This design comes from an exercise in tuning for small area on the open sky130 flow, not from production work.
Function was checked by simulation only, so behaviour that the tests miss may differ from the original.
The series may have gaps, and a smaller design here may also do less where the tests do not look.
The clock cells of runs 11, 12 and 16 to 22 come from the design's own scripts or RTL, not from TritonCTS.
The clock port is modelled as an ideal driver, which makes a skipped or thinned clock tree look cheaper than it is; a real chip needs a root buffer or a tree.

$ cat design/flow/run.sh
#!/bin/bash
# synth_recipe.tcl (not shown) runs the flow's synth.tcl, then flattens the netlist and writes it again
# the make line also repeats each setting of config.mk as NAME=value (left out here)
make -C /OpenROAD-flow-scripts/flow DESIGN_CONFIG=/design/flow/config.mk WORK_HOME=/design/flow/orfs CLKGATE_MAP_FILE= SYNTH_SCRIPT=/design/flow/synth_recipe.tcl finish
$ cat design/flow/config.mk
export PLATFORM = sky130hd
export DESIGN_NAME = battleship
export DESIGN_NICKNAME = battleship
export VERILOG_FILES = /design/flow/design.v
export SDC_FILE = /design/flow/constraint.sdc
export NUM_CORES = 4
export LEC_CHECK = 0
export CAP_MARGIN = 20
export CORE_MARGIN = 2
export CORE_UTILIZATION = 40
export SLEW_MARGIN = 20
$ cat design/flow/constraint.sdc
create_clock -name core_clock -period 5.0 [get_ports {clk}]
set_input_delay 1.0000 -clock core_clock [delete_from_list [all_inputs] [get_ports {clk}]]
set_output_delay 1.0000 -clock core_clock [all_outputs]
set_load 0.01 [all_outputs]
$ cat design/flow/design.v
`timescale 1ns / 1ps
module battleship(
input wire clk,
input wire rst,  
input wire ARDUINO_A0,    
input wire ARDUINO_A1,    
input wire ARDUINO_A2,    
input wire ARDUINO_A3,    
output reg ARDUINO_IO0,   
output reg ARDUINO_IO1,   
output reg ARDUINO_IO2,   
output reg ARDUINO_IO6,   
output reg ARDUINO_IO7,   
output reg ARDUINO_IO8,   
output reg ARDUINO_IO9,   
output reg ARDUINO_IO10,  
output reg ARDUINO_IO11,  
output reg ARDUINO_A4,  
output reg ARDUINO_A5,  
output reg PMOD1_D0_P,  
output reg PMOD1_D0_N,  
output reg PMOD1_D1_P,  
output reg PMOD1_D1_N,  
output reg PMOD1_D2_P,  
output reg PMOD1_D2_N,  
output reg PMOD2_D0_P,  
output reg PMOD2_D0_N,  
output reg PMOD2_D1_P,  
output reg PMOD2_D2_P,  
output reg PMOD2_D2_N,  
output reg PMOD2_D3_P,  
output reg ARDUINO_IO3,   
output reg ARDUINO_IO4,   
output reg ARDUINO_IO5    
);
reg makeBoards;
reg make2DArray;
reg [7:0] playerOneBoard [0:2][0:2];     
reg [1:0] a;  
reg [1:0] b;  
reg [7:0] playerOneSHIPSBoard [0:2][0:2];  
reg [1:0] c;  
reg [1:0] d;  
reg [2:0] numShipsP1;
reg [2:0] hitsP1;
reg [7:0] playerTwoBoard [0:2][0:2];  
reg [1:0] e;  
reg [1:0] f;  
reg [7:0] playerTwoSHIPSBoard [0:2][0:2];  
reg [1:0] g;  
reg [1:0] h;  
reg [2:0] numShipsP2;
reg [2:0] hitsP2;
reg [2:0] playerTurn;
integer i, j;  
reg [3:0] nineStates; 
reg [3:0] nineStates2;
reg [5:0] gameLogicState;
reg [2:0] inputRow;  
reg [2:0] inputCol;  
reg [26:0] customCounter;  
reg customClk; 
reg [26:0] oneSecondCounter;  
reg oneSecondClk; 
reg [1:0] turnOnFirstBoard;
reg [1:0] turnOnSecondBoard;
localparam [26:0] DISP_DIV = 27'd24;
localparam [26:0] GAME_DIV = 27'd1249;
wire customTick    = (customCounter == DISP_DIV) && (customClk == 1'b0);
wire oneSecondTick = (oneSecondCounter == GAME_DIV) && (oneSecondClk == 1'b0);
always@(posedge clk)
begin
if (rst)
    begin
        customClk <= 0;
        customCounter <= 0;
    end
else if (customCounter == DISP_DIV)  
    begin
        customClk <= ~customClk;  
        customCounter <= 0;  
    end
else
    begin
        customCounter <= customCounter + 1;  
    end
end
always@(posedge clk)
begin
if (rst)
    begin
        oneSecondClk <= 0;
        oneSecondCounter <= 0;
    end
else if (oneSecondCounter == GAME_DIV)  
    begin
        oneSecondClk <= ~oneSecondClk;  
        oneSecondCounter <= 0;  
    end
else
    begin
        oneSecondCounter <= oneSecondCounter + 1;  
    end
end
always @ (posedge clk)
begin
if (rst)
begin
    gameLogicState = 0;
    inputRow = 0;
    inputCol = 0;
    numShipsP1 = 0;
    hitsP1 = 0;
    numShipsP2 = 0;
    hitsP2 = 0;
    playerTurn = 1;
    turnOnFirstBoard <= 0;
    turnOnSecondBoard <= 0;
    ARDUINO_A4 = 0;
    ARDUINO_A5 = 0;
end
else if (oneSecondTick)
begin
case (gameLogicState) 
0:  
begin
    for (i = 0; i < 3; i = i + 1) begin
        for (j = 0; j < 3; j = j + 1) begin
            playerOneBoard[i][j] <= 1;
            playerOneSHIPSBoard[i][j] <= 1;
            playerTwoBoard[i][j] <= 1;
            playerTwoSHIPSBoard[i][j] <= 1;
        end
    end
    gameLogicState = gameLogicState + 1;
end
1:  
begin
    ARDUINO_A4 = 1;
    ARDUINO_A5 = 0;
    if (ARDUINO_A0 == 0) 
    begin
        if(ARDUINO_A1 == 0)  
        begin
            inputRow = 0;
        end
        else if(ARDUINO_A2 == 0)  
        begin
            inputRow = 1;
        end
        else if(ARDUINO_A3 == 0)  
        begin
            inputRow = 2;
        end
        gameLogicState = gameLogicState + 1;  
   end 
end
2:  
begin
    ARDUINO_A4 = 0;
    ARDUINO_A5 = 1;
    if (ARDUINO_A0 == 0) 
    begin
        if(ARDUINO_A1 == 0 )  
        begin
            inputCol = 0;
        end
        else if(ARDUINO_A2 == 0)  
        begin
            inputCol = 1;
        end
        else if(ARDUINO_A3 == 0)  
        begin
            inputCol = 2;
        end
        gameLogicState = gameLogicState + 1;  
   end 
end
3:  
begin
    playerOneSHIPSBoard[inputRow][inputCol] <= 2;
    numShipsP1 = numShipsP1 + 1;
    if (numShipsP1 == 2) 
    begin
        gameLogicState = 4;  
    end
    else
    begin
        gameLogicState = 1;  
    end
end
4:  
begin
    ARDUINO_A4 = 1;
    ARDUINO_A5 = 0;
    if (ARDUINO_A0 == 0) 
    begin
        if(ARDUINO_A1 == 0)  
        begin
            inputRow = 0;
        end
        else if(ARDUINO_A2 == 0)  
        begin
            inputRow = 1;
        end
        else if(ARDUINO_A3 == 0)  
        begin
            inputRow = 2;
        end
        gameLogicState = gameLogicState + 1;  
   end 
end
5:  
begin
    ARDUINO_A4 = 0;
    ARDUINO_A5 = 1;
    if (ARDUINO_A0 == 0) 
    begin
        if(ARDUINO_A1 == 0 )  
        begin
            inputCol = 0;
        end
        else if(ARDUINO_A2 == 0)  
        begin
            inputCol = 1;
        end
        else if(ARDUINO_A3 == 0)  
        begin
            inputCol = 2;
        end
        gameLogicState = gameLogicState + 1;  
   end 
end
6:  
begin
    if(inputCol == 2)
    begin
        playerOneSHIPSBoard[inputRow][inputCol-1] <= 2;
        playerOneSHIPSBoard[inputRow][inputCol] <= 2;
    end
    else if (inputCol == 1 || inputCol == 0)
    begin
        playerOneSHIPSBoard[inputRow][inputCol] <= 2;
        playerOneSHIPSBoard[inputRow][inputCol+1] <= 2;
    end
    else
    begin
    end
    gameLogicState = 7;
end
7:  
begin
    ARDUINO_A4 = 1;
    ARDUINO_A5 = 0;
    if (ARDUINO_A0 == 0) 
    begin
        if(ARDUINO_A1 == 0)  
        begin
            inputRow = 0;
        end
        else if(ARDUINO_A2 == 0)  
        begin
            inputRow = 1;
        end
        else if(ARDUINO_A3 == 0)  
        begin
            inputRow = 2;
        end
        gameLogicState = gameLogicState + 1;  
   end 
end
8:  
begin
    ARDUINO_A4 = 0;
    ARDUINO_A5 = 1;
    if (ARDUINO_A0 == 0) 
    begin
        if(ARDUINO_A1 == 0 )  
        begin
            inputCol = 0;
        end
        else if(ARDUINO_A2 == 0)  
        begin
            inputCol = 1;
        end
        else if(ARDUINO_A3 == 0)  
        begin
            inputCol = 2;
        end
        gameLogicState = gameLogicState + 1;  
   end 
end
9:  
begin
    playerTwoSHIPSBoard[inputRow][inputCol] <= 2;
    numShipsP2 = numShipsP2 + 1;
    if (numShipsP2 == 2) 
    begin
        gameLogicState = 10;  
    end
    else
    begin
        gameLogicState = 7;  
    end
end
10:  
begin
    ARDUINO_A4 = 1;
    ARDUINO_A5 = 0;
    if (ARDUINO_A0 == 0) 
    begin
        if(ARDUINO_A1 == 0)  
        begin
            inputRow = 0;
        end
        else if(ARDUINO_A2 == 0)  
        begin
            inputRow = 1;
        end
        else if(ARDUINO_A3 == 0)  
        begin
            inputRow = 2;
        end
        gameLogicState = gameLogicState + 1;  
   end 
end
11:  
begin
    ARDUINO_A4 = 0;
    ARDUINO_A5 = 1;
    if (ARDUINO_A0 == 0) 
    begin
        if(ARDUINO_A1 == 0 )  
        begin
            inputCol = 0;
        end
        else if(ARDUINO_A2 == 0)  
        begin
            inputCol = 1;
        end
        else if(ARDUINO_A3 == 0)  
        begin
            inputCol = 2;
        end
        gameLogicState = gameLogicState + 1;  
   end 
end
12:  
begin
    if(inputCol == 2)
    begin
        playerTwoSHIPSBoard[inputRow][inputCol-1] <= 2;
        playerTwoSHIPSBoard[inputRow][inputCol] <= 2;
    end
    else if (inputCol == 1 || inputCol == 0)
    begin
        playerTwoSHIPSBoard[inputRow][inputCol] <= 2;
        playerTwoSHIPSBoard[inputRow][inputCol+1] <= 2;
    end
    else
    begin
    end
    turnOnFirstBoard <= 1;
    turnOnSecondBoard <= 1;
    gameLogicState = 13;
end
13:  
begin
    ARDUINO_A4 = 1;
    ARDUINO_A5 = 0;
    if (ARDUINO_A0 == 0) 
    begin
        if(ARDUINO_A1 == 0)  
        begin
            inputRow = 0;
        end
        else if(ARDUINO_A2 == 0)  
        begin
            inputRow = 1;
        end
        else if(ARDUINO_A3 == 0)  
        begin
            inputRow = 2;
        end
        gameLogicState = gameLogicState + 1;  
   end 
end
14:  
begin
    ARDUINO_A4 = 0;
    ARDUINO_A5 = 1;
    if (ARDUINO_A0 == 0) 
    begin
        if(ARDUINO_A1 == 0 )  
        begin
            inputCol = 0;
        end
        else if(ARDUINO_A2 == 0)  
        begin
            inputCol = 1;
        end
        else if(ARDUINO_A3 == 0)  
        begin
            inputCol = 2;
        end
        gameLogicState = gameLogicState + 1;  
   end 
end
15:  
begin
    if (playerTurn == 1)
    begin
        if (playerOneSHIPSBoard[inputRow][inputCol] == 2 )
        begin
            playerOneBoard[inputRow][inputCol] <= 2; 
            playerTurn = 2;
            hitsP2 = hitsP2 + 1;
        end
        else 
        begin
            playerOneBoard[inputRow][inputCol] <= 3;
            playerTurn = 2;
        end
    end  
    else
    begin
     if (playerTwoSHIPSBoard[inputRow][inputCol] == 2 )
       begin
           playerTwoBoard[inputRow][inputCol] <= 2;
           playerTurn = 1;
           hitsP1 = hitsP1 + 1;
       end
       else 
       begin
           playerTwoBoard[inputRow][inputCol] <= 3;
           playerTurn = 1;
       end
    end
    if(hitsP2 == 4)
    begin
        turnOnFirstBoard <= 0;
        gameLogicState = 16;  
    end
    else if ( hitsP1 == 4)
    begin
        turnOnSecondBoard <= 0;
        gameLogicState = 16;  
    end
    else
    begin
        gameLogicState = 13;  
    end
end
16: 
begin
   ARDUINO_A4 = 0;
   ARDUINO_A5 = 0;
   if (ARDUINO_A1 == 0 && ARDUINO_A3 == 0 && ARDUINO_A2 == 0)
   begin
       a = 0;
       b = 0;
       c = 0;
       d = 0;
       e = 0;
       f = 0;
       g = 0;
       hitsP1 = 0;
       hitsP2 = 0;
       playerTurn = 1;
       turnOnFirstBoard <= 0;
       turnOnSecondBoard <= 0;
       gameLogicState = 0;
   end
end
default:
begin
end
endcase
end  
end  
always @ (posedge clk)
begin
if (rst)
begin
    nineStates <= 1;
    ARDUINO_IO0 = 0; ARDUINO_IO1 = 0; ARDUINO_IO2 = 0;
    ARDUINO_IO3 = 1; ARDUINO_IO4 = 1; ARDUINO_IO5 = 1;
    ARDUINO_IO6 = 0; ARDUINO_IO7 = 0; ARDUINO_IO8 = 0;
    ARDUINO_IO9 = 0; ARDUINO_IO10 = 0; ARDUINO_IO11 = 0;
end
else if (customTick)
begin
if (turnOnFirstBoard == 1)
begin
case (nineStates)
1:    
begin
    if (playerOneBoard[0][0] == 1)  
    begin
        ARDUINO_IO0 = 1;  
        ARDUINO_IO1 = 0;  
        ARDUINO_IO2 = 0;  
        ARDUINO_IO9 = 0;  
        ARDUINO_IO10 = 0;  
        ARDUINO_IO11 = 0;  
        ARDUINO_IO6 = 0;  
        ARDUINO_IO7 = 0;  
        ARDUINO_IO8 = 0;  
        ARDUINO_IO3 = 0;  
        ARDUINO_IO4 = 1; 
        ARDUINO_IO5 = 1;
    end
    else if ( playerOneBoard[0][0] == 3)
    begin
        ARDUINO_IO0 = 0;  
        ARDUINO_IO1 = 0;  
        ARDUINO_IO2 = 0;  
        ARDUINO_IO9 = 1;  
        ARDUINO_IO10 = 0;  
        ARDUINO_IO11 = 0;  
        ARDUINO_IO6 = 0;  
        ARDUINO_IO7 = 0;  
        ARDUINO_IO8 = 0;  
        ARDUINO_IO3 = 0;  
        ARDUINO_IO4 = 1; 
        ARDUINO_IO5 = 1;
    end
    else if ( playerOneBoard[0][0] == 2)
    begin
        ARDUINO_IO0 = 0;  
        ARDUINO_IO1 = 0;  
        ARDUINO_IO2 = 0;  
        ARDUINO_IO9 = 0;  
        ARDUINO_IO10 = 0;  
        ARDUINO_IO11 = 0;  
        ARDUINO_IO6 = 1;  
        ARDUINO_IO7 = 0;  
        ARDUINO_IO8 = 0;  
        ARDUINO_IO3 = 0;  
        ARDUINO_IO4 = 1; 
        ARDUINO_IO5 = 1;
    end
    else  
    begin
        ARDUINO_IO0 = 0;  
        ARDUINO_IO1 = 0;  
        ARDUINO_IO2 = 0;  
        ARDUINO_IO9 = 0;  
        ARDUINO_IO10 = 0;  
        ARDUINO_IO11 = 0;  
        ARDUINO_IO6 = 0;  
        ARDUINO_IO7 = 0;  
        ARDUINO_IO8 = 0;  
        ARDUINO_IO3 = 1;  
        ARDUINO_IO4 = 1; 
        ARDUINO_IO5 = 1;
       end
end
2:  
begin
    if (playerOneBoard[0][1] == 1)  
    begin
        ARDUINO_IO0 = 0;  
        ARDUINO_IO1 = 1;  
        ARDUINO_IO2 = 0;  
        ARDUINO_IO9 = 0;  
        ARDUINO_IO10 = 0;  
        ARDUINO_IO11 = 0;  
        ARDUINO_IO6 = 0;  
        ARDUINO_IO7 = 0;  
        ARDUINO_IO8 = 0;  
        ARDUINO_IO3 = 0;  
        ARDUINO_IO4 = 1; 
        ARDUINO_IO5 = 1;
    end
    else if ( playerOneBoard[0][1] == 2)
    begin
        ARDUINO_IO0 = 0;  
        ARDUINO_IO1 = 0;  
        ARDUINO_IO2 = 0;  
        ARDUINO_IO9 = 0;  
        ARDUINO_IO10 = 0;  
        ARDUINO_IO11 = 0;  
        ARDUINO_IO6 = 0;  
        ARDUINO_IO7 = 1;  
        ARDUINO_IO8 = 0;  
        ARDUINO_IO3 = 0;  
        ARDUINO_IO4 = 1; 
        ARDUINO_IO5 = 1;
    end
    else if ( playerOneBoard[0][1] == 3)
    begin
        ARDUINO_IO0 = 0;  
        ARDUINO_IO1 = 0;  
        ARDUINO_IO2 = 0;  
        ARDUINO_IO9 = 0;  
        ARDUINO_IO10 = 1;  
        ARDUINO_IO11 = 0;  
        ARDUINO_IO6 = 0;  
        ARDUINO_IO7 = 0;  
        ARDUINO_IO8 = 0;  
        ARDUINO_IO3 = 0;  
        ARDUINO_IO4 = 1; 
        ARDUINO_IO5 = 1;
    end
    else  
    begin
        ARDUINO_IO0 = 0;  
        ARDUINO_IO1 = 0;  
        ARDUINO_IO2 = 0;  
        ARDUINO_IO9 = 0;  
        ARDUINO_IO10 = 0;  
        ARDUINO_IO11 = 0;  
        ARDUINO_IO6 = 0;  
        ARDUINO_IO7 = 0;  
        ARDUINO_IO8 = 0;  
        ARDUINO_IO3 = 1;  
        ARDUINO_IO4 = 1; 
        ARDUINO_IO5 = 1;
       end
end
3:  
begin
    if (playerOneBoard[0][2] == 1)  
    begin
        ARDUINO_IO0 = 0;  
        ARDUINO_IO1 = 0;  
        ARDUINO_IO2 = 1;  
        ARDUINO_IO9 = 0;  
        ARDUINO_IO10 = 0;  
        ARDUINO_IO11 = 0;  
        ARDUINO_IO6 = 0;  
        ARDUINO_IO7 = 0;  
        ARDUINO_IO8 = 0;  
        ARDUINO_IO3 = 0;  
        ARDUINO_IO4 = 1; 
        ARDUINO_IO5 = 1;
    end
    else if ( playerOneBoard[0][2] == 2)
    begin
        ARDUINO_IO0 = 0;  
        ARDUINO_IO1 = 0;  
        ARDUINO_IO2 = 0;  
        ARDUINO_IO9 = 0;  
        ARDUINO_IO10 = 0;  
        ARDUINO_IO11 = 0;  
        ARDUINO_IO6 = 0;  
        ARDUINO_IO7 = 0;  
        ARDUINO_IO8 = 1;  
        ARDUINO_IO3 = 0;  
        ARDUINO_IO4 = 1; 
        ARDUINO_IO5 = 1;
    end
    else if ( playerOneBoard[0][2] == 3)
    begin
        ARDUINO_IO0 = 0;  
        ARDUINO_IO1 = 0;  
        ARDUINO_IO2 = 0;  
        ARDUINO_IO9 = 0;  
        ARDUINO_IO10 = 0;  
        ARDUINO_IO11 = 1;  
        ARDUINO_IO6 = 0;  
        ARDUINO_IO7 = 0;  
        ARDUINO_IO8 = 0;  
        ARDUINO_IO3 = 0;  
        ARDUINO_IO4 = 1; 
        ARDUINO_IO5 = 1;
    end
    else  
    begin
        ARDUINO_IO0 = 0;  
        ARDUINO_IO1 = 0;  
        ARDUINO_IO2 = 0;  
        ARDUINO_IO9 = 0;  
        ARDUINO_IO10 = 0;  
        ARDUINO_IO11 = 0;  
        ARDUINO_IO6 = 0;  
        ARDUINO_IO7 = 0;  
        ARDUINO_IO8 = 0;  
        ARDUINO_IO3 = 1;  
        ARDUINO_IO4 = 1; 
        ARDUINO_IO5 = 1;
       end
end
4:  
begin
    if (playerOneBoard[1][0] == 1)  
    begin
        ARDUINO_IO0 = 1;  
        ARDUINO_IO1 = 0;  
        ARDUINO_IO2 = 0;  
        ARDUINO_IO9 = 0;  
        ARDUINO_IO10 = 0;  
        ARDUINO_IO11 = 0;  
        ARDUINO_IO6 = 0;  
        ARDUINO_IO7 = 0;  
        ARDUINO_IO8 = 0;  
        ARDUINO_IO3 = 1;  
        ARDUINO_IO4 = 0; 
        ARDUINO_IO5 = 1;
    end
    else if ( playerOneBoard[1][0] == 2)
    begin
        ARDUINO_IO0 = 0;  
        ARDUINO_IO1 = 0;  
        ARDUINO_IO2 = 0;  
        ARDUINO_IO9 = 0;  
        ARDUINO_IO10 = 0;  
        ARDUINO_IO11 = 0;  
        ARDUINO_IO6 = 1;  
        ARDUINO_IO7 = 0;  
        ARDUINO_IO8 = 0;  
        ARDUINO_IO3 = 1; 
        ARDUINO_IO4 = 0; 
        ARDUINO_IO5 = 1;
    end
    else if ( playerOneBoard[1][0] == 3)
    begin
        ARDUINO_IO0 = 0;  
        ARDUINO_IO1 = 0;  
        ARDUINO_IO2 = 0;  
        ARDUINO_IO9 = 1;  
        ARDUINO_IO10 = 0;  
        ARDUINO_IO11 = 0;  
        ARDUINO_IO6 = 0;  
        ARDUINO_IO7 = 0;  
        ARDUINO_IO8 = 0;  
        ARDUINO_IO3 = 1; 
        ARDUINO_IO4 = 0;  
        ARDUINO_IO5 = 1;
    end
    else  
    begin
        ARDUINO_IO0 = 0;  
        ARDUINO_IO1 = 0;  
        ARDUINO_IO2 = 0;  
        ARDUINO_IO9 = 0;  
        ARDUINO_IO10 = 0;  
        ARDUINO_IO11 = 0;  
        ARDUINO_IO6 = 0;  
        ARDUINO_IO7 = 0;  
        ARDUINO_IO8 = 0;  
        ARDUINO_IO3 = 1;  
        ARDUINO_IO4 = 1; 
        ARDUINO_IO5 = 1;
       end
end
5:  
begin
    if (playerOneBoard[1][1] == 1)  
    begin
        ARDUINO_IO0 = 0;  
        ARDUINO_IO1 = 1;  
        ARDUINO_IO2 = 0;  
        ARDUINO_IO9 = 0;  
        ARDUINO_IO10 = 0;  
        ARDUINO_IO11 = 0;  
        ARDUINO_IO6 = 0;  
        ARDUINO_IO7 = 0;  
        ARDUINO_IO8 = 0;  
        ARDUINO_IO3 = 1; 
        ARDUINO_IO4 = 0;  
        ARDUINO_IO5 = 1;
    end
    else if ( playerOneBoard[1][1] == 2)
    begin
        ARDUINO_IO0 = 0;  
        ARDUINO_IO1 = 0;  
        ARDUINO_IO2 = 0;  
        ARDUINO_IO9 = 0;  
        ARDUINO_IO10 = 0;  
        ARDUINO_IO11 = 0;  
        ARDUINO_IO6 = 0;  
        ARDUINO_IO7 = 1;  
        ARDUINO_IO8 = 0;  
        ARDUINO_IO3 = 1; 
        ARDUINO_IO4 = 0; 
        ARDUINO_IO5 = 1;
    end
    else if ( playerOneBoard[1][1] == 3)
    begin
        ARDUINO_IO0 = 0;  
        ARDUINO_IO1 = 0;  
        ARDUINO_IO2 = 0;  
        ARDUINO_IO9 = 0;  
        ARDUINO_IO10 = 1;  
        ARDUINO_IO11 = 0;  
        ARDUINO_IO6 = 0;  
        ARDUINO_IO7 = 0;  
        ARDUINO_IO8 = 0;  
        ARDUINO_IO3 = 1; 
        ARDUINO_IO4 = 0;  
        ARDUINO_IO5 = 1;
    end
    else  
    begin
        ARDUINO_IO0 = 0;  
        ARDUINO_IO1 = 0;  
        ARDUINO_IO2 = 0;  
        ARDUINO_IO9 = 0;  
        ARDUINO_IO10 = 0;  
        ARDUINO_IO11 = 0;  
        ARDUINO_IO6 = 0;  
        ARDUINO_IO7 = 0;  
        ARDUINO_IO8 = 0;  
        ARDUINO_IO3 = 1;  
        ARDUINO_IO4 = 1; 
        ARDUINO_IO5 = 1;
       end
end
6:  
begin
    if (playerOneBoard[1][2] == 1)  
    begin
        ARDUINO_IO0 = 0;  
        ARDUINO_IO1 = 0;  
        ARDUINO_IO2 = 1;  
        ARDUINO_IO9 = 0;  
        ARDUINO_IO10 = 0;  
        ARDUINO_IO11 = 0;  
        ARDUINO_IO6 = 0;  
        ARDUINO_IO7 = 0;  
        ARDUINO_IO8 = 0;  
        ARDUINO_IO3 = 1; 
        ARDUINO_IO4 = 0;  
        ARDUINO_IO5 = 1;
    end
    else if ( playerOneBoard[1][2] == 2)
    begin
        ARDUINO_IO0 = 0;  
        ARDUINO_IO1 = 0;  
        ARDUINO_IO2 = 0;  
        ARDUINO_IO9 = 0;  
        ARDUINO_IO10 = 0;  
        ARDUINO_IO11 = 0;  
        ARDUINO_IO6 = 0;  
        ARDUINO_IO7 = 0;  
        ARDUINO_IO8 = 1;  
        ARDUINO_IO3 = 1;  
        ARDUINO_IO4 = 0; 
        ARDUINO_IO5 = 1;
    end
    else if ( playerOneBoard[1][2] == 3)
    begin
        ARDUINO_IO0 = 0;  
        ARDUINO_IO1 = 0;  
        ARDUINO_IO2 = 0;  
        ARDUINO_IO9 = 0;  
        ARDUINO_IO10 = 0;  
        ARDUINO_IO11 = 1;  
        ARDUINO_IO6 = 0;  
        ARDUINO_IO7 = 0;  
        ARDUINO_IO8 = 0;  
        ARDUINO_IO3 = 1; 
        ARDUINO_IO4 = 0;  
        ARDUINO_IO5 = 1;
    end
    else  
    begin
        ARDUINO_IO0 = 0;  
        ARDUINO_IO1 = 0;  
        ARDUINO_IO2 = 0;  
        ARDUINO_IO9 = 0;  
        ARDUINO_IO10 = 0;  
        ARDUINO_IO11 = 0;  
        ARDUINO_IO6 = 0;  
        ARDUINO_IO7 = 0;  
        ARDUINO_IO8 = 0;  
        ARDUINO_IO3 = 1;  
        ARDUINO_IO4 = 1; 
        ARDUINO_IO5 = 1;
       end
end
7:  
begin
    if (playerOneBoard[2][0] == 1)  
    begin
        ARDUINO_IO0 = 1;  
        ARDUINO_IO1 = 0;  
        ARDUINO_IO2 = 0;  
        ARDUINO_IO9 = 0;  
        ARDUINO_IO10 = 0;  
        ARDUINO_IO11 = 0;  
        ARDUINO_IO6 = 0;  
        ARDUINO_IO7 = 0;  
        ARDUINO_IO8 = 0;  
        ARDUINO_IO3 = 1; 
        ARDUINO_IO4 = 1; 
        ARDUINO_IO5 = 0;  
    end
    else if ( playerOneBoard[2][0] == 2)
    begin
        ARDUINO_IO0 = 0;  
        ARDUINO_IO1 = 0;  
        ARDUINO_IO2 = 0;  
        ARDUINO_IO9 = 0;  
        ARDUINO_IO10 = 0;  
        ARDUINO_IO11 = 0;  
        ARDUINO_IO6 = 1;  
        ARDUINO_IO7 = 0;  
        ARDUINO_IO8 = 0;  
        ARDUINO_IO3 = 1; 
        ARDUINO_IO4 = 1; 
        ARDUINO_IO5 = 0;
    end
    else if ( playerOneBoard[2][0] == 3)
    begin
        ARDUINO_IO0 = 0;  
        ARDUINO_IO1 = 0;  
        ARDUINO_IO2 = 0;  
        ARDUINO_IO9 = 1;  
        ARDUINO_IO10 = 0;  
        ARDUINO_IO11 = 0;  
        ARDUINO_IO6 = 0;  
        ARDUINO_IO7 = 0;  
        ARDUINO_IO8 = 0;  
        ARDUINO_IO3 = 1; 
        ARDUINO_IO4 = 1; 
        ARDUINO_IO5 = 0;  
    end
    else  
    begin
        ARDUINO_IO0 = 0;  
        ARDUINO_IO1 = 0;  
        ARDUINO_IO2 = 0;  
        ARDUINO_IO9 = 0;  
        ARDUINO_IO10 = 0;  
        ARDUINO_IO11 = 0;  
        ARDUINO_IO6 = 0;  
        ARDUINO_IO7 = 0;  
        ARDUINO_IO8 = 0;  
        ARDUINO_IO3 = 1;  
        ARDUINO_IO4 = 1; 
        ARDUINO_IO5 = 1;
       end
end
8:  
begin
    if (playerOneBoard[2][1] == 1)  
    begin
        ARDUINO_IO0 = 0;  
        ARDUINO_IO1 = 1;  
        ARDUINO_IO2 = 0;  
        ARDUINO_IO9 = 0;  
        ARDUINO_IO10 = 0;  
        ARDUINO_IO11 = 0;  
        ARDUINO_IO6 = 0;  
        ARDUINO_IO7 = 0;  
        ARDUINO_IO8 = 0;  
        ARDUINO_IO3 = 1; 
        ARDUINO_IO4 = 1; 
        ARDUINO_IO5 = 0;  
    end
    else if ( playerOneBoard[2][1] == 2)
    begin
        ARDUINO_IO0 = 0;  
        ARDUINO_IO1 = 0;  
        ARDUINO_IO2 = 0;  
        ARDUINO_IO9 = 0;  
        ARDUINO_IO10 = 0;  
        ARDUINO_IO11 = 0;  
        ARDUINO_IO6 = 0;  
        ARDUINO_IO7 = 1;  
        ARDUINO_IO8 = 0;  
        ARDUINO_IO3 = 1; 
        ARDUINO_IO4 = 1; 
        ARDUINO_IO5 = 0;
    end
    else if ( playerOneBoard[2][1] == 3)
    begin
        ARDUINO_IO0 = 0;  
        ARDUINO_IO1 = 0;  
        ARDUINO_IO2 = 0;  
        ARDUINO_IO9 = 0;  
        ARDUINO_IO10 = 1;  
        ARDUINO_IO11 = 0;  
        ARDUINO_IO6 = 0;  
        ARDUINO_IO7 = 0;  
        ARDUINO_IO8 = 0;  
        ARDUINO_IO3 = 1; 
        ARDUINO_IO4 = 1; 
        ARDUINO_IO5 = 0;  
    end
    else  
    begin
        ARDUINO_IO0 = 0;  
        ARDUINO_IO1 = 0;  
        ARDUINO_IO2 = 0;  
        ARDUINO_IO9 = 0;  
        ARDUINO_IO10 = 0;  
        ARDUINO_IO11 = 0;  
        ARDUINO_IO6 = 0;  
        ARDUINO_IO7 = 0;  
        ARDUINO_IO8 = 0;  
        ARDUINO_IO3 = 1;  
        ARDUINO_IO4 = 1; 
        ARDUINO_IO5 = 1;
       end
end
9:  
begin
    if (playerOneBoard[2][2] == 1)  
    begin
        ARDUINO_IO0 = 0;  
        ARDUINO_IO1 = 0;  
        ARDUINO_IO2 = 1;  
        ARDUINO_IO9 = 0;  
        ARDUINO_IO10 = 0;  
        ARDUINO_IO11 = 0;  
        ARDUINO_IO6 = 0;  
        ARDUINO_IO7 = 0;  
        ARDUINO_IO8 = 0;  
        ARDUINO_IO3 = 1; 
        ARDUINO_IO4 = 1; 
        ARDUINO_IO5 = 0;  
    end
    else if ( playerOneBoard[2][2] == 2)
    begin
        ARDUINO_IO0 = 0;  
        ARDUINO_IO1 = 0;  
        ARDUINO_IO2 = 0;  
        ARDUINO_IO9 = 0;  
        ARDUINO_IO10 = 0;  
        ARDUINO_IO11 = 0;  
        ARDUINO_IO6 = 0;  
        ARDUINO_IO7 = 0;  
        ARDUINO_IO8 = 1;  
        ARDUINO_IO3 = 1; 
        ARDUINO_IO4 = 1; 
        ARDUINO_IO5 = 0;
    end
    else if ( playerOneBoard[2][2] == 3)
    begin
        ARDUINO_IO0 = 0;  
        ARDUINO_IO1 = 0;  
        ARDUINO_IO2 = 0;  
        ARDUINO_IO9 = 0;  
        ARDUINO_IO10 = 0;  
        ARDUINO_IO11 = 1;  
        ARDUINO_IO6 = 0;  
        ARDUINO_IO7 = 0;  
        ARDUINO_IO8 = 0;  
        ARDUINO_IO3 = 1; 
        ARDUINO_IO4 = 1; 
        ARDUINO_IO5 = 0;  
    end
    else  
    begin
        ARDUINO_IO0 = 0;  
        ARDUINO_IO1 = 0;  
        ARDUINO_IO2 = 0;  
        ARDUINO_IO9 = 0;  
        ARDUINO_IO10 = 0;  
        ARDUINO_IO11 = 0;  
        ARDUINO_IO6 = 0;  
        ARDUINO_IO7 = 0;  
        ARDUINO_IO8 = 0;  
        ARDUINO_IO3 = 1;  
        ARDUINO_IO4 = 1; 
        ARDUINO_IO5 = 1;
       end
end
default:  
begin
    ARDUINO_IO0 = 0;    
    ARDUINO_IO1 = 0;    
    ARDUINO_IO2 = 0;     
    ARDUINO_IO3 = 1;    
    ARDUINO_IO4 = 1;   
    ARDUINO_IO5 = 1;    
    ARDUINO_IO9 = 0;  
    ARDUINO_IO10 = 0;  
    ARDUINO_IO11 = 0;  
    ARDUINO_IO6 = 0;  
    ARDUINO_IO7 = 0;  
    ARDUINO_IO8 = 0;  
end
endcase
end  
nineStates <= nineStates + 1;
if (nineStates >= 10 )
begin
    nineStates <= 1;
end
end  
end  
always @ (posedge clk)
begin
if (rst)
begin
    nineStates2 <= 1;
    PMOD1_D0_P = 0; PMOD1_D0_N = 0; PMOD1_D1_P = 0;
    PMOD1_D1_N = 0; PMOD1_D2_P = 0; PMOD1_D2_N = 0;
    PMOD2_D0_P = 0; PMOD2_D0_N = 0; PMOD2_D1_P = 0;
    PMOD2_D2_P = 1; PMOD2_D2_N = 1; PMOD2_D3_P = 1;
end
else if (customTick)
begin
if (turnOnSecondBoard == 1)
begin
case (nineStates2)
1:    
begin
    if (playerTwoBoard[0][0] == 1)  
    begin
        PMOD1_D1_N = 1;  
        PMOD1_D2_P = 0;  
        PMOD1_D2_N = 0;  
        PMOD1_D0_P = 0;  
        PMOD1_D0_N = 0;  
        PMOD1_D1_P = 0;  
        PMOD2_D0_P = 0;  
        PMOD2_D0_N = 0;  
        PMOD2_D1_P = 0;  
        PMOD2_D2_P = 0;  
        PMOD2_D2_N = 1; 
        PMOD2_D3_P = 1;
    end
    else if ( playerTwoBoard[0][0] == 3)
    begin
        PMOD1_D1_N = 0;  
        PMOD1_D2_P = 0;  
        PMOD1_D2_N = 0;  
        PMOD1_D0_P = 1;  
        PMOD1_D0_N = 0;  
        PMOD1_D1_P = 0;  
        PMOD2_D0_P = 0;  
        PMOD2_D0_N = 0;  
        PMOD2_D1_P = 0;  
        PMOD2_D2_P = 0;  
        PMOD2_D2_N = 1; 
        PMOD2_D3_P = 1;
    end
    else if ( playerTwoBoard[0][0] == 2)
    begin
        PMOD1_D1_N = 0;  
        PMOD1_D2_P = 0;  
        PMOD1_D2_N = 0;  
        PMOD1_D0_P = 0;  
        PMOD1_D0_N = 0;  
        PMOD1_D1_P = 0;  
        PMOD2_D0_P = 1;  
        PMOD2_D0_N = 0;  
        PMOD2_D1_P = 0;  
        PMOD2_D2_P = 0;  
        PMOD2_D2_N = 1; 
        PMOD2_D3_P = 1;
    end
    else  
    begin
        PMOD1_D1_N = 0;  
        PMOD1_D2_P = 0;  
        PMOD1_D2_N = 0;  
        PMOD1_D0_P = 0;  
        PMOD1_D0_N = 0;  
        PMOD1_D1_P = 0;  
        PMOD2_D0_P = 0;  
        PMOD2_D0_N = 0;  
        PMOD2_D1_P = 0;  
        PMOD2_D2_P = 1;  
        PMOD2_D2_N = 1; 
        PMOD2_D3_P = 1;
       end
end
2:  
begin
    if (playerTwoBoard[0][1] == 1)  
    begin
        PMOD1_D1_N = 0;  
        PMOD1_D2_P = 1;  
        PMOD1_D2_N = 0;  
        PMOD1_D0_P = 0;  
        PMOD1_D0_N = 0;  
        PMOD1_D1_P = 0;  
        PMOD2_D0_P = 0;  
        PMOD2_D0_N = 0;  
        PMOD2_D1_P = 0;  
        PMOD2_D2_P = 0;  
        PMOD2_D2_N = 1; 
        PMOD2_D3_P = 1;
    end
    else if ( playerTwoBoard[0][1] == 2)
    begin
        PMOD1_D1_N = 0;  
        PMOD1_D2_P = 0;  
        PMOD1_D2_N = 0;  
        PMOD1_D0_P = 0;  
        PMOD1_D0_N = 0;  
        PMOD1_D1_P = 0;  
        PMOD2_D0_P = 0;  
        PMOD2_D0_N = 1;  
        PMOD2_D1_P = 0;  
        PMOD2_D2_P = 0;  
        PMOD2_D2_N = 1; 
        PMOD2_D3_P = 1;
    end
    else if ( playerTwoBoard[0][1] == 3)
    begin
        PMOD1_D1_N = 0;  
        PMOD1_D2_P = 0;  
        PMOD1_D2_N = 0;  
        PMOD1_D0_P = 0;  
        PMOD1_D0_N = 1;  
        PMOD1_D1_P = 0;  
        PMOD2_D0_P = 0;  
        PMOD2_D0_N = 0;  
        PMOD2_D1_P = 0;  
        PMOD2_D2_P = 0;  
        PMOD2_D2_N = 1; 
        PMOD2_D3_P = 1;
    end
    else  
    begin
        PMOD1_D1_N = 0;  
        PMOD1_D2_P = 0;  
        PMOD1_D2_N = 0;  
        PMOD1_D0_P = 0;  
        PMOD1_D0_N = 0;  
        PMOD1_D1_P = 0;  
        PMOD2_D0_P = 0;  
        PMOD2_D0_N = 0;  
        PMOD2_D1_P = 0;  
        PMOD2_D2_P = 1;  
        PMOD2_D2_N = 1; 
        PMOD2_D3_P = 1;
       end
end
3:  
begin
    if (playerTwoBoard[0][2] == 1)  
    begin
        PMOD1_D1_N = 0;  
        PMOD1_D2_P = 0;  
        PMOD1_D2_N = 1;  
        PMOD1_D0_P = 0;  
        PMOD1_D0_N = 0;  
        PMOD1_D1_P = 0;  
        PMOD2_D0_P = 0;  
        PMOD2_D0_N = 0;  
        PMOD2_D1_P = 0;  
        PMOD2_D2_P = 0;  
        PMOD2_D2_N = 1; 
        PMOD2_D3_P = 1;
    end
    else if ( playerTwoBoard[0][2] == 2)
    begin
        PMOD1_D1_N = 0;  
        PMOD1_D2_P = 0;  
        PMOD1_D2_N = 0;  
        PMOD1_D0_P = 0;  
        PMOD1_D0_N = 0;  
        PMOD1_D1_P = 0;  
        PMOD2_D0_P = 0;  
        PMOD2_D0_N = 0;  
        PMOD2_D1_P = 1;  
        PMOD2_D2_P = 0;  
        PMOD2_D2_N = 1; 
        PMOD2_D3_P = 1;
    end
    else if ( playerTwoBoard[0][2] == 3)
    begin
        PMOD1_D1_N = 0;  
        PMOD1_D2_P = 0;  
        PMOD1_D2_N = 0;  
        PMOD1_D0_P = 0;  
        PMOD1_D0_N = 0;  
        PMOD1_D1_P = 1;  
        PMOD2_D0_P = 0;  
        PMOD2_D0_N = 0;  
        PMOD2_D1_P = 0;  
        PMOD2_D2_P = 0;  
        PMOD2_D2_N = 1; 
        PMOD2_D3_P = 1;
    end
    else  
    begin
        PMOD1_D1_N = 0;  
        PMOD1_D2_P = 0;  
        PMOD1_D2_N = 0;  
        PMOD1_D0_P = 0;  
        PMOD1_D0_N = 0;  
        PMOD1_D1_P = 0;  
        PMOD2_D0_P = 0;  
        PMOD2_D0_N = 0;  
        PMOD2_D1_P = 0;  
       PMOD2_D2_P = 1;  
       PMOD2_D2_N = 1; 
       PMOD2_D3_P = 1;
       end
end
4:  
begin
    if (playerTwoBoard[1][0] == 1)  
    begin
        PMOD1_D1_N = 1;  
        PMOD1_D2_P = 0;  
        PMOD1_D2_N = 0;  
        PMOD1_D0_P = 0;  
        PMOD1_D0_N = 0;  
        PMOD1_D1_P = 0;  
        PMOD2_D0_P = 0;  
        PMOD2_D0_N = 0;  
        PMOD2_D1_P = 0;  
        PMOD2_D2_P = 1;  
        PMOD2_D2_N = 0; 
        PMOD2_D3_P = 1;
    end
    else if ( playerTwoBoard[1][0] == 2)
    begin
        PMOD1_D1_N = 0;  
        PMOD1_D2_P = 0;  
        PMOD1_D2_N = 0;  
        PMOD1_D0_P = 0;  
        PMOD1_D0_N = 0;  
        PMOD1_D1_P = 0;  
        PMOD2_D0_P = 1;  
        PMOD2_D0_N = 0;  
        PMOD2_D1_P = 0;  
        PMOD2_D2_P = 1;  
        PMOD2_D2_N = 0; 
        PMOD2_D3_P = 1;
    end
    else if ( playerTwoBoard[1][0] == 3)
    begin
        PMOD1_D1_N = 0;  
        PMOD1_D2_P = 0;  
        PMOD1_D2_N = 0;  
        PMOD1_D0_P = 1;  
        PMOD1_D0_N = 0;  
        PMOD1_D1_P = 0;  
        PMOD2_D0_P = 0;  
        PMOD2_D0_N = 0;  
        PMOD2_D1_P = 0;  
        PMOD2_D2_P = 1;  
        PMOD2_D2_N = 0; 
        PMOD2_D3_P = 1;
    end
    else  
    begin
        PMOD1_D1_N = 0;  
        PMOD1_D2_P = 0;  
        PMOD1_D2_N = 0;  
        PMOD1_D0_P = 0;  
        PMOD1_D0_N = 0;  
        PMOD1_D1_P = 0;  
        PMOD2_D0_P = 0;  
        PMOD2_D0_N = 0;  
        PMOD2_D1_P = 0;  
        PMOD2_D2_P = 1;  
        PMOD2_D2_N = 1; 
        PMOD2_D3_P = 1;
       end
end
5:  
begin
    if (playerTwoBoard[1][1] == 1)  
    begin
        PMOD1_D1_N = 0;  
        PMOD1_D2_P = 1;  
        PMOD1_D2_N = 0;  
        PMOD1_D0_P = 0;  
        PMOD1_D0_N = 0;  
        PMOD1_D1_P = 0;  
        PMOD2_D0_P = 0;  
        PMOD2_D0_N = 0;  
        PMOD2_D1_P = 0;  
        PMOD2_D2_P = 1;  
        PMOD2_D2_N = 0; 
        PMOD2_D3_P = 1;
    end
    else if ( playerTwoBoard[1][1] == 2)
    begin
        PMOD1_D1_N = 0;  
        PMOD1_D2_P = 0;  
        PMOD1_D2_N = 0;  
        PMOD1_D0_P = 0;  
        PMOD1_D0_N = 0;  
        PMOD1_D1_P = 0;  
        PMOD2_D0_P = 0;  
        PMOD2_D0_N = 1;  
        PMOD2_D1_P = 0;  
        PMOD2_D2_P = 1;  
        PMOD2_D2_N = 0; 
        PMOD2_D3_P = 1;
    end
    else if ( playerTwoBoard[1][1] == 3)
    begin
        PMOD1_D1_N = 0;  
        PMOD1_D2_P = 0;  
        PMOD1_D2_N = 0;  
        PMOD1_D0_P = 0;  
        PMOD1_D0_N = 1;  
        PMOD1_D1_P = 0;  
        PMOD2_D0_P = 0;  
        PMOD2_D0_N = 0;  
        PMOD2_D1_P = 0;  
        PMOD2_D2_P = 1;  
        PMOD2_D2_N = 0; 
        PMOD2_D3_P = 1;
    end
    else  
    begin
        PMOD1_D1_N = 0;  
        PMOD1_D2_P = 0;  
        PMOD1_D2_N = 0;  
        PMOD1_D0_P = 0;  
        PMOD1_D0_N = 0;  
        PMOD1_D1_P = 0;  
        PMOD2_D0_P = 0;  
        PMOD2_D0_N = 0;  
        PMOD2_D1_P = 0;  
        PMOD2_D2_P = 1; 
        PMOD2_D2_N = 1; 
        PMOD2_D3_P = 1;
       end
end
6:  
begin
    if (playerTwoBoard[1][2] == 1)  
    begin
        PMOD1_D1_N = 0;  
        PMOD1_D2_P = 0;  
        PMOD1_D2_N = 1;  
        PMOD1_D0_P = 0;  
        PMOD1_D0_N = 0;  
        PMOD1_D1_P = 0;  
        PMOD2_D0_P = 0;  
        PMOD2_D0_N = 0;  
        PMOD2_D1_P = 0;  
        PMOD2_D2_P = 1;  
        PMOD2_D2_N = 0; 
        PMOD2_D3_P = 1;
    end
    else if ( playerTwoBoard[1][2] == 2)
    begin
        PMOD1_D1_N = 0;  
        PMOD1_D2_P = 0;  
        PMOD1_D2_N = 0;  
        PMOD1_D0_P = 0;  
        PMOD1_D0_N = 0;  
        PMOD1_D1_P = 0;  
        PMOD2_D0_P = 0;  
        PMOD2_D0_N = 0;  
        PMOD2_D1_P = 1;  
        PMOD2_D2_P = 1;  
        PMOD2_D2_N = 0; 
        PMOD2_D3_P = 1;
    end
    else if ( playerTwoBoard[1][2] == 3)
    begin
        PMOD1_D1_N = 0;  
        PMOD1_D2_P = 0;  
        PMOD1_D2_N = 0;  
        PMOD1_D0_P = 0;  
        PMOD1_D0_N = 0;  
        PMOD1_D1_P = 1;  
        PMOD2_D0_P = 0;  
        PMOD2_D0_N = 0;  
        PMOD2_D1_P = 0;  
        PMOD2_D2_P = 1;  
        PMOD2_D2_N = 0; 
        PMOD2_D3_P = 1;
    end
    else  
    begin
        PMOD1_D1_N = 0;  
        PMOD1_D2_P = 0;  
        PMOD1_D2_N = 0;  
        PMOD1_D0_P = 0;  
        PMOD1_D0_N = 0;  
        PMOD1_D1_P = 0;  
        PMOD2_D0_P = 0;  
        PMOD2_D0_N = 0;  
        PMOD2_D1_P = 0;  
        PMOD2_D2_P = 1;  
        PMOD2_D2_N = 1; 
        PMOD2_D3_P = 1;
       end
end
7:  
begin
    if (playerTwoBoard[2][0] == 1)  
    begin
        PMOD1_D1_N = 1;  
        PMOD1_D2_P = 0;  
        PMOD1_D2_N = 0;  
        PMOD1_D0_P = 0;  
        PMOD1_D0_N = 0;  
        PMOD1_D1_P = 0;  
        PMOD2_D0_P = 0;  
        PMOD2_D0_N = 0;  
        PMOD2_D1_P = 0;  
        PMOD2_D2_P = 1;  
        PMOD2_D2_N = 1; 
        PMOD2_D3_P = 0; 
    end
    else if ( playerTwoBoard[2][0] == 2)
    begin
        PMOD1_D1_N = 0;  
        PMOD1_D2_P = 0;  
        PMOD1_D2_N = 0;  
        PMOD1_D0_P = 0;  
        PMOD1_D0_N = 0;  
        PMOD1_D1_P = 0;  
        PMOD2_D0_P = 1;  
        PMOD2_D0_N = 0;  
        PMOD2_D1_P = 0;  
        PMOD2_D2_P = 1;  
        PMOD2_D2_N = 1; 
        PMOD2_D3_P = 0;
    end
    else if ( playerTwoBoard[2][0] == 3)
    begin
        PMOD1_D1_N = 0;  
        PMOD1_D2_P = 0;  
        PMOD1_D2_N = 0;  
        PMOD1_D0_P = 1;  
        PMOD1_D0_N = 0;  
        PMOD1_D1_P = 0;  
        PMOD2_D0_P = 0;  
        PMOD2_D0_N = 0;  
        PMOD2_D1_P = 0;  
        PMOD2_D2_P = 1;  
        PMOD2_D2_N = 1; 
        PMOD2_D3_P = 0;
    end
    else  
    begin
        PMOD1_D1_N = 0;  
        PMOD1_D2_P = 0;  
        PMOD1_D2_N = 0;  
        PMOD1_D0_P = 0;  
        PMOD1_D0_N = 0;  
        PMOD1_D1_P = 0;  
        PMOD2_D0_P = 0;  
        PMOD2_D0_N = 0;  
        PMOD2_D1_P = 0;  
        PMOD2_D2_P = 1;  
        PMOD2_D2_N = 1; 
        PMOD2_D3_P = 1;
       end
end
8:  
begin
    if (playerTwoBoard[2][1] == 1)  
    begin
        PMOD1_D1_N = 0;  
        PMOD1_D2_P = 1;  
        PMOD1_D2_N = 0;  
        PMOD1_D0_P = 0;  
        PMOD1_D0_N = 0;  
        PMOD1_D1_P = 0;  
        PMOD2_D0_P = 0;  
        PMOD2_D0_N = 0;  
        PMOD2_D1_P = 0;  
        PMOD2_D2_P = 1;  
        PMOD2_D2_N = 1; 
        PMOD2_D3_P = 0;
    end
    else if ( playerTwoBoard[2][1] == 2)
    begin
        PMOD1_D1_N = 0;  
        PMOD1_D2_P = 0;  
        PMOD1_D2_N = 0;  
        PMOD1_D0_P = 0;  
        PMOD1_D0_N = 0;  
        PMOD1_D1_P = 0;  
        PMOD2_D0_P = 0;  
        PMOD2_D0_N = 1;  
        PMOD2_D1_P = 0;  
        PMOD2_D2_P = 1;  
        PMOD2_D2_N = 1; 
        PMOD2_D3_P = 0;
    end
    else if ( playerTwoBoard[2][1] == 3)
    begin
        PMOD1_D1_N = 0;  
        PMOD1_D2_P = 0;  
        PMOD1_D2_N = 0;  
        PMOD1_D0_P = 0;  
        PMOD1_D0_N = 1;  
        PMOD1_D1_P = 0;  
        PMOD2_D0_P = 0;  
        PMOD2_D0_N = 0;  
        PMOD2_D1_P = 0;  
        PMOD2_D2_P = 1;  
        PMOD2_D2_N = 1; 
        PMOD2_D3_P = 0;
    end
    else  
    begin
        PMOD1_D1_N = 0;  
        PMOD1_D2_P = 0;  
        PMOD1_D2_N = 0;  
        PMOD1_D0_P = 0;  
        PMOD1_D0_N = 0;  
        PMOD1_D1_P = 0;  
        PMOD2_D0_P = 0;  
        PMOD2_D0_N = 0;  
        PMOD2_D1_P = 0;  
        PMOD2_D2_P = 1;  
        PMOD2_D2_N = 1; 
        PMOD2_D3_P = 1;
       end
end
9:  
begin
    if (playerTwoBoard[2][2] == 1)  
    begin
        PMOD1_D1_N = 0;  
        PMOD1_D2_P = 0;  
        PMOD1_D2_N = 1;  
        PMOD1_D0_P = 0;  
        PMOD1_D0_N = 0;  
        PMOD1_D1_P = 0;  
        PMOD2_D0_P = 0;  
        PMOD2_D0_N = 0;  
        PMOD2_D1_P = 0;  
        PMOD2_D2_P = 1;  
        PMOD2_D2_N = 1; 
        PMOD2_D3_P = 0;
    end
    else if ( playerTwoBoard[2][2] == 2)
    begin
        PMOD1_D1_N = 0;  
        PMOD1_D2_P = 0;  
        PMOD1_D2_N = 0;  
        PMOD1_D0_P = 0;  
        PMOD1_D0_N = 0;  
        PMOD1_D1_P = 0;  
        PMOD2_D0_P = 0;  
        PMOD2_D0_N = 0;  
        PMOD2_D1_P = 1;  
        PMOD2_D2_P = 1;  
        PMOD2_D2_N = 1; 
        PMOD2_D3_P = 0;
    end
    else if ( playerTwoBoard[2][2] == 3)
    begin
        PMOD1_D1_N = 0;  
        PMOD1_D2_P = 0;  
        PMOD1_D2_N = 0;  
        PMOD1_D0_P = 0;  
        PMOD1_D0_N = 0;  
        PMOD1_D1_P = 1;  
        PMOD2_D0_P = 0;  
        PMOD2_D0_N = 0;  
        PMOD2_D1_P = 0;  
        PMOD2_D2_P = 1;  
        PMOD2_D2_N = 1; 
        PMOD2_D3_P = 0;
    end
    else  
    begin
        PMOD1_D1_N = 0;  
        PMOD1_D2_P = 0;  
        PMOD1_D2_N = 0;  
        PMOD1_D0_P = 0;  
        PMOD1_D0_N = 0;  
        PMOD1_D1_P = 0;  
        PMOD2_D0_P = 0;  
        PMOD2_D0_N = 0;  
        PMOD2_D1_P = 0;  
        PMOD2_D2_P = 1;  
        PMOD2_D2_N = 1; 
        PMOD2_D3_P = 0;
       end
end
default:  
begin
    PMOD1_D1_N = 0;  
    PMOD1_D2_P = 0;  
    PMOD1_D2_N = 0;  
    PMOD2_D2_P = 1;  
    PMOD2_D2_N = 1;  
    PMOD2_D3_P = 1;  
    PMOD1_D0_P = 0;  
    PMOD1_D0_N = 0;  
    PMOD1_D1_P = 0;  
    PMOD2_D0_P = 0;  
    PMOD2_D0_N = 0;  
    PMOD2_D1_P = 0;  
end
endcase
end
nineStates2 <= nineStates2 + 1;
if (nineStates2 >= 10 )
begin
    nineStates2 <= 1;
end
end  
end  
endmodule 
==> run_1/layer_met3.png <==
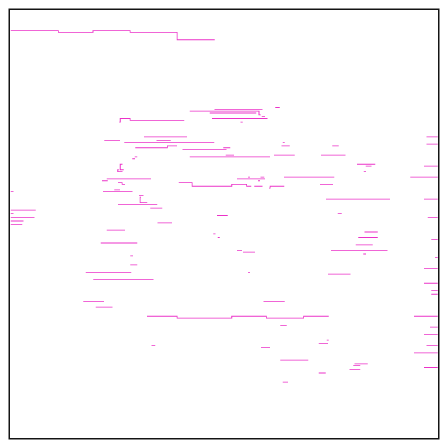
81 nets have wire on it. The layer carries 864 um of wire. The wires run mostly horizontal.

==> run_1/congestion.png <==
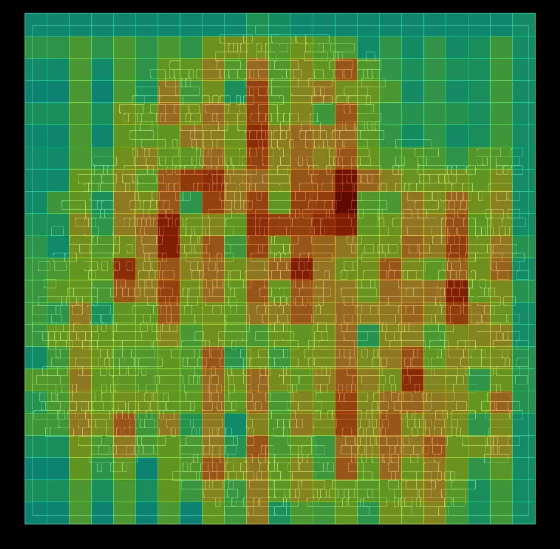
GR Util met1: 0.242
Layout Utilization: 0.455
Avg WL per Cell: 15.2 um
grt peak-use layer: met2

==> run_1/layer_met2.png <==
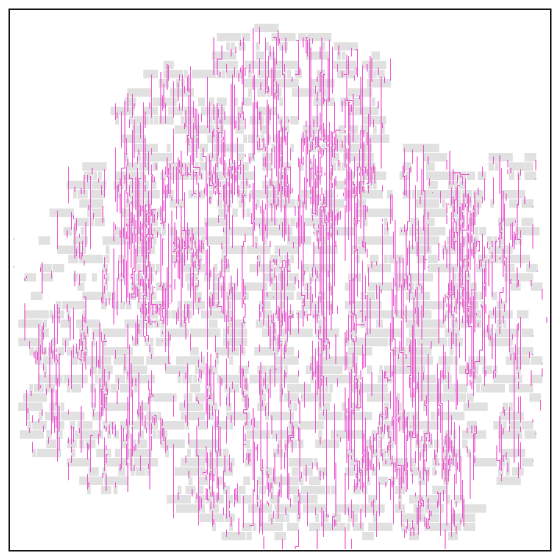
The wires run mostly vertical. The layer holds 46% of the routed length. The layer carries 10,200 um of wire.

==> flow_summary.json, run 1 <==
{
  "r2r-start": "inputRow[0]",
  "synth.avg_cell_area_um2": 8.48,
  "cts.clk_slew.worst_paths_ns": 0.07,
  "muxShareOfSynthArea": 0.0224,
  "detail-route-antenna-nets": 0,
  "via_per_inst": 5.45,
  "crit_end": "gameLogicState[3]",
  "yosysWarningCount": 1,
  "relSlewSlack": 0.335,
  "ys_async_sr_fraction": 0,
  "syn_inst": 1133,
  "die_x_um": 159,
  "synth_compound_area_frac": 0.161,
  "first_iter_violations": 498,
  "drc": 0,
  "routed_wl_um": 22300,
  "fin_crit_sh": 0.771,
  "layout_common_cells": "nor2_1, dfxtp_1, nand2_1",
  "post-cts-setup-buffer-count": 0,
  "die-area_um2": 25300,
  "cts_resized": 0,
  "placed_cell_area_um2": 10100,
  "fmax_mhz": 260,
  "syn-cell-area_um2": 9600,
  "final_nets": 1175,
  "clk-insertion-delay-late_ns": 0.46,
  "clock_skew_ns": 0.0267,
  "synth_fa_ha_area_frac": 0.0461,
  "final_max_slew_viol_count": 0,
  "grt_antenna_before_repair": 0,
  "synth-edff-count": 18,
  "grt_pass1_vias": 7434,
  "maxCapViolCount": 0,
  "numCtsBuffers": 17,
  "cp_top_family": "adder cells",
  "ff2ff_path_depth": 10,
  "grt_max_degree": 63,
  "worstPathCellList": "inv_1 -> ha_1 -> fa_1 -> mux4_2 -> a222oi_1 -> o31a_1 -> a211o_1 -> mux2i_1 -> a31oi_1 -> a31oi_1",
  "gp_congestion": 0.845,
  "cts_sinks": 188,
  "synth_fp_nets": 1172,
  "synthFlopType": "dfxtp_1",
  "htree_levels": 4,
  "tightest_slew_ns": 0.995,
  "crit_cells": 10,
  "crit_slowest_cell": "fa_1",
  "synthXorXnorAreaFrac": 0.0628,
  "min_path_type": "register to register",
  "synth_top_family_by_area": "simple AND/OR/NAND/NOR gates",
  "final_common_cell": "nor2_1",
  "ios": 32,
  "diodes": 0,
  "worstReg2RegEnd": "gameLogicState[3]",
  "area_growth_pct": 11.5,
  "drive_above_1_share": 0.0531,
  "min_from": "playerOneSHIPSBoard[3][1]",
  "required_ns": 5.37,
  "cts_hold_buf": 0,
  "rows": 56,
  "synthDistinctLibCells": 79,
  "grt_overflow": 0,
  "cts_tree": "built",
  "rsz0062_at_grt": "false",
  "period_needed_ns": 3.85,
  "grt_pass1_wl_um": 37400,
  "endpoint_kind": "register",
  "synth-seq-cells": 188,
  "ys_seq_area_frac": 0.411,
  "port_buffers": 31,
  "crit_buf_inv": 1,
  "fin_setup_tns_ns": 0,
  "status": "complete, no violations",
  "grtUsageTotal": 0.179,
  "die_h_um": 159,
  "ctsRootBufferMaster": "clkbuf_16",
  "finalSetupViolations": 0,
  "start_util": 0.408,
  "path_max_fanout": 13,
  "final_hold_viol_count": 0,
  "synth_simple_gate_area_share": 0.258,
  "worstSetupPathType": "register to register",
  "critPathMaxStageDelay_ns": 0.88,
  "final_cell_area_um2": 10700,
  "critical_path.startpoint": "inputRow[0]",
  "critPathLaunchType": "register",
  "placeableCoreArea_um2": 23500,
  "regToRegSetupSlack_ns": 1.15,
  "cts_buffer_depth": 2,
  "cp_data_arrival_time_ns": 4.22,
  "cp_common_cell": "a31oi_1",
  "vias": 8004,
  "dp_hpwl_um": 15900,
  "first_pass_iters": 5
}
[run 1: tightest hold or removal path, cell delays in order (launching register included)]
cell,delay [ns]
dfxtp_1,0.31
nand2_1,0.05
nand2_1,0.04
[run 1: how the worst min path moves through the flow]
stage          slack [ns]  depth (start not counted)                         to
3_3_place_gp         0.43                          1  playerTwoSHIPSBoard[4][1]
2_1_floorplan        0.42                          1  playerOneSHIPSBoard[6][1]
6_report             0.44                          2  playerOneSHIPSBoard[3][1]
4_1_cts              0.45                          2  playerOneSHIPSBoard[3][1]
3_5_place_dp         0.43                          1  playerTwoSHIPSBoard[4][1]
5_1_grt              0.47                          2  playerOneSHIPSBoard[1][1]
[run 1: cells in the mapped netlist, types with 7 or more instances]
cell type	count	share of area
edfxtp_1	18	0.056
and2_1	10	0.0065
o22ai_1	18	0.012
o2111ai_1	7	0.0064
dfxtp_1	170	0.35
nand3_1	51	0.027
inv_1	43	0.017
nor4_1	11	0.0072
nand2b_1	10	0.0065
o21ai_0	44	0.023
ha_1	29	0.038
a21boi_0	11	0.0086
nand4_1	28	0.018
or2_2	7	0.0046
mux2i_1	11	0.011
nor2_1	182	0.071
a211o_1	10	0.0091
a211oi_1	16	0.013
a21o_1	16	0.013
xor2_1	42	0.038
a21oi_1	33	0.017
nand2_1	87	0.034
and3_1	17	0.011
nor2b_1	16	0.010
a31oi_1	8	0.0052
or3_1	10	0.0065
o31ai_1	7	0.0055
nor3_1	40	0.021
clkbuf_1	37	0.014
nor3b_1	9	0.0070
xnor2_1	25	0.023
[run 1: final cells by class]
class | instances | area [um^2]
Fill cell | 2361 | 12800
Multi-Input combinational cell | 852 | 5290
Sequential cell | 188 | 3940
Clock buffer | 22 | 485
Tap cell | 319 | 399
Timing Repair Buffer | 34 | 328
Inverter | 43 | 161
Clock inverter | 10 | 93.8
[run 1: routing by layer]
layer,vias to the layer above,routed length (um),track usage
met2,177,10200,0.285
li1,4039,-,-
met3,35,864,0.0313
met4,0,497,0.0694
met5,-,0,0
met1,3753,10800,0.242
[run 1: per-stage QoR]
step / setup WS [ns] / hold slack (ns) / std cells
6_report: 1.15 / 0.444 / 1468
4_1_cts: 1.12 / 0.447 / 1468
3_3_place_gp: 1.20 / 0.426 / 1436
3_5_place_dp: 1.12 / 0.433 / 1436
5_1_grt: 0.786 / 0.466 / 1468
2_1_floorplan: 1.77 / 0.418 / 1133
[run 1: flip-flops by register name, summed over array words and instances, names as in the netlist, 2 cells and up]
register / cells
customCounter: 27
oneSecondCounter: 27
playerOneBoard: 18
playerOneSHIPSBoard: 18
playerTwoBoard: 18
playerTwoSHIPSBoard: 18
gameLogicState: 6
nineStates2: 4
nineStates: 4
hitsP1: 3
hitsP2: 3
numShipsP1: 3
numShipsP2: 3
inputCol: 2
inputRow: 2
playerTurn: 2
[run 1: cells by family (layout without fill, tap and decap cells)]
family,count (synthesis),after routing
muxes,17,17
xor gates and xnor gates,68,68
DFF,188,188
and+or+nand+nor,508,508
buffers and inverters,93,109
adders and majority gates,33,33
AOI/OAI and AO/OA,226,226
==> run_1/sizes.png <==
The bar under the picture is 50 um long.
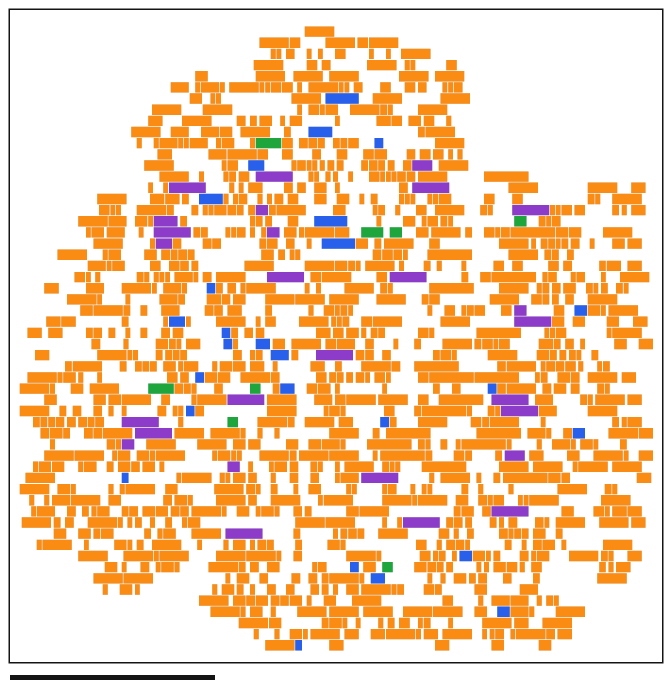

--- run 2 (changed files replaced; the others as in run 1) ---
==> design/flow/design.v <==
`timescale 1ns / 1ps
module battleship(
input wire clk,
input wire rst,
input wire ARDUINO_A0,
input wire ARDUINO_A1,
input wire ARDUINO_A2,
input wire ARDUINO_A3,
output wire ARDUINO_IO0,
output wire ARDUINO_IO1,
output wire ARDUINO_IO2,
output wire ARDUINO_IO6,
output wire ARDUINO_IO7,
output wire ARDUINO_IO8,
output wire ARDUINO_IO9,
output wire ARDUINO_IO10,
output wire ARDUINO_IO11,
output reg ARDUINO_A4,
output reg ARDUINO_A5,
output wire PMOD1_D0_P,
output wire PMOD1_D0_N,
output wire PMOD1_D1_P,
output wire PMOD1_D1_N,
output wire PMOD1_D2_P,
output wire PMOD1_D2_N,
output wire PMOD2_D0_P,
output wire PMOD2_D0_N,
output wire PMOD2_D1_P,
output wire PMOD2_D2_P,
output wire PMOD2_D2_N,
output wire PMOD2_D3_P,
output wire ARDUINO_IO3,
output wire ARDUINO_IO4,
output wire ARDUINO_IO5
);
reg [5:0] sub;
reg [1:0] pr, pc;
reg [2:0] q;
wire dtick = (sub == 6'd24);
wire gtick = (sub == 6'd49) && (q == 3'd2) && (pr == 2'd1) && (pc == 2'd1);
wire       slot_wrap = (pc == 2'd2) || (pr == 2'd3);
wire [1:0] nr = slot_wrap ? pr + 2'd1 : pr;
wire [1:0] nc = slot_wrap ? 2'd0 : pc + 2'd1;
always @(posedge clk) begin
    if (rst) begin
        sub <= 0;
        pr <= 2'd3;
        pc <= 2'd0;
        q <= 0;
    end else begin
        sub <= (sub == 6'd49) ? 6'd0 : sub + 6'd1;
        if (dtick) begin
            pr <= nr;
            pc <= nc;
            if (pr == 2'd2 && pc == 2'd2)
                q <= (q == 3'd4) ? 3'd0 : q + 3'd1;
        end
    end
end
localparam [4:0] CLR = 5'b00011;
localparam [4:0] END = 5'b10011;
reg [2:0] grp;
reg [1:0] step;
reg [1:0] inputRow, inputCol;
reg [2:0] cnt;        
reg       first;      
reg [1:0] hitsP1, hitsP2;
reg       turn;       
reg [8:0] fired1, fired2, ship1, ship2;
wire is_clr = (grp == 3'd0) && (step == 2'd3);
wire is_end = (grp == 3'd4) && (step == 2'd3);
wire on1 = (grp == 3'd4) && (step != 2'd3 || !turn);
wire on2 = (grp == 3'd4) && (step != 2'd3 || turn);
wire any_sw = !ARDUINO_A1 || !ARDUINO_A2 || !ARDUINO_A3;
wire [1:0] sw_val = !ARDUINO_A1 ? 2'd0 : !ARDUINO_A2 ? 2'd1 : 2'd2;
wire [2:0] row_hot = 3'b001 << inputRow;
wire [2:0] col_hot = 3'b001 << inputCol;
wire [2:0] col2_hot = (inputCol == 2'd0) ? 3'b011 : 3'b110;
wire [8:0] cell_hot = {{3{row_hot[2]}} & col_hot, {3{row_hot[1]}} & col_hot, {3{row_hot[0]}} & col_hot};
wire [8:0] ship_hot = {{3{row_hot[2]}}, {3{row_hot[1]}}, {3{row_hot[0]}}} &
                      {3{grp[0] ? col2_hot : col_hot}};
wire [8:0] tgt_ship = turn ? ship2 : ship1;
wire hit = |(tgt_ship & cell_hot);
wire [1:0] tgt_hits = turn ? hitsP1 : hitsP2;
wire win = hit && (tgt_hits == 2'd3);
always @(posedge clk) begin
    if (rst) begin
        grp <= 3'd0;
        step <= 2'd3;
        inputRow <= 0;
        inputCol <= 0;
        cnt <= 0;
        first <= 1'b1;
        hitsP1 <= 0;
        hitsP2 <= 0;
        turn <= 0;
        ARDUINO_A4 <= 0;
        ARDUINO_A5 <= 0;
    end else if (gtick) begin
        if (is_clr) begin
            fired1 <= 0; fired2 <= 0; ship1 <= 0; ship2 <= 0;
            step <= 2'd0;
        end else if (is_end) begin
            ARDUINO_A4 <= 0;
            ARDUINO_A5 <= 0;
            if (!ARDUINO_A1 && !ARDUINO_A2 && !ARDUINO_A3) begin
                hitsP1 <= 0;
                hitsP2 <= 0;
                turn <= 0;
                grp <= 3'd0;
                step <= 2'd3;
            end
        end else if (step == 2'd0) begin
            ARDUINO_A4 <= 1;
            ARDUINO_A5 <= 0;
            if (!ARDUINO_A0) begin
                if (any_sw) inputRow <= sw_val;
                step <= 2'd1;
            end
        end else if (step == 2'd1) begin
            ARDUINO_A4 <= 0;
            ARDUINO_A5 <= 1;
            if (!ARDUINO_A0) begin
                if (any_sw) inputCol <= sw_val;
                step <= 2'd2;
            end
        end else begin
            step <= 2'd0;
            case (grp)
            3'd0, 3'd2: begin
                if (grp[1]) ship2 <= ship2 | ship_hot;
                else        ship1 <= ship1 | ship_hot;
                cnt <= cnt + 3'd1;
                if (cnt == 3'd1) grp <= grp + 3'd1;
            end
            3'd1, 3'd3: begin
                if (grp[1]) ship2 <= ship2 | ship_hot;
                else        ship1 <= ship1 | ship_hot;
                if (!grp[1]) begin
                    if (first) cnt <= 0;
                    first <= 0;
                end
                grp <= grp + 3'd1;
            end
            default: begin
                if (turn) fired2 <= fired2 | cell_hot;
                else      fired1 <= fired1 | cell_hot;
                if (hit) begin
                    if (turn) hitsP1 <= hitsP1 + 2'd1;
                    else      hitsP2 <= hitsP2 + 2'd1;
                end
                turn <= !turn;
                if (win) step <= 2'd3;
            end
            endcase
        end
    end
end
reg [1:0] colr1, colr2;
wire [3:0] nidx = {nr, 2'b00} - {2'b00, nr} + {2'b00, nc};  
wire lit = (nr != 2'd3);
wire f1 = fired1[nidx], s1 = ship1[nidx];
wire f2 = fired2[nidx], s2 = ship2[nidx];
always @(posedge clk) begin
    if (rst) begin
        colr1 <= 0;
        colr2 <= 0;
    end else if (dtick) begin
        if (on1) colr1 <= {lit & f1, lit & (!f1 | s1)};
        if (on2) colr2 <= {lit & f2, lit & (!f2 | s2)};
    end
end
wire [1:0] sr1 = on1 ? pr : 2'd1;
wire [1:0] sc1 = on1 ? pc : 2'd1;
wire [1:0] sr2 = on2 ? pr : 2'd1;
wire [1:0] sc2 = on2 ? pc : 2'd1;
wire g1 = (colr1 == 2'b01), r1 = (colr1 == 2'b10), b1 = (colr1 == 2'b11), l1 = |colr1;
wire g2 = (colr2 == 2'b01), r2 = (colr2 == 2'b10), b2 = (colr2 == 2'b11), l2 = |colr2;
assign ARDUINO_IO0  = g1 & (sc1 == 2'd0);
assign ARDUINO_IO1  = g1 & (sc1 == 2'd1);
assign ARDUINO_IO2  = g1 & (sc1 == 2'd2);
assign ARDUINO_IO6  = b1 & (sc1 == 2'd0);
assign ARDUINO_IO7  = b1 & (sc1 == 2'd1);
assign ARDUINO_IO8  = b1 & (sc1 == 2'd2);
assign ARDUINO_IO9  = r1 & (sc1 == 2'd0);
assign ARDUINO_IO10 = r1 & (sc1 == 2'd1);
assign ARDUINO_IO11 = r1 & (sc1 == 2'd2);
assign ARDUINO_IO3  = !(l1 & (sr1 == 2'd0));
assign ARDUINO_IO4  = !(l1 & (sr1 == 2'd1));
assign ARDUINO_IO5  = !(l1 & (sr1 == 2'd2));
assign PMOD1_D1_N = g2 & (sc2 == 2'd0);
assign PMOD1_D2_P = g2 & (sc2 == 2'd1);
assign PMOD1_D2_N = g2 & (sc2 == 2'd2);
assign PMOD2_D0_P = b2 & (sc2 == 2'd0);
assign PMOD2_D0_N = b2 & (sc2 == 2'd1);
assign PMOD2_D1_P = b2 & (sc2 == 2'd2);
assign PMOD1_D0_P = r2 & (sc2 == 2'd0);
assign PMOD1_D0_N = r2 & (sc2 == 2'd1);
assign PMOD1_D1_P = r2 & (sc2 == 2'd2);
assign PMOD2_D2_P = !(l2 & (sr2 == 2'd0));
assign PMOD2_D2_N = !(l2 & (sr2 == 2'd1));
assign PMOD2_D3_P = !(l2 & (sr2 == 2'd2));
endmodule
==> run_2/sizes.png <==
The bar under the picture is 20 um long.
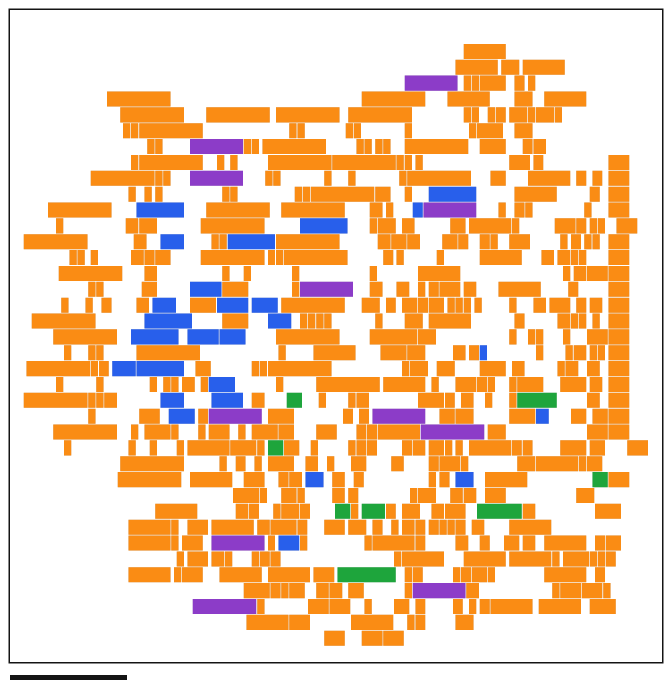
Key: purple = _6 and larger [cells 11, share 2.1%]; orange = _0 and _1 cells [cells 489, share 92%]; green = _3 and _4 cells [cells 8, share 1.5%]; blue = _2 cells [cells 26, share 4.9%]

==> run_2/placement_by_type.png <==
The bar under the picture is 20 um long.
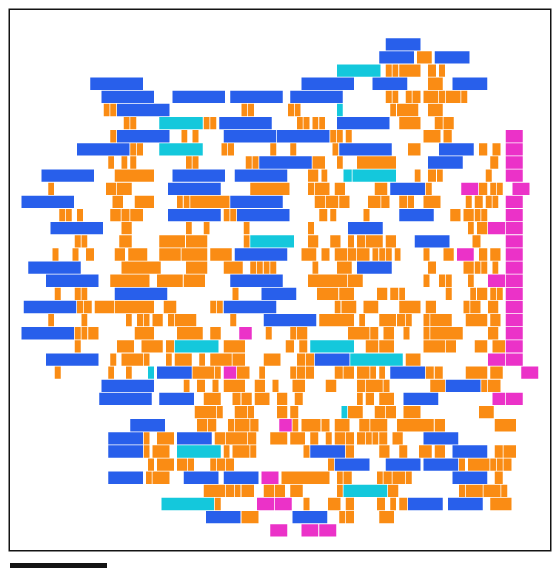
Key: cyan = clock drivers and dummy loads [cells 15, share of their area 5.9%]; orange = combinational and other logic [cells 411, share of their area 52%]; magenta = remaining buffers and delay cells [cells 35, share of their area 6.7%]; blue = sequential cells [cells 73, share of their area 36%]
Layout Utilization: 0.466
Rows: 39
Seq area share: 0.344
fin area: 5300 um^2
core region area: 11,400 um^2

==> run 2 against run 1 <==
Die area decreased by 51%. Synthesized cell count decreased by 54%. Sequential cell count decreased by 115. Critical path type is now register to output pin.
==> flow_summary.json, run 2 <==
{
  "path_max_fanout": 19,
  "clock_skew_ns": 0.00796,
  "nFillCells": 1088,
  "syn-cell-area_um2": 4650,
  "synth-edff-count": 36,
  "ctsRootBufferMaster": "clkbuf_16",
  "final_max_slew_viol_count": 0,
  "globalRouteMet1Util": 0.237,
  "final_hold_viol_count": 0,
  "post_drt_wl_per_cell_um": 16.0,
  "min_path_type": "register to register",
  "tightest_slew_ns": 0.999,
  "port_buffers": 31,
  "clk-insertion-delay-late_ns": 0.34,
  "cts_resized": 0,
  "synthTopCellsByCount": "nor2_1, dfxtp_1, edfxtp_1",
  "dp.cells": 662,
  "seq_area_um2": 1820,
  "final_cells": 677,
  "drc": 0,
  "grt_antenna_before_repair": 0,
  "cts.clk_slew.worst_paths_ns": 0.05,
  "syn_inst": 517,
  "met2_usage": 0.284,
  "relSlewSlack": 0.334,
  "critical_path.startpoint": "step[1]",
  "synth_fp_nets": 544,
  "rsz0062_at_grt": "false",
  "ff2ff_path_depth": 11,
  "synth.avg_cell_area_um2": 9.00,
  "die-area_um2": 12500,
  "gp_congestion": 0.787,
  "synth.area.top_cells": "edfxtp_1, dfxtp_1, nor2_1",
  "yosysTopAreaCell": "edfxtp_1",
  "diodes": 0,
  "multiInputGateArea_um2": 2570,
  "finalSetupViolations": 0,
  "grt_overflow": 0,
  "cts_sinks": 73,
  "first_pass_iters": 4,
  "worstSetupPathType": "register to output pin",
  "die_x_um": 112,
  "cts_hold_buf": 0,
  "ys_async_sr_fraction": 0,
  "htree_levels": 3,
  "cts_buffer_depth": 2,
  "grtUsageTotal": 0.179,
  "grtUsageMet3": 0.0441,
  "critPathLaunchType": "register",
  "vias": 3689,
  "status": "complete, no violations",
  "cts_tree": "built",
  "grt_pass1_wl_um": 17900,
  "first_iter_violations": 231,
  "yosys.area.top_type_share": 0.232,
  "synthDistinctLibCells": 69,
  "grt_max_degree": 38,
  "crit_end": "PMOD2_D0_N",
  "drive_above_1_share": 0.0843,
  "via_per_inst": 5.45,
  "r2r-start": "pc[0]",
  "numCtsBuffers": 9,
  "post-cts-setup-buffer-count": 0,
  "start_util": 0.409,
  "detail-route-antenna-nets": 0,
  "worstReg2RegEnd": "colr2[0]",
  "synth.most_common_cell": "nor2_1",
  "fin_setup_tns_ns": 0,
  "final_common_cell": "nor2_1",
  "maxCapViolCount": 0,
  "fin_crit_sh": 0.769,
  "synthFlopType": "dfxtp_1",
  "synth-seq-cells": 73,
  "dp_hpwl_um": 7860,
  "fmax_mhz": 260,
  "grt_busiest_layer": "met2",
  "regToRegSetupSlack_ns": 1.33,
  "ios": 32,
  "final_nets": 557,
  "grt_pass1_vias": 3498,
  "endpoint_kind": "output pin",
  "routed_wl_um": 10800,
  "ys_seq_area_frac": 0.392,
  "area_growth_pct": 13.9,
  "yosysWarningCount": 1,
  "required_ns": 4.00,
  "die_h_um": 112,
  "cp_data_arrival_time_ns": 2.84,
  "period_needed_ns": 3.84,
  "layout_common_cells": "nor2_1, dfxtp_1, edfxtp_1"
}
## run 2: cell count changes in the layout (fill, tap and decap cells not counted), moves of 18 or more
| cell | change |
|---|---|
| inv_1 | -21 |
| nand2_1 | -56 |
| xor2_1 | -38 |
| xnor2_1 | -20 |
| o21ai_0 | -34 |
| dfxtp_1 | -133 |
| nor2_1 | -60 |
| edfxtp_1 | +18 |
| nor3_1 | -25 |
| nand3_1 | -40 |
| nand4_1 | -20 |
## run 2: metal layers
metal  wire [um]  vias up
li1            -     1864
met1        4960     1724
met2        5060       89
met3         605       12
met4         201        0
met5           0        -
## run 2: cell families (layout without fill, tap and decap cells)
logic type / after synthesis / count (layout) / share of synthesized area
xor+xnor: 10 / 10 / 0.0218
compound gates: 74 / 74 / 0.108
buf+inv: 56 / 73 / 0.0565
simple gates: 259 / 259 / 0.292
fa+ha+maj: 21 / 21 / 0.0581
mux: 24 / 24 / 0.0718
flops: 73 / 73 / 0.392
## run 2: worst min-delay path by stage
| stage | from | cells after the start | endpoint |
|---|---|---|---|
| final | first | 2 | first |
| after global routing | first | 2 | first |
| after CTS | first | 2 | first |
| after detailed placement | first | 2 | first |
| after global placement | sub[0] | 1 | sub[0] |
| after floorplan | first | 2 | first |
## run 2: layout make-up
| class | instances | area share |
|---|---|---|
| Clock buffer | 11 | 0.0440 |
| Inverter | 23 | 0.0163 |
| Clock inverter | 4 | 0.0130 |
| Tap cell | 143 | 0.0338 |
| Sequential cell | 73 | 0.344 |
| Multi-Input combinational cell | 388 | 0.485 |
| Timing Repair Buffer | 35 | 0.0643 |
## run 2: stage by stage
stage	worst slack (ns)	cell area, um^2	utilization	hold slack, ns
floorplan	1.79	4650	-	0.444
global placement	1.49	4990	0.439	0.464
detailed placement	1.35	4990	0.439	0.462
CTS	1.17	5300	0.466	0.475
global route	0.958	5300	0.466	0.503
finish	1.16	5300	0.466	0.473
## run 2: critical path, stage by stage (launching register included)
cell             delay, ns
dfxtp_1               0.74
nand2_1               0.12
o211ai_1              0.72
o21ai_0               0.26
nor2_1                0.13
clkdlybuf4s50_1       0.54
## Run 3: files that changed since run 2, shown whole
removed: design/flow/run.sh
==> design/flow/design.v <==
`timescale 1ns / 1ps
module battleship(
input wire clk,
input wire rst,
input wire ARDUINO_A0,
input wire ARDUINO_A1,
input wire ARDUINO_A2,
input wire ARDUINO_A3,
output wire ARDUINO_IO0,
output wire ARDUINO_IO1,
output wire ARDUINO_IO2,
output wire ARDUINO_IO6,
output wire ARDUINO_IO7,
output wire ARDUINO_IO8,
output wire ARDUINO_IO9,
output wire ARDUINO_IO10,
output wire ARDUINO_IO11,
output reg ARDUINO_A4,
output reg ARDUINO_A5,
output wire PMOD1_D0_P,
output wire PMOD1_D0_N,
output wire PMOD1_D1_P,
output wire PMOD1_D1_N,
output wire PMOD1_D2_P,
output wire PMOD1_D2_N,
output wire PMOD2_D0_P,
output wire PMOD2_D0_N,
output wire PMOD2_D1_P,
output wire PMOD2_D2_P,
output wire PMOD2_D2_N,
output wire PMOD2_D3_P,
output wire ARDUINO_IO3,
output wire ARDUINO_IO4,
output wire ARDUINO_IO5
);
reg [5:0] sub;        
reg [1:0] pr, pc;
reg [2:0] q;          
localparam [5:0] SUB_DISP = 6'd48;    
localparam [5:0] SUB_LAST = 6'd9;     
wire dtick = (sub == SUB_DISP);
wire sub_last = (sub == SUB_LAST);
wire gtick = sub_last && q[1] && q[0] && (pr == 2'd1) && (pc == 2'd1);
wire       slot_wrap = pc[1] || (pr == 2'd3);
wire [1:0] nr = slot_wrap ? pr + 2'd1 : pr;
wire [1:0] nc = {!slot_wrap && pc[0], !slot_wrap && !pc[0]};
always @(posedge clk) begin
    sub <= (rst || sub_last) ? 6'd0 : {sub[4:0], ~(sub[5] ^ sub[4])};
    if (rst) begin
        pr <= 2'd3;
        pc <= 2'd0;
        q <= 0;
    end else if (dtick) begin
        pr <= nr;
        pc <= nc;
        if (pr == 2'd2 && pc[1])
            q <= {q[1:0], !(q[2] || q[1])};
    end
end
reg [1:0] step;
reg p2, big, atk;
reg [1:0] inputRow, inputCol;
reg [2:0] cnt;        
reg       first;      
reg [1:0] hitsP1, hitsP2;    
reg       turn;       
reg       hit;        
reg [8:0] fired1, fired2, ship1, ship2;
wire s_row = (step == 2'd0);
wire s_col = (step == 2'd1);
wire s_com = (step == 2'd2);
wire s_spc = (step == 2'd3);
wire on1 = atk && (!s_spc || !turn);
wire on2 = atk && (!s_spc || turn);
wire any_sw = !ARDUINO_A1 || !ARDUINO_A2 || !ARDUINO_A3;
wire [1:0] sw_val = {ARDUINO_A1 && ARDUINO_A2, ARDUINO_A1 && !ARDUINO_A2};
wire tgt_hits3 = turn ? (hitsP1 == 2'b10) : (hitsP2 == 2'b10);
wire win = hit && tgt_hits3;
wire [2:0] row_hot = {inputRow[1], inputRow[0], !inputRow[1] && !inputRow[0]};
wire [2:0] col_msk = {inputCol[1] || (big && inputCol[0]), big || inputCol[0],
                      !inputCol[1] && !inputCol[0]};
wire commit = gtick && s_com;
wire clr_en = gtick && s_spc && !atk;
wire place1 = commit && !atk && !p2;
wire place2 = commit && !atk && p2;
wire shoot1 = commit && atk && !turn;
wire shoot2 = commit && atk && turn;
wire [8:0] cell_msk = {{3{row_hot[2]}} & col_msk, {3{row_hot[1]}} & col_msk, {3{row_hot[0]}} & col_msk};
always @(posedge clk) begin
    ship1  <= (ship1  & {9{!clr_en}}) | (cell_msk & {9{place1}});
    ship2  <= (ship2  & {9{!clr_en}}) | (cell_msk & {9{place2}});
    fired1 <= (fired1 & {9{!clr_en}}) | (cell_msk & {9{shoot1}});
    fired2 <= (fired2 & {9{!clr_en}}) | (cell_msk & {9{shoot2}});
end
wire lit = (nr != 2'd3);
reg f1, s1, f2, s2;
always @(*) begin
    case ({nr, nc})
    4'b0000: begin f1 = fired1[0]; s1 = ship1[0]; f2 = fired2[0]; s2 = ship2[0]; end
    4'b0001: begin f1 = fired1[1]; s1 = ship1[1]; f2 = fired2[1]; s2 = ship2[1]; end
    4'b0010: begin f1 = fired1[2]; s1 = ship1[2]; f2 = fired2[2]; s2 = ship2[2]; end
    4'b0100: begin f1 = fired1[3]; s1 = ship1[3]; f2 = fired2[3]; s2 = ship2[3]; end
    4'b0101: begin f1 = fired1[4]; s1 = ship1[4]; f2 = fired2[4]; s2 = ship2[4]; end
    4'b0110: begin f1 = fired1[5]; s1 = ship1[5]; f2 = fired2[5]; s2 = ship2[5]; end
    4'b1000: begin f1 = fired1[6]; s1 = ship1[6]; f2 = fired2[6]; s2 = ship2[6]; end
    4'b1001: begin f1 = fired1[7]; s1 = ship1[7]; f2 = fired2[7]; s2 = ship2[7]; end
    4'b1010: begin f1 = fired1[8]; s1 = ship1[8]; f2 = fired2[8]; s2 = ship2[8]; end
    default: begin f1 = 1'b0; s1 = 1'b0; f2 = 1'b0; s2 = 1'b0; end
    endcase
end
wire scan_tgt = atk && s_com && (nr == inputRow) && (nc == inputCol);
always @(posedge clk) begin
    if (scan_tgt) hit <= turn ? s2 : s1;
end
always @(posedge clk) begin
    if (rst) begin
        step <= 2'd3;
        p2 <= 0;
        big <= 0;
        atk <= 0;
        inputRow <= 0;
        inputCol <= 0;
        cnt <= 0;
        first <= 1'b1;
        hitsP1 <= 0;
        hitsP2 <= 0;
        turn <= 0;
        ARDUINO_A4 <= 0;
        ARDUINO_A5 <= 0;
    end else if (gtick) begin
        case (step)
        2'd0: begin
            ARDUINO_A4 <= 1;
            ARDUINO_A5 <= 0;
            if (!ARDUINO_A0) begin
                if (any_sw) inputRow <= sw_val;
                step <= 2'd1;
            end
        end
        2'd1: begin
            ARDUINO_A4 <= 0;
            ARDUINO_A5 <= 1;
            if (!ARDUINO_A0) begin
                if (any_sw) inputCol <= sw_val;
                step <= 2'd2;
            end
        end
        2'd2: begin
            step <= 2'd0;
            if (atk) begin
                if (hit) begin
                    if (turn) hitsP1 <= {hitsP1[0], !hitsP1[1]};
                    else      hitsP2 <= {hitsP2[0], !hitsP2[1]};
                end
                turn <= !turn;
                if (win) step <= 2'd3;
            end else if (!big) begin
                cnt <= {cnt[1:0], cnt[2] ^ (cnt[1] || !cnt[0])};
                if (cnt == 3'b001) big <= 1;
            end else begin
                big <= 0;
                if (p2) begin
                    p2 <= 0;
                    atk <= 1;
                end else begin
                    p2 <= 1;
                    if (first) cnt <= 0;
                    first <= 0;
                end
            end
        end
        2'd3: begin
            if (!atk) begin
                step <= 2'd0;
            end else begin
                ARDUINO_A4 <= 0;
                ARDUINO_A5 <= 0;
                if (!ARDUINO_A1 && !ARDUINO_A2 && !ARDUINO_A3) begin
                    hitsP1 <= 0;
                    hitsP2 <= 0;
                    turn <= 0;
                    atk <= 0;
                end
            end
        end
        endcase
    end
end
reg [1:0] colr1, colr2;
always @(posedge clk) begin
    if (rst) begin
        colr1 <= 0;
        colr2 <= 0;
    end else if (dtick) begin
        if (on1) colr1 <= {lit & f1, lit & (!f1 | s1)};
        if (on2) colr2 <= {lit & f2, lit & (!f2 | s2)};
    end
end
wire [2:0] pr_hot = {pr[1] && !pr[0], !pr[1] && pr[0], !pr[1] && !pr[0]};
wire [2:0] pc_hot = {pc[1], pc[0], !pc[1] && !pc[0]};
wire [2:0] sr1 = {on1 && pr_hot[2], !on1 || pr_hot[1], on1 && pr_hot[0]};
wire [2:0] sc1 = {on1 && pc_hot[2], !on1 || pc_hot[1], on1 && pc_hot[0]};
wire [2:0] sr2 = {on2 && pr_hot[2], !on2 || pr_hot[1], on2 && pr_hot[0]};
wire [2:0] sc2 = {on2 && pc_hot[2], !on2 || pc_hot[1], on2 && pc_hot[0]};
wire g1 = !colr1[1] && colr1[0], r1 = colr1[1] && !colr1[0], b1 = colr1[1] && colr1[0], l1 = colr1[1] || colr1[0];
wire g2 = !colr2[1] && colr2[0], r2 = colr2[1] && !colr2[0], b2 = colr2[1] && colr2[0], l2 = colr2[1] || colr2[0];
assign ARDUINO_IO0  = g1 & sc1[0];
assign ARDUINO_IO1  = g1 & sc1[1];
assign ARDUINO_IO2  = g1 & sc1[2];
assign ARDUINO_IO6  = b1 & sc1[0];
assign ARDUINO_IO7  = b1 & sc1[1];
assign ARDUINO_IO8  = b1 & sc1[2];
assign ARDUINO_IO9  = r1 & sc1[0];
assign ARDUINO_IO10 = r1 & sc1[1];
assign ARDUINO_IO11 = r1 & sc1[2];
assign ARDUINO_IO3  = !(l1 & sr1[0]);
assign ARDUINO_IO4  = !(l1 & sr1[1]);
assign ARDUINO_IO5  = !(l1 & sr1[2]);
assign PMOD1_D1_N = g2 & sc2[0];
assign PMOD1_D2_P = g2 & sc2[1];
assign PMOD1_D2_N = g2 & sc2[2];
assign PMOD2_D0_P = b2 & sc2[0];
assign PMOD2_D0_N = b2 & sc2[1];
assign PMOD2_D1_P = b2 & sc2[2];
assign PMOD1_D0_P = r2 & sc2[0];
assign PMOD1_D0_N = r2 & sc2[1];
assign PMOD1_D1_P = r2 & sc2[2];
assign PMOD2_D2_P = !(l2 & sr2[0]);
assign PMOD2_D2_N = !(l2 & sr2[1]);
assign PMOD2_D3_P = !(l2 & sr2[2]);
endmodule
==> design/flow/flow/run.sh <==
#!/bin/bash
# Standard layout, with the port buffers made from the smallest buffer cell.
set -e
export BUFFER_PORTS_ARGS="-buffer_cell sky130_fd_sc_hd__buf_1"
bash standard.sh > standard.log 2>&1
==> design/flow/standard.sh <==
#!/bin/bash
# synth_recipe.tcl (not shown) runs the flow's synth.tcl, then flattens the netlist and writes it again
# the make line also repeats each setting of config.mk as NAME=value (left out here)
make -C /OpenROAD-flow-scripts/flow DESIGN_CONFIG=/design/flow/config.mk WORK_HOME=/design/flow/orfs CLKGATE_MAP_FILE= SYNTH_SCRIPT=/design/flow/synth_recipe.tcl "${@:-finish}"
==> design/flow/config.mk <==
export PLATFORM = sky130hd
export DESIGN_NAME = battleship
export DESIGN_NICKNAME = battleship
export VERILOG_FILES = /design/flow/design.v
export SDC_FILE = /design/flow/constraint.sdc
export NUM_CORES = 4
export LEC_CHECK = 0
export CAP_MARGIN = 20
export CORE_MARGIN = 2
export CORE_UTILIZATION = 65
export CTS_BUF_LIST = sky130_fd_sc_hd__clkbuf_4 sky130_fd_sc_hd__clkbuf_8
export SLEW_MARGIN = 20
==> run 3 against run 2 <==
Still clean. Cell area down 25%. Non-clock buffer count down 2. Count of clock-buffer cells in the layout down 1. Critical path type unchanged. Largest cell class unchanged.
==> flow_summary.json, run 3 <==
{
  "regToRegSetupSlack_ns": 2.42,
  "relSlewSlack": 0.481,
  "synth-edff-count": 1,
  "cp_data_arrival_time_ns": 2.16,
  "final_max_slew_viol_count": 0,
  "worstReg2RegEnd": "fired1[1]",
  "ctsRootBufferMaster": "clkbuf_8",
  "layout_common_cells": "dfxtp_1, nand2_1, nor2_1",
  "rows": 27,
  "synthFlopType": "dfxtp_1",
  "period_needed_ns": 3.16,
  "synth_fp_nets": 453,
  "synth-seq-cells": 74,
  "seq_area_um2": 1490,
  "place_ws_ns": 2.17,
  "detail-route-antenna-nets": 0,
  "endpoint_kind": "output pin",
  "area_growth_pct": 8.28,
  "dp_hpwl_um": 5630,
  "cts.clk_slew.worst_paths_ns": 0.08,
  "worstSetupPathType": "register to output pin",
  "path_max_fanout": 18,
  "ys_seq_area_frac": 0.408,
  "synth.most_common_cell": "dfxtp_1",
  "vias": 3082,
  "r2r-start": "pc[0]",
  "placeableCoreArea_um2": 5470,
  "fin_crit_sh": 0.633,
  "via_per_inst": 5.78,
  "required_ns": 4.00,
  "min_path_type": "register to register",
  "whs_path_depth": 2,
  "synthDistinctLibCells": 62,
  "cts_buffer_depth": 2,
  "die-area_um2": 6240,
  "dp.cells": 516,
  "htree_levels": 3,
  "first_pass_iters": 5,
  "diodes": 0,
  "routed_wl_um": 7950,
  "ys_async_sr_fraction": 0,
  "synthTopCellsByCount": "dfxtp_1, nand2_1, nor2_1",
  "gp_congestion": 0.825,
  "tightest_slew_ns": 0.778,
  "layout_setup_ws_ns": 1.84,
  "grt_pass1_vias": 2679,
  "clk-insertion-delay-late_ns": 0.36,
  "final_hold_viol_count": 0,
  "critPathLaunchType": "register",
  "cts_tree": "built",
  "post_drt_wl_per_cell_um": 14.9,
  "post-cts-setup-buffer-count": 0,
  "cts_hold_buf": 0,
  "fmax_mhz": 316,
  "ios": 32,
  "synth.area.top_cells": "dfxtp_1, nand2_1, o21ai_1",
  "final_common_cell": "dfxtp_1",
  "syn_inst": 439,
  "finalSetupViolations": 0,
  "rsz0062_at_grt": "false",
  "start_util": 0.668,
  "yosysWarningCount": 1,
  "yosysTopAreaCell": "dfxtp_1",
  "worst_hold_path.endpoint": "ship2[7]",
  "grt_max_degree": 39,
  "first_iter_violations": 194,
  "yosys.area.top_type_share": 0.400,
  "ff2ff_path_depth": 6,
  "grt_pass1_wl_um": 13000,
  "final_nets": 470,
  "port_buffers": 31,
  "nFillCells": 450,
  "syn-cell-area_um2": 3660,
  "status": "complete, no violations",
  "synth.avg_cell_area_um2": 8.33,
  "min_from": "ship2[7]",
  "grtUsageTotal": 0.269,
  "cts_sinks": 74,
  "clock_skew_ns": 0.0130,
  "die_x_um": 79.0,
  "cts_resized": 0,
  "grt_overflow": 0,
  "maxCapViolCount": 0,
  "multiInputGateArea_um2": 1970,
  "drive_above_1_share": 0.0716,
  "fin_setup_tns_ns": 0,
  "numCtsBuffers": 9,
  "drc": 0,
  "die_h_um": 79.0,
  "final_cells": 533,
  "grt_antenna_before_repair": 0
}
==> run 3: changes by cell type after synthesis, sizes merged, moves of 5 or more <==
cell    delta
buf        -6
ha        -12
nand4      -6
o21ai     +35
dfxtp     +36
inv       -11
nand2     +38
nor4       -6
nor3       -5
edfxtp    -35
nor2      -77
==> run 3: cell families after synthesis <==
group / count (synthesis) / synth area share
AND/OR/NAND/NOR: 188 / 0.260
AO/OA/AOI/OAI: 108 / 0.181
flip-flops: 74 / 0.408
buffers and inverters: 39 / 0.0544
multiplexers: 17 / 0.0571
adder cells (fa/ha/maj): 8 / 0.0274
XOR/XNOR: 5 / 0.0120
==> run 3: through the flow <==
step           hold WS, ns  area (um^2)
2_1_floorplan        0.425         3660
3_3_place_gp         0.433         3720
3_5_place_dp         0.439         3720
4_1_cts              0.449         3940
5_1_grt              0.469         3960
6_report             0.449         3960
==> run 3: worst max-delay path, stage by stage, from the launching register on <==
cell and delay, ns:
dfxtp_1 0.71, nand2_1 0.32, o21ai_0 0.38, nor2_1 0.14
nand2_1 0.09, buf_1 0.15
==> run 3: routing by layer <==
layer / share of wire / GRT usage
met4: 0.022 / 0.138
met3: 0.041 / 0.0443
met1: 0.47 / 0.371
met2: 0.47 / 0.408
met5: 0 / 0
==> run 3: how the worst max path moves through the flow <==
| stage | slack [ns] | end | from |
|---|---|---|---|
| floorplan | 2.68 | PMOD1_D1_N | atk |
| global placement | 2.24 | fired1[7] | pc[0] |
| detailed placement | 2.17 | fired1[1] | pc[0] |
| CTS | 1.86 | PMOD2_D3_P | step[0] |
| global route | 1.63 | PMOD2_D3_P | step[0] |
| finish | 1.84 | PMOD2_D3_P | step[0] |
==> run 3: layout make-up <==
class / count / area share
Multi-Input combinational cell: 326 / 0.497
Sequential cell: 74 / 0.377
Timing Repair Buffer: 33 / 0.0351
Clock buffer: 10 / 0.0348
Clock inverter: 6 / 0.0228
Tap cell: 72 / 0.0228
Inverter: 12 / 0.0114
==> run_3/placement.png <==
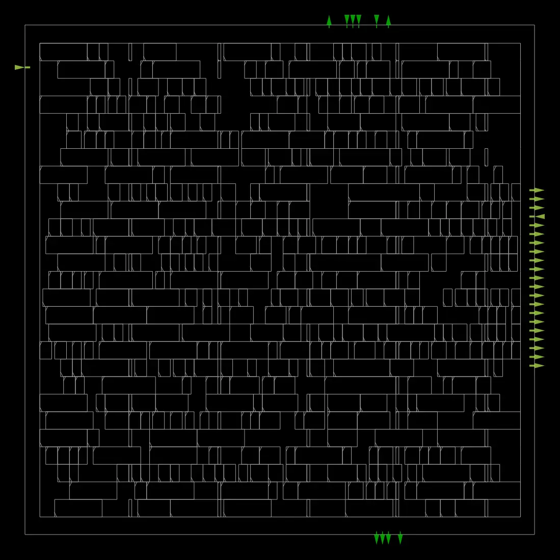
num sequential: 74
Layout Utilization: 0.723
Seq area share: 0.377

==> run_3/layer_met2.png <==
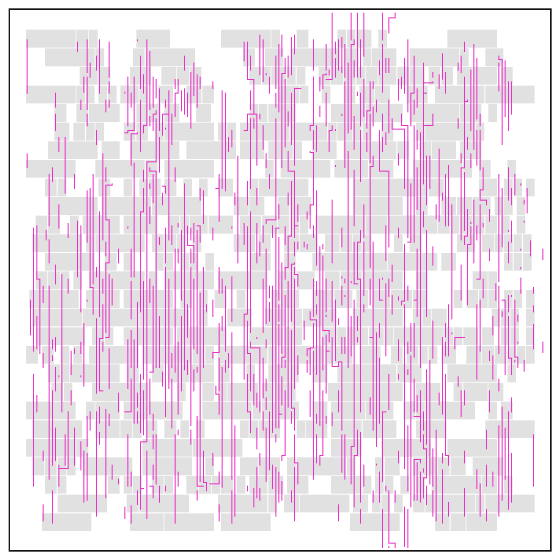
The layer carries 3,710 um of wire. 371 nets have wire on it. The wires run mostly vertical.

--- run 4 (diff from run 3) ---
--- a/design/flow/config.mk
+++ b/design/flow/config.mk
@@ -10,3 +10,5 @@
 export CORE_UTILIZATION = 65
-export CTS_BUF_LIST = sky130_fd_sc_hd__clkbuf_4 sky130_fd_sc_hd__clkbuf_8
+export CTS_BUF_LIST = sky130_fd_sc_hd__clkbuf_8
+export CTS_CLUSTER_DIAMETER = 200
+export CTS_CLUSTER_SIZE = 40
 export SLEW_MARGIN = 20
==> run 4 against run 3 <==
Sequential cell count did not move. Setup slack stayed put. Register-to-register slack is essentially flat. Utilization stayed put. Clock skew did not move.
==> flow_summary.json, run 4 <==
{
  "ios": 32,
  "die_x_um": 79.0,
  "synthDistinctLibCells": 62,
  "status": "complete, no violations",
  "regToRegSetupSlack_ns": 2.42,
  "cts.clk_slew.worst_paths_ns": 0.08,
  "cp_top_family": "flip-flops",
  "ff2ff_path_depth": 6,
  "final_nets": 470,
  "synthTopCellsByCount": "dfxtp_1, nand2_1, nor2_1",
  "tightest_slew_ns": 0.778,
  "clk-insertion-delay-late_ns": 0.36,
  "grt_max_degree": 39,
  "path_max_fanout": 18,
  "layout_common_cells": "dfxtp_1, nand2_1, nor2_1",
  "synth.most_common_cell": "dfxtp_1",
  "critical_path.startpoint": "step[0]",
  "required_ns": 4.00,
  "cts_resized": 0,
  "cp_common_cell": "nand2_1",
  "numCtsBuffers": 9,
  "yosysTopAreaCell": "dfxtp_1",
  "drc": 0,
  "worstSetupPathType": "register to output pin",
  "maxCapViolCount": 0,
  "fmax_mhz": 316,
  "cts_hold_buf": 0,
  "relSlewSlack": 0.481,
  "die_h_um": 79.0,
  "gp_congestion": 0.825,
  "post_drt_wl_per_cell_um": 14.9,
  "drive_above_1_share": 0.0716,
  "yosys.area.top_type_share": 0.400,
  "synth-edff-count": 1,
  "grt_overflow": 0,
  "diodes": 0,
  "via_per_inst": 5.78,
  "clock_skew_ns": 0.0130,
  "crit_end": "PMOD2_D3_P",
  "final_hold_viol_count": 0,
  "area_growth_pct": 8.28,
  "endpoint_kind": "output pin",
  "grtUsageTotal": 0.269,
  "cp_data_arrival_time_ns": 2.16,
  "grt_pass1_vias": 2679,
  "htree_levels": 3,
  "vias": 3082,
  "layout_setup_ws_ns": 1.84,
  "synth.avg_cell_area_um2": 8.33,
  "ys_seq_area_frac": 0.408,
  "routed_wl_um": 7950,
  "rsz0062_at_grt": "false",
  "cts_tree": "built",
  "syn-cell-area_um2": 3660,
  "syn_inst": 439,
  "synthFlopType": "dfxtp_1",
  "yosysWarningCount": 1,
  "critPathMaxStageDelay_ns": 0.71,
  "placed_cell_area_um2": 3720,
  "ys_async_sr_fraction": 0,
  "synth_fp_nets": 453,
  "finalSetupViolations": 0,
  "grt_pass1_wl_um": 13000,
  "r2r-start": "pc[0]",
  "synth.area.top_cells": "dfxtp_1, nand2_1, o21ai_1",
  "first_pass_iters": 5,
  "synth-seq-cells": 74,
  "crit_cells": 5,
  "fin_crit_sh": 0.633,
  "cts_buffer_depth": 2,
  "die-area_um2": 6240,
  "critPathLaunchType": "register",
  "port_buffers": 31,
  "place_ws_ns": 2.17
}
## run 4: cell counts after synthesis
No cell type changed its count.
## run 4: cell families (layout without fill, tap and decap cells)
kind of cell	Yosys count	after routing	synth area share
muxes	17	17	0.0571
adders and majority gates	8	8	0.0274
and+or+nand+nor	188	188	0.260
buffers and inverters	39	61	0.0544
AOI/OAI and AO/OA	108	108	0.181
DFF	74	74	0.408
xor gates and xnor gates	5	5	0.0120
## run 4: metrics by stage
step | cells | hold WS [ns] | util
after floorplan | 439 | 0.425 | -
after global placement | 516 | 0.433 | 0.679
after detailed placement | 516 | 0.439 | 0.679
after CTS | 532 | 0.449 | 0.721
after global routing | 533 | 0.469 | 0.723
final | 533 | 0.449 | 0.723
## run 4: layout make-up
type	instances	area, um^2
sequential	74	1490
timing repair buffer	33	139
tap	72	90.1
clock inverter	6	90.1
inverter	12	45.0
fill	450	1510
multi-input combinational	326	1970
clock buffer	10	138
## run 4: worst min-delay path by stage
stage,from,end,slack [ns],cells after the start
floorplan,fired1[8],fired1[8],0.43,2
global placement,fired1[2],fired1[2],0.43,2
detailed placement,ship2[7],ship2[7],0.44,2
CTS,ship2[7],ship2[7],0.45,2
global route,cnt[0],cnt[0],0.47,2
finish,ship2[7],ship2[7],0.45,2
## run 4: layer usage
metal	track usage	routed length, um	up-vias
met4	0.138	176	0
met2	0.408	3710	82
li1	-	-	1572
met3	0.0443	323	14
met1	0.371	3740	1414
met5	0	0	-
## run 4: worst min-delay path: cells and delay by family (launching register included)
kind / cells / cell delay (ns)
and+or+nand+nor: 1 / 0.05
AOI/OAI and AO/OA: 1 / 0.05
DFF: 1 / 0.31
==> run_4/placement_by_type.png <==
The bar under the picture is 20 um long.
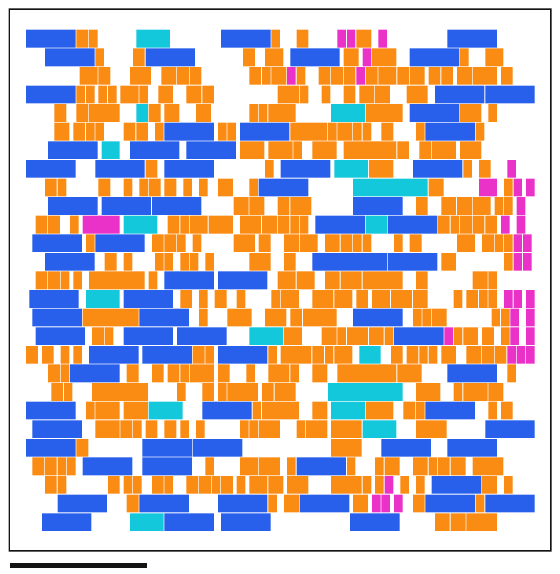
Key: magenta = remaining buffers and delay cells [cells 33, share of their area 3.6%]; blue = sequential cells [cells 74, share of their area 39%]; orange = combinational and other logic [cells 338, share of their area 52%]; cyan = clock drivers and dummy loads [cells 16, share of their area 5.9%]
fin area: 3960 um^2
Rows: 27
core region area: 5470 um^2

==> run_4/sizes.png <==
The bar under the picture is 20 um long.
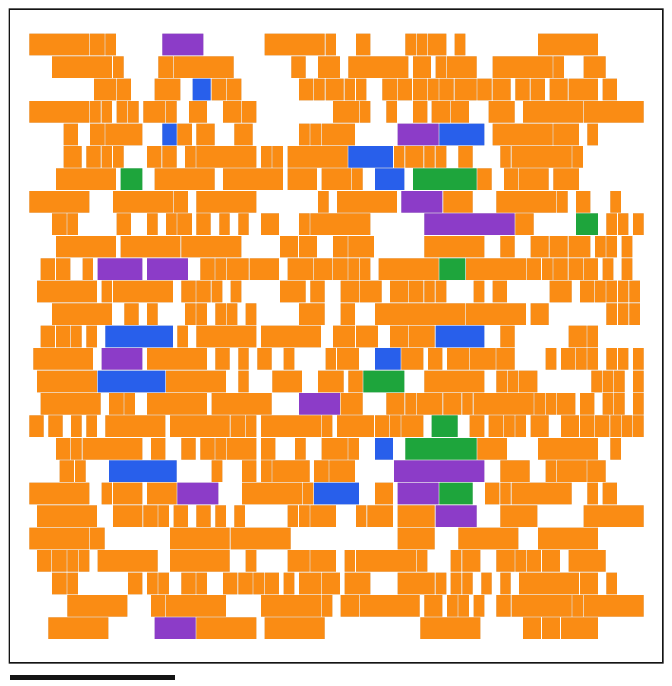
Key: blue = _2 cells [cells 12, share 2.6%]; orange = _0 and _1 cells [cells 428, share 93%]; purple = _6 and larger [cells 13, share 2.8%]; green = _3 and _4 cells [cells 8, share 1.7%]

==> run_4/layer_met3.png <==
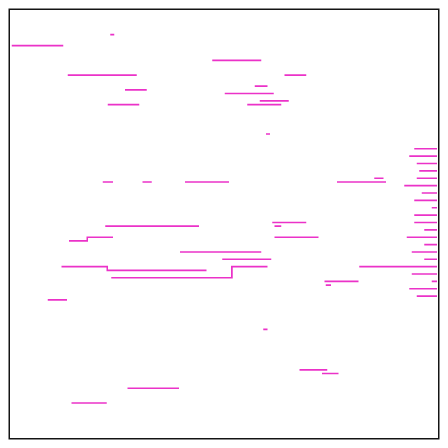

--- run 5 (diff from run 4) ---
--- a/design/flow/config.mk
+++ b/design/flow/config.mk
@@ -10,5 +10,5 @@
 export CORE_UTILIZATION = 65
-export CTS_BUF_LIST = sky130_fd_sc_hd__clkbuf_8
-export CTS_CLUSTER_DIAMETER = 200
-export CTS_CLUSTER_SIZE = 40
+export CTS_BUF_LIST = sky130_fd_sc_hd__clkbuf_16
+export CTS_CLUSTER_DIAMETER = 500
+export CTS_CLUSTER_SIZE = 80
 export SLEW_MARGIN = 20
==> run_5/layer_met3.png <==
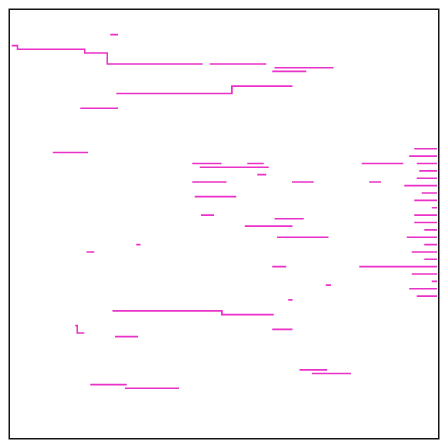
44 nets have wire on it. The layer holds 4.1% of the routed length. The layer carries 341 um of wire.
met3 usage: 0.0636
detailed-route wire length: 8270 um

==> run_5/layer_met2.png <==
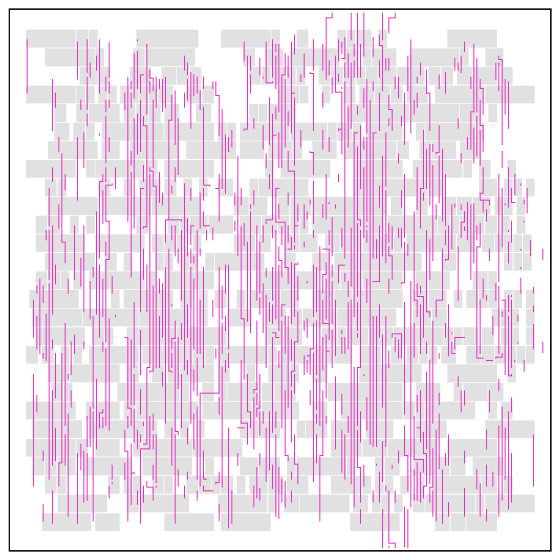
The layer holds 47% of the routed length. The longest straight run is 50.3 um. The layer carries 3,850 um of wire.

==> run 5 against run 4 <==
Still clean on timing, DRC and antenna. Critical path depth unchanged. Sequential cell count unchanged. Setup slack got worse by 0.023 ns. Worst hold slack got worse by 0.0056 ns.
==> flow_summary.json, run 5 <==
{
  "relSlewSlack": 0.455,
  "seq_area_um2": 1490,
  "crit_slowest_cell": "dfxtp_1",
  "synth.avg_cell_area_um2": 8.33,
  "grt_max_degree": 39,
  "cts_tree": "built",
  "finalSetupViolations": 0,
  "drive_above_1_share": 0.0696,
  "grt_antenna_before_repair": 0,
  "synth.area.top_cells": "dfxtp_1, nand2_1, o21ai_1",
  "cp_top_family": "flip-flops",
  "placed_cell_area_um2": 3720,
  "period_needed_ns": 3.19,
  "cts_buffer_depth": 2,
  "crit_end": "PMOD2_D3_P",
  "first_iter_violations": 162,
  "placeableCoreArea_um2": 5470,
  "rsz0062_at_grt": "false",
  "yosysTopAreaCell": "dfxtp_1",
  "required_ns": 4.00,
  "regToRegSetupSlack_ns": 2.27,
  "synthTopCellsByCount": "dfxtp_1, nand2_1, nor2_1",
  "post_drt_wl_per_cell_um": 15.5,
  "start_util": 0.668,
  "maxCapViolCount": 0,
  "port_buffers": 31,
  "layout_setup_ws_ns": 1.81,
  "dp_hpwl_um": 5630,
  "cts_resized": 0,
  "nFillCells": 428,
  "cp_common_cell": "nand2_1",
  "cts_hold_buf": 0,
  "hold-worst-slack_ns": 0.444,
  "die_x_um": 79.0,
  "via_per_inst": 5.87,
  "worstSetupPathType": "register to output pin",
  "r2r-start": "pc[0]",
  "cts.clk_slew.worst_paths_ns": 0.06,
  "gp_congestion": 0.825,
  "drc": 0,
  "critPathMaxStageDelay_ns": 0.73,
  "path_max_fanout": 18,
  "critical_path.startpoint": "step[0]",
  "place_ws_ns": 2.17,
  "min_path_type": "register to register",
  "die_h_um": 79.0,
  "ios": 32,
  "crit_cells": 5,
  "first_pass_iters": 4,
  "tightest_slew_ns": 0.817,
  "fmax_mhz": 314,
  "numCtsBuffers": 9,
  "synthDistinctLibCells": 62,
  "final_hold_viol_count": 0,
  "endpoint_kind": "output pin",
  "rows": 27,
  "vias": 3122,
  "status": "complete, no violations",
  "synth_fp_nets": 453,
  "post-cts-setup-buffer-count": 0,
  "ctsRootBufferMaster": "clkbuf_16",
  "yosys.area.top_type_share": 0.400,
  "syn-cell-area_um2": 3660,
  "diodes": 0,
  "synth-edff-count": 1
}
==> run 5: cell counts after synthesis <==
No cell type changed its count.
==> run 5: kinds of logic after synthesis <==
logic type | count (synthesis) | synth area share
compound gates | 108 | 0.181
fa+ha+maj | 8 | 0.0274
xor+xnor | 5 | 0.0120
mux | 17 | 0.0571
buf+inv | 39 | 0.0544
simple gates | 188 | 0.260
flops | 74 | 0.408
==> run 5: how the worst min path moves through the flow <==
| stage | slack [ns] | depth (start not counted) | start | to |
|---|---|---|---|---|
| 2_1_floorplan | 0.43 | 2 | fired1[8] | fired1[8] |
| 3_3_place_gp | 0.43 | 2 | fired1[2] | fired1[2] |
| 3_5_place_dp | 0.44 | 2 | ship2[7] | ship2[7] |
| 4_1_cts | 0.45 | 2 | ship2[7] | ship2[7] |
| 5_1_grt | 0.47 | 2 | cnt[0] | cnt[0] |
| 6_report | 0.44 | 2 | ship2[7] | ship2[7] |
==> run 5: final cells by class <==
type / count / share of cell area
clock buffer: 9 / 0.0558
clock inverter: 7 / 0.0232
inverter: 12 / 0.0112
multi-input combinational: 326 / 0.487
sequential: 74 / 0.369
tap: 72 / 0.0223
timing repair buffer: 32 / 0.0307
==> run 5: stage by stage <==
step / cells / util
floorplan: 439 / -
global placement: 516 / 0.679
detailed placement: 516 / 0.679
CTS: 532 / 0.737
global route: 532 / 0.738
finish: 532 / 0.738
==> run 5: routing by layer <==
layer | part of all wire | vias to the layer above | track usage
met5 | 0 | - | 0
met4 | 0.017 | 0 | 0.0983
met3 | 0.041 | 15 | 0.0636
met2 | 0.47 | 77 | 0.438
met1 | 0.48 | 1456 | 0.377
li1 | - | 1574 | -
==> run 5: worst register-to-register path: cells and delay by family, from the launching register on <==
kind / cells / cell delay [ns]
AOI/OAI and AO/OA: 1 / 0.08
DFF: 1 / 0.85
and+or+nand+nor: 4 / 1.68
--- run 6 (diff from run 5) ---
==> design/flow/flow/run.sh (replaced) <==
#!/bin/bash
# Standard layout, with the port buffers made from the smallest buffer cell
# and a clock tree of few, large buffers without dummy loads.
set -e
export BUFFER_PORTS_ARGS="-buffer_cell sky130_fd_sc_hd__buf_1"
export CTS_ARGS="-sink_clustering_enable -sink_clustering_size 40 -sink_clustering_max_diameter 300 -buf_list sky130_fd_sc_hd__clkbuf_8 -root_buf sky130_fd_sc_hd__clkbuf_8 -dont_use_dummy_load -repair_clock_nets"
bash standard.sh > standard.log 2>&1
--- a/design/flow/config.mk
+++ b/design/flow/config.mk
@@ -10,5 +10,2 @@
 export CORE_UTILIZATION = 65
-export CTS_BUF_LIST = sky130_fd_sc_hd__clkbuf_16
-export CTS_CLUSTER_DIAMETER = 500
-export CTS_CLUSTER_SIZE = 80
 export SLEW_MARGIN = 20
==> run 6 against run 5 <==
Still clean on timing, DRC and antenna. Via count shrank 1.8%. Cell area down 4.5%. Sequential cell count is the same. Global-route usage is 1.2 points lower.
==> flow_summary.json, run 6 <==
{
  "routed_wl_um": 7800,
  "final_common_cell": "dfxtp_1",
  "synth-edff-count": 1,
  "relSlewSlack": 0.475,
  "synthDistinctLibCells": 62,
  "start_util": 0.668,
  "placeableCoreArea_um2": 5470,
  "drive_above_1_share": 0.0573,
  "worstReg2RegEnd": "fired2[8]",
  "layout_setup_ws_ns": 1.89,
  "detail-route-antenna-nets": 0,
  "hold-worst-slack_ns": 0.446,
  "ctsRootBufferMaster": "clkbuf_8",
  "first_pass_iters": 5,
  "synthFlopType": "dfxtp_1",
  "synth_simple_gate_area_share": 0.260,
  "grtUsageTotal": 0.266,
  "clock_skew_ns": 0.0185,
  "port_buffers": 31,
  "critPathLaunchType": "register",
  "rsz0062_at_grt": "false",
  "syn_inst": 439,
  "rows": 27,
  "path_max_fanout": 18,
  "ios": 32,
  "place_ws_ns": 2.17,
  "grt_pass1_wl_um": 12900,
  "grt_antenna_before_repair": 0,
  "cts_resized": 0,
  "min_path_type": "register to register",
  "grt_pass1_vias": 2679,
  "clk-insertion-delay-late_ns": 0.34,
  "regToRegSetupSlack_ns": 2.42,
  "maxCapViolCount": 0,
  "area_growth_pct": 5.44,
  "grt_max_degree": 39,
  "synth.most_common_cell": "dfxtp_1",
  "cts_tree": "built",
  "whs_path_depth": 2,
  "status": "complete, no violations",
  "final_cell_area_um2": 3850,
  "fin_setup_tns_ns": 0,
  "final_nets": 470,
  "r2r-start": "pc[0]",
  "synth_fa_ha_area_frac": 0.0274,
  "cts_hold_buf": 0,
  "finalSetupViolations": 0,
  "diodes": 0,
  "die_x_um": 79.0,
  "fmax_mhz": 322,
  "endpoint_kind": "output pin",
  "tightest_slew_ns": 0.786,
  "die-area_um2": 6240,
  "final_max_slew_viol_count": 0,
  "yosys.area.top_type_share": 0.400,
  "synth.area.top_cells": "dfxtp_1, nand2_1, o21ai_1",
  "post_drt_wl_per_cell_um": 14.8,
  "vias": 3065,
  "yosysWarningCount": 1,
  "required_ns": 4.00,
  "synth_compound_area_frac": 0.181,
  "worstSetupPathType": "register to output pin",
  "fin_crit_sh": 0.622,
  "cp_data_arrival_time_ns": 2.11,
  "die_h_um": 79.0,
  "yosysTopAreaCell": "dfxtp_1",
  "cts.clk_slew.worst_paths_ns": 0.07,
  "dp.cells": 516,
  "muxShareOfSynthArea": 0.0572,
  "drc": 0,
  "period_needed_ns": 3.11,
  "via_per_inst": 5.83,
  "cts_buffer_depth": 2,
  "synth.avg_cell_area_um2": 8.33,
  "ff2ff_path_depth": 6,
  "syn-cell-area_um2": 3660,
  "synth-seq-cells": 74,
  "post-cts-setup-buffer-count": 0,
  "synth_fp_nets": 453,
  "crit_end": "PMOD2_D3_P",
  "synthTopCellsByCount": "dfxtp_1, nand2_1, nor2_1",
  "dp_hpwl_um": 5630,
  "htree_levels": 3,
  "final_hold_viol_count": 0,
  "synthXorXnorAreaFrac": 0.0120,
  "critical_path.startpoint": "step[0]",
  "first_iter_violations": 153,
  "synth_top_family_by_area": "simple AND/OR/NAND/NOR gates",
  "gp_congestion": 0.825,
  "placed_cell_area_um2": 3720,
  "layout_common_cells": "dfxtp_1, nand2_1, nor2_1",
  "numCtsBuffers": 9,
  "grt_overflow": 0,
  "ys_async_sr_fraction": 0,
  "ys_seq_area_frac": 0.408,
  "cts_sinks": 74
}
-- run 6: critical path: stages (launching register included) --
cell,delay (ns)
dfxtp_1,0.70
nand2_1,0.31
o21ai_0,0.37
nor2_1,0.14
nand2_1,0.09
buf_1,0.15
-- run 6: per-layer routing --
metal,global-route usage,vias to the layer above,share of wire
li1,-,1559,-
met1,0.369,1404,0.47
met4,0.116,0,0.024
met2,0.403,84,0.45
met3,0.0545,18,0.050
met5,0,-,0
-- run 6: cells by family (layout without fill, tap and decap cells) --
| family | count (synthesis) | count (layout) |
|---|---|---|
| AND/OR/NAND/NOR | 188 | 188 |
| multiplexers | 17 | 17 |
| adder cells (fa/ha/maj) | 8 | 8 |
| flip-flops | 74 | 74 |
| buffers and inverters | 39 | 54 |
| XOR/XNOR | 5 | 5 |
| AO/OA/AOI/OAI | 108 | 108 |
-- run 6: final cells by class --
| cell class | instances | area (um^2) | share of cell area |
|---|---|---|---|
| Multi-Input combinational cell | 326 | 1970 | 0.510 |
| Timing Repair Buffer | 33 | 139 | 0.0360 |
| Tap cell | 72 | 90.1 | 0.0234 |
| Sequential cell | 74 | 1490 | 0.387 |
| Inverter | 12 | 45.0 | 0.0117 |
| Clock buffer | 9 | 124 | 0.0321 |
-- run 6: how the worst min path moves through the flow --
stage	slack (ns)	from	end
2_1_floorplan	0.43	fired1[8]	fired1[8]
3_3_place_gp	0.43	fired1[2]	fired1[2]
3_5_place_dp	0.44	ship2[7]	ship2[7]
4_1_cts	0.45	ship2[7]	ship2[7]
5_1_grt	0.47	cnt[0]	cnt[0]
6_report	0.45	ship2[7]	ship2[7]
==> run_6/layer_met3.png <==
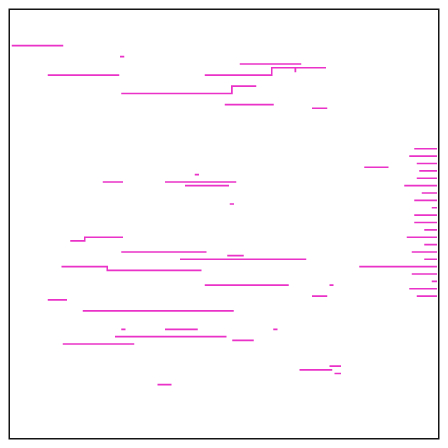
The wires run mostly horizontal. 42 nets have wire on it. The layer holds 5.0% of the routed length. The layer carries 386 um of wire.

==> run_6/placement.png <==
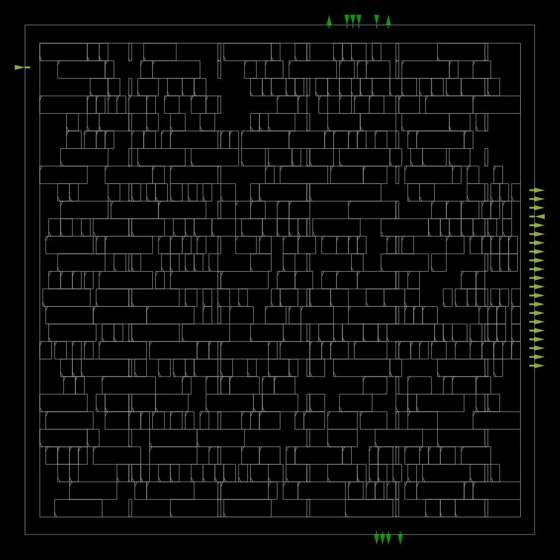
fillers: 470
Layout Utilization: 0.704
final cell count without fillers: 526
Tap Cells: 72
Seq area share: 0.387

--- run 7 (diff from run 6) ---
==> design/flow/flow/run.sh (replaced) <==
#!/bin/bash
# Standard layout, with the port buffers made from the smallest buffer cell
# and a clock tree of few, large buffers without dummy loads.
set -e
export BUFFER_PORTS_ARGS="-buffer_cell sky130_fd_sc_hd__buf_1"
export CTS_ARGS="-buf_list sky130_fd_sc_hd__clkbuf_8 -root_buf sky130_fd_sc_hd__clkbuf_8 -dont_use_dummy_load -repair_clock_nets"
bash standard.sh > standard.log 2>&1
==> run_7/layer_met2.png <==
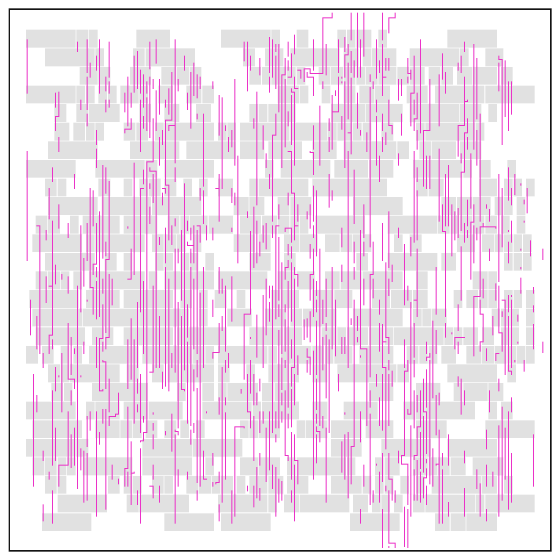
The wires run mostly vertical. The layer holds 45% of the routed length.

==> run_7/sizes.png <==
The bar under the picture is 20 um long.
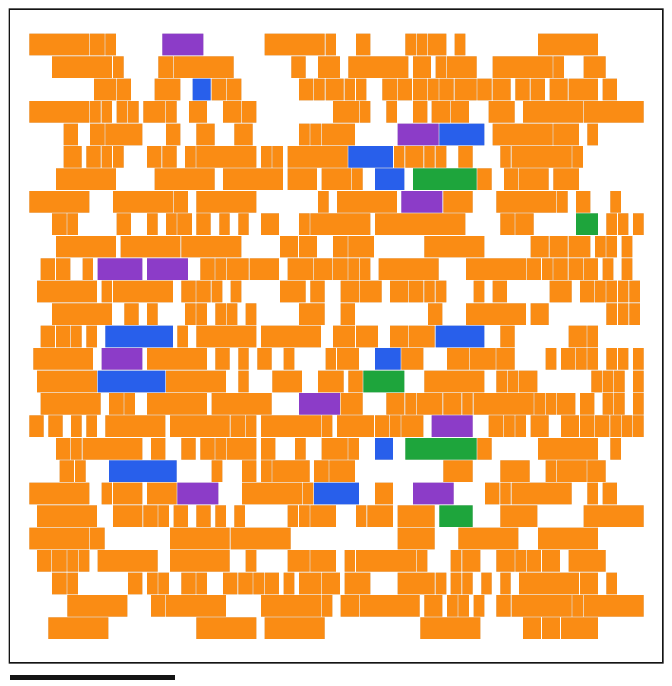
Key: blue = _2 cells [cells 11, share 2.4%]; green = _3 and _4 cells [cells 5, share 1.1%]; orange = _0 and _1 cells [cells 428, share 94%]; purple = _6 and larger [cells 10, share 2.2%]

==> run 7 against run 6 <==
Highest routed layer unchanged. Maximum frequency did not move. Still clean on timing, DRC and antenna. Worst hold slack unchanged. Critical endpoint unchanged. Global-route usage is the same. Utilization did not move. Via count unchanged. Routed wire length is the same. Cell area stayed put.
==> flow_summary.json, run 7 <==
{
  "port_buffers": 31,
  "fmax_mhz": 322,
  "placeableCoreArea_um2": 5470,
  "synthDistinctLibCells": 62,
  "critical_path.startpoint": "step[0]",
  "tightest_slew_ns": 0.786,
  "clock_skew_ns": 0.0185,
  "syn-cell-area_um2": 3660,
  "globalRouteMet1Util": 0.369,
  "cts_tree": "built",
  "die_h_um": 79.0,
  "post-cts-setup-buffer-count": 0,
  "r2r-start": "pc[0]",
  "synthTopCellsByCount": "dfxtp_1, nand2_1, nor2_1",
  "period_needed_ns": 3.11,
  "final_hold_viol_count": 0,
  "syn_inst": 439,
  "gp_congestion": 0.825,
  "min_path_type": "register to register",
  "ctsRootBufferMaster": "clkbuf_8",
  "synth_fp_nets": 453,
  "final_cell_area_um2": 3850,
  "rsz0062_at_grt": "false",
  "nFillCells": 470,
  "grt_max_degree": 39,
  "grt_busiest_layer": "met2",
  "fin_crit_sh": 0.622,
  "drive_above_1_share": 0.0573,
  "grt_antenna_before_repair": 0,
  "grt_pass1_vias": 2679,
  "cts_buffer_depth": 2,
  "yosys.area.top_type_share": 0.400,
  "required_ns": 4.00,
  "grt_overflow": 0,
  "synth-seq-cells": 74,
  "cts.clk_slew.worst_paths_ns": 0.07,
  "hold-worst-slack_ns": 0.446,
  "finalSetupViolations": 0,
  "path_max_fanout": 18,
  "die_x_um": 79.0,
  "synth.most_common_cell": "dfxtp_1",
  "worstSetupPathType": "register to output pin",
  "endpoint_kind": "output pin",
  "final_nets": 470,
  "ys_async_sr_fraction": 0,
  "met2_usage": 0.403,
  "dp.cells": 516,
  "place_ws_ns": 2.17,
  "maxCapViolCount": 0,
  "dp_hpwl_um": 5630,
  "area_growth_pct": 5.44,
  "numCtsBuffers": 9,
  "start_util": 0.668,
  "yosysWarningCount": 1,
  "cp_data_arrival_time_ns": 2.11,
  "routed_wl_um": 7800,
  "grt_pass1_wl_um": 12900,
  "htree_levels": 3,
  "clk-insertion-delay-late_ns": 0.34,
  "via_per_inst": 5.83,
  "fin_setup_tns_ns": 0,
  "vias": 3065,
  "synth-edff-count": 1,
  "yosysTopAreaCell": "dfxtp_1",
  "first_pass_iters": 5,
  "min_from": "ship2[7]",
  "diodes": 0,
  "synth.area.top_cells": "dfxtp_1, nand2_1, o21ai_1",
  "relSlewSlack": 0.475,
  "final_max_slew_viol_count": 0,
  "critPathLaunchType": "register",
  "layout_setup_ws_ns": 1.89,
  "cts_sinks": 74,
  "post_drt_wl_per_cell_um": 14.8,
  "detail-route-antenna-nets": 0,
  "drc": 0,
  "final_common_cell": "dfxtp_1",
  "crit_end": "PMOD2_D3_P",
  "status": "complete, no violations",
  "ios": 32,
  "synthFlopType": "dfxtp_1",
  "rows": 27,
  "cts_resized": 0,
  "regToRegSetupSlack_ns": 2.42,
  "ys_seq_area_frac": 0.408,
  "layout_common_cells": "dfxtp_1, nand2_1, nor2_1",
  "grtUsageTotal": 0.266,
  "grtUsageMet3": 0.0545,
  "first_iter_violations": 153,
  "placed_cell_area_um2": 3720,
  "worstReg2RegEnd": "fired2[8]",
  "ff2ff_path_depth": 6,
  "synth.avg_cell_area_um2": 8.33,
  "cts_hold_buf": 0,
  "final_cells": 526,
  "die-area_um2": 6240
}
run 7: how the worst min path moves through the flow:
| stage | to | slack [ns] | cells after the start |
|---|---|---|---|
| floorplan | fired1[8] | 0.43 | 2 |
| global placement | fired1[2] | 0.43 | 2 |
| detailed placement | ship2[7] | 0.44 | 2 |
| CTS | ship2[7] | 0.45 | 2 |
| global route | cnt[0] | 0.47 | 2 |
| finish | ship2[7] | 0.45 | 2 |
run 7: through the flow:
step            util
2_1_floorplan      -
3_3_place_gp   0.679
3_5_place_dp   0.679
4_1_cts        0.702
5_1_grt        0.704
6_report       0.704
run 7: kinds of logic (layout without fill, tap and decap cells):
group	Yosys count	in the layout	synth area share
xor+xnor	5	5	0.0120
fa+ha+maj	8	8	0.0274
flops	74	74	0.408
mux	17	17	0.0571
simple gates	188	188	0.260
compound gates	108	108	0.181
buf+inv	39	54	0.0544
run 7: layout make-up:
| type | count | area, um^2 | share of cell area |
|---|---|---|---|
| clock buffers | 9 | 124 | 0.0321 |
| inverters | 12 | 45.0 | 0.0117 |
| multi-input cells | 326 | 1970 | 0.510 |
| flip-flops and latches | 74 | 1490 | 0.387 |
| well taps | 72 | 90.1 | 0.0234 |
| repair buffers | 33 | 139 | 0.0360 |
run 7: per-layer routing:
metal / part of all wire / routed length [um]
met2: 0.45 / 3540
met4: 0.024 / 187
met1: 0.47 / 3680
met3: 0.050 / 386
met5: 0 / 0
run 7: worst max-delay path, stage by stage (launching register included):
cell     delay, ns
dfxtp_1       0.70
nand2_1       0.31
o21ai_0       0.37
nor2_1        0.14
nand2_1       0.09
buf_1         0.15
--- run 8 (diff from run 7) ---
==> design/flow/flow/run.sh (replaced) <==
#!/bin/bash
# Standard layout, with the port buffers made from the smallest buffer cell
# and a clock tree of few, large buffers without dummy loads.
set -e
export BUFFER_PORTS_ARGS="-buffer_cell sky130_fd_sc_hd__buf_1"
export CTS_ARGS="-sink_clustering_enable -sink_clustering_size 80 -sink_clustering_max_diameter 300 -buf_list sky130_fd_sc_hd__clkbuf_16 -root_buf sky130_fd_sc_hd__clkbuf_16 -dont_use_dummy_load -repair_clock_nets"
bash standard.sh > standard.log 2>&1
==> run 8 against run 7 <==
Still clean. Final cell count is 0.19% lower. Clock skew is 0.0034 ns lower. Synthesized cell count stayed put. Via count is 1.2% higher. Count of clock-buffer cells in the layout stayed put. Cell area is 2.3% higher. Critical path depth stayed put. Setup slack hardly changed. Critical path type unchanged. Critical endpoint unchanged. Largest cell class unchanged.
==> flow_summary.json, run 8 <==
{
  "status": "complete, no violations",
  "finalSetupViolations": 0,
  "vias": 3103,
  "post_drt_wl_per_cell_um": 15.4,
  "worstSetupPathType": "register to output pin",
  "final_common_cell": "dfxtp_1",
  "drive_above_1_share": 0.0574,
  "cp_top_family": "flip-flops",
  "syn-cell-area_um2": 3660,
  "critPathLaunchType": "register",
  "gp_congestion": 0.825,
  "cts_hold_buf": 0,
  "routed_wl_um": 8100,
  "clock_skew_ns": 0.0150,
  "via_per_inst": 5.91,
  "ios": 32,
  "diodes": 0,
  "fin_setup_tns_ns": 0,
  "endpoint_kind": "output pin",
  "maxCapViolCount": 0,
  "grt_max_degree": 39,
  "synth_fp_nets": 453,
  "area_growth_pct": 7.84,
  "period_needed_ns": 3.11,
  "critPathMaxStageDelay_ns": 0.70,
  "cts_buffer_depth": 2,
  "relSlewSlack": 0.455,
  "final_nets": 469,
  "cts_resized": 0,
  "grt_pass1_wl_um": 13100,
  "ys_async_sr_fraction": 0,
  "ctsRootBufferMaster": "clkbuf_16",
  "tightest_slew_ns": 0.817,
  "cts_sinks": 74,
  "crit_buf_inv": 1,
  "fmax_mhz": 322,
  "first_iter_violations": 165,
  "htree_levels": 3,
  "syn_inst": 439,
  "crit_slowest_cell": "dfxtp_1",
  "numCtsBuffers": 9,
  "die-area_um2": 6240,
  "die_x_um": 79.0,
  "synth.most_common_cell": "dfxtp_1",
  "synth.area.top_cells": "dfxtp_1, nand2_1, o21ai_1",
  "required_ns": 4.00,
  "drc": 0,
  "fin_crit_sh": 0.622,
  "grt_antenna_before_repair": 0,
  "first_pass_iters": 5,
  "min_path_type": "register to register",
  "grtUsageTotal": 0.274,
  "synthDistinctLibCells": 62,
  "yosys.area.top_type_share": 0.400,
  "layout_common_cells": "dfxtp_1, nand2_1, nor2_1",
  "cts.clk_slew.worst_paths_ns": 0.05,
  "synthFlopType": "dfxtp_1",
  "yosysTopAreaCell": "dfxtp_1",
  "die_h_um": 79.0,
  "dp_hpwl_um": 5630,
  "rsz0062_at_grt": "false",
  "post-cts-setup-buffer-count": 0,
  "detail-route-antenna-nets": 0,
  "final_max_slew_viol_count": 0,
  "synth.avg_cell_area_um2": 8.33,
  "grt_pass1_vias": 2702,
  "path_max_fanout": 18,
  "ys_seq_area_frac": 0.408,
  "placeableCoreArea_um2": 5470,
  "final_hold_viol_count": 0,
  "synth-seq-cells": 74,
  "cts_tree": "built",
  "clk-insertion-delay-late_ns": 0.33,
  "cp_data_arrival_time_ns": 2.11,
  "grt_overflow": 0,
  "synth-edff-count": 1,
  "rows": 27,
  "port_buffers": 31,
  "yosysWarningCount": 1,
  "worstPathCellList": "nand2_1 -> o21ai_0 -> nor2_1 -> nand2_1 -> buf_1",
  "start_util": 0.668,
  "cp_common_cell": "nand2_1",
  "synthTopCellsByCount": "dfxtp_1, nand2_1, nor2_1"
}
[run 8: through the flow]
stage | utilization | instance area (um^2) | setup slack (ns) | instances | hold WS (ns)
2_1_floorplan | - | 3660 | 2.68 | 439 | 0.425
3_3_place_gp | 0.679 | 3720 | 2.24 | 516 | 0.433
3_5_place_dp | 0.679 | 3720 | 2.17 | 516 | 0.439
4_1_cts | 0.720 | 3940 | 1.90 | 525 | 0.446
5_1_grt | 0.720 | 3940 | 1.68 | 525 | 0.465
6_report | 0.720 | 3940 | 1.89 | 525 | 0.443
[run 8: cell families (layout without fill, tap and decap cells)]
family | after synthesis | count (layout) | synth area share
muxes | 17 | 17 | 0.0571
buffers and inverters | 39 | 53 | 0.0544
DFF | 74 | 74 | 0.408
AOI/OAI and AO/OA | 108 | 108 | 0.181
and+or+nand+nor | 188 | 188 | 0.260
xor gates and xnor gates | 5 | 5 | 0.0120
adders and majority gates | 8 | 8 | 0.0274
[run 8: final timing paths]
path,end,from,cells after the start,slack [ns]
max,PMOD2_D3_P,step[0],5,1.89
min,ship2[7],ship2[7],2,0.44
max reg2reg,fired1[1],pc[0],5,2.27
min reg2reg,ship2[7],ship2[7],2,0.44
[run 8: worst reg2reg max path, cell delays in order, from the launching register on]
cell and delay [ns]:
dfxtp_1 0.84, and4_4 0.39, nand4b_4 0.27, or3_2 0.84, nand2_1 0.19, o21ai_1 0.08
[run 8: area by class of cell]
cell class,instances,area [um^2]
fillers,444,1530
repair buffers,32,124
clock buffers,9,225
well taps,72,90.1
flip-flops and latches,74,1490
multi-input cells,326,1970
inverters,12,45.0
[run 8: routing by layer]
metal,wire (um),part of all wire,global-route usage
met1,3820,0.47,0.372
met2,3770,0.46,0.429
met3,385,0.048,0.0625
met4,130,0.016,0.0983
met5,0,0,0
==> run_8/placement_by_type.png <==
The bar under the picture is 20 um long.
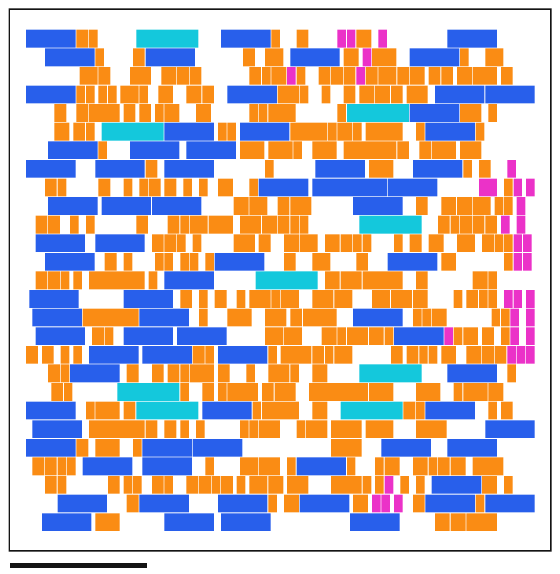
Key: magenta = remaining buffers and delay cells [cells 32, share of their area 3.2%]; blue = sequential cells [cells 74, share of their area 39%]; orange = combinational and other logic [cells 338, share of their area 52%]; cyan = clock drivers [cells 9, share of their area 5.8%]
fin area: 3940 um^2
Layout Utilization: 0.720
Seq area share: 0.378

==> run_8/sizes.png <==
The bar under the picture is 20 um long.
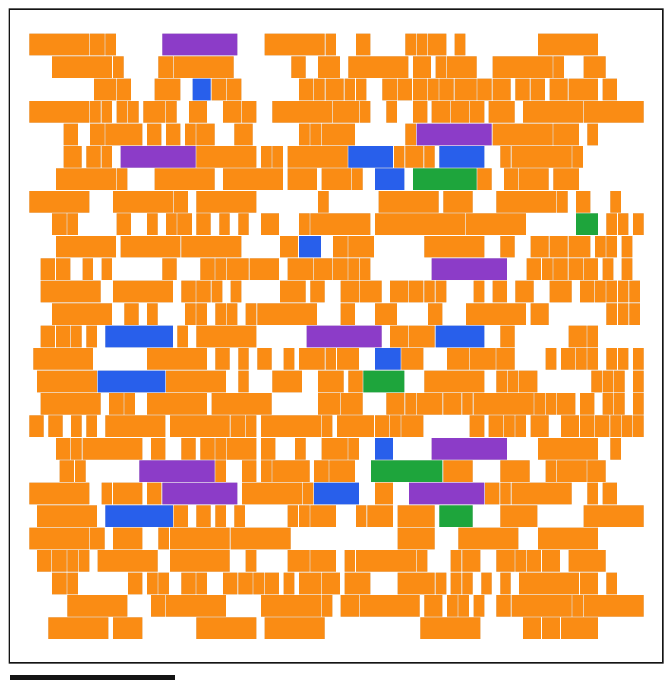
Key: purple = _6 and larger [cells 9, share 2.0%]; green = _3 and _4 cells [cells 5, share 1.1%]; orange = _0 and _1 cells [cells 427, share 94%]; blue = _2 cells [cells 12, share 2.6%]

==> run_8/placement.png <==
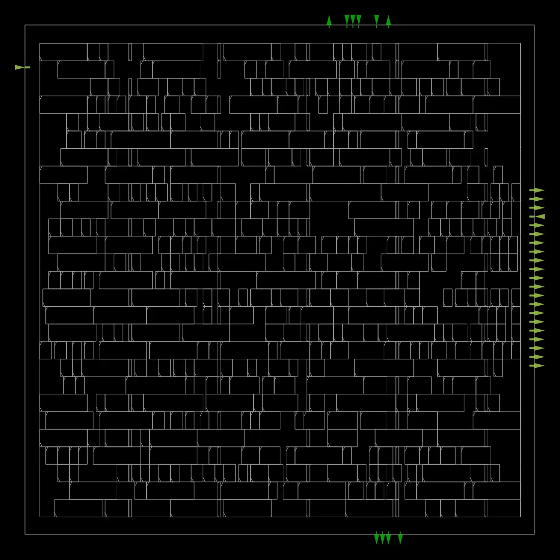

--- run 9 (diff from run 8) ---
==> design/flow/run.sh (new file) <==
#!/bin/bash
# synth_recipe.tcl (not shown) runs the flow's synth.tcl, then flattens the netlist and writes it again
# the make line also repeats each setting of config.mk as NAME=value (left out here)
make -C /OpenROAD-flow-scripts/flow DESIGN_CONFIG=/design/flow/config.mk WORK_HOME=/design/flow/orfs CLKGATE_MAP_FILE= SYNTH_SCRIPT=/design/flow/synth_recipe.tcl finish
--- a/design/flow/config.mk
+++ b/design/flow/config.mk
@@ -9,3 +9,3 @@
 export CORE_MARGIN = 2
-export CORE_UTILIZATION = 65
+export CORE_UTILIZATION = 40
 export SLEW_MARGIN = 20
removed: design/flow/flow/run.sh
removed: design/flow/standard.sh
==> run_9/placement.png <==
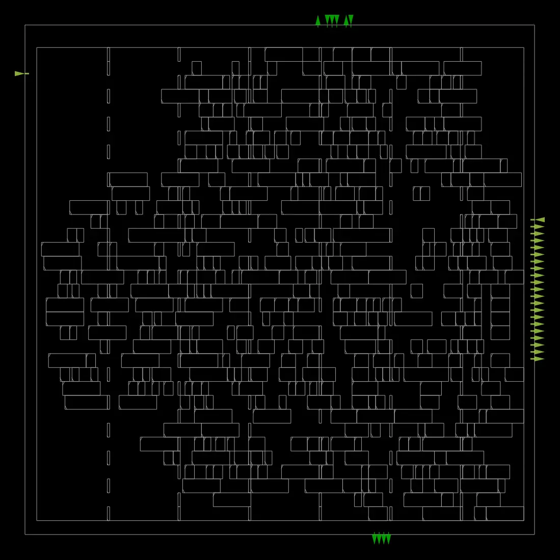
fillers: 857
Rows: 34
final cell count without fillers: 568
Tap Cells: 108

==> run_9/congestion.png <==
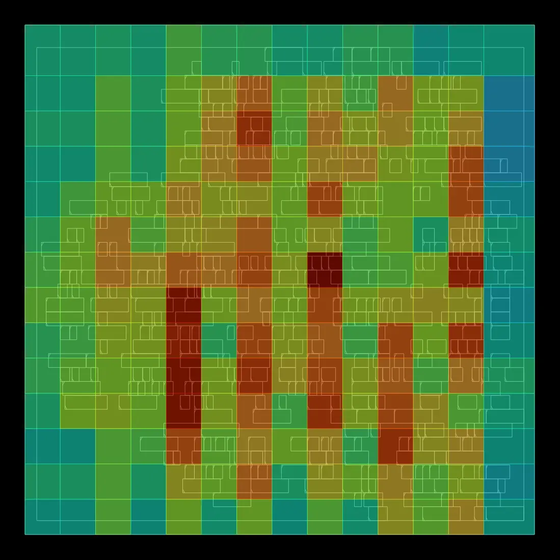
GRT met2 Usage: 0.291
Layout Utilization: 0.471
Avg WL per Cell: 15.2 um

==> run 9 against run 8 <==
First-iteration DRC count down 11%. Worst hold slack better by 0.0074 ns. Count of clock-buffer cells in the layout unchanged.
==> flow_summary.json, run 9 <==
{
  "status": "complete, no violations",
  "htree_levels": 3,
  "cts_hold_buf": 0,
  "numCtsBuffers": 9,
  "final_common_cell": "dfxtp_1",
  "final_max_slew_viol_count": 0,
  "required_ns": 4.00,
  "endpoint_kind": "output pin",
  "final_cell_area_um2": 4150,
  "die-area_um2": 9920,
  "min_path_type": "register to register",
  "routed_wl_um": 8640,
  "yosysWarningCount": 1,
  "vias": 3104,
  "final_hold_viol_count": 0,
  "grt_antenna_before_repair": 0,
  "final_nets": 469,
  "cp_top_family": "flip-flops",
  "synth-seq-cells": 74,
  "ctsRootBufferMaster": "clkbuf_8",
  "start_util": 0.415,
  "drc": 0,
  "dp_hpwl_um": 6140,
  "path_max_fanout": 18,
  "synth_fp_nets": 453,
  "fmax_mhz": 282,
  "area_growth_pct": 13.5,
  "via_per_inst": 5.46,
  "layout_common_cells": "dfxtp_1, nand2_1, nor2_1",
  "maxCapViolCount": 0,
  "cts_sinks": 74,
  "grt_max_degree": 37,
  "cts_buffer_depth": 2,
  "period_needed_ns": 3.55,
  "yosys.area.top_type_share": 0.400,
  "tightest_slew_ns": 0.983,
  "layout_setup_ws_ns": 1.45,
  "yosysTopAreaCell": "dfxtp_1",
  "placeableCoreArea_um2": 8810,
  "diodes": 0,
  "ys_seq_area_frac": 0.408,
  "grtUsageTotal": 0.183,
  "cts_tree": "built",
  "fin_crit_sh": 0.710,
  "clock_skew_ns": 0.0125,
  "cts.clk_slew.worst_paths_ns": 0.08,
  "syn-cell-area_um2": 3660,
  "syn_inst": 439,
  "grt_overflow": 0,
  "relSlewSlack": 0.342,
  "gp_congestion": 0.866,
  "worstSetupPathType": "register to output pin",
  "die_x_um": 99.6,
  "first_iter_violations": 147,
  "synth-edff-count": 1,
  "synthDistinctLibCells": 62,
  "critPathLaunchType": "register",
  "grt_pass1_wl_um": 14400,
  "finalSetupViolations": 0,
  "synth.avg_cell_area_um2": 8.33,
  "clk-insertion-delay-late_ns": 0.35,
  "first_pass_iters": 4,
  "post-cts-setup-buffer-count": 0,
  "synthTopCellsByCount": "dfxtp_1, nand2_1, nor2_1",
  "cp_common_cell": "nand2_1",
  "critPathMaxStageDelay_ns": 0.69,
  "grt_pass1_vias": 2918,
  "die_h_um": 99.6,
  "synth.most_common_cell": "dfxtp_1",
  "ys_async_sr_fraction": 0,
  "place_ws_ns": 1.84,
  "synth.area.top_cells": "dfxtp_1, nand2_1, o21ai_1",
  "placed_cell_area_um2": 3960,
  "ios": 32,
  "drive_above_1_share": 0.0717,
  "cts_resized": 0,
  "detail-route-antenna-nets": 0,
  "port_buffers": 31,
  "worstPathCellList": "nand2_1 -> o21ai_0 -> nor2_1 -> nand2_1 -> clkdlybuf4s50_1",
  "cp_data_arrival_time_ns": 2.55,
  "synthFlopType": "dfxtp_1",
  "hold-worst-slack_ns": 0.450,
  "crit_buf_inv": 1,
  "fin_setup_tns_ns": 0,
  "crit_slowest_cell": "dfxtp_1"
}
==> run 9: cell count changes in the layout (fill, tap and decap cells not counted), sizes merged <==
cell           delta
buf              -31
clkdlybuf4s50    +31
clkinv            +5
bufinv            +1
inv               +1
==> run 9: path summary, 6_finish.rpt <==
kind / start / endpoint / slack (ns) / cells after the start
worst max-delay path: step[0] / PMOD2_D3_P / 1.45 / 5
worst min-delay path: fired2[8] / fired2[8] / 0.45 / 2
worst max register to register: pc[0] / fired2[1] / 2.19 / 5
worst min register to register: fired2[8] / fired2[8] / 0.45 / 2
==> run 9: layout make-up <==
class                           count  area (um^2)
Clock inverter                      7         68.8
Fill cell                         857         4660
Tap cell                          108          135
Multi-Input combinational cell    326         1970
Sequential cell                    74         1490
Timing Repair Buffer               32          318
Clock buffer                        9          124
Inverter                           12         45.0
==> run 9: cell families (layout without fill, tap and decap cells) <==
family | after synthesis | count (layout) | share of synthesized area
buf+inv | 39 | 60 | 0.0544
simple gates | 188 | 188 | 0.260
fa+ha+maj | 8 | 8 | 0.0274
xor+xnor | 5 | 5 | 0.0120
compound gates | 108 | 108 | 0.181
mux | 17 | 17 | 0.0571
flops | 74 | 74 | 0.408
==> run 9: per-layer routing <==
layer,up-vias,part of all wire,GRT usage
met5,-,0,0
met4,0,0.018,0.0738
met3,13,0.040,0.0443
met2,56,0.46,0.291
met1,1461,0.48,0.239
li1,1574,-,-
==> run 9: worst min-delay path, stage by stage (launching register included) <==
cell     delay [ns]
dfxtp_1        0.31
nand2_1        0.05
o21ai_1        0.05
==> run 9: per-stage QoR <==
stage	utilization	cells
floorplan	-	439
global route	0.471	568
finish	0.471	568
CTS	0.471	568
detailed placement	0.449	552
global placement	0.449	552
--- run 10 (diff from run 9) ---
==> design/flow/flow/run.sh (new file) <==
#!/bin/bash
# The standard layout with three changes:
#  - synthesis maps the logic with an area-oriented ABC script (flow/area.abc);
#    everything else in synthesis (registers, flattening, renaming) is the standard flow's own
#  - the port buffers are made from the smallest buffer cell
#  - the clock tree uses clkbuf_8 buffers and no dummy loads
set -e
here=$PWD
export MY_ABC_SCRIPT=$here/flow/area.abc
sed 's#log_cmd abc {\*}\$abc_args#log_cmd abc -script $::env(MY_ABC_SCRIPT) {*}[lrange $abc_args 2 end]#' \
    $FLOW_HOME/scripts/synth.tcl > $here/synth_area.tcl
grep -q 'MY_ABC_SCRIPT' $here/synth_area.tcl
sed "s#\$::env(SCRIPTS_DIR)/synth.tcl#$here/synth_area.tcl#" synth_recipe.tcl > $here/synth_recipe_area.tcl
grep -q 'synth_area.tcl' $here/synth_recipe_area.tcl
export BUFFER_PORTS_ARGS="-buffer_cell sky130_fd_sc_hd__buf_1"
export CTS_ARGS="-buf_list sky130_fd_sc_hd__clkbuf_8 -root_buf sky130_fd_sc_hd__clkbuf_8 -dont_use_dummy_load -repair_clock_nets"
bash standard.sh SYNTH_SCRIPT=$here/synth_recipe_area.tcl finish > standard.log 2>&1
==> design/flow/flow/area.abc (new file) <==
strash
&get -n
&fraig -x
&put
scorr
dc2
strash
&get -n
&dch -f
&nf -R 1000 -p
&put
==> design/flow/standard.sh (new file) <==
#!/bin/bash
# synth_recipe.tcl (not shown) runs the flow's synth.tcl, then flattens the netlist and writes it again
# the make line also repeats each setting of config.mk as NAME=value (left out here)
make -C /OpenROAD-flow-scripts/flow DESIGN_CONFIG=/design/flow/config.mk WORK_HOME=/design/flow/orfs CLKGATE_MAP_FILE= SYNTH_SCRIPT=/design/flow/synth_recipe.tcl "${@:-finish}"
--- a/design/flow/config.mk
+++ b/design/flow/config.mk
@@ -9,3 +9,3 @@
 export CORE_MARGIN = 2
-export CORE_UTILIZATION = 40
+export CORE_UTILIZATION = 65
 export SLEW_MARGIN = 20
removed: design/flow/run.sh
==> run 10 against run 9 <==
Still clean. Maximum frequency up 17%. Clock skew rose by 0.0054 ns. Worst hold slack gained 0.0076 ns. Critical path type unchanged. Largest cell class unchanged. Highest routed layer unchanged.
==> flow_summary.json, run 10 <==
{
  "status": "complete, no violations",
  "dp_hpwl_um": 5630,
  "first_iter_violations": 301,
  "synth_fp_nets": 418,
  "yosys.area.top_type_share": 0.451,
  "maxCapViolCount": 0,
  "final_cells": 513,
  "grt_overflow": 0,
  "die_h_um": 74.6,
  "ctsRootBufferMaster": "clkbuf_8",
  "diodes": 0,
  "cp_common_cell": "nor2_1",
  "die_x_um": 74.6,
  "synthDistinctLibCells": 39,
  "cts_buffer_depth": 2,
  "synthXorXnorAreaFrac": 0.00541,
  "ios": 32,
  "synth-edff-count": 1,
  "final_nets": 462,
  "port_buffers": 31,
  "layout_common_cells": "nand2_1, dfxtp_1, nor2_1",
  "cts_resized": 0,
  "fin_crit_sh": 0.608,
  "final_common_cell": "nand2_1",
  "grt_pass1_vias": 2720,
  "muxShareOfSynthArea": 0.0154,
  "detail-route-antenna-nets": 0,
  "synth.avg_cell_area_um2": 8.02,
  "cts.clk_slew.worst_paths_ns": 0.07,
  "yosysTopAreaCell": "dfxtp_1",
  "rsz0062_at_grt": "false",
  "synth.area.top_cells": "dfxtp_1, nand2_1, o21ai_0",
  "path_max_fanout": 8,
  "fmax_mhz": 329,
  "synthFlopType": "dfxtp_1",
  "synth_fa_ha_area_frac": 0.0309,
  "grt_max_degree": 37,
  "crit_slowest_cell": "o21ai_0",
  "final_max_slew_viol_count": 0,
  "period_needed_ns": 3.04,
  "critPathMaxStageDelay_ns": 0.57,
  "worstPathCellList": "nand2_1 -> o21ai_0 -> nor2_1 -> nor2_1 -> buf_1",
  "synth_simple_gate_area_share": 0.281,
  "first_pass_iters": 6,
  "dp.cells": 504,
  "grt_antenna_before_repair": 0,
  "clk-insertion-delay-late_ns": 0.36,
  "drive_above_1_share": 0.0247,
  "finalSetupViolations": 0,
  "cts_hold_buf": 0,
  "htree_levels": 3,
  "post-cts-setup-buffer-count": 0,
  "start_util": 0.682,
  "critPathLaunchType": "register",
  "grt_pass1_wl_um": 12700,
  "synth_top_family_by_area": "simple AND/OR/NAND/NOR gates",
  "numCtsBuffers": 9,
  "synth_compound_area_frac": 0.197,
  "drc": 0,
  "syn_inst": 404,
  "tightest_slew_ns": 0.740,
  "synth.most_common_cell": "nand2_1",
  "min_path_type": "register to register",
  "worstSetupPathType": "register to output pin"
}
run 10: changes by cell type in the layout (fill, tap and decap cells not counted), sizes merged, moves of 5 or more:
cell / delta
buf: +32
inv: -13
a22oi: +5
mux2i: -8
nor2: +10
a222oi: +6
nand2: +9
clkdlybuf4s50: -31
run 10: per-layer routing:
metal | vias to the layer above | share of wire | GRT usage
li1 | 1525 | - | -
met1 | 1450 | 0.45 | 0.415
met2 | 134 | 0.46 | 0.478
met3 | 14 | 0.068 | 0.0602
met4 | 0 | 0.021 | 0.129
met5 | - | 0 | 0
run 10: cells by family after synthesis:
kind of cell,after synthesis
adder cells (fa/ha/maj),8
buffers and inverters,8
AND/OR/NAND/NOR,201
flip-flops,74
AO/OA/AOI/OAI,106
multiplexers,5
XOR/XNOR,2
run 10: path summary, 6_finish.rpt:
check        cells past startpoint    endpoint  slack (ns)  startpoint
max                              5  PMOD1_D0_N        1.96     step[1]
min                              2    ship2[0]        0.46    ship2[0]
max reg2reg                     10   hitsP2[0]        2.15      sub[4]
min reg2reg                      2    ship2[0]        0.46    ship2[0]
run 10: per-stage QoR:
| stage | hold slack [ns] | worst slack (ns) | area [um^2] |
|---|---|---|---|
| detailed placement | 0.442 | 2.19 | 3460 |
| CTS | 0.456 | 2.03 | 3580 |
| global placement | 0.436 | 2.27 | 3460 |
| floorplan | 0.424 | 2.62 | 3240 |
| global route | 0.479 | 1.75 | 3580 |
| finish | 0.458 | 1.96 | 3580 |
run 10: layout make-up:
cell class / instances / area, um^2
Multi-Input combinational cell: 322 / 1720
Clock buffer: 9 / 124
Tap cell: 67 / 83.8
Sequential cell: 74 / 1490
Inverter: 8 / 30.0
Timing Repair Buffer: 33 / 131
Fill cell: 373 / 1170
run 10: critical path: cells and delay by family, from the launching register on:
family	cells	cell delay [ns]
DFF	1	0.46
AOI/OAI and AO/OA	1	0.57
and+or+nand+nor	3	0.50
buffers and inverters	1	0.15
==> run_10/layer_met2.png <==
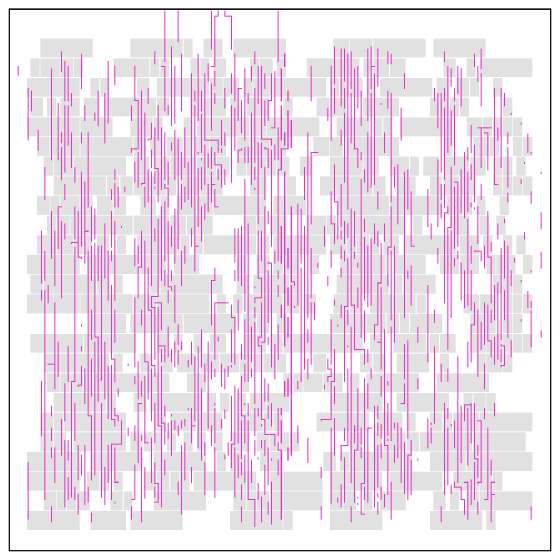
The longest straight run is 28.9 um. 377 nets have wire on it. The wires run mostly vertical.
DR vias: 3,123
detailed-route wire length: 7820 um

==> run_10/placement_by_type.png <==
The bar under the picture is 20 um long.
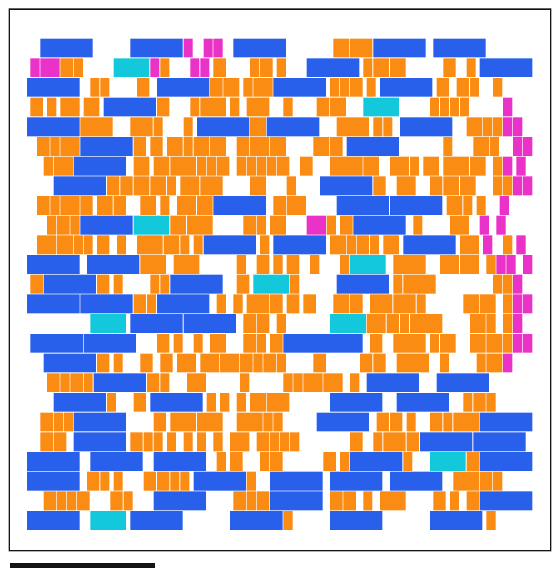
Key: cyan = clock drivers [cells 9, share of their area 3.5%]; magenta = remaining buffers and delay cells [cells 33, share of their area 3.8%]; blue = sequential cells [cells 74, share of their area 43%]; orange = combinational and other logic [cells 330, share of their area 50%]
core region area: 4750 um^2
Layout Utilization: 0.753

--- run 11 (diff from run 10) ---
--- a/design/flow/flow/run.sh
+++ b/design/flow/flow/run.sh
@@ -5,3 +5,3 @@
 #  - the port buffers are made from the smallest buffer cell
-#  - the clock tree uses clkbuf_8 buffers and no dummy loads
+#  - the clock port drives four clock buffers, one per group of registers (flow/cts_hook.tcl)
 set -e
@@ -15,3 +15,6 @@
 export BUFFER_PORTS_ARGS="-buffer_cell sky130_fd_sc_hd__buf_1"
-export CTS_ARGS="-buf_list sky130_fd_sc_hd__clkbuf_8 -root_buf sky130_fd_sc_hd__clkbuf_8 -dont_use_dummy_load -repair_clock_nets"
+export FLOW_CLOCK_PORT=clk
+export FLOW_CLOCK_BUF=${FLOW_CLOCK_BUF_OVERRIDE:-sky130_fd_sc_hd__clkbuf_8}
+export FLOW_CLOCK_LEVELS=${FLOW_CLOCK_LEVELS_OVERRIDE:-2}
+export PRE_CTS_TCL=$here/flow/cts_hook.tcl
 bash standard.sh SYNTH_SCRIPT=$here/synth_recipe_area.tcl finish > standard.log 2>&1
==> design/flow/flow/cts_hook.tcl (new file) <==
# Sourced before ORFS's CTS step (PRE_CTS_TCL). The clock port drives a few
# clock buffers directly; the registers are split into as many groups by
# recursive bisection of their placement, and each group's buffer sits at the
# group's centre. This replaces TritonCTS's tree; the rest of the CTS step
# (legalisation, timing repair) runs as usual.
proc my_split { sinks levels } {
  if { $levels == 0 || [llength $sinks] < 2 } { return [list $sinks] }
  set xs {}
  set ys {}
  foreach s $sinks { lappend xs [lindex $s 1]; lappend ys [lindex $s 2] }
  set w [expr { [tcl::mathfunc::max {*}$xs] - [tcl::mathfunc::min {*}$xs] }]
  set h [expr { [tcl::mathfunc::max {*}$ys] - [tcl::mathfunc::min {*}$ys] }]
  set key [expr { $w >= $h ? 1 : 2 }]
  set sorted [lsort -integer -index $key $sinks]
  set half [expr { [llength $sorted] / 2 }]
  return [concat [my_split [lrange $sorted 0 [expr { $half - 1 }]] [expr { $levels - 1 }]] \
                 [my_split [lrange $sorted $half end] [expr { $levels - 1 }]]]
}

proc clock_tree_synthesis { args } {
  set block [ord::get_db_block]
  set db [ord::get_db]
  set port_net [$block findNet $::env(FLOW_CLOCK_PORT)]
  set master [$db findMaster $::env(FLOW_CLOCK_BUF)]
  set sinks {}
  foreach it [$port_net getITerms] {
    set inst [$it getInst]
    set bb [$inst getBBox]
    lappend sinks [list $it [expr { ([$bb xMin] + [$bb xMax]) / 2 }] [expr { ([$bb yMin] + [$bb yMax]) / 2 }]]
  }
  set groups [my_split $sinks $::env(FLOW_CLOCK_LEVELS)]
  set k 0
  foreach g $groups {
    set buf [odb::dbInst_create $block $master clkbuf_leaf_$k]
    set net [odb::dbNet_create $block clknet_leaf_$k]
    $net setSigType CLOCK
    set sx 0
    set sy 0
    foreach s $g {
      set it [lindex $s 0]
      $it disconnect
      $it connect $net
      set sx [expr { $sx + [lindex $s 1] }]
      set sy [expr { $sy + [lindex $s 2] }]
    }
    set n [llength $g]
    [$buf findITerm A] connect $port_net
    [$buf findITerm X] connect $net
    $buf setLocation [expr { $sx / $n }] [expr { $sy / $n }]
    $buf setPlacementStatus PLACED
    puts "clock: buffer $k drives $n register clock pins"
    incr k
  }
  set_propagated_clock [all_clocks]
}
==> run_11/placement_by_type.png <==
The bar under the picture is 20 um long.
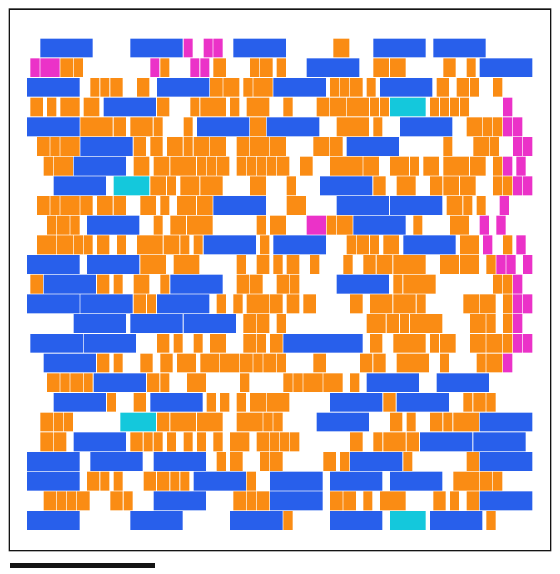
Key: blue = sequential cells [cells 74, share of their area 44%]; cyan = clock drivers [cells 4, share of their area 1.6%]; orange = combinational and other logic [cells 330, share of their area 51%]; magenta = remaining buffers and delay cells [cells 33, share of their area 3.8%]
Layout Utilization: 0.738
Rows: 25
Seq area share: 0.425
fin area: 3510 um^2

==> run_11/layer_met2.png <==
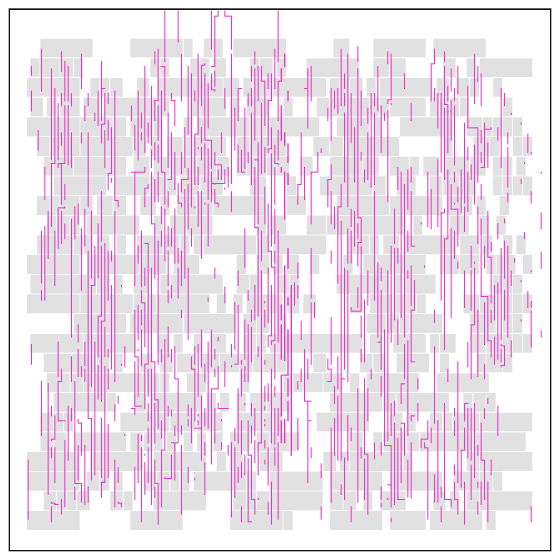
The wires run mostly vertical. The layer holds 46% of the routed length. The longest straight run is 33.0 um. 368 nets have wire on it. The layer carries 3,450 um of wire.

==> run 11 against run 10 <==
Still clean. Setup slack better by 0.17 ns. Synthesized area stayed put. Sequential share of layout area is 0.82 points higher. Die area stayed put. Register-to-register slack worse by 0.03 ns. Final cell count is 0.97% lower. Largest cell class unchanged. Highest routed layer unchanged.
==> flow_summary.json, run 11 <==
{
  "cts_hold_buf": 0,
  "grt_antenna_before_repair": 0,
  "clock_skew_ns": 0.0118,
  "grt_max_degree": 37,
  "grt_pass1_vias": 2690,
  "final_common_cell": "nand2_1",
  "status": "complete, no violations",
  "critPathLaunchType": "register",
  "synth.most_common_cell": "nand2_1",
  "endpoint_kind": "register",
  "die-area_um2": 5570,
  "synth_simple_gate_area_share": 0.281,
  "first_pass_iters": 6,
  "detail-route-antenna-nets": 0,
  "final_cells": 508,
  "synth-edff-count": 1,
  "syn_inst": 404,
  "synthXorXnorAreaFrac": 0.00541,
  "drive_above_1_share": 0.0136,
  "area_growth_pct": 8.34,
  "dp.cells": 504,
  "synthDistinctLibCells": 39,
  "synthTopCellsByCount": "nand2_1, dfxtp_1, nor2_1",
  "grtUsageTotal": 0.286,
  "yosysTopAreaCell": "dfxtp_1",
  "grt_pass1_wl_um": 12700,
  "ys_async_sr_fraction": 0,
  "port_buffers": 31,
  "grt_overflow": 0,
  "clk-insertion-delay-late_ns": 0.17,
  "placed_cell_area_um2": 3460,
  "cp_data_arrival_time_ns": 2.93,
  "final_max_slew_viol_count": 0,
  "place_ws_ns": 2.19,
  "required_ns": 5.06,
  "tightest_slew_ns": 0.718,
  "muxShareOfSynthArea": 0.0154,
  "placeableCoreArea_um2": 4750,
  "vias": 3035,
  "synth_fa_ha_area_frac": 0.0309,
  "ios": 32,
  "syn-cell-area_um2": 3240,
  "synth_compound_area_frac": 0.197,
  "die_x_um": 74.6,
  "post-cts-setup-buffer-count": 0,
  "dp_hpwl_um": 5630,
  "synthFlopType": "dfxtp_1",
  "via_per_inst": 5.97,
  "rsz0062_at_grt": "false",
  "layout_setup_ws_ns": 2.12,
  "min_path_type": "register to register",
  "fin_setup_tns_ns": 0,
  "synth_fp_nets": 418,
  "start_util": 0.682,
  "period_needed_ns": 2.88,
  "relSlewSlack": 0.514,
  "routed_wl_um": 7570,
  "cts.clk_slew.worst_paths_ns": 0.11,
  "finalSetupViolations": 0,
  "maxCapViolCount": 0,
  "ys_seq_area_frac": 0.460,
  "post_drt_wl_per_cell_um": 14.9,
  "synth-seq-cells": 74,
  "yosys.area.top_type_share": 0.451,
  "path_max_fanout": 10,
  "synth.avg_cell_area_um2": 8.02,
  "fmax_mhz": 348,
  "first_iter_violations": 255,
  "hold-worst-slack_ns": 0.462,
  "die_h_um": 74.6,
  "worstSetupPathType": "register to register",
  "diodes": 0,
  "final_nets": 457,
  "synth_top_family_by_area": "simple AND/OR/NAND/NOR gates",
  "final_hold_viol_count": 0,
  "fin_crit_sh": 0.575,
  "layout_common_cells": "nand2_1, dfxtp_1, nor2_1",
  "yosysWarningCount": 1,
  "gp_congestion": 0.984,
  "synth.area.top_cells": "dfxtp_1, nand2_1, o21ai_0",
  "drc": 0,
  "cts_resized": 0
}
==> run 11: layout make-up <==
class	instances	area, um^2
well taps	67	83.8
fillers	387	1240
repair buffers	33	131
multi-input cells	322	1720
plain buffers	4	55.1
inverters	8	30.0
flip-flops and latches	74	1490
==> run 11: kinds of logic (layout without fill, tap and decap cells) <==
group | count (synthesis) | after routing
flops | 74 | 74
mux | 5 | 5
simple gates | 201 | 201
buf+inv | 8 | 45
fa+ha+maj | 8 | 8
compound gates | 106 | 106
xor+xnor | 2 | 2
==> run 11: final timing paths <==
kind | startpoint | end | cells past startpoint | slack, ns
hold reg to reg | ship1[0] | ship1[0] | 2 | 0.46
setup reg to reg | sub[4] | hitsP2[0] | 10 | 2.12
hold / removal | ship1[0] | ship1[0] | 2 | 0.46
setup / recovery | sub[4] | hitsP2[0] | 10 | 2.12
==> run 11: per-layer routing <==
| layer | GRT usage | part of all wire |
|---|---|---|
| met4 | 0.0337 | 0.015 |
| met5 | 0 | 0 |
| met2 | 0.480 | 0.46 |
| met1 | 0.417 | 0.45 |
| met3 | 0.0281 | 0.075 |
==> run 11: worst max-delay path, cell delays in order, from the launching register on <==
cell      delay (ns)
dfxtp_1         0.34
clkinv_1        0.06
ha_1            0.13
nor4b_1         0.59
nand3_1         0.49
nor2_1          0.29
nand3_1         0.16
a211oi_1        0.41
nor2b_1         0.09
a31oi_1         0.16
nor2_1          0.05
--- run 12 (diff from run 11) ---
--- a/design/flow/flow/run.sh
+++ b/design/flow/flow/run.sh
@@ -16,4 +16,4 @@
 export FLOW_CLOCK_PORT=clk
-export FLOW_CLOCK_BUF=${FLOW_CLOCK_BUF_OVERRIDE:-sky130_fd_sc_hd__clkbuf_8}
-export FLOW_CLOCK_LEVELS=${FLOW_CLOCK_LEVELS_OVERRIDE:-2}
+export FLOW_CLOCK_BUF=${FLOW_CLOCK_BUF_OVERRIDE:-sky130_fd_sc_hd__clkbuf_16}
+export FLOW_CLOCK_LEVELS=${FLOW_CLOCK_LEVELS_OVERRIDE:-1}
 export PRE_CTS_TCL=$here/flow/cts_hook.tcl
==> run 12 against run 11 <==
Setup slack got worse by 0.0037 ns. Worst hold slack improved by 0.0044 ns. Die area unchanged. Critical path depth decreased by 5. Critical endpoint is now PMOD1_D0_N. Largest cell class unchanged. Highest routed layer unchanged.
==> flow_summary.json, run 12 <==
{
  "status": "complete, no violations",
  "endpoint_kind": "output pin",
  "drc": 0,
  "synthXorXnorAreaFrac": 0.00541,
  "path_max_fanout": 8,
  "synthFlopType": "dfxtp_1",
  "synth.avg_cell_area_um2": 8.02,
  "muxShareOfSynthArea": 0.0154,
  "multiInputGateArea_um2": 1720,
  "clk-insertion-delay-late_ns": 0.18,
  "rows": 25,
  "place_ws_ns": 2.19,
  "worstPathCellList": "nand2_1 -> o21ai_0 -> nor2_1 -> nor2_1 -> buf_1",
  "critPathMaxStageDelay_ns": 0.56,
  "nFillCells": 383,
  "final_core_util": 0.737,
  "fmax_mhz": 347,
  "synthDistinctLibCells": 39,
  "final_max_slew_viol_count": 0,
  "worstSetupPathType": "register to output pin",
  "required_ns": 4.00,
  "grt_overflow": 0,
  "fin_setup_tns_ns": 0,
  "die_h_um": 74.6,
  "final_common_cell": "nand2_1",
  "yosysTopAreaCell": "dfxtp_1",
  "grt_pass1_vias": 2654,
  "final_nets": 455,
  "drive_above_1_share": 0.00911,
  "vias": 3034,
  "synth_top_family_by_area": "simple AND/OR/NAND/NOR gates",
  "grtUsageTotal": 0.279,
  "ios": 32,
  "maxCapViolCount": 0,
  "final_cells": 506,
  "post-cts-setup-buffer-count": 0,
  "die-area_um2": 5570,
  "fin_crit_sh": 0.576,
  "min_path_type": "register to register",
  "layout_common_cells": "nand2_1, dfxtp_1, nor2_1",
  "synth_compound_area_frac": 0.197,
  "diodes": 0,
  "final_hold_viol_count": 0,
  "met2_usage": 0.471,
  "tightest_slew_ns": 0.721,
  "placeableCoreArea_um2": 4750,
  "cts_hold_buf": 0,
  "grt_max_degree": 38,
  "cp_data_arrival_time_ns": 1.88,
  "yosys.area.top_type_share": 0.451,
  "start_util": 0.682,
  "ys_seq_area_frac": 0.460,
  "whs_path_depth": 2,
  "grt_antenna_before_repair": 0,
  "via_per_inst": 6.00,
  "routed_wl_um": 7490,
  "crit_slowest_cell": "o21ai_0",
  "cp_top_family": "compound AO/OA/AOI/OAI gates",
  "grt_busiest_layer": "met2",
  "dp.cells": 504,
  "first_pass_iters": 5,
  "hold-worst-slack_ns": 0.467
}
==> run 12: cells by family (layout without fill, tap and decap cells) <==
family,after synthesis,after routing
xor+xnor,2,2
buf+inv,8,43
simple gates,201,201
fa+ha+maj,8,8
flops,74,74
compound gates,106,106
mux,5,5
==> run 12: tightest hold or removal path, stage by stage, from the launching register on <==
cell and delay [ns]:
dfxtp_1 0.35, nand2_1 0.05, o21ai_0 0.05
==> run 12: path summary, 6_finish.rpt <==
| check | startpoint | endpoint | slack [ns] |
|---|---|---|---|
| max reg2reg | sub[4] | hitsP2[0] | 2.13 |
| min reg2reg | ship1[0] | ship1[0] | 0.47 |
| min | ship1[0] | ship1[0] | 0.47 |
| max | step[1] | PMOD1_D0_N | 2.12 |
==> run 12: final cells by class <==
class	count	area share
well taps	67	0.0239
repair buffers	33	0.0375
inverters	8	0.00857
multi-input cells	322	0.490
plain buffers	2	0.0143
flip-flops and latches	74	0.425
==> run 12: routing by layer <==
layer	part of all wire	wire, um
met2	0.47	3490
met5	0	0
met4	0.0091	68
met3	0.055	409
met1	0.47	3520
==> run_12/sizes.png <==
The bar under the picture is 20 um long.
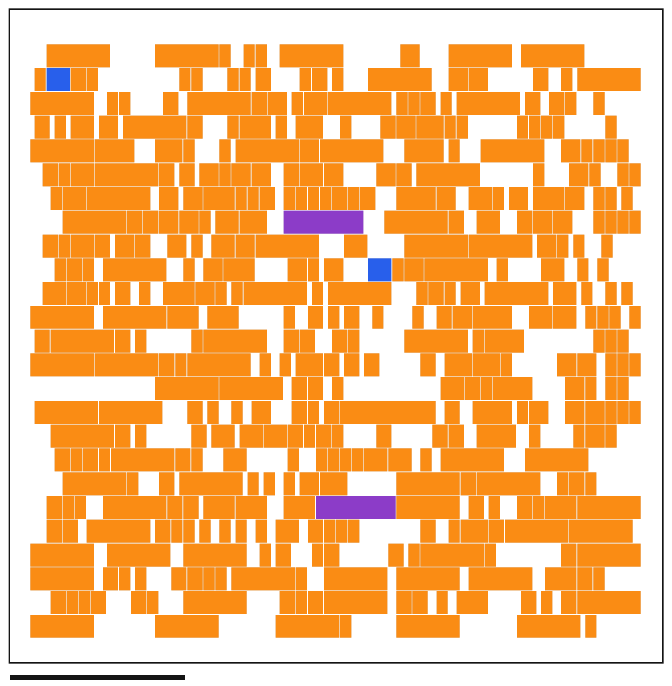
Key: purple = _6 and larger [cells 2, share 0.46%]; orange = _0 and _1 cells [cells 435, share 99%]; blue = _3 and _4 cells [cells 2, share 0.46%]
final worst slack: 2.12 ns
fin area: 3510 um^2
Layout area overhead: 8.19%

==> run_12/congestion.png <==
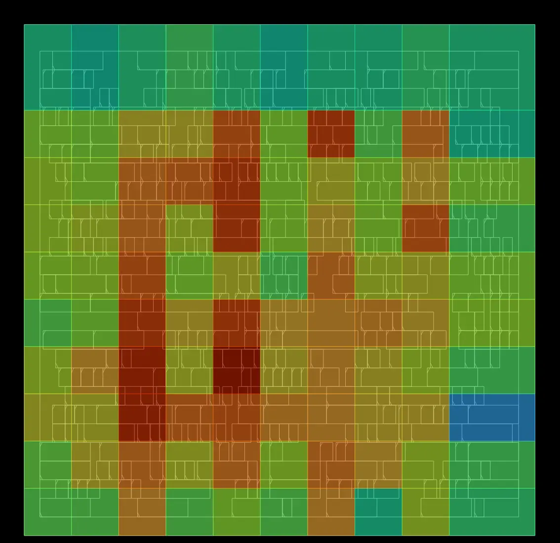
met3 usage: 0.0201
GR Util met1: 0.411
Avg WL per Cell: 14.8 um

--- run 13 (diff from run 12) ---
--- a/design/flow/design.v
+++ b/design/flow/design.v
@@ -63,3 +63,2 @@
 reg [2:0] cnt;        
-reg       first;      
 reg [1:0] hitsP1, hitsP2;    
@@ -68,2 +67,3 @@
 reg [8:0] fired1, fired2, ship1, ship2;
+wire never_shown;
 wire s_row = (step == 2'd0);
@@ -123,3 +123,2 @@
         cnt <= 0;
-        first <= 1'b1;
         hitsP1 <= 0;
@@ -166,4 +165,3 @@
                     p2 <= 1;
-                    if (first) cnt <= 0;
-                    first <= 0;
+                    if (never_shown) cnt <= 0;
                 end
@@ -189,2 +187,3 @@
 reg [1:0] colr1, colr2;
+assign never_shown = (colr1 == 2'b00);
 always @(posedge clk) begin
--- a/design/flow/flow/run.sh
+++ b/design/flow/flow/run.sh
@@ -5,3 +5,5 @@
 #  - the port buffers are made from the smallest buffer cell
-#  - the clock port drives four clock buffers, one per group of registers (flow/cts_hook.tcl)
+#  - the clock port drives four clkbuf_8 buffers, one per group of registers
+#    (flow/cts_hook.tcl), in place of TritonCTS's tree
+# Each tool's output goes to standard.log and the ORFS logs under orfs/logs.
 set -e
@@ -16,4 +18,4 @@
 export FLOW_CLOCK_PORT=clk
-export FLOW_CLOCK_BUF=${FLOW_CLOCK_BUF_OVERRIDE:-sky130_fd_sc_hd__clkbuf_16}
-export FLOW_CLOCK_LEVELS=${FLOW_CLOCK_LEVELS_OVERRIDE:-1}
+export FLOW_CLOCK_BUF=sky130_fd_sc_hd__clkbuf_8
+export FLOW_CLOCK_LEVELS=2
 export PRE_CTS_TCL=$here/flow/cts_hook.tcl
--- a/design/flow/config.mk
+++ b/design/flow/config.mk
@@ -9,3 +9,3 @@
 export CORE_MARGIN = 2
-export CORE_UTILIZATION = 65
+export CORE_UTILIZATION = 90
 export SLEW_MARGIN = 20
==> run 13 against run 12 <==
The flow now stops in 3_1_place_gp_skip_io. Synthesized cell count down 3.5%. Synthesized area decreased by 1.2%.
==> flow_summary.json, run 13 <==
{
  "status": "did not finish",
  "stop_stage": "3_1_place_gp_skip_io",
  "firstError": "[ERROR GPL-0301] Utilization 108.922 % exceeds 100%.",
  "synth_compound_area_frac": 0.190,
  "rows": 21,
  "synthFlopType": "dfxtp_1",
  "synthTopCellsByCount": "dfxtp_1, nand2_1, nor2_1",
  "yosysWarningCount": 1,
  "synth-seq-cells": 73,
  "synth.most_common_cell": "dfxtp_1",
  "ys_seq_area_frac": 0.459,
  "syn-cell-area_um2": 3200,
  "start_util": 0.945,
  "syn_inst": 390,
  "synthXorXnorAreaFrac": 0.00820,
  "muxShareOfSynthArea": 0.0281,
  "synth_top_family_by_area": "simple AND/OR/NAND/NOR gates",
  "synth_fp_nets": 404,
  "die_x_um": 63.7,
  "yosysTopAreaCell": "dfxtp_1",
  "synth.area.top_cells": "dfxtp_1, nand2_1, o21ai_0",
  "die_h_um": 63.7,
  "yosys.area.top_type_share": 0.450,
  "ys_async_sr_fraction": 0,
  "synthDistinctLibCells": 41,
  "synth.avg_cell_area_um2": 8.21,
  "synth-edff-count": 1,
  "synth_fa_ha_area_frac": 0.0313,
  "synth_simple_gate_area_share": 0.275
}
[run 13: cell families after synthesis]
| family | count (synthesis) |
|---|---|
| xor+xnor | 3 |
| fa+ha+maj | 8 |
| compound gates | 97 |
| simple gates | 193 |
| buf+inv | 7 |
| mux | 9 |
| flops | 73 |
--- run 14 (diff from run 13) ---
--- a/design/flow/config.mk
+++ b/design/flow/config.mk
@@ -9,3 +9,3 @@
 export CORE_MARGIN = 2
-export CORE_UTILIZATION = 90
+export CORE_UTILIZATION = 80
 export SLEW_MARGIN = 20
==> run 14 against run 13 <==
Synthesized cell count stayed put. The flow stops in 3_3_place_gp. Synthesized area stayed put.
==> flow_summary.json, run 14 <==
{
  "status": "did not finish",
  "stop_stage": "3_3_place_gp",
  "firstError": "[ERROR GPL-0301] Utilization 101.604 % exceeds 100%.",
  "synth.area.top_cells": "dfxtp_1, nand2_1, o21ai_0",
  "die_x_um": 67.3,
  "synthTopCellsByCount": "dfxtp_1, nand2_1, nor2_1",
  "ys_async_sr_fraction": 0,
  "syn-cell-area_um2": 3200,
  "ios": 32,
  "synth_fp_nets": 404,
  "synthDistinctLibCells": 41,
  "synth-edff-count": 1,
  "yosys.area.top_type_share": 0.450,
  "synthFlopType": "dfxtp_1",
  "yosysTopAreaCell": "dfxtp_1",
  "port_buffers": 31,
  "ys_seq_area_frac": 0.459,
  "yosysWarningCount": 1,
  "syn_inst": 390,
  "die_h_um": 67.3,
  "rows": 22,
  "synth-seq-cells": 73,
  "start_util": 0.856,
  "synth.avg_cell_area_um2": 8.21,
  "synth.most_common_cell": "dfxtp_1"
}
## run 14: cell counts after synthesis
No cell type changed its count.
## run 14: cell families after synthesis
logic type | share of synthesized area
AND/OR/NAND/NOR | 0.275
AO/OA/AOI/OAI | 0.190
flip-flops | 0.459
multiplexers | 0.0281
adder cells (fa/ha/maj) | 0.0313
buffers and inverters | 0.00820
XOR/XNOR | 0.00820
--- run 15 (diff from run 14) ---
--- a/design/flow/config.mk
+++ b/design/flow/config.mk
@@ -7,5 +7,5 @@
 export LEC_CHECK = 0
-export CAP_MARGIN = 20
+export CAP_MARGIN = 0
 export CORE_MARGIN = 2
 export CORE_UTILIZATION = 80
-export SLEW_MARGIN = 20
+export SLEW_MARGIN = 0
==> run 15 against run 14 <==
The flow again stops in 3_3_place_gp. Synthesized cell count unchanged. Synthesized area stayed put.
==> flow_summary.json, run 15 <==
{
  "status": "did not finish",
  "stop_stage": "3_3_place_gp",
  "firstError": "[ERROR GPL-0301] Utilization 101.604 % exceeds 100%.",
  "yosysTopAreaCell": "dfxtp_1",
  "synthXorXnorAreaFrac": 0.00820,
  "synth-edff-count": 1,
  "synth.avg_cell_area_um2": 8.21,
  "yosys.area.top_type_share": 0.450,
  "syn-cell-area_um2": 3200,
  "synth-seq-cells": 73,
  "yosysWarningCount": 1,
  "ios": 32,
  "synth_top_family_by_area": "simple AND/OR/NAND/NOR gates",
  "die_h_um": 67.3,
  "synthFlopType": "dfxtp_1",
  "synthTopCellsByCount": "dfxtp_1, nand2_1, nor2_1",
  "start_util": 0.856,
  "synth_compound_area_frac": 0.190,
  "rows": 22,
  "synth_fa_ha_area_frac": 0.0313,
  "synthDistinctLibCells": 41,
  "synth.most_common_cell": "dfxtp_1",
  "port_buffers": 31,
  "synth.area.top_cells": "dfxtp_1, nand2_1, o21ai_0",
  "ys_seq_area_frac": 0.459,
  "synth_fp_nets": 404,
  "ys_async_sr_fraction": 0,
  "synth_simple_gate_area_share": 0.275,
  "muxShareOfSynthArea": 0.0281,
  "die_x_um": 67.3,
  "syn_inst": 390
}
run 15: cell counts after synthesis:
Identical to the previous run, type by type.
run 15: kinds of logic after synthesis:
kind of cell | count (synthesis)
simple gates | 193
compound gates | 97
flops | 73
mux | 9
fa+ha+maj | 8
buf+inv | 7
xor+xnor | 3
--- run 16 (diff from run 15) ---
--- a/design/flow/config.mk
+++ b/design/flow/config.mk
@@ -7,5 +7,5 @@
 export LEC_CHECK = 0
-export CAP_MARGIN = 0
+export CAP_MARGIN = 20
 export CORE_MARGIN = 2
-export CORE_UTILIZATION = 80
-export SLEW_MARGIN = 0
+export CORE_UTILIZATION = 65
+export SLEW_MARGIN = 20
==> run_16/sizes.png <==
The bar under the picture is 20 um long.
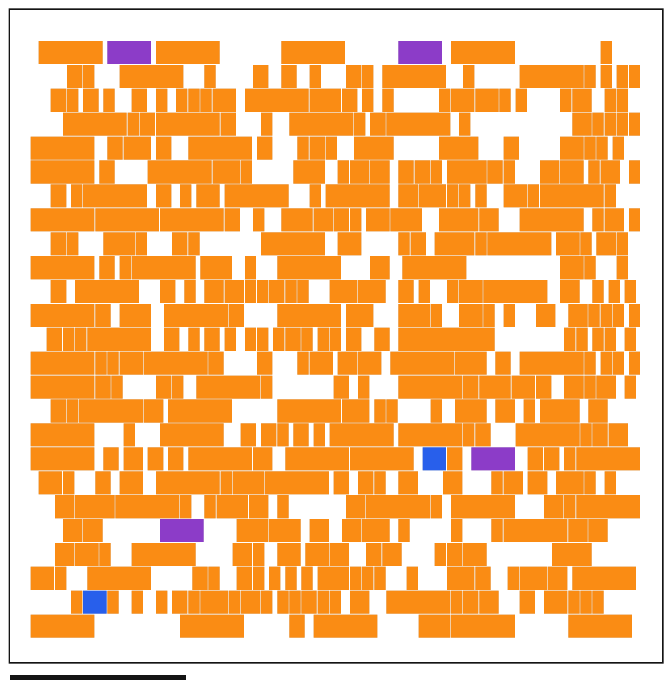
Key: purple = _6 and larger [cells 4, share 0.94%]; blue = _3 and _4 cells [cells 2, share 0.47%]; orange = _0 and _1 cells [cells 421, share 99%]
Layout area overhead: 8.44%
fin area: 3470 um^2

==> run 16 against run 15 <==
The run now finishes clean. Synthesized area stayed put. Synthesized cell count stayed put.
==> flow_summary.json, run 16 <==
{
  "vias": 2963,
  "grt_pass1_vias": 2560,
  "crit_slowest_cell": "nor4_1",
  "grt_antenna_before_repair": 0,
  "tightest_slew_ns": 0.995,
  "critPathMaxStageDelay_ns": 0.96,
  "regToRegSetupSlack_ns": 1.97,
  "final_max_slew_viol_count": 0,
  "cp_data_arrival_time_ns": 3.10,
  "clk-insertion-delay-late_ns": 0.17,
  "syn_inst": 390,
  "hold-worst-slack_ns": 0.464,
  "dp_hpwl_um": 5490,
  "whs_path_depth": 2,
  "cts.clk_slew.worst_paths_ns": 0.11,
  "yosys.area.top_type_share": 0.450,
  "synth.area.top_cells": "dfxtp_1, nand2_1, o21ai_0",
  "crit_buf_inv": 1,
  "post-cts-setup-buffer-count": 0,
  "grt_pass1_wl_um": 12300,
  "cp_top_family": "simple AND/OR/NAND/NOR gates",
  "diodes": 0,
  "path_max_fanout": 10,
  "period_needed_ns": 3.03,
  "worstReg2RegEnd": "cnt[1]",
  "grtUsageTotal": 0.277,
  "fmax_mhz": 330,
  "rows": 25,
  "required_ns": 5.08,
  "synthTopCellsByCount": "dfxtp_1, nand2_1, nor2_1",
  "yosysWarningCount": 1,
  "gp_congestion": 0.915,
  "rsz0062_at_grt": "false",
  "post_drt_wl_per_cell_um": 15.1,
  "cts_hold_buf": 0,
  "fin_setup_tns_ns": 0,
  "via_per_inst": 6.00,
  "drive_above_1_share": 0.0141,
  "die-area_um2": 5510,
  "synth-edff-count": 1,
  "final_hold_viol_count": 0,
  "ys_seq_area_frac": 0.459,
  "first_pass_iters": 5,
  "syn-cell-area_um2": 3200,
  "worstSetupPathType": "register to register",
  "drc": 0,
  "synth.avg_cell_area_um2": 8.21,
  "r2r-start": "sub[4]",
  "final_nets": 443,
  "critPathLaunchType": "register",
  "finalSetupViolations": 0,
  "die_x_um": 74.2,
  "ios": 32,
  "grt_max_degree": 37,
  "ff2ff_path_depth": 7,
  "synthDistinctLibCells": 41,
  "grt_overflow": 0,
  "final_common_cell": "dfxtp_1",
  "placeableCoreArea_um2": 4720,
  "start_util": 0.678,
  "clock_skew_ns": 0.0184,
  "port_buffers": 31,
  "endpoint_kind": "register",
  "min_from": "ship2[8]",
  "routed_wl_um": 7440,
  "fin_crit_sh": 0.605,
  "status": "complete, no violations",
  "maxCapViolCount": 0,
  "synthFlopType": "dfxtp_1",
  "ys_async_sr_fraction": 0,
  "cts_resized": 0,
  "worst_hold_path.endpoint": "ship2[8]",
  "layout_common_cells": "dfxtp_1, nand2_1, nor2_1",
  "relSlewSlack": 0.331,
  "min_path_type": "register to register",
  "die_h_um": 74.2,
  "detail-route-antenna-nets": 0,
  "crit_cells": 7,
  "yosysTopAreaCell": "dfxtp_1",
  "first_iter_violations": 197,
  "synth-seq-cells": 73,
  "worstPathCellList": "clkinv_1 -> ha_1 -> nor4b_1 -> nand3_1 -> nor4_1 -> nor2_1 -> a211oi_1",
  "synth_fp_nets": 404,
  "synth.most_common_cell": "dfxtp_1"
}
==> run_16/placement.png <==
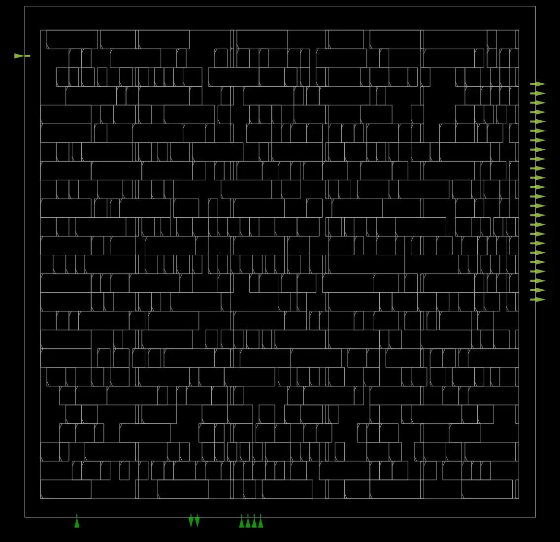
Layout Utilization: 0.735
fillers: 373

## run 16: worst max path at each step
stage           start        end
3_5_place_dp   sub[4]     cnt[1]
6_report       sub[4]     cnt[1]
3_3_place_gp   sub[4]     cnt[2]
2_1_floorplan  sub[4]  hitsP2[0]
5_1_grt        sub[4]  hitsP2[0]
4_1_cts        sub[4]     cnt[1]
## run 16: metal layers
metal	routed length [um]	up-vias	global-route usage	share of wire
met5	0	-	0	0
met4	181	0	0.0586	0.024
met3	424	16	0.0217	0.057
met2	3350	80	0.462	0.45
met1	3490	1385	0.398	0.47
li1	-	1482	-	-
## run 16: cell families (layout without fill, tap and decap cells)
kind of cell,after synthesis,in the layout,synth area share
flip-flops,73,73,0.459
multiplexers,9,9,0.0281
AND/OR/NAND/NOR,193,193,0.275
XOR/XNOR,3,3,0.00820
buffers and inverters,7,44,0.00820
AO/OA/AOI/OAI,97,97,0.190
adder cells (fa/ha/maj),8,8,0.0313
## run 16: stage by stage
step	instances	instance area (um^2)	setup WS, ns
after global placement	490	3420	2.19
after CTS	494	3470	2.00
after detailed placement	490	3420	2.05
final	494	3470	1.97
after global routing	494	3470	1.59
after floorplan	390	3200	2.62
## run 16: final cells by class
| class | instances | area, um^2 | area share |
|---|---|---|---|
| plain buffers | 4 | 55.1 | 0.0159 |
| inverters | 7 | 26.3 | 0.00756 |
| multi-input cells | 310 | 1710 | 0.491 |
| flip-flops and latches | 73 | 1470 | 0.424 |
| well taps | 67 | 83.8 | 0.0241 |
| repair buffers | 33 | 131 | 0.0378 |
## run 16: tightest hold or removal path, stage by stage (launching register included)
cell,delay (ns)
dfxtp_1,0.34
nand2_1,0.04
o21ai_0,0.05
--- run 17 (diff from run 16) ---
--- a/design/flow/design.v
+++ b/design/flow/design.v
@@ -114,2 +114,28 @@
 end
+wire com_atk  = commit && atk;
+wire com_small = commit && !atk && !big;
+wire com_big   = commit && !atk && big;
+wire do_clr    = clr_en;
+always @(posedge clk) begin
+    if (do_clr) begin
+        hitsP1 <= 0;
+        hitsP2 <= 0;
+        turn <= 0;
+        p2 <= 0;
+        big <= 0;
+    end else begin
+        if (com_atk) begin
+            if (hit) begin
+                if (turn) hitsP1 <= {hitsP1[0], !hitsP1[1]};
+                else      hitsP2 <= {hitsP2[0], !hitsP2[1]};
+            end
+            turn <= !turn;
+        end
+        if (com_small && cnt == 3'b001) big <= 1;
+        if (com_big) begin
+            big <= 0;
+            p2 <= !p2;
+        end
+    end
+end
 always @(posedge clk) begin
@@ -117,4 +143,2 @@
         step <= 2'd3;
-        p2 <= 0;
-        big <= 0;
         atk <= 0;
@@ -123,5 +147,2 @@
         cnt <= 0;
-        hitsP1 <= 0;
-        hitsP2 <= 0;
-        turn <= 0;
         ARDUINO_A4 <= 0;
@@ -149,7 +170,2 @@
             if (atk) begin
-                if (hit) begin
-                    if (turn) hitsP1 <= {hitsP1[0], !hitsP1[1]};
-                    else      hitsP2 <= {hitsP2[0], !hitsP2[1]};
-                end
-                turn <= !turn;
                 if (win) step <= 2'd3;
@@ -157,12 +173,5 @@
                 cnt <= {cnt[1:0], cnt[2] ^ (cnt[1] || !cnt[0])};
-                if (cnt == 3'b001) big <= 1;
             end else begin
-                big <= 0;
-                if (p2) begin
-                    p2 <= 0;
-                    atk <= 1;
-                end else begin
-                    p2 <= 1;
-                    if (never_shown) cnt <= 0;
-                end
+                if (p2) atk <= 1;
+                else if (never_shown) cnt <= 0;
             end
@@ -175,8 +184,3 @@
                 ARDUINO_A5 <= 0;
-                if (!ARDUINO_A1 && !ARDUINO_A2 && !ARDUINO_A3) begin
-                    hitsP1 <= 0;
-                    hitsP2 <= 0;
-                    turn <= 0;
-                    atk <= 0;
-                end
+                if (!ARDUINO_A1 && !ARDUINO_A2 && !ARDUINO_A3) atk <= 0;
             end
--- a/design/flow/flow/run.sh
+++ b/design/flow/flow/run.sh
@@ -2,3 +2,4 @@
 # The standard layout with three changes:
-#  - synthesis maps the logic with an area-oriented ABC script (flow/area.abc);
+#  - synthesis maps the logic with an area-oriented ABC script (flow/area.abc)
+#    and leaves adders to ABC instead of mapping them to adder cells;
 #    everything else in synthesis (registers, flattening, renaming) is the standard flow's own
@@ -21,2 +22,2 @@
 export PRE_CTS_TCL=$here/flow/cts_hook.tcl
-bash standard.sh SYNTH_SCRIPT=$here/synth_recipe_area.tcl finish > standard.log 2>&1
+bash standard.sh SYNTH_SCRIPT=$here/synth_recipe_area.tcl ADDER_MAP_FILE= finish > standard.log 2>&1
--- a/design/flow/config.mk
+++ b/design/flow/config.mk
@@ -9,3 +9,3 @@
 export CORE_MARGIN = 2
-export CORE_UTILIZATION = 65
+export CORE_UTILIZATION = 70
 export SLEW_MARGIN = 20
==> run_17/placement.png <==
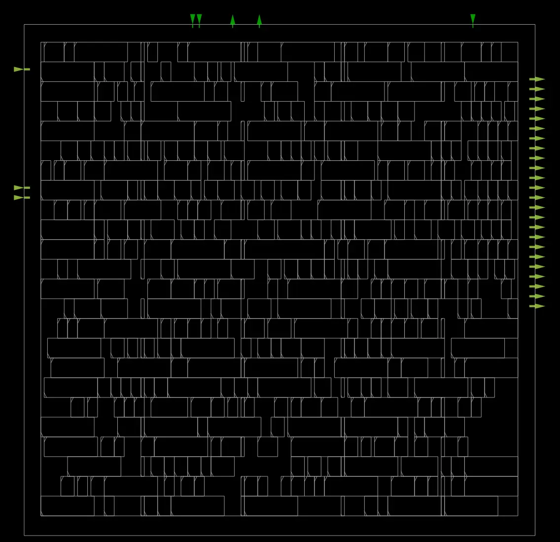
Tap Cells: 52
Layout Utilization: 0.778

==> run_17/sizes.png <==
The bar under the picture is 20 um long.
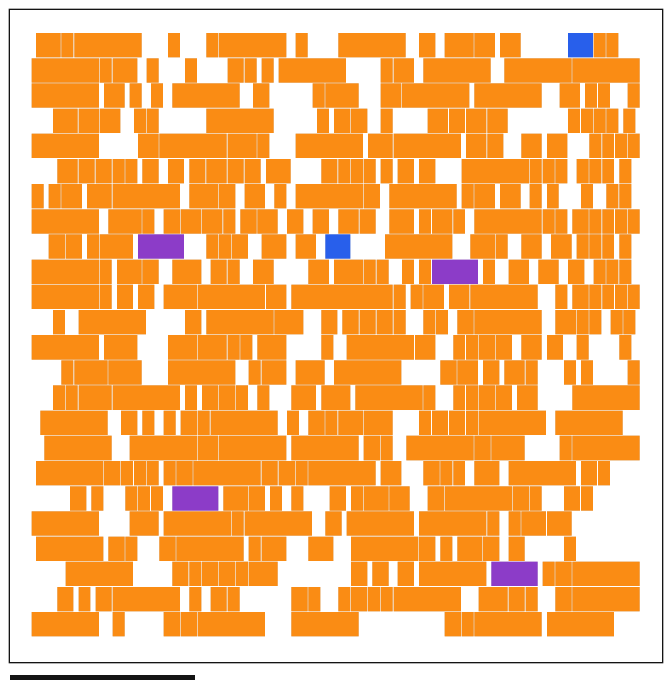
Key: orange = _0 and _1 cells [cells 419, share 99%]; purple = _6 and larger [cells 4, share 0.94%]; blue = _3 and _4 cells [cells 2, share 0.47%]
final worst slack: 1.90 ns
Layout area overhead: 8.14%

==> run 17 against run 16 <==
Via count down 1.8%. Routed wire length is 1.3% lower. Sequential cell count unchanged. Die area down 9.9%. Critical endpoint is now PMOD1_D0_N. Synthesized area is 3.5% lower. Still clean. Utilization increased by 4.3 points. Sequential share of layout area up 1.7 points. Largest cell class unchanged. Maximum frequency fell by 2.3%.
==> flow_summary.json, run 17 <==
{
  "multiInputGateArea_um2": 1620,
  "worstSetupPathType": "register to output pin",
  "port_buffers": 31,
  "synthFlopType": "dfxtp_1",
  "routed_wl_um": 7350,
  "relSlewSlack": 0.352,
  "synth.area.top_cells": "dfxtp_1, nand2_1, nor2_1",
  "ios": 32,
  "synthTopCellsByCount": "dfxtp_1, nand2_1, nor2_1",
  "fin_crit_sh": 0.619,
  "ys_seq_area_frac": 0.476,
  "grt_max_degree": 39,
  "final_cell_area_um2": 3340,
  "clk-insertion-delay-late_ns": 0.17,
  "final_max_slew_viol_count": 0,
  "whs_path_depth": 1,
  "finalSetupViolations": 0,
  "worstPathCellList": "nand2_1 -> o21ai_0 -> nor2_1 -> nor2_1 -> buf_1",
  "ys_async_sr_fraction": 0,
  "layout_common_cells": "dfxtp_1, nand2_1, nor2_1",
  "rows": 24,
  "r2r-start": "pc[1]",
  "die_x_um": 70.4,
  "hold-worst-slack_ns": 0.465,
  "via_per_inst": 6.10,
  "period_needed_ns": 3.10,
  "status": "complete, no violations",
  "grt_overflow": 0,
  "syn_inst": 388,
  "fmax_mhz": 323,
  "drc": 0,
  "grt_pass1_wl_um": 12200,
  "synth.most_common_cell": "dfxtp_1",
  "gp_congestion": 0.844,
  "die-area_um2": 4960,
  "crit_end": "PMOD1_D0_N",
  "rsz0062_at_grt": "false",
  "critical_path.startpoint": "step[1]",
  "synth-seq-cells": 73,
  "synth.avg_cell_area_um2": 7.97,
  "dp.cells": 473,
  "final_common_cell": "dfxtp_1",
  "worstReg2RegEnd": "ship1[0]",
  "cts_hold_buf": 0,
  "cts_resized": 0,
  "tightest_slew_ns": 0.962,
  "cp_common_cell": "nor2_1",
  "endpoint_kind": "output pin",
  "first_pass_iters": 5,
  "grt_antenna_before_repair": 0,
  "synth_fp_nets": 394,
  "critPathMaxStageDelay_ns": 0.78,
  "grt_pass1_vias": 2499,
  "grtUsageTotal": 0.295,
  "crit_slowest_cell": "o21ai_0",
  "post-cts-setup-buffer-count": 0,
  "min_path_type": "register to register",
  "seq_area_um2": 1470,
  "final_nets": 433,
  "die_h_um": 70.4,
  "dp_hpwl_um": 5340,
  "crit_cells": 5,
  "syn-cell-area_um2": 3090,
  "start_util": 0.720,
  "yosysTopAreaCell": "dfxtp_1",
  "synth-edff-count": 1,
  "synthDistinctLibCells": 33,
  "placeableCoreArea_um2": 4290,
  "post_drt_wl_per_cell_um": 15.4,
  "ff2ff_path_depth": 6,
  "final_hold_viol_count": 0,
  "detail-route-antenna-nets": 0,
  "fin_setup_tns_ns": 0,
  "drive_above_1_share": 0.0141,
  "maxCapViolCount": 0,
  "yosys.area.top_type_share": 0.466,
  "nFillCells": 334,
  "yosysWarningCount": 1,
  "path_max_fanout": 11,
  "cts.clk_slew.worst_paths_ns": 0.11,
  "clock_skew_ns": 0.00870,
  "regToRegSetupSlack_ns": 2.31,
  "required_ns": 4.00,
  "critPathLaunchType": "register"
}
[run 17: worst min path at each step]
stage | startpoint | end | slack, ns
CTS | hitsP1[1] | hitsP1[0] | 0.46
global placement | ship2[6] | ship2[6] | 0.43
detailed placement | ship2[6] | ship2[6] | 0.44
global route | hitsP1[1] | hitsP1[0] | 0.48
finish | hitsP1[1] | hitsP1[0] | 0.47
floorplan | fired2[5] | fired2[5] | 0.42
[run 17: kinds of logic after synthesis]
| group | count (synthesis) | share of synthesized area |
|---|---|---|
| buffers and inverters | 1 | 0.00121 |
| and+or+nand+nor | 205 | 0.299 |
| muxes | 6 | 0.0194 |
| DFF | 73 | 0.476 |
| xor gates and xnor gates | 6 | 0.0170 |
| AOI/OAI and AO/OA | 97 | 0.187 |
[run 17: layout make-up]
type,instances,share of cell area
inverters,1,0.00112
flip-flops and latches,73,0.440
multi-input cells,314,0.483
well taps,52,0.0195
plain buffers,4,0.0165
repair buffers,33,0.0393
[run 17: metal layers]
metal  track usage  share of wire  wire [um]  vias to the layer above
met1         0.458           0.47       3460                     1339
met4        0.0491          0.015        110                        0
met5             0              0          0                        -
met2         0.456           0.44       3210                      118
met3        0.0245          0.077        564                       14
li1              -              -          -                     1440
[run 17: stage by stage]
step	setup WS (ns)
final	1.90
after global routing	1.69
after CTS	1.96
after detailed placement	2.16
after global placement	2.26
after floorplan	2.56
--- run 18 (diff from run 17) ---
--- a/design/flow/config.mk
+++ b/design/flow/config.mk
@@ -9,3 +9,3 @@
 export CORE_MARGIN = 2
-export CORE_UTILIZATION = 70
+export CORE_UTILIZATION = 65
 export SLEW_MARGIN = 20
==> run_18/sizes.png <==
The bar under the picture is 20 um long.
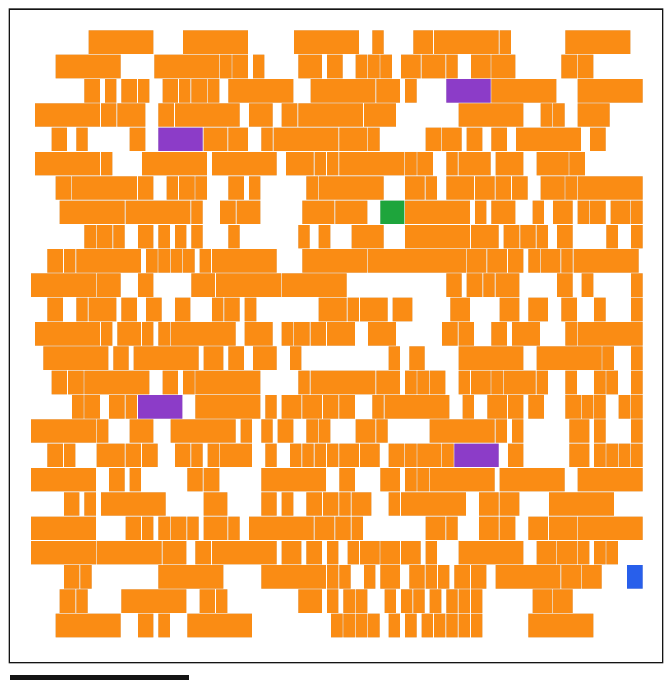
Key: purple = _6 and larger [cells 4, share 0.94%]; green = _3 and _4 cells [cells 1, share 0.24%]; blue = _2 cells [cells 1, share 0.24%]; orange = _0 and _1 cells [cells 418, share 99%]
final worst slack: 1.88 ns
fin area: 3340 um^2
Layout area overhead: 8.02%

==> run_18/layer_met2.png <==
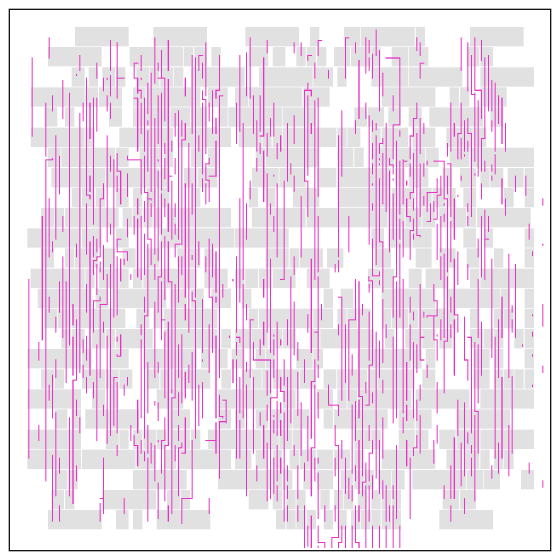
The wires run mostly vertical. The layer holds 49% of the routed length. 355 nets have wire on it.
GRT met2 Usage: 0.467
detailed-route wire length: 7200 um
DR vias: 2,878

==> run 18 against run 17 <==
Via count fell by 1.1%. First-iteration DRC count fell by 8.4%. Worst hold slack barely moved. Utilization fell by 6.2 points. Synthesized area did not move. Sequential cell count did not move. Final cell count rose by 0.21%. Synthesized cell count did not move.
==> flow_summary.json, run 18 <==
{
  "ys_async_sr_fraction": 0,
  "cp_data_arrival_time_ns": 2.12,
  "rsz0062_at_grt": "false",
  "final_core_util": 0.716,
  "layout_common_cells": "dfxtp_1, nand2_1, nor2_1",
  "worstReg2RegEnd": "ship1[7]",
  "synth.most_common_cell": "dfxtp_1",
  "clock_skew_ns": 0.00953,
  "yosysTopAreaCell": "dfxtp_1",
  "critPathMaxStageDelay_ns": 0.79,
  "multiInputGateArea_um2": 1620,
  "final_cells": 478,
  "finalSetupViolations": 0,
  "grt_max_degree": 37,
  "final_common_cell": "dfxtp_1",
  "cts_hold_buf": 0,
  "gp_congestion": 0.893,
  "ys_seq_area_frac": 0.476,
  "worst_hold_path.endpoint": "fired1[2]",
  "relSlewSlack": 0.341,
  "synth.avg_cell_area_um2": 7.97,
  "synth_fp_nets": 394,
  "ff2ff_path_depth": 6,
  "synth_fa_ha_area_frac": 0,
  "crit_slowest_cell": "o21ai_0",
  "rows": 25,
  "final_hold_viol_count": 0,
  "via_per_inst": 6.02,
  "min_from": "fired1[2]",
  "yosys.area.top_type_share": 0.466,
  "grt_overflow": 0,
  "die-area_um2": 5320,
  "synthDistinctLibCells": 33,
  "grt_antenna_before_repair": 0,
  "start_util": 0.663,
  "dp_hpwl_um": 5250,
  "first_pass_iters": 5,
  "cts.clk_slew.worst_paths_ns": 0.11,
  "syn-cell-area_um2": 3090,
  "place_ws_ns": 2.16,
  "cp_common_cell": "nor2_1",
  "synth_top_family_by_area": "simple AND/OR/NAND/NOR gates",
  "status": "complete, no violations",
  "clk-insertion-delay-late_ns": 0.16,
  "synthFlopType": "dfxtp_1",
  "ios": 32,
  "worstPathCellList": "nand2_1 -> o21ai_0 -> nor2_1 -> nor2_1 -> buf_1",
  "synthXorXnorAreaFrac": 0.0170,
  "crit_buf_inv": 1,
  "min_path_type": "register to register",
  "diodes": 0,
  "synth.area.top_cells": "dfxtp_1, nand2_1, nor2_1",
  "post_drt_wl_per_cell_um": 15.1,
  "grt_pass1_vias": 2409,
  "syn_inst": 388,
  "cts_resized": 0,
  "period_needed_ns": 3.12,
  "fmax_mhz": 321,
  "drive_above_1_share": 0.0142,
  "final_nets": 432,
  "grtUsageTotal": 0.268,
  "synthTopCellsByCount": "dfxtp_1, nand2_1, nor2_1",
  "first_iter_violations": 272,
  "regToRegSetupSlack_ns": 2.13,
  "yosysWarningCount": 1,
  "synth_compound_area_frac": 0.187,
  "final_max_slew_viol_count": 0,
  "r2r-start": "pc[1]",
  "worstSetupPathType": "register to output pin",
  "port_buffers": 31,
  "synth-seq-cells": 73,
  "maxCapViolCount": 0,
  "fin_setup_tns_ns": 0,
  "cp_top_family": "compound AO/OA/AOI/OAI gates",
  "grt_pass1_wl_um": 11400,
  "fin_crit_sh": 0.624,
  "required_ns": 4.00,
  "synth_simple_gate_area_share": 0.299,
  "nFillCells": 391,
  "placeableCoreArea_um2": 4660,
  "die_h_um": 73.0,
  "dp.cells": 474,
  "critical_path.startpoint": "step[1]",
  "endpoint_kind": "output pin",
  "placed_cell_area_um2": 3280,
  "tightest_slew_ns": 0.978,
  "post-cts-setup-buffer-count": 0,
  "hold-worst-slack_ns": 0.466,
  "synth-edff-count": 1,
  "critPathLaunchType": "register",
  "die_x_um": 73.0,
  "muxShareOfSynthArea": 0.0194,
  "drc": 0,
  "seq_area_um2": 1470,
  "detail-route-antenna-nets": 0,
  "whs_path_depth": 2,
  "path_max_fanout": 11
}
-- run 18: final cells by class --
class                   instances  share of cell area
multi-input cells             314               0.484
flip-flops and latches         73               0.441
repair buffers                 32              0.0375
well taps                      54              0.0202
plain buffers                   4              0.0165
inverters                       1             0.00112
-- run 18: how the worst max path moves through the flow --
| stage | end | slack [ns] | depth (start not counted) |
|---|---|---|---|
| final | PMOD1_D2_P | 1.88 | 5 |
| after global routing | PMOD1_D2_P | 1.71 | 5 |
| after CTS | PMOD1_D2_P | 1.94 | 5 |
| after detailed placement | PMOD1_D2_P | 2.16 | 5 |
| after global placement | PMOD1_D0_N | 2.25 | 5 |
| after floorplan | PMOD1_D0_N | 2.56 | 4 |
-- run 18: kinds of logic (layout without fill, tap and decap cells) --
kind of cell / Yosys count / in the layout
buf+inv: 1 / 37
xor+xnor: 6 / 6
simple gates: 205 / 205
compound gates: 97 / 97
mux: 6 / 6
flops: 73 / 73
-- run 18: worst register-to-register path, delay by kind of cell (launching register included) --
family / cells / cell delay (ns)
compound gates: 1 / 0.27
simple gates: 5 / 2.08
flops: 1 / 0.43
-- run 18: layer usage --
| metal | vias up | global-route usage | part of all wire |
|---|---|---|---|
| li1 | 1436 | - | - |
| met5 | - | 0 | 0 |
| met2 | 89 | 0.467 | 0.49 |
| met1 | 1339 | 0.368 | 0.44 |
| met4 | 0 | 0.0453 | 0.015 |
| met3 | 14 | 0.0221 | 0.056 |
==> run_18/placement_by_type.png <==
The bar under the picture is 20 um long.
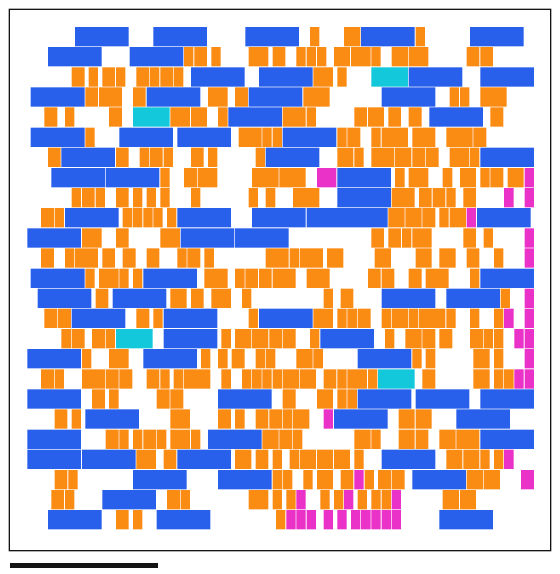

--- run 19 (diff from run 18) ---
--- a/design/flow/design.v
+++ b/design/flow/design.v
@@ -60,8 +60,11 @@
 reg [1:0] step;
-reg p2, big, atk;
+reg atk;
 reg [1:0] inputRow, inputCol;
-reg [2:0] cnt;        
-reg [1:0] hitsP1, hitsP2;    
-reg       turn;       
-reg       hit;        
+reg hit;              
+reg [2:0] X;
+reg p2, big;
+wire       turn   = big;
+wire [1:0] hitsP1 = {p2, X[2]};
+wire [1:0] hitsP2 = X[1:0];
+wire       big_s  = big && !atk;
 reg [8:0] fired1, fired2, ship1, ship2;
@@ -79,3 +82,3 @@
 wire [2:0] row_hot = {inputRow[1], inputRow[0], !inputRow[1] && !inputRow[0]};
-wire [2:0] col_msk = {inputCol[1] || (big && inputCol[0]), big || inputCol[0],
+wire [2:0] col_msk = {inputCol[1] || (big_s && inputCol[0]), big_s || inputCol[0],
                       !inputCol[1] && !inputCol[0]};
@@ -114,28 +117,2 @@
 end
-wire com_atk  = commit && atk;
-wire com_small = commit && !atk && !big;
-wire com_big   = commit && !atk && big;
-wire do_clr    = clr_en;
-always @(posedge clk) begin
-    if (do_clr) begin
-        hitsP1 <= 0;
-        hitsP2 <= 0;
-        turn <= 0;
-        p2 <= 0;
-        big <= 0;
-    end else begin
-        if (com_atk) begin
-            if (hit) begin
-                if (turn) hitsP1 <= {hitsP1[0], !hitsP1[1]};
-                else      hitsP2 <= {hitsP2[0], !hitsP2[1]};
-            end
-            turn <= !turn;
-        end
-        if (com_small && cnt == 3'b001) big <= 1;
-        if (com_big) begin
-            big <= 0;
-            p2 <= !p2;
-        end
-    end
-end
 always @(posedge clk) begin
@@ -146,3 +123,3 @@
         inputCol <= 0;
-        cnt <= 0;
+        X <= 0;
         ARDUINO_A4 <= 0;
@@ -170,8 +147,16 @@
             if (atk) begin
+                if (hit) begin
+                    if (turn) X[2] <= !p2;
+                    else      X[1:0] <= {X[0], !X[1]};
+                end
                 if (win) step <= 2'd3;
             end else if (!big) begin
-                cnt <= {cnt[1:0], cnt[2] ^ (cnt[1] || !cnt[0])};
+                X <= {X[1:0], X[2] ^ (X[1] || !X[0])};
             end else begin
-                if (p2) atk <= 1;
-                else if (never_shown) cnt <= 0;
+                if (p2) begin
+                    atk <= 1;
+                    X <= 0;
+                end else begin
+                    if (never_shown) X <= 0;
+                end
             end
@@ -184,3 +169,6 @@
                 ARDUINO_A5 <= 0;
-                if (!ARDUINO_A1 && !ARDUINO_A2 && !ARDUINO_A3) atk <= 0;
+                if (!ARDUINO_A1 && !ARDUINO_A2 && !ARDUINO_A3) begin
+                    atk <= 0;
+                    X <= 3'b010;    
+                end
             end
@@ -188,2 +176,18 @@
         endcase
+    end
+end
+always @(posedge clk) begin
+    if (clr_en) begin
+        p2 <= 0;
+        big <= 0;
+    end else if (commit) begin
+        if (atk) begin
+            if (hit && turn) p2 <= X[2];
+            big <= !big;
+        end else if (!big) begin
+            if (X == 3'b001) big <= 1;
+        end else begin
+            big <= 0;
+            p2 <= !p2;
+        end
     end
--- a/design/flow/flow/run.sh
+++ b/design/flow/flow/run.sh
@@ -19,3 +19,3 @@
 export FLOW_CLOCK_PORT=clk
-export FLOW_CLOCK_BUF=sky130_fd_sc_hd__clkbuf_8
+export FLOW_CLOCK_BUF=sky130_fd_sc_hd__buf_6
 export FLOW_CLOCK_LEVELS=2
==> run_19/placement_by_type.png <==
The bar under the picture is 20 um long.
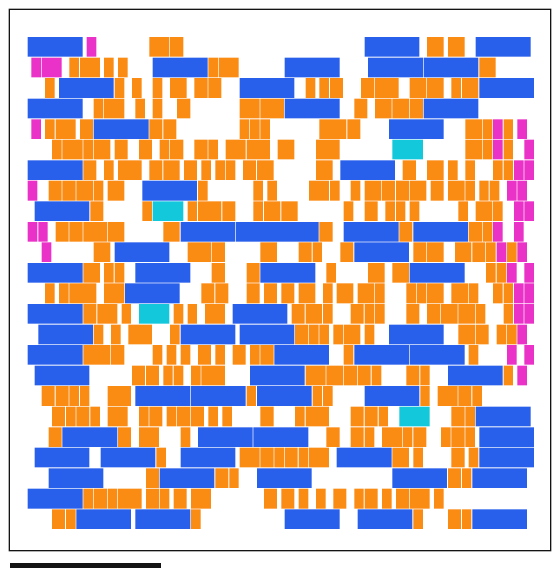
Key: magenta = remaining buffers and delay cells [cells 32, share of their area 4.0%]; orange = combinational and other logic [cells 319, share of their area 51%]; cyan = clock drivers [cells 4, share of their area 1.4%]; blue = sequential cells [cells 68, share of their area 44%]
Rows: 24
fin area: 3200 um^2

==> run_19/sizes.png <==
The bar under the picture is 20 um long.
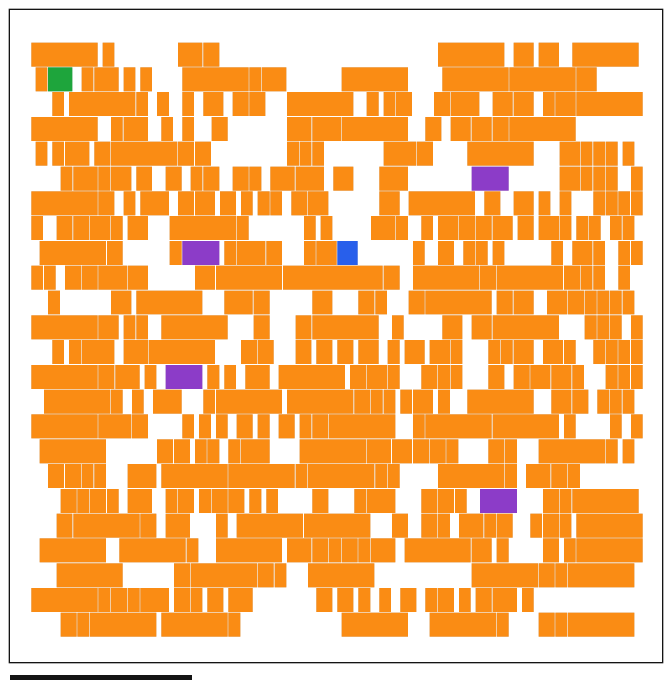
Key: green = _3 and _4 cells [cells 1, share 0.24%]; blue = _2 cells [cells 1, share 0.24%]; orange = _0 and _1 cells [cells 417, share 99%]; purple = _6 and larger [cells 4, share 0.95%]

==> run 19 against run 18 <==
Sequential share of layout area fell by 1.2 points. First-iteration DRC count rose by 12%. Final cell count fell by 0.63%. Utilization rose by 1.4 points. Critical path type unchanged. Global-route usage rose by 2.1 points. Register-to-register slack improved by 0.42 ns. Synthesized area fell by 4.1%. Highest routed layer unchanged. Synthesized cell count fell by 0.26%.
==> flow_summary.json, run 19 <==
{
  "ys_async_sr_fraction": 0,
  "grt_pass1_vias": 2550,
  "muxShareOfSynthArea": 0.0101,
  "grt_pass1_wl_um": 12100,
  "synth.most_common_cell": "nand2_1",
  "routed_wl_um": 7240,
  "grt_max_degree": 38,
  "synthFlopType": "dfxtp_1",
  "final_nets": 431,
  "min_path_type": "register to register",
  "fin_setup_tns_ns": 0,
  "grt_antenna_before_repair": 0,
  "post-cts-setup-buffer-count": 0,
  "synth_fp_nets": 393,
  "drive_above_1_share": 0.0142,
  "detail-route-antenna-nets": 0,
  "area_growth_pct": 7.98,
  "syn-cell-area_um2": 2960,
  "crit_buf_inv": 1,
  "cp_common_cell": "nor2_1",
  "layout_common_cells": "nand2_1, dfxtp_1, nor2_1",
  "synthDistinctLibCells": 31,
  "clock_skew_ns": 0.0105,
  "start_util": 0.676,
  "cp_data_arrival_time_ns": 2.02,
  "synth.avg_cell_area_um2": 7.66,
  "die-area_um2": 5120,
  "via_per_inst": 6.14,
  "fin_crit_sh": 0.605,
  "synth_simple_gate_area_share": 0.308,
  "cts_hold_buf": 0,
  "worstSetupPathType": "register to output pin",
  "crit_cells": 5,
  "vias": 2917,
  "grtUsageTotal": 0.288,
  "yosysWarningCount": 1,
  "final_hold_viol_count": 0,
  "drc": 0,
  "post_drt_wl_per_cell_um": 15.3,
  "gp_congestion": 0.913,
  "synth-edff-count": 1,
  "crit_slowest_cell": "o21ai_0",
  "port_buffers": 31,
  "ios": 32,
  "synth_top_family_by_area": "simple AND/OR/NAND/NOR gates",
  "cts_resized": 0,
  "first_pass_iters": 5,
  "die_h_um": 71.5,
  "period_needed_ns": 3.02,
  "synth.area.top_cells": "dfxtp_1, o21ai_0, nand2_1",
  "worstPathCellList": "nand2_1 -> o21ai_0 -> nor2_1 -> nor2_1 -> buf_1",
  "fmax_mhz": 331,
  "finalSetupViolations": 0,
  "syn_inst": 387,
  "tightest_slew_ns": 0.947,
  "yosysTopAreaCell": "dfxtp_1",
  "critPathMaxStageDelay_ns": 0.78,
  "clk-insertion-delay-late_ns": 0.14,
  "critPathLaunchType": "register",
  "yosys.area.top_type_share": 0.453,
  "placeableCoreArea_um2": 4380,
  "ys_seq_area_frac": 0.463,
  "first_iter_violations": 304,
  "nFillCells": 368,
  "relSlewSlack": 0.362,
  "status": "complete, no violations",
  "synth_fa_ha_area_frac": 0,
  "ff2ff_path_depth": 6,
  "final_max_slew_viol_count": 0
}
run 19: cell count changes in the layout (fill, tap and decap cells not counted), moves of 3 or more:
cell	delta
mux2i_1	-3
nand2b_1	-8
nor2b_1	+4
clkbuf_8	-4
clkinv_1	+3
nand2_1	+3
xor2_1	-3
buf_6	+4
o21ai_0	+9
dfxtp_1	-5
a221oi_1	+3
a21oi_1	-3
run 19: cells by family (layout without fill, tap and decap cells):
| kind of cell | Yosys count | in the layout |
|---|---|---|
| and+or+nand+nor | 205 | 205 |
| AOI/OAI and AO/OA | 105 | 105 |
| DFF | 68 | 68 |
| buffers and inverters | 4 | 40 |
| muxes | 3 | 3 |
| xor gates and xnor gates | 2 | 2 |
run 19: layout make-up:
type / instances / area, um^2 / area share
Multi-Input combinational cell: 315 / 1580 / 0.494
Sequential cell: 68 / 1370 / 0.428
Timing Repair Buffer: 32 / 124 / 0.0387
Tap cell: 52 / 65.1 / 0.0203
Buffer: 4 / 45.0 / 0.0141
Inverter: 4 / 15.0 / 0.00469
run 19: metal layers:
metal | vias up | share of wire | routed length [um] | GRT usage
met5 | - | 0 | 0 | 0
met1 | 1365 | 0.47 | 3380 | 0.436
met2 | 90 | 0.46 | 3320 | 0.464
met3 | 11 | 0.064 | 460 | 0.0225
li1 | 1451 | - | - | -
met4 | 0 | 0.012 | 86 | 0.0440
run 19: worst register-to-register path, delay by kind of cell (launching register included):
| kind | cells | cell delay (ns) |
|---|---|---|
| simple gates | 5 | 1.79 |
| flops | 1 | 0.42 |
| compound gates | 1 | 0.13 |
run 19: worst paths after layout:
path,slack [ns],to,from
hold / removal,0.47,fired2[8],fired2[8]
setup / recovery,1.98,PMOD1_D2_P,step[1]
hold reg to reg,0.47,fired2[8],fired2[8]
setup reg to reg,2.55,fired1[1],pc[1]
run 19: stage by stage:
step | cells | utilization | area (um^2) | setup WS, ns | hold WS, ns
after detailed placement | 471 | 0.719 | 3150 | 2.17 | 0.443
final | 475 | 0.730 | 3200 | 1.98 | 0.466
after global placement | 471 | 0.719 | 3150 | 2.22 | 0.434
after floorplan | 387 | - | 2960 | 2.53 | 0.425
after CTS | 475 | 0.729 | 3200 | 2.00 | 0.470
after global routing | 475 | 0.730 | 3200 | 1.72 | 0.495
--- run 20 (diff from run 19) ---
--- a/design/flow/flow/run.sh
+++ b/design/flow/flow/run.sh
@@ -19,3 +19,3 @@
 export FLOW_CLOCK_PORT=clk
-export FLOW_CLOCK_BUF=sky130_fd_sc_hd__buf_6
+export FLOW_CLOCK_BUF=sky130_fd_sc_hd__clkbuf_8
 export FLOW_CLOCK_LEVELS=2
==> run_20/placement.png <==
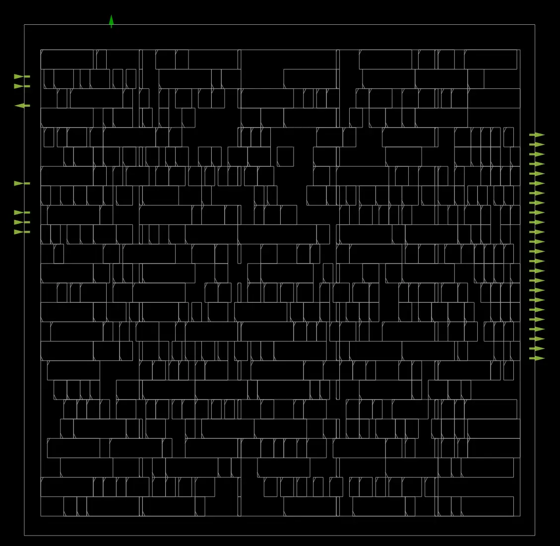
final cell count without fillers: 475
Seq area share: 0.427

==> run 20 against run 19 <==
Largest cell class unchanged. Worst hold slack lost 0.0023 ns. Final cell count unchanged. Maximum frequency down 0.60%.
==> flow_summary.json, run 20 <==
{
  "synth-edff-count": 1,
  "final_common_cell": "nand2_1",
  "die_x_um": 71.5,
  "multiInputGateArea_um2": 1580,
  "final_nets": 431,
  "crit_slowest_cell": "o21ai_0",
  "placeableCoreArea_um2": 4380,
  "gp_congestion": 0.913,
  "drc": 0,
  "final_max_slew_viol_count": 0,
  "grt_max_degree": 38,
  "routed_wl_um": 7210,
  "critPathMaxStageDelay_ns": 0.77,
  "synth-seq-cells": 68,
  "fmax_mhz": 329,
  "final_cell_area_um2": 3210,
  "die-area_um2": 5120,
  "grtUsageTotal": 0.288,
  "relSlewSlack": 0.370,
  "yosys.area.top_type_share": 0.453,
  "post-cts-setup-buffer-count": 0,
  "post_drt_wl_per_cell_um": 15.2,
  "place_ws_ns": 2.17,
  "grt_pass1_vias": 2547,
  "path_max_fanout": 10,
  "layout_setup_ws_ns": 1.96,
  "syn_inst": 387,
  "endpoint_kind": "output pin",
  "tightest_slew_ns": 0.934,
  "cp_top_family": "compound AO/OA/AOI/OAI gates",
  "whs_path_depth": 2,
  "area_growth_pct": 8.32,
  "finalSetupViolations": 0,
  "rows": 24,
  "synth_fp_nets": 393,
  "synth.most_common_cell": "nand2_1",
  "start_util": 0.676,
  "required_ns": 4.00,
  "globalRouteMet1Util": 0.432,
  "maxCapViolCount": 0,
  "met2_usage": 0.468,
  "synthDistinctLibCells": 31,
  "critPathLaunchType": "register",
  "grt_pass1_wl_um": 12100,
  "min_from": "fired2[8]",
  "cts.clk_slew.worst_paths_ns": 0.11,
  "vias": 2907,
  "diodes": 0,
  "crit_buf_inv": 1,
  "worstReg2RegEnd": "ship2[2]",
  "rsz0062_at_grt": "false",
  "grt_overflow": 0,
  "fin_crit_sh": 0.608,
  "nFillCells": 367,
  "clk-insertion-delay-late_ns": 0.16,
  "first_pass_iters": 7,
  "drive_above_1_share": 0.0142,
  "synthFlopType": "dfxtp_1",
  "ios": 32,
  "ys_async_sr_fraction": 0,
  "first_iter_violations": 271,
  "worstPathCellList": "nand2_1 -> o21ai_0 -> nor2_1 -> nor2_1 -> buf_1",
  "layout_common_cells": "nand2_1, dfxtp_1, nor2_1",
  "clock_skew_ns": 0.00959,
  "cp_data_arrival_time_ns": 2.04,
  "grt_antenna_before_repair": 0,
  "dp.cells": 471,
  "cts_hold_buf": 0,
  "die_h_um": 71.5,
  "final_hold_viol_count": 0,
  "regToRegSetupSlack_ns": 2.55,
  "fin_setup_tns_ns": 0,
  "cp_common_cell": "nor2_1",
  "cts_resized": 0,
  "ff2ff_path_depth": 6,
  "ys_seq_area_frac": 0.463,
  "port_buffers": 31,
  "worstSetupPathType": "register to output pin",
  "yosysWarningCount": 1,
  "status": "complete, no violations"
}
==> run_20/placement_by_type.png <==
The bar under the picture is 20 um long.
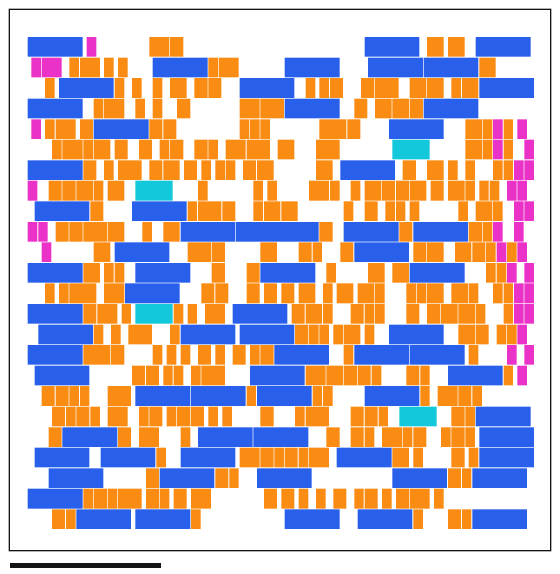
Key: cyan = clock drivers [cells 4, share of their area 1.8%]; blue = sequential cells [cells 68, share of their area 44%]; orange = combinational and other logic [cells 319, share of their area 51%]; magenta = remaining buffers and delay cells [cells 32, share of their area 3.9%]

## run 20: cell counts after synthesis
No cell type changed its count.
## run 20: cell type report
class                           count  share of cell area
Timing Repair Buffer               32              0.0386
Buffer                              4              0.0171
Sequential cell                    68               0.427
Multi-Input combinational cell    315               0.492
Inverter                            4             0.00468
Tap cell                           52              0.0203
## run 20: tightest hold or removal path: stages, from the launching register on
cell and delay, ns:
dfxtp_1 0.34, nand2_1 0.04, o21ai_0 0.06
## run 20: cell families after synthesis
kind of cell	synth area share
AOI/OAI and AO/OA	0.209
xor gates and xnor gates	0.00591
buffers and inverters	0.00506
DFF	0.463
muxes	0.0101
and+or+nand+nor	0.308
## run 20: worst max-delay path by stage
stage	startpoint	end	slack (ns)	cells after the start
floorplan	step[1]	PMOD1_D0_N	2.53	4
CTS	step[1]	PMOD1_D2_P	1.98	5
global route	step[1]	PMOD2_D0_N	1.70	5
global placement	step[1]	PMOD1_D0_N	2.22	5
finish	step[1]	PMOD1_D2_P	1.96	5
detailed placement	step[1]	PMOD1_D2_P	2.17	5
## run 20: per-layer routing
layer,share of wire,vias to the layer above
li1,-,1446
met2,0.45,109
met5,0,-
met4,0.014,0
met3,0.071,13
met1,0.46,1339
## run 20: per-stage QoR
step                       util  hold WS [ns]
after floorplan               -         0.425
after global placement    0.719         0.434
after detailed placement  0.719         0.443
after CTS                 0.732         0.468
after global routing      0.732         0.492
final                     0.732         0.464
--- run 21 (diff from run 20) ---
--- a/design/flow/design.v
+++ b/design/flow/design.v
@@ -79,3 +79,3 @@
 wire [1:0] sw_val = {ARDUINO_A1 && ARDUINO_A2, ARDUINO_A1 && !ARDUINO_A2};
-wire tgt_hits3 = turn ? (hitsP1 == 2'b10) : (hitsP2 == 2'b10);
+wire tgt_hits3 = turn ? (hitsP1 == 2'b10) : (hitsP2 == 2'b11);
 wire win = hit && tgt_hits3;
@@ -157,3 +157,2 @@
                     atk <= 1;
-                    X <= 0;
                 end else begin
==> design/flow/flow/area.abc (replaced) <==
strash
&get -n
&fraig -x
&put
scorr
dc2
strash
&get -n
&dch -f
&nf -R 1000 -p -C 32 -F 8 -A 8
&put
==> run_21/placement.png <==
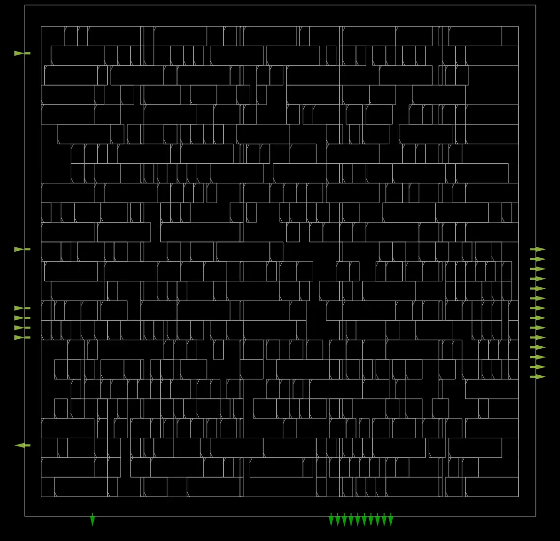
Seq area share: 0.433
Layout Utilization: 0.732

==> run 21 against run 20 <==
Critical path depth did not move. Utilization barely moved. Sequential cell count did not move. Setup slack improved by 0.076 ns. Die area fell by 1.6%.
==> flow_summary.json, run 21 <==
{
  "yosys.area.top_type_share": 0.460,
  "vias": 2787,
  "min_path_type": "register to register",
  "grt_pass1_vias": 2478,
  "worstSetupPathType": "register to output pin",
  "synth.avg_cell_area_um2": 7.94,
  "critPathMaxStageDelay_ns": 0.67,
  "cp_common_cell": "nor2_1",
  "final_nets": 412,
  "ios": 32,
  "critical_path.startpoint": "step[1]",
  "layout_common_cells": "dfxtp_1, nand2_1, nor2_1",
  "synth.area.top_cells": "dfxtp_1, o21ai_0, nand2_1",
  "gp_congestion": 0.866,
  "post-cts-setup-buffer-count": 0,
  "r2r-start": "pc[1]",
  "dp_hpwl_um": 5220,
  "finalSetupViolations": 0,
  "required_ns": 4.00,
  "critPathLaunchType": "register",
  "syn-cell-area_um2": 2910,
  "synthTopCellsByCount": "dfxtp_1, nand2_1, nor2_1",
  "cp_data_arrival_time_ns": 1.97,
  "grt_max_degree": 39,
  "die-area_um2": 5030,
  "synth.most_common_cell": "dfxtp_1",
  "synth-edff-count": 1,
  "seq_area_um2": 1370,
  "ff2ff_path_depth": 8,
  "tightest_slew_ns": 0.888,
  "port_buffers": 31,
  "start_util": 0.674,
  "first_pass_iters": 5,
  "syn_inst": 367,
  "drive_above_1_share": 0.0149,
  "synthFlopType": "dfxtp_1",
  "ys_async_sr_fraction": 0,
  "nFillCells": 352,
  "worstPathCellList": "nand2_1 -> o21ai_0 -> nor2_1 -> nor2_1 -> buf_1",
  "via_per_inst": 6.11,
  "grt_pass1_wl_um": 11800,
  "routed_wl_um": 7130,
  "rows": 24,
  "ys_seq_area_frac": 0.471,
  "first_iter_violations": 373,
  "clk-insertion-delay-late_ns": 0.16,
  "path_max_fanout": 8,
  "endpoint_kind": "output pin",
  "cts.clk_slew.worst_paths_ns": 0.10,
  "placeableCoreArea_um2": 4320,
  "regToRegSetupSlack_ns": 2.06,
  "final_hold_viol_count": 0,
  "rsz0062_at_grt": "false",
  "maxCapViolCount": 0,
  "crit_buf_inv": 1,
  "cp_top_family": "compound AO/OA/AOI/OAI gates",
  "drc": 0,
  "crit_end": "PMOD1_D0_N",
  "worstReg2RegEnd": "X[2]",
  "synthDistinctLibCells": 33,
  "crit_slowest_cell": "o21ai_0",
  "hold-worst-slack_ns": 0.470,
  "status": "complete, no violations",
  "diodes": 0,
  "crit_cells": 5,
  "fin_crit_sh": 0.593,
  "yosysTopAreaCell": "dfxtp_1",
  "post_drt_wl_per_cell_um": 15.6,
  "clock_skew_ns": 0.00744,
  "grtUsageTotal": 0.285,
  "die_x_um": 71.0,
  "period_needed_ns": 2.97,
  "final_common_cell": "dfxtp_1",
  "grt_antenna_before_repair": 0,
  "fin_setup_tns_ns": 0,
  "synth-seq-cells": 68,
  "die_h_um": 71.0,
  "grt_overflow": 0
}
==> run_21/placement_by_type.png <==
The bar under the picture is 20 um long.
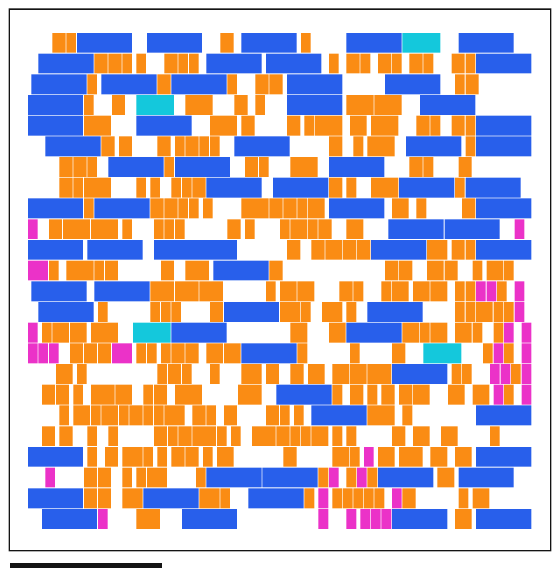
Key: magenta = remaining buffers and delay cells [cells 33, share of their area 4.2%]; cyan = clock drivers [cells 4, share of their area 1.8%]; orange = combinational and other logic [cells 299, share of their area 50%]; blue = sequential cells [cells 68, share of their area 44%]

run 21: cell count changes after synthesis, sizes merged, moves of 3 or more:
cell / previous run / this run
a21oi: 13 / 17
a221oi: 3 / 0
a222oi: 0 / 12
a22o: 3 / 0
a22oi: 12 / 0
mux2i: 3 / 6
nand2: 71 / 64
nor2: 66 / 61
nor2b: 11 / 8
nor3: 17 / 8
o21ai: 57 / 52
run 21: how the worst min path moves through the flow:
stage,start,to,slack [ns],cells past startpoint
2_1_floorplan,fired1[3],fired1[3],0.42,2
3_3_place_gp,fired2[0],fired2[0],0.44,2
3_5_place_dp,fired1[3],fired1[3],0.44,2
4_1_cts,fired1[3],fired1[3],0.46,2
5_1_grt,fired1[2],fired1[2],0.49,2
6_report,ship2[0],ship2[0],0.47,2
run 21: routing by layer:
layer,global-route usage,vias up,share of wire
met4,0.0545,0,0.015
met5,0,-,0
met1,0.427,1251,0.45
met2,0.453,125,0.45
met3,0.0285,11,0.085
li1,-,1400,-
run 21: metrics by stage:
step                std cells   util  instance area, um^2  setup WS (ns)
detailed placement        452  0.719                 3110           2.14
global placement          452  0.719                 3110           2.29
global route              456  0.732                 3170           1.70
CTS                       456  0.732                 3170           2.04
finish                    456  0.732                 3170           2.03
floorplan                 367      -                 2910           2.48
run 21: kinds of logic (layout without fill, tap and decap cells):
logic type,Yosys count,in the layout,share of synthesized area
and+or+nand+nor,182,182,0.277
AOI/OAI and AO/OA,103,103,0.216
DFF,68,68,0.471
muxes,6,6,0.0206
buffers and inverters,5,42,0.00644
xor gates and xnor gates,3,3,0.00902
run 21: tightest hold or removal path, delay by kind of cell (launching register included):
family | cells | cell delay (ns)
simple gates | 1 | 0.04
compound gates | 1 | 0.06
flops | 1 | 0.34
run 21: layout make-up:
| class | count | area share |
|---|---|---|
| multi-input combinational | 294 | 0.481 |
| sequential | 68 | 0.433 |
| timing repair buffer | 33 | 0.0415 |
| tap | 52 | 0.0206 |
| buffer | 4 | 0.0174 |
| inverter | 5 | 0.00593 |
--- run 22 (diff from run 21) ---
--- a/design/flow/config.mk
+++ b/design/flow/config.mk
@@ -7,5 +7,5 @@
 export LEC_CHECK = 0
-export CAP_MARGIN = 20
+export CAP_MARGIN = 0
 export CORE_MARGIN = 2
 export CORE_UTILIZATION = 65
-export SLEW_MARGIN = 20
+export SLEW_MARGIN = 0
==> run_22/sizes.png <==
The bar under the picture is 20 um long.
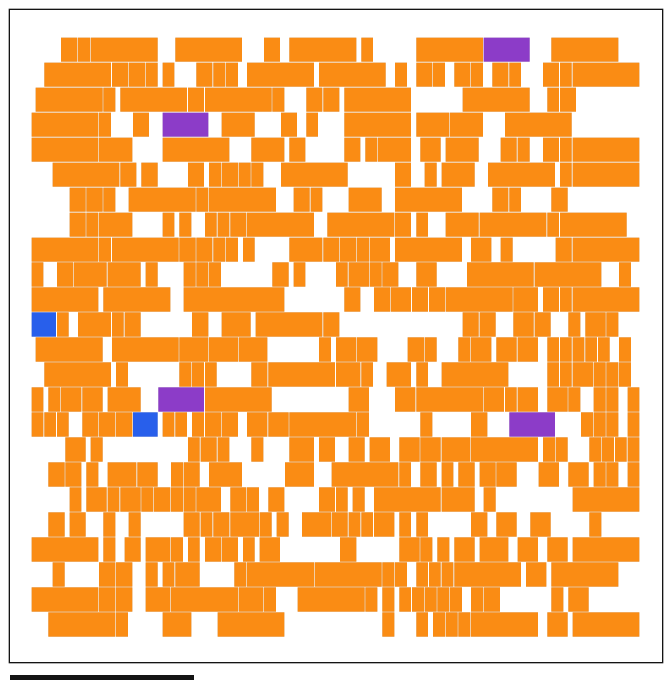
Key: purple = _6 and larger [cells 4, share 0.99%]; orange = _0 and _1 cells [cells 398, share 99%]; blue = _3 and _4 cells [cells 2, share 0.50%]

==> run 22 against run 21 <==
Worst hold slack is the same. Synthesized area unchanged. Cell area stayed put. Die area unchanged. Via count unchanged. Highest routed layer unchanged.
==> flow_summary.json, run 22 <==
{
  "cts_resized": 0,
  "endpoint_kind": "output pin",
  "diodes": 0,
  "start_util": 0.674,
  "grtUsageTotal": 0.285,
  "synth-edff-count": 1,
  "post-cts-setup-buffer-count": 0,
  "clock_skew_ns": 0.00744,
  "drive_above_1_share": 0.0149,
  "ios": 32,
  "rows": 24,
  "status": "complete, no violations",
  "placed_cell_area_um2": 3110,
  "ys_async_sr_fraction": 0,
  "crit_buf_inv": 1,
  "die_x_um": 71.0,
  "finalSetupViolations": 0,
  "final_cells": 456,
  "cp_data_arrival_time_ns": 1.97,
  "period_needed_ns": 2.97,
  "critPathMaxStageDelay_ns": 0.67,
  "yosysWarningCount": 1,
  "synthTopCellsByCount": "dfxtp_1, nand2_1, nor2_1",
  "cp_common_cell": "nor2_1",
  "synthFlopType": "dfxtp_1",
  "post_drt_wl_per_cell_um": 15.6,
  "cts_hold_buf": 0,
  "fmax_mhz": 337,
  "dp.cells": 452,
  "gp_congestion": 0.866,
  "fin_setup_tns_ns": 0,
  "cts.clk_slew.worst_paths_ns": 0.10,
  "grt_overflow": 0,
  "worstSetupPathType": "register to output pin",
  "ys_seq_area_frac": 0.471,
  "port_buffers": 31,
  "clk-insertion-delay-late_ns": 0.16,
  "final_hold_viol_count": 0,
  "via_per_inst": 6.11,
  "synth.most_common_cell": "dfxtp_1",
  "dp_hpwl_um": 5220,
  "grt_antenna_before_repair": 0,
  "maxCapViolCount": 0,
  "synth.area.top_cells": "dfxtp_1, o21ai_0, nand2_1",
  "first_iter_violations": 373,
  "die-area_um2": 5030,
  "drc": 0,
  "grt_pass1_vias": 2478,
  "worst_hold_path.endpoint": "ship2[0]",
  "synth_fp_nets": 373,
  "syn-cell-area_um2": 2910,
  "regToRegSetupSlack_ns": 2.06,
  "layout_common_cells": "dfxtp_1, nand2_1, nor2_1",
  "min_path_type": "register to register",
  "min_from": "ship2[0]",
  "placeableCoreArea_um2": 4320,
  "final_cell_area_um2": 3170,
  "crit_cells": 5,
  "final_nets": 412,
  "required_ns": 4.00,
  "worstReg2RegEnd": "X[2]",
  "ff2ff_path_depth": 8,
  "yosys.area.top_type_share": 0.460,
  "synth.avg_cell_area_um2": 7.94,
  "area_growth_pct": 8.63,
  "die_h_um": 71.0,
  "final_max_slew_viol_count": 0,
  "grt_pass1_wl_um": 11800,
  "detail-route-antenna-nets": 0,
  "syn_inst": 367,
  "grt_max_degree": 39,
  "final_common_cell": "dfxtp_1",
  "r2r-start": "pc[1]",
  "worstPathCellList": "nand2_1 -> o21ai_0 -> nor2_1 -> nor2_1 -> buf_1",
  "crit_slowest_cell": "o21ai_0",
  "synthDistinctLibCells": 33,
  "synth-seq-cells": 68,
  "rsz0062_at_grt": "false",
  "first_pass_iters": 5,
  "path_max_fanout": 8,
  "critPathLaunchType": "register",
  "tightest_slew_ns": 0.888,
  "cp_top_family": "compound AO/OA/AOI/OAI gates",
  "relSlewSlack": 0.402,
  "whs_path_depth": 2,
  "yosysTopAreaCell": "dfxtp_1",
  "fin_crit_sh": 0.593
}
==> run_22/layer_met2.png <==
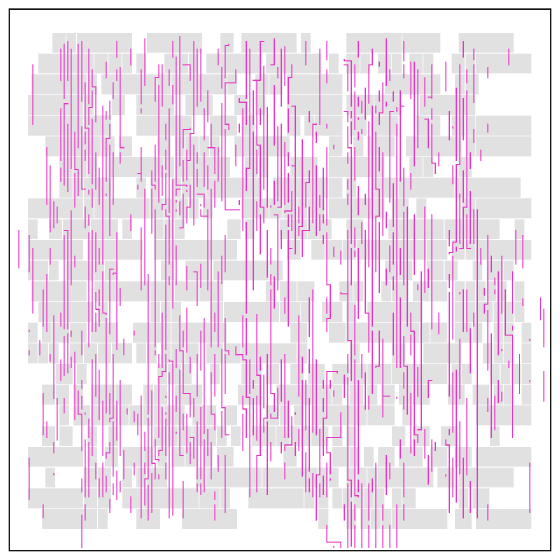
The wires run mostly vertical. The layer holds 45% of the routed length. The layer carries 3,230 um of wire.
GRT met2 Usage: 0.453
DR vias: 2,787
detailed-route wire length: 7130 um

-- run 22: kinds of logic (layout without fill, tap and decap cells) --
| kind of cell | Yosys count | in the layout | synth area share |
|---|---|---|---|
| AOI/OAI and AO/OA | 103 | 103 | 0.216 |
| xor gates and xnor gates | 3 | 3 | 0.00902 |
| buffers and inverters | 5 | 42 | 0.00644 |
| DFF | 68 | 68 | 0.471 |
| muxes | 6 | 6 | 0.0206 |
| and+or+nand+nor | 182 | 182 | 0.277 |
-- run 22: metrics by stage --
step / hold WS, ns / utilization / setup WS (ns)
2_1_floorplan: 0.424 / - / 2.48
3_3_place_gp: 0.435 / 0.719 / 2.29
3_5_place_dp: 0.441 / 0.719 / 2.14
4_1_cts: 0.465 / 0.732 / 2.04
5_1_grt: 0.490 / 0.732 / 1.70
6_report: 0.470 / 0.732 / 2.03
-- run 22: worst max-delay path by stage --
stage	end	startpoint
2_1_floorplan	big	pc[1]
3_3_place_gp	X[2]	pc[1]
3_5_place_dp	X[2]	pc[1]
4_1_cts	PMOD1_D0_N	step[1]
5_1_grt	X[2]	pc[1]
6_report	PMOD1_D0_N	step[1]
-- run 22: layout make-up --
cell class              instances  area [um^2]
plain buffers                   4         55.1
multi-input cells             294         1520
fillers                       352         1160
inverters                       5         18.8
flip-flops and latches         68         1370
repair buffers                 33          131
well taps                      52         65.1
-- run 22: layer usage --
metal / vias to the layer above / share of wire / wire length [um] / track usage
li1: 1400 / - / - / -
met1: 1251 / 0.45 / 3190 / 0.427
met2: 125 / 0.45 / 3230 / 0.453
met3: 11 / 0.085 / 609 / 0.0285
met4: 0 / 0.015 / 104 / 0.0545
met5: - / 0 / 0 / 0
-- run 22: worst min-delay path, stage by stage (launching register included) --
cell     delay (ns)
dfxtp_1        0.34
nand2_1        0.04
o21ai_0        0.06

==> layout pictures side by side <==
Cell classes on the final placement.
shot_01.png
The bar under the picture is 20 um long.
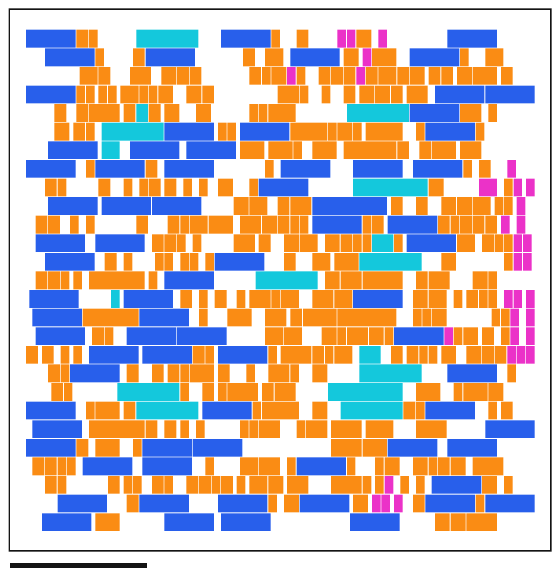
shot_02.png
The bar under the picture is 20 um long.
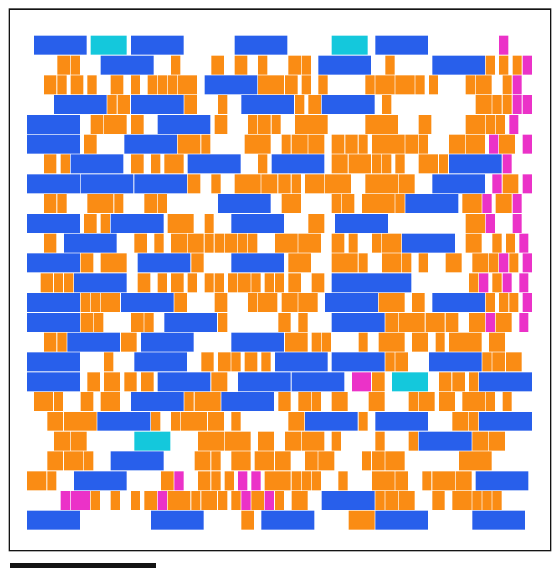
shot_03.png
The bar under the picture is 50 um long.
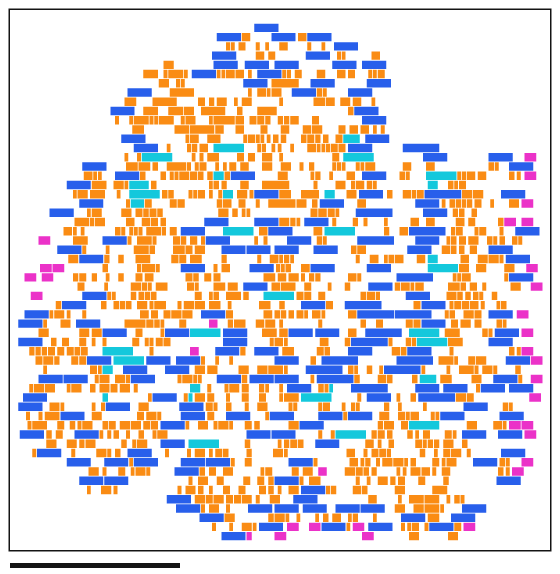
shot_04.png
The bar under the picture is 20 um long.
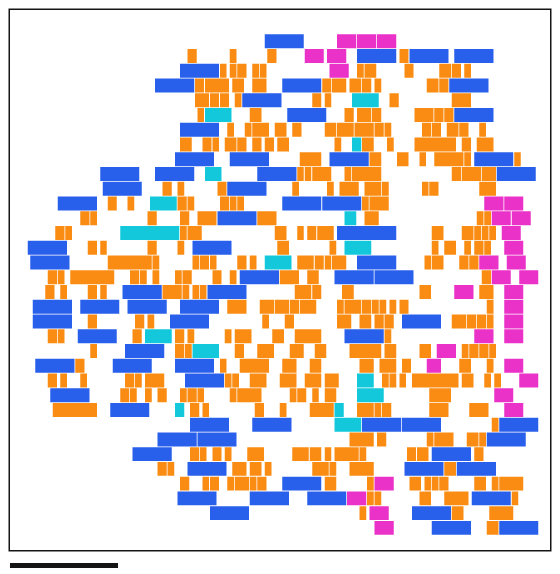
shot_05.png
The bar under the picture is 20 um long.
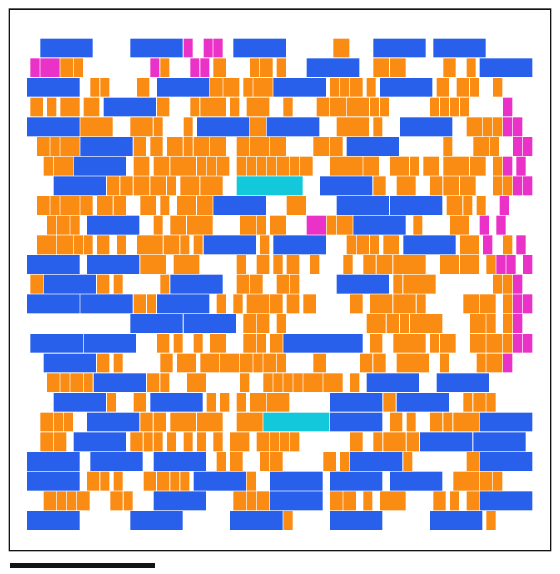
shot_06.png
The bar under the picture is 20 um long.
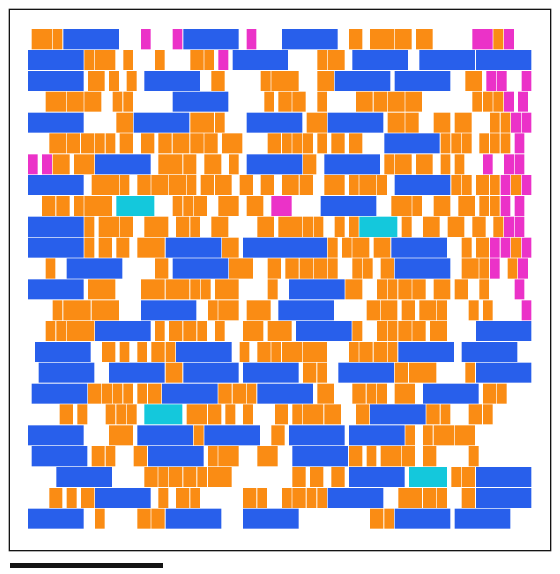
- shot_06.png = run 17
- shot_03.png = run 1
- shot_04.png = run 9
- shot_01.png = run 5
- shot_05.png = run 12
- shot_02.png = run 16
Of these, largest die: shot_03.png

Key to shot_04.png:
Key: blue = sequential cells [cells 74, share of their area 37%]; magenta = remaining buffers and delay cells [cells 32, share of their area 7.9%]; cyan = clock drivers and dummy loads [cells 16, share of their area 4.8%]; orange = combinational and other logic [cells 338, share of their area 50%]


==> gallery <==
M2 wires.
Plate I
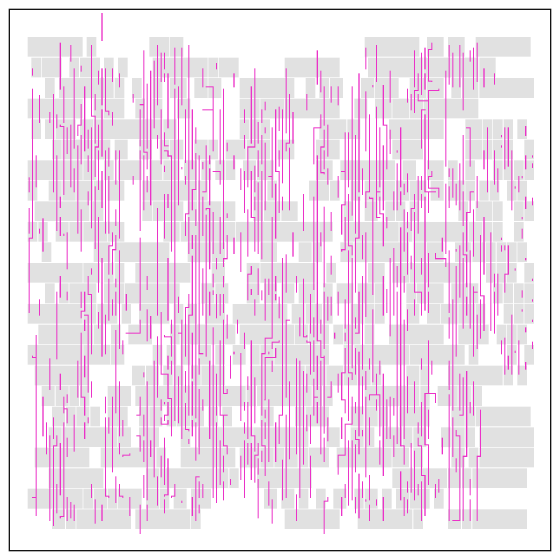
Plate II
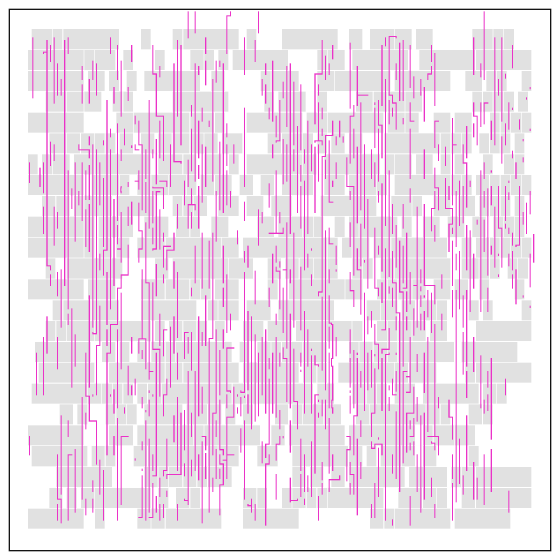
Plate III
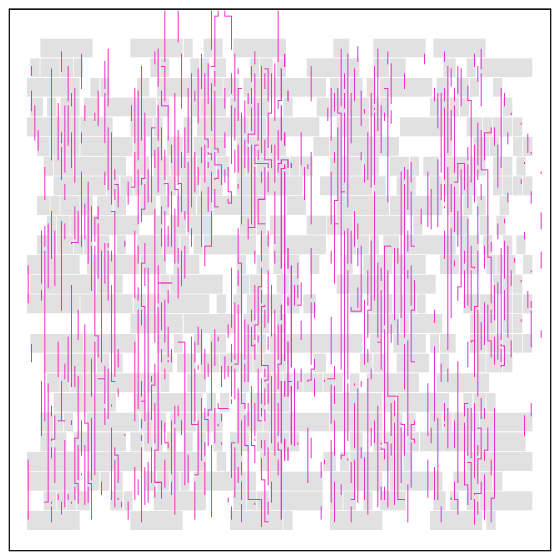
Plate IV
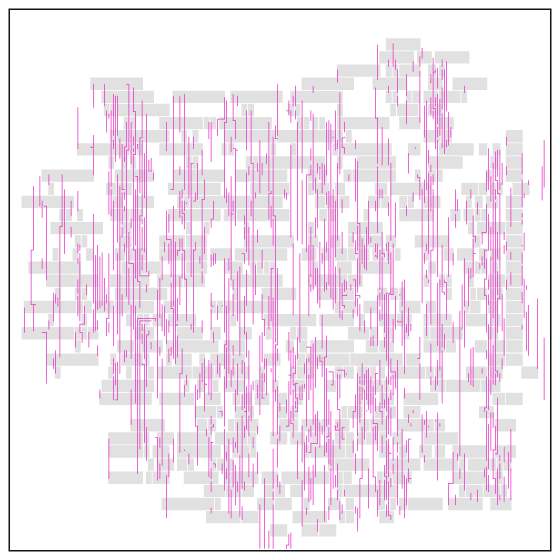
Plate V
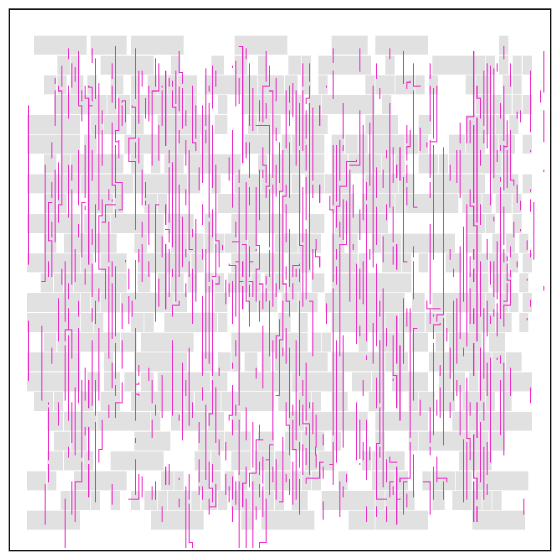
Plate VI
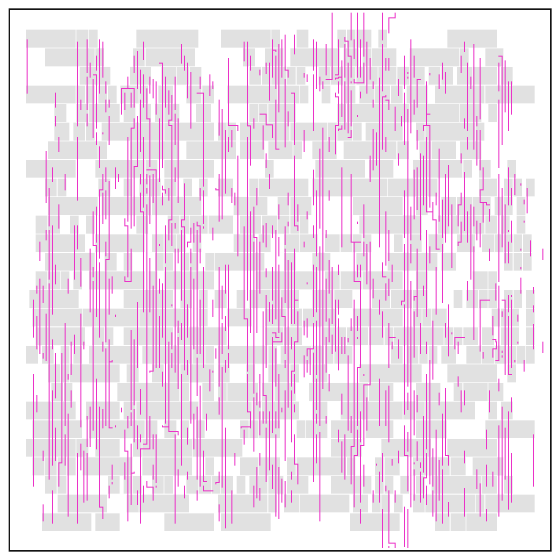
run 12 -> Plate III
run 2 -> Plate IV
run 8 -> Plate VI
run 19 -> Plate I
run 17 -> Plate II
run 16 -> Plate V

## port drivers added, routing unchanged
Ports are ideal in the flow. The routed layouts listed here were re-timed in OpenROAD. Step 1 assumes that a clkbuf_16 drives the clock port and a buf_2 every other input. Step 2 also shifts input and output timing later by t, the mid clock arrival at the registers, as if the neighbouring blocks saw the same clock. a / b / c = ideal / step 1 / step 2; a / b = the first two.
run	t (ns)	setup slack, ns	slew at the worst register clock pin (ns)
run 1	0.491	1.147 / 1.147 / 1.147	0.07 / 0.07
run 2	0.368	1.157 / 1.121 / 1.334	0.06 / 0.06
run 3	0.385	1.837 / 1.806 / 2.191	0.08 / 0.08
run 4	0.385	1.837 / 1.806 / 2.191	0.08 / 0.08
run 5	0.365	1.813 / 1.778 / 2.143	0.06 / 0.06
run 6	0.363	1.891 / 1.862 / 2.225	0.07 / 0.07
run 7	0.363	1.891 / 1.862 / 2.225	0.07 / 0.07
run 8	0.354	1.891 / 1.856 / 2.210	0.06 / 0.06
run 9	0.379	1.451 / 1.420 / 1.799	0.08 / 0.08
run 10	0.379	1.959 / 1.929 / 2.149	0.07 / 0.07
run 11	0.223	2.125 / 2.093 / 2.125	0.11 / 0.11
run 12	0.229	2.121 / 2.072 / 2.133	0.13 / 0.13
run 16	0.220	1.974 / 1.974 / 1.974	0.12 / 0.12
run 17	0.224	1.904 / 1.843 / 2.066	0.11 / 0.11
run 18	0.221	1.880 / 1.819 / 2.040	0.11 / 0.11
run 19	0.196	1.977 / 1.918 / 2.114	0.12 / 0.12
run 20	0.214	1.959 / 1.902 / 2.116	0.11 / 0.11
run 21	0.216	2.035 / 1.976 / 2.059	0.11 / 0.11
run 22	0.216	2.035 / 1.976 / 2.059	0.11 / 0.11
After both steps setup and hold are still met in every run listed.
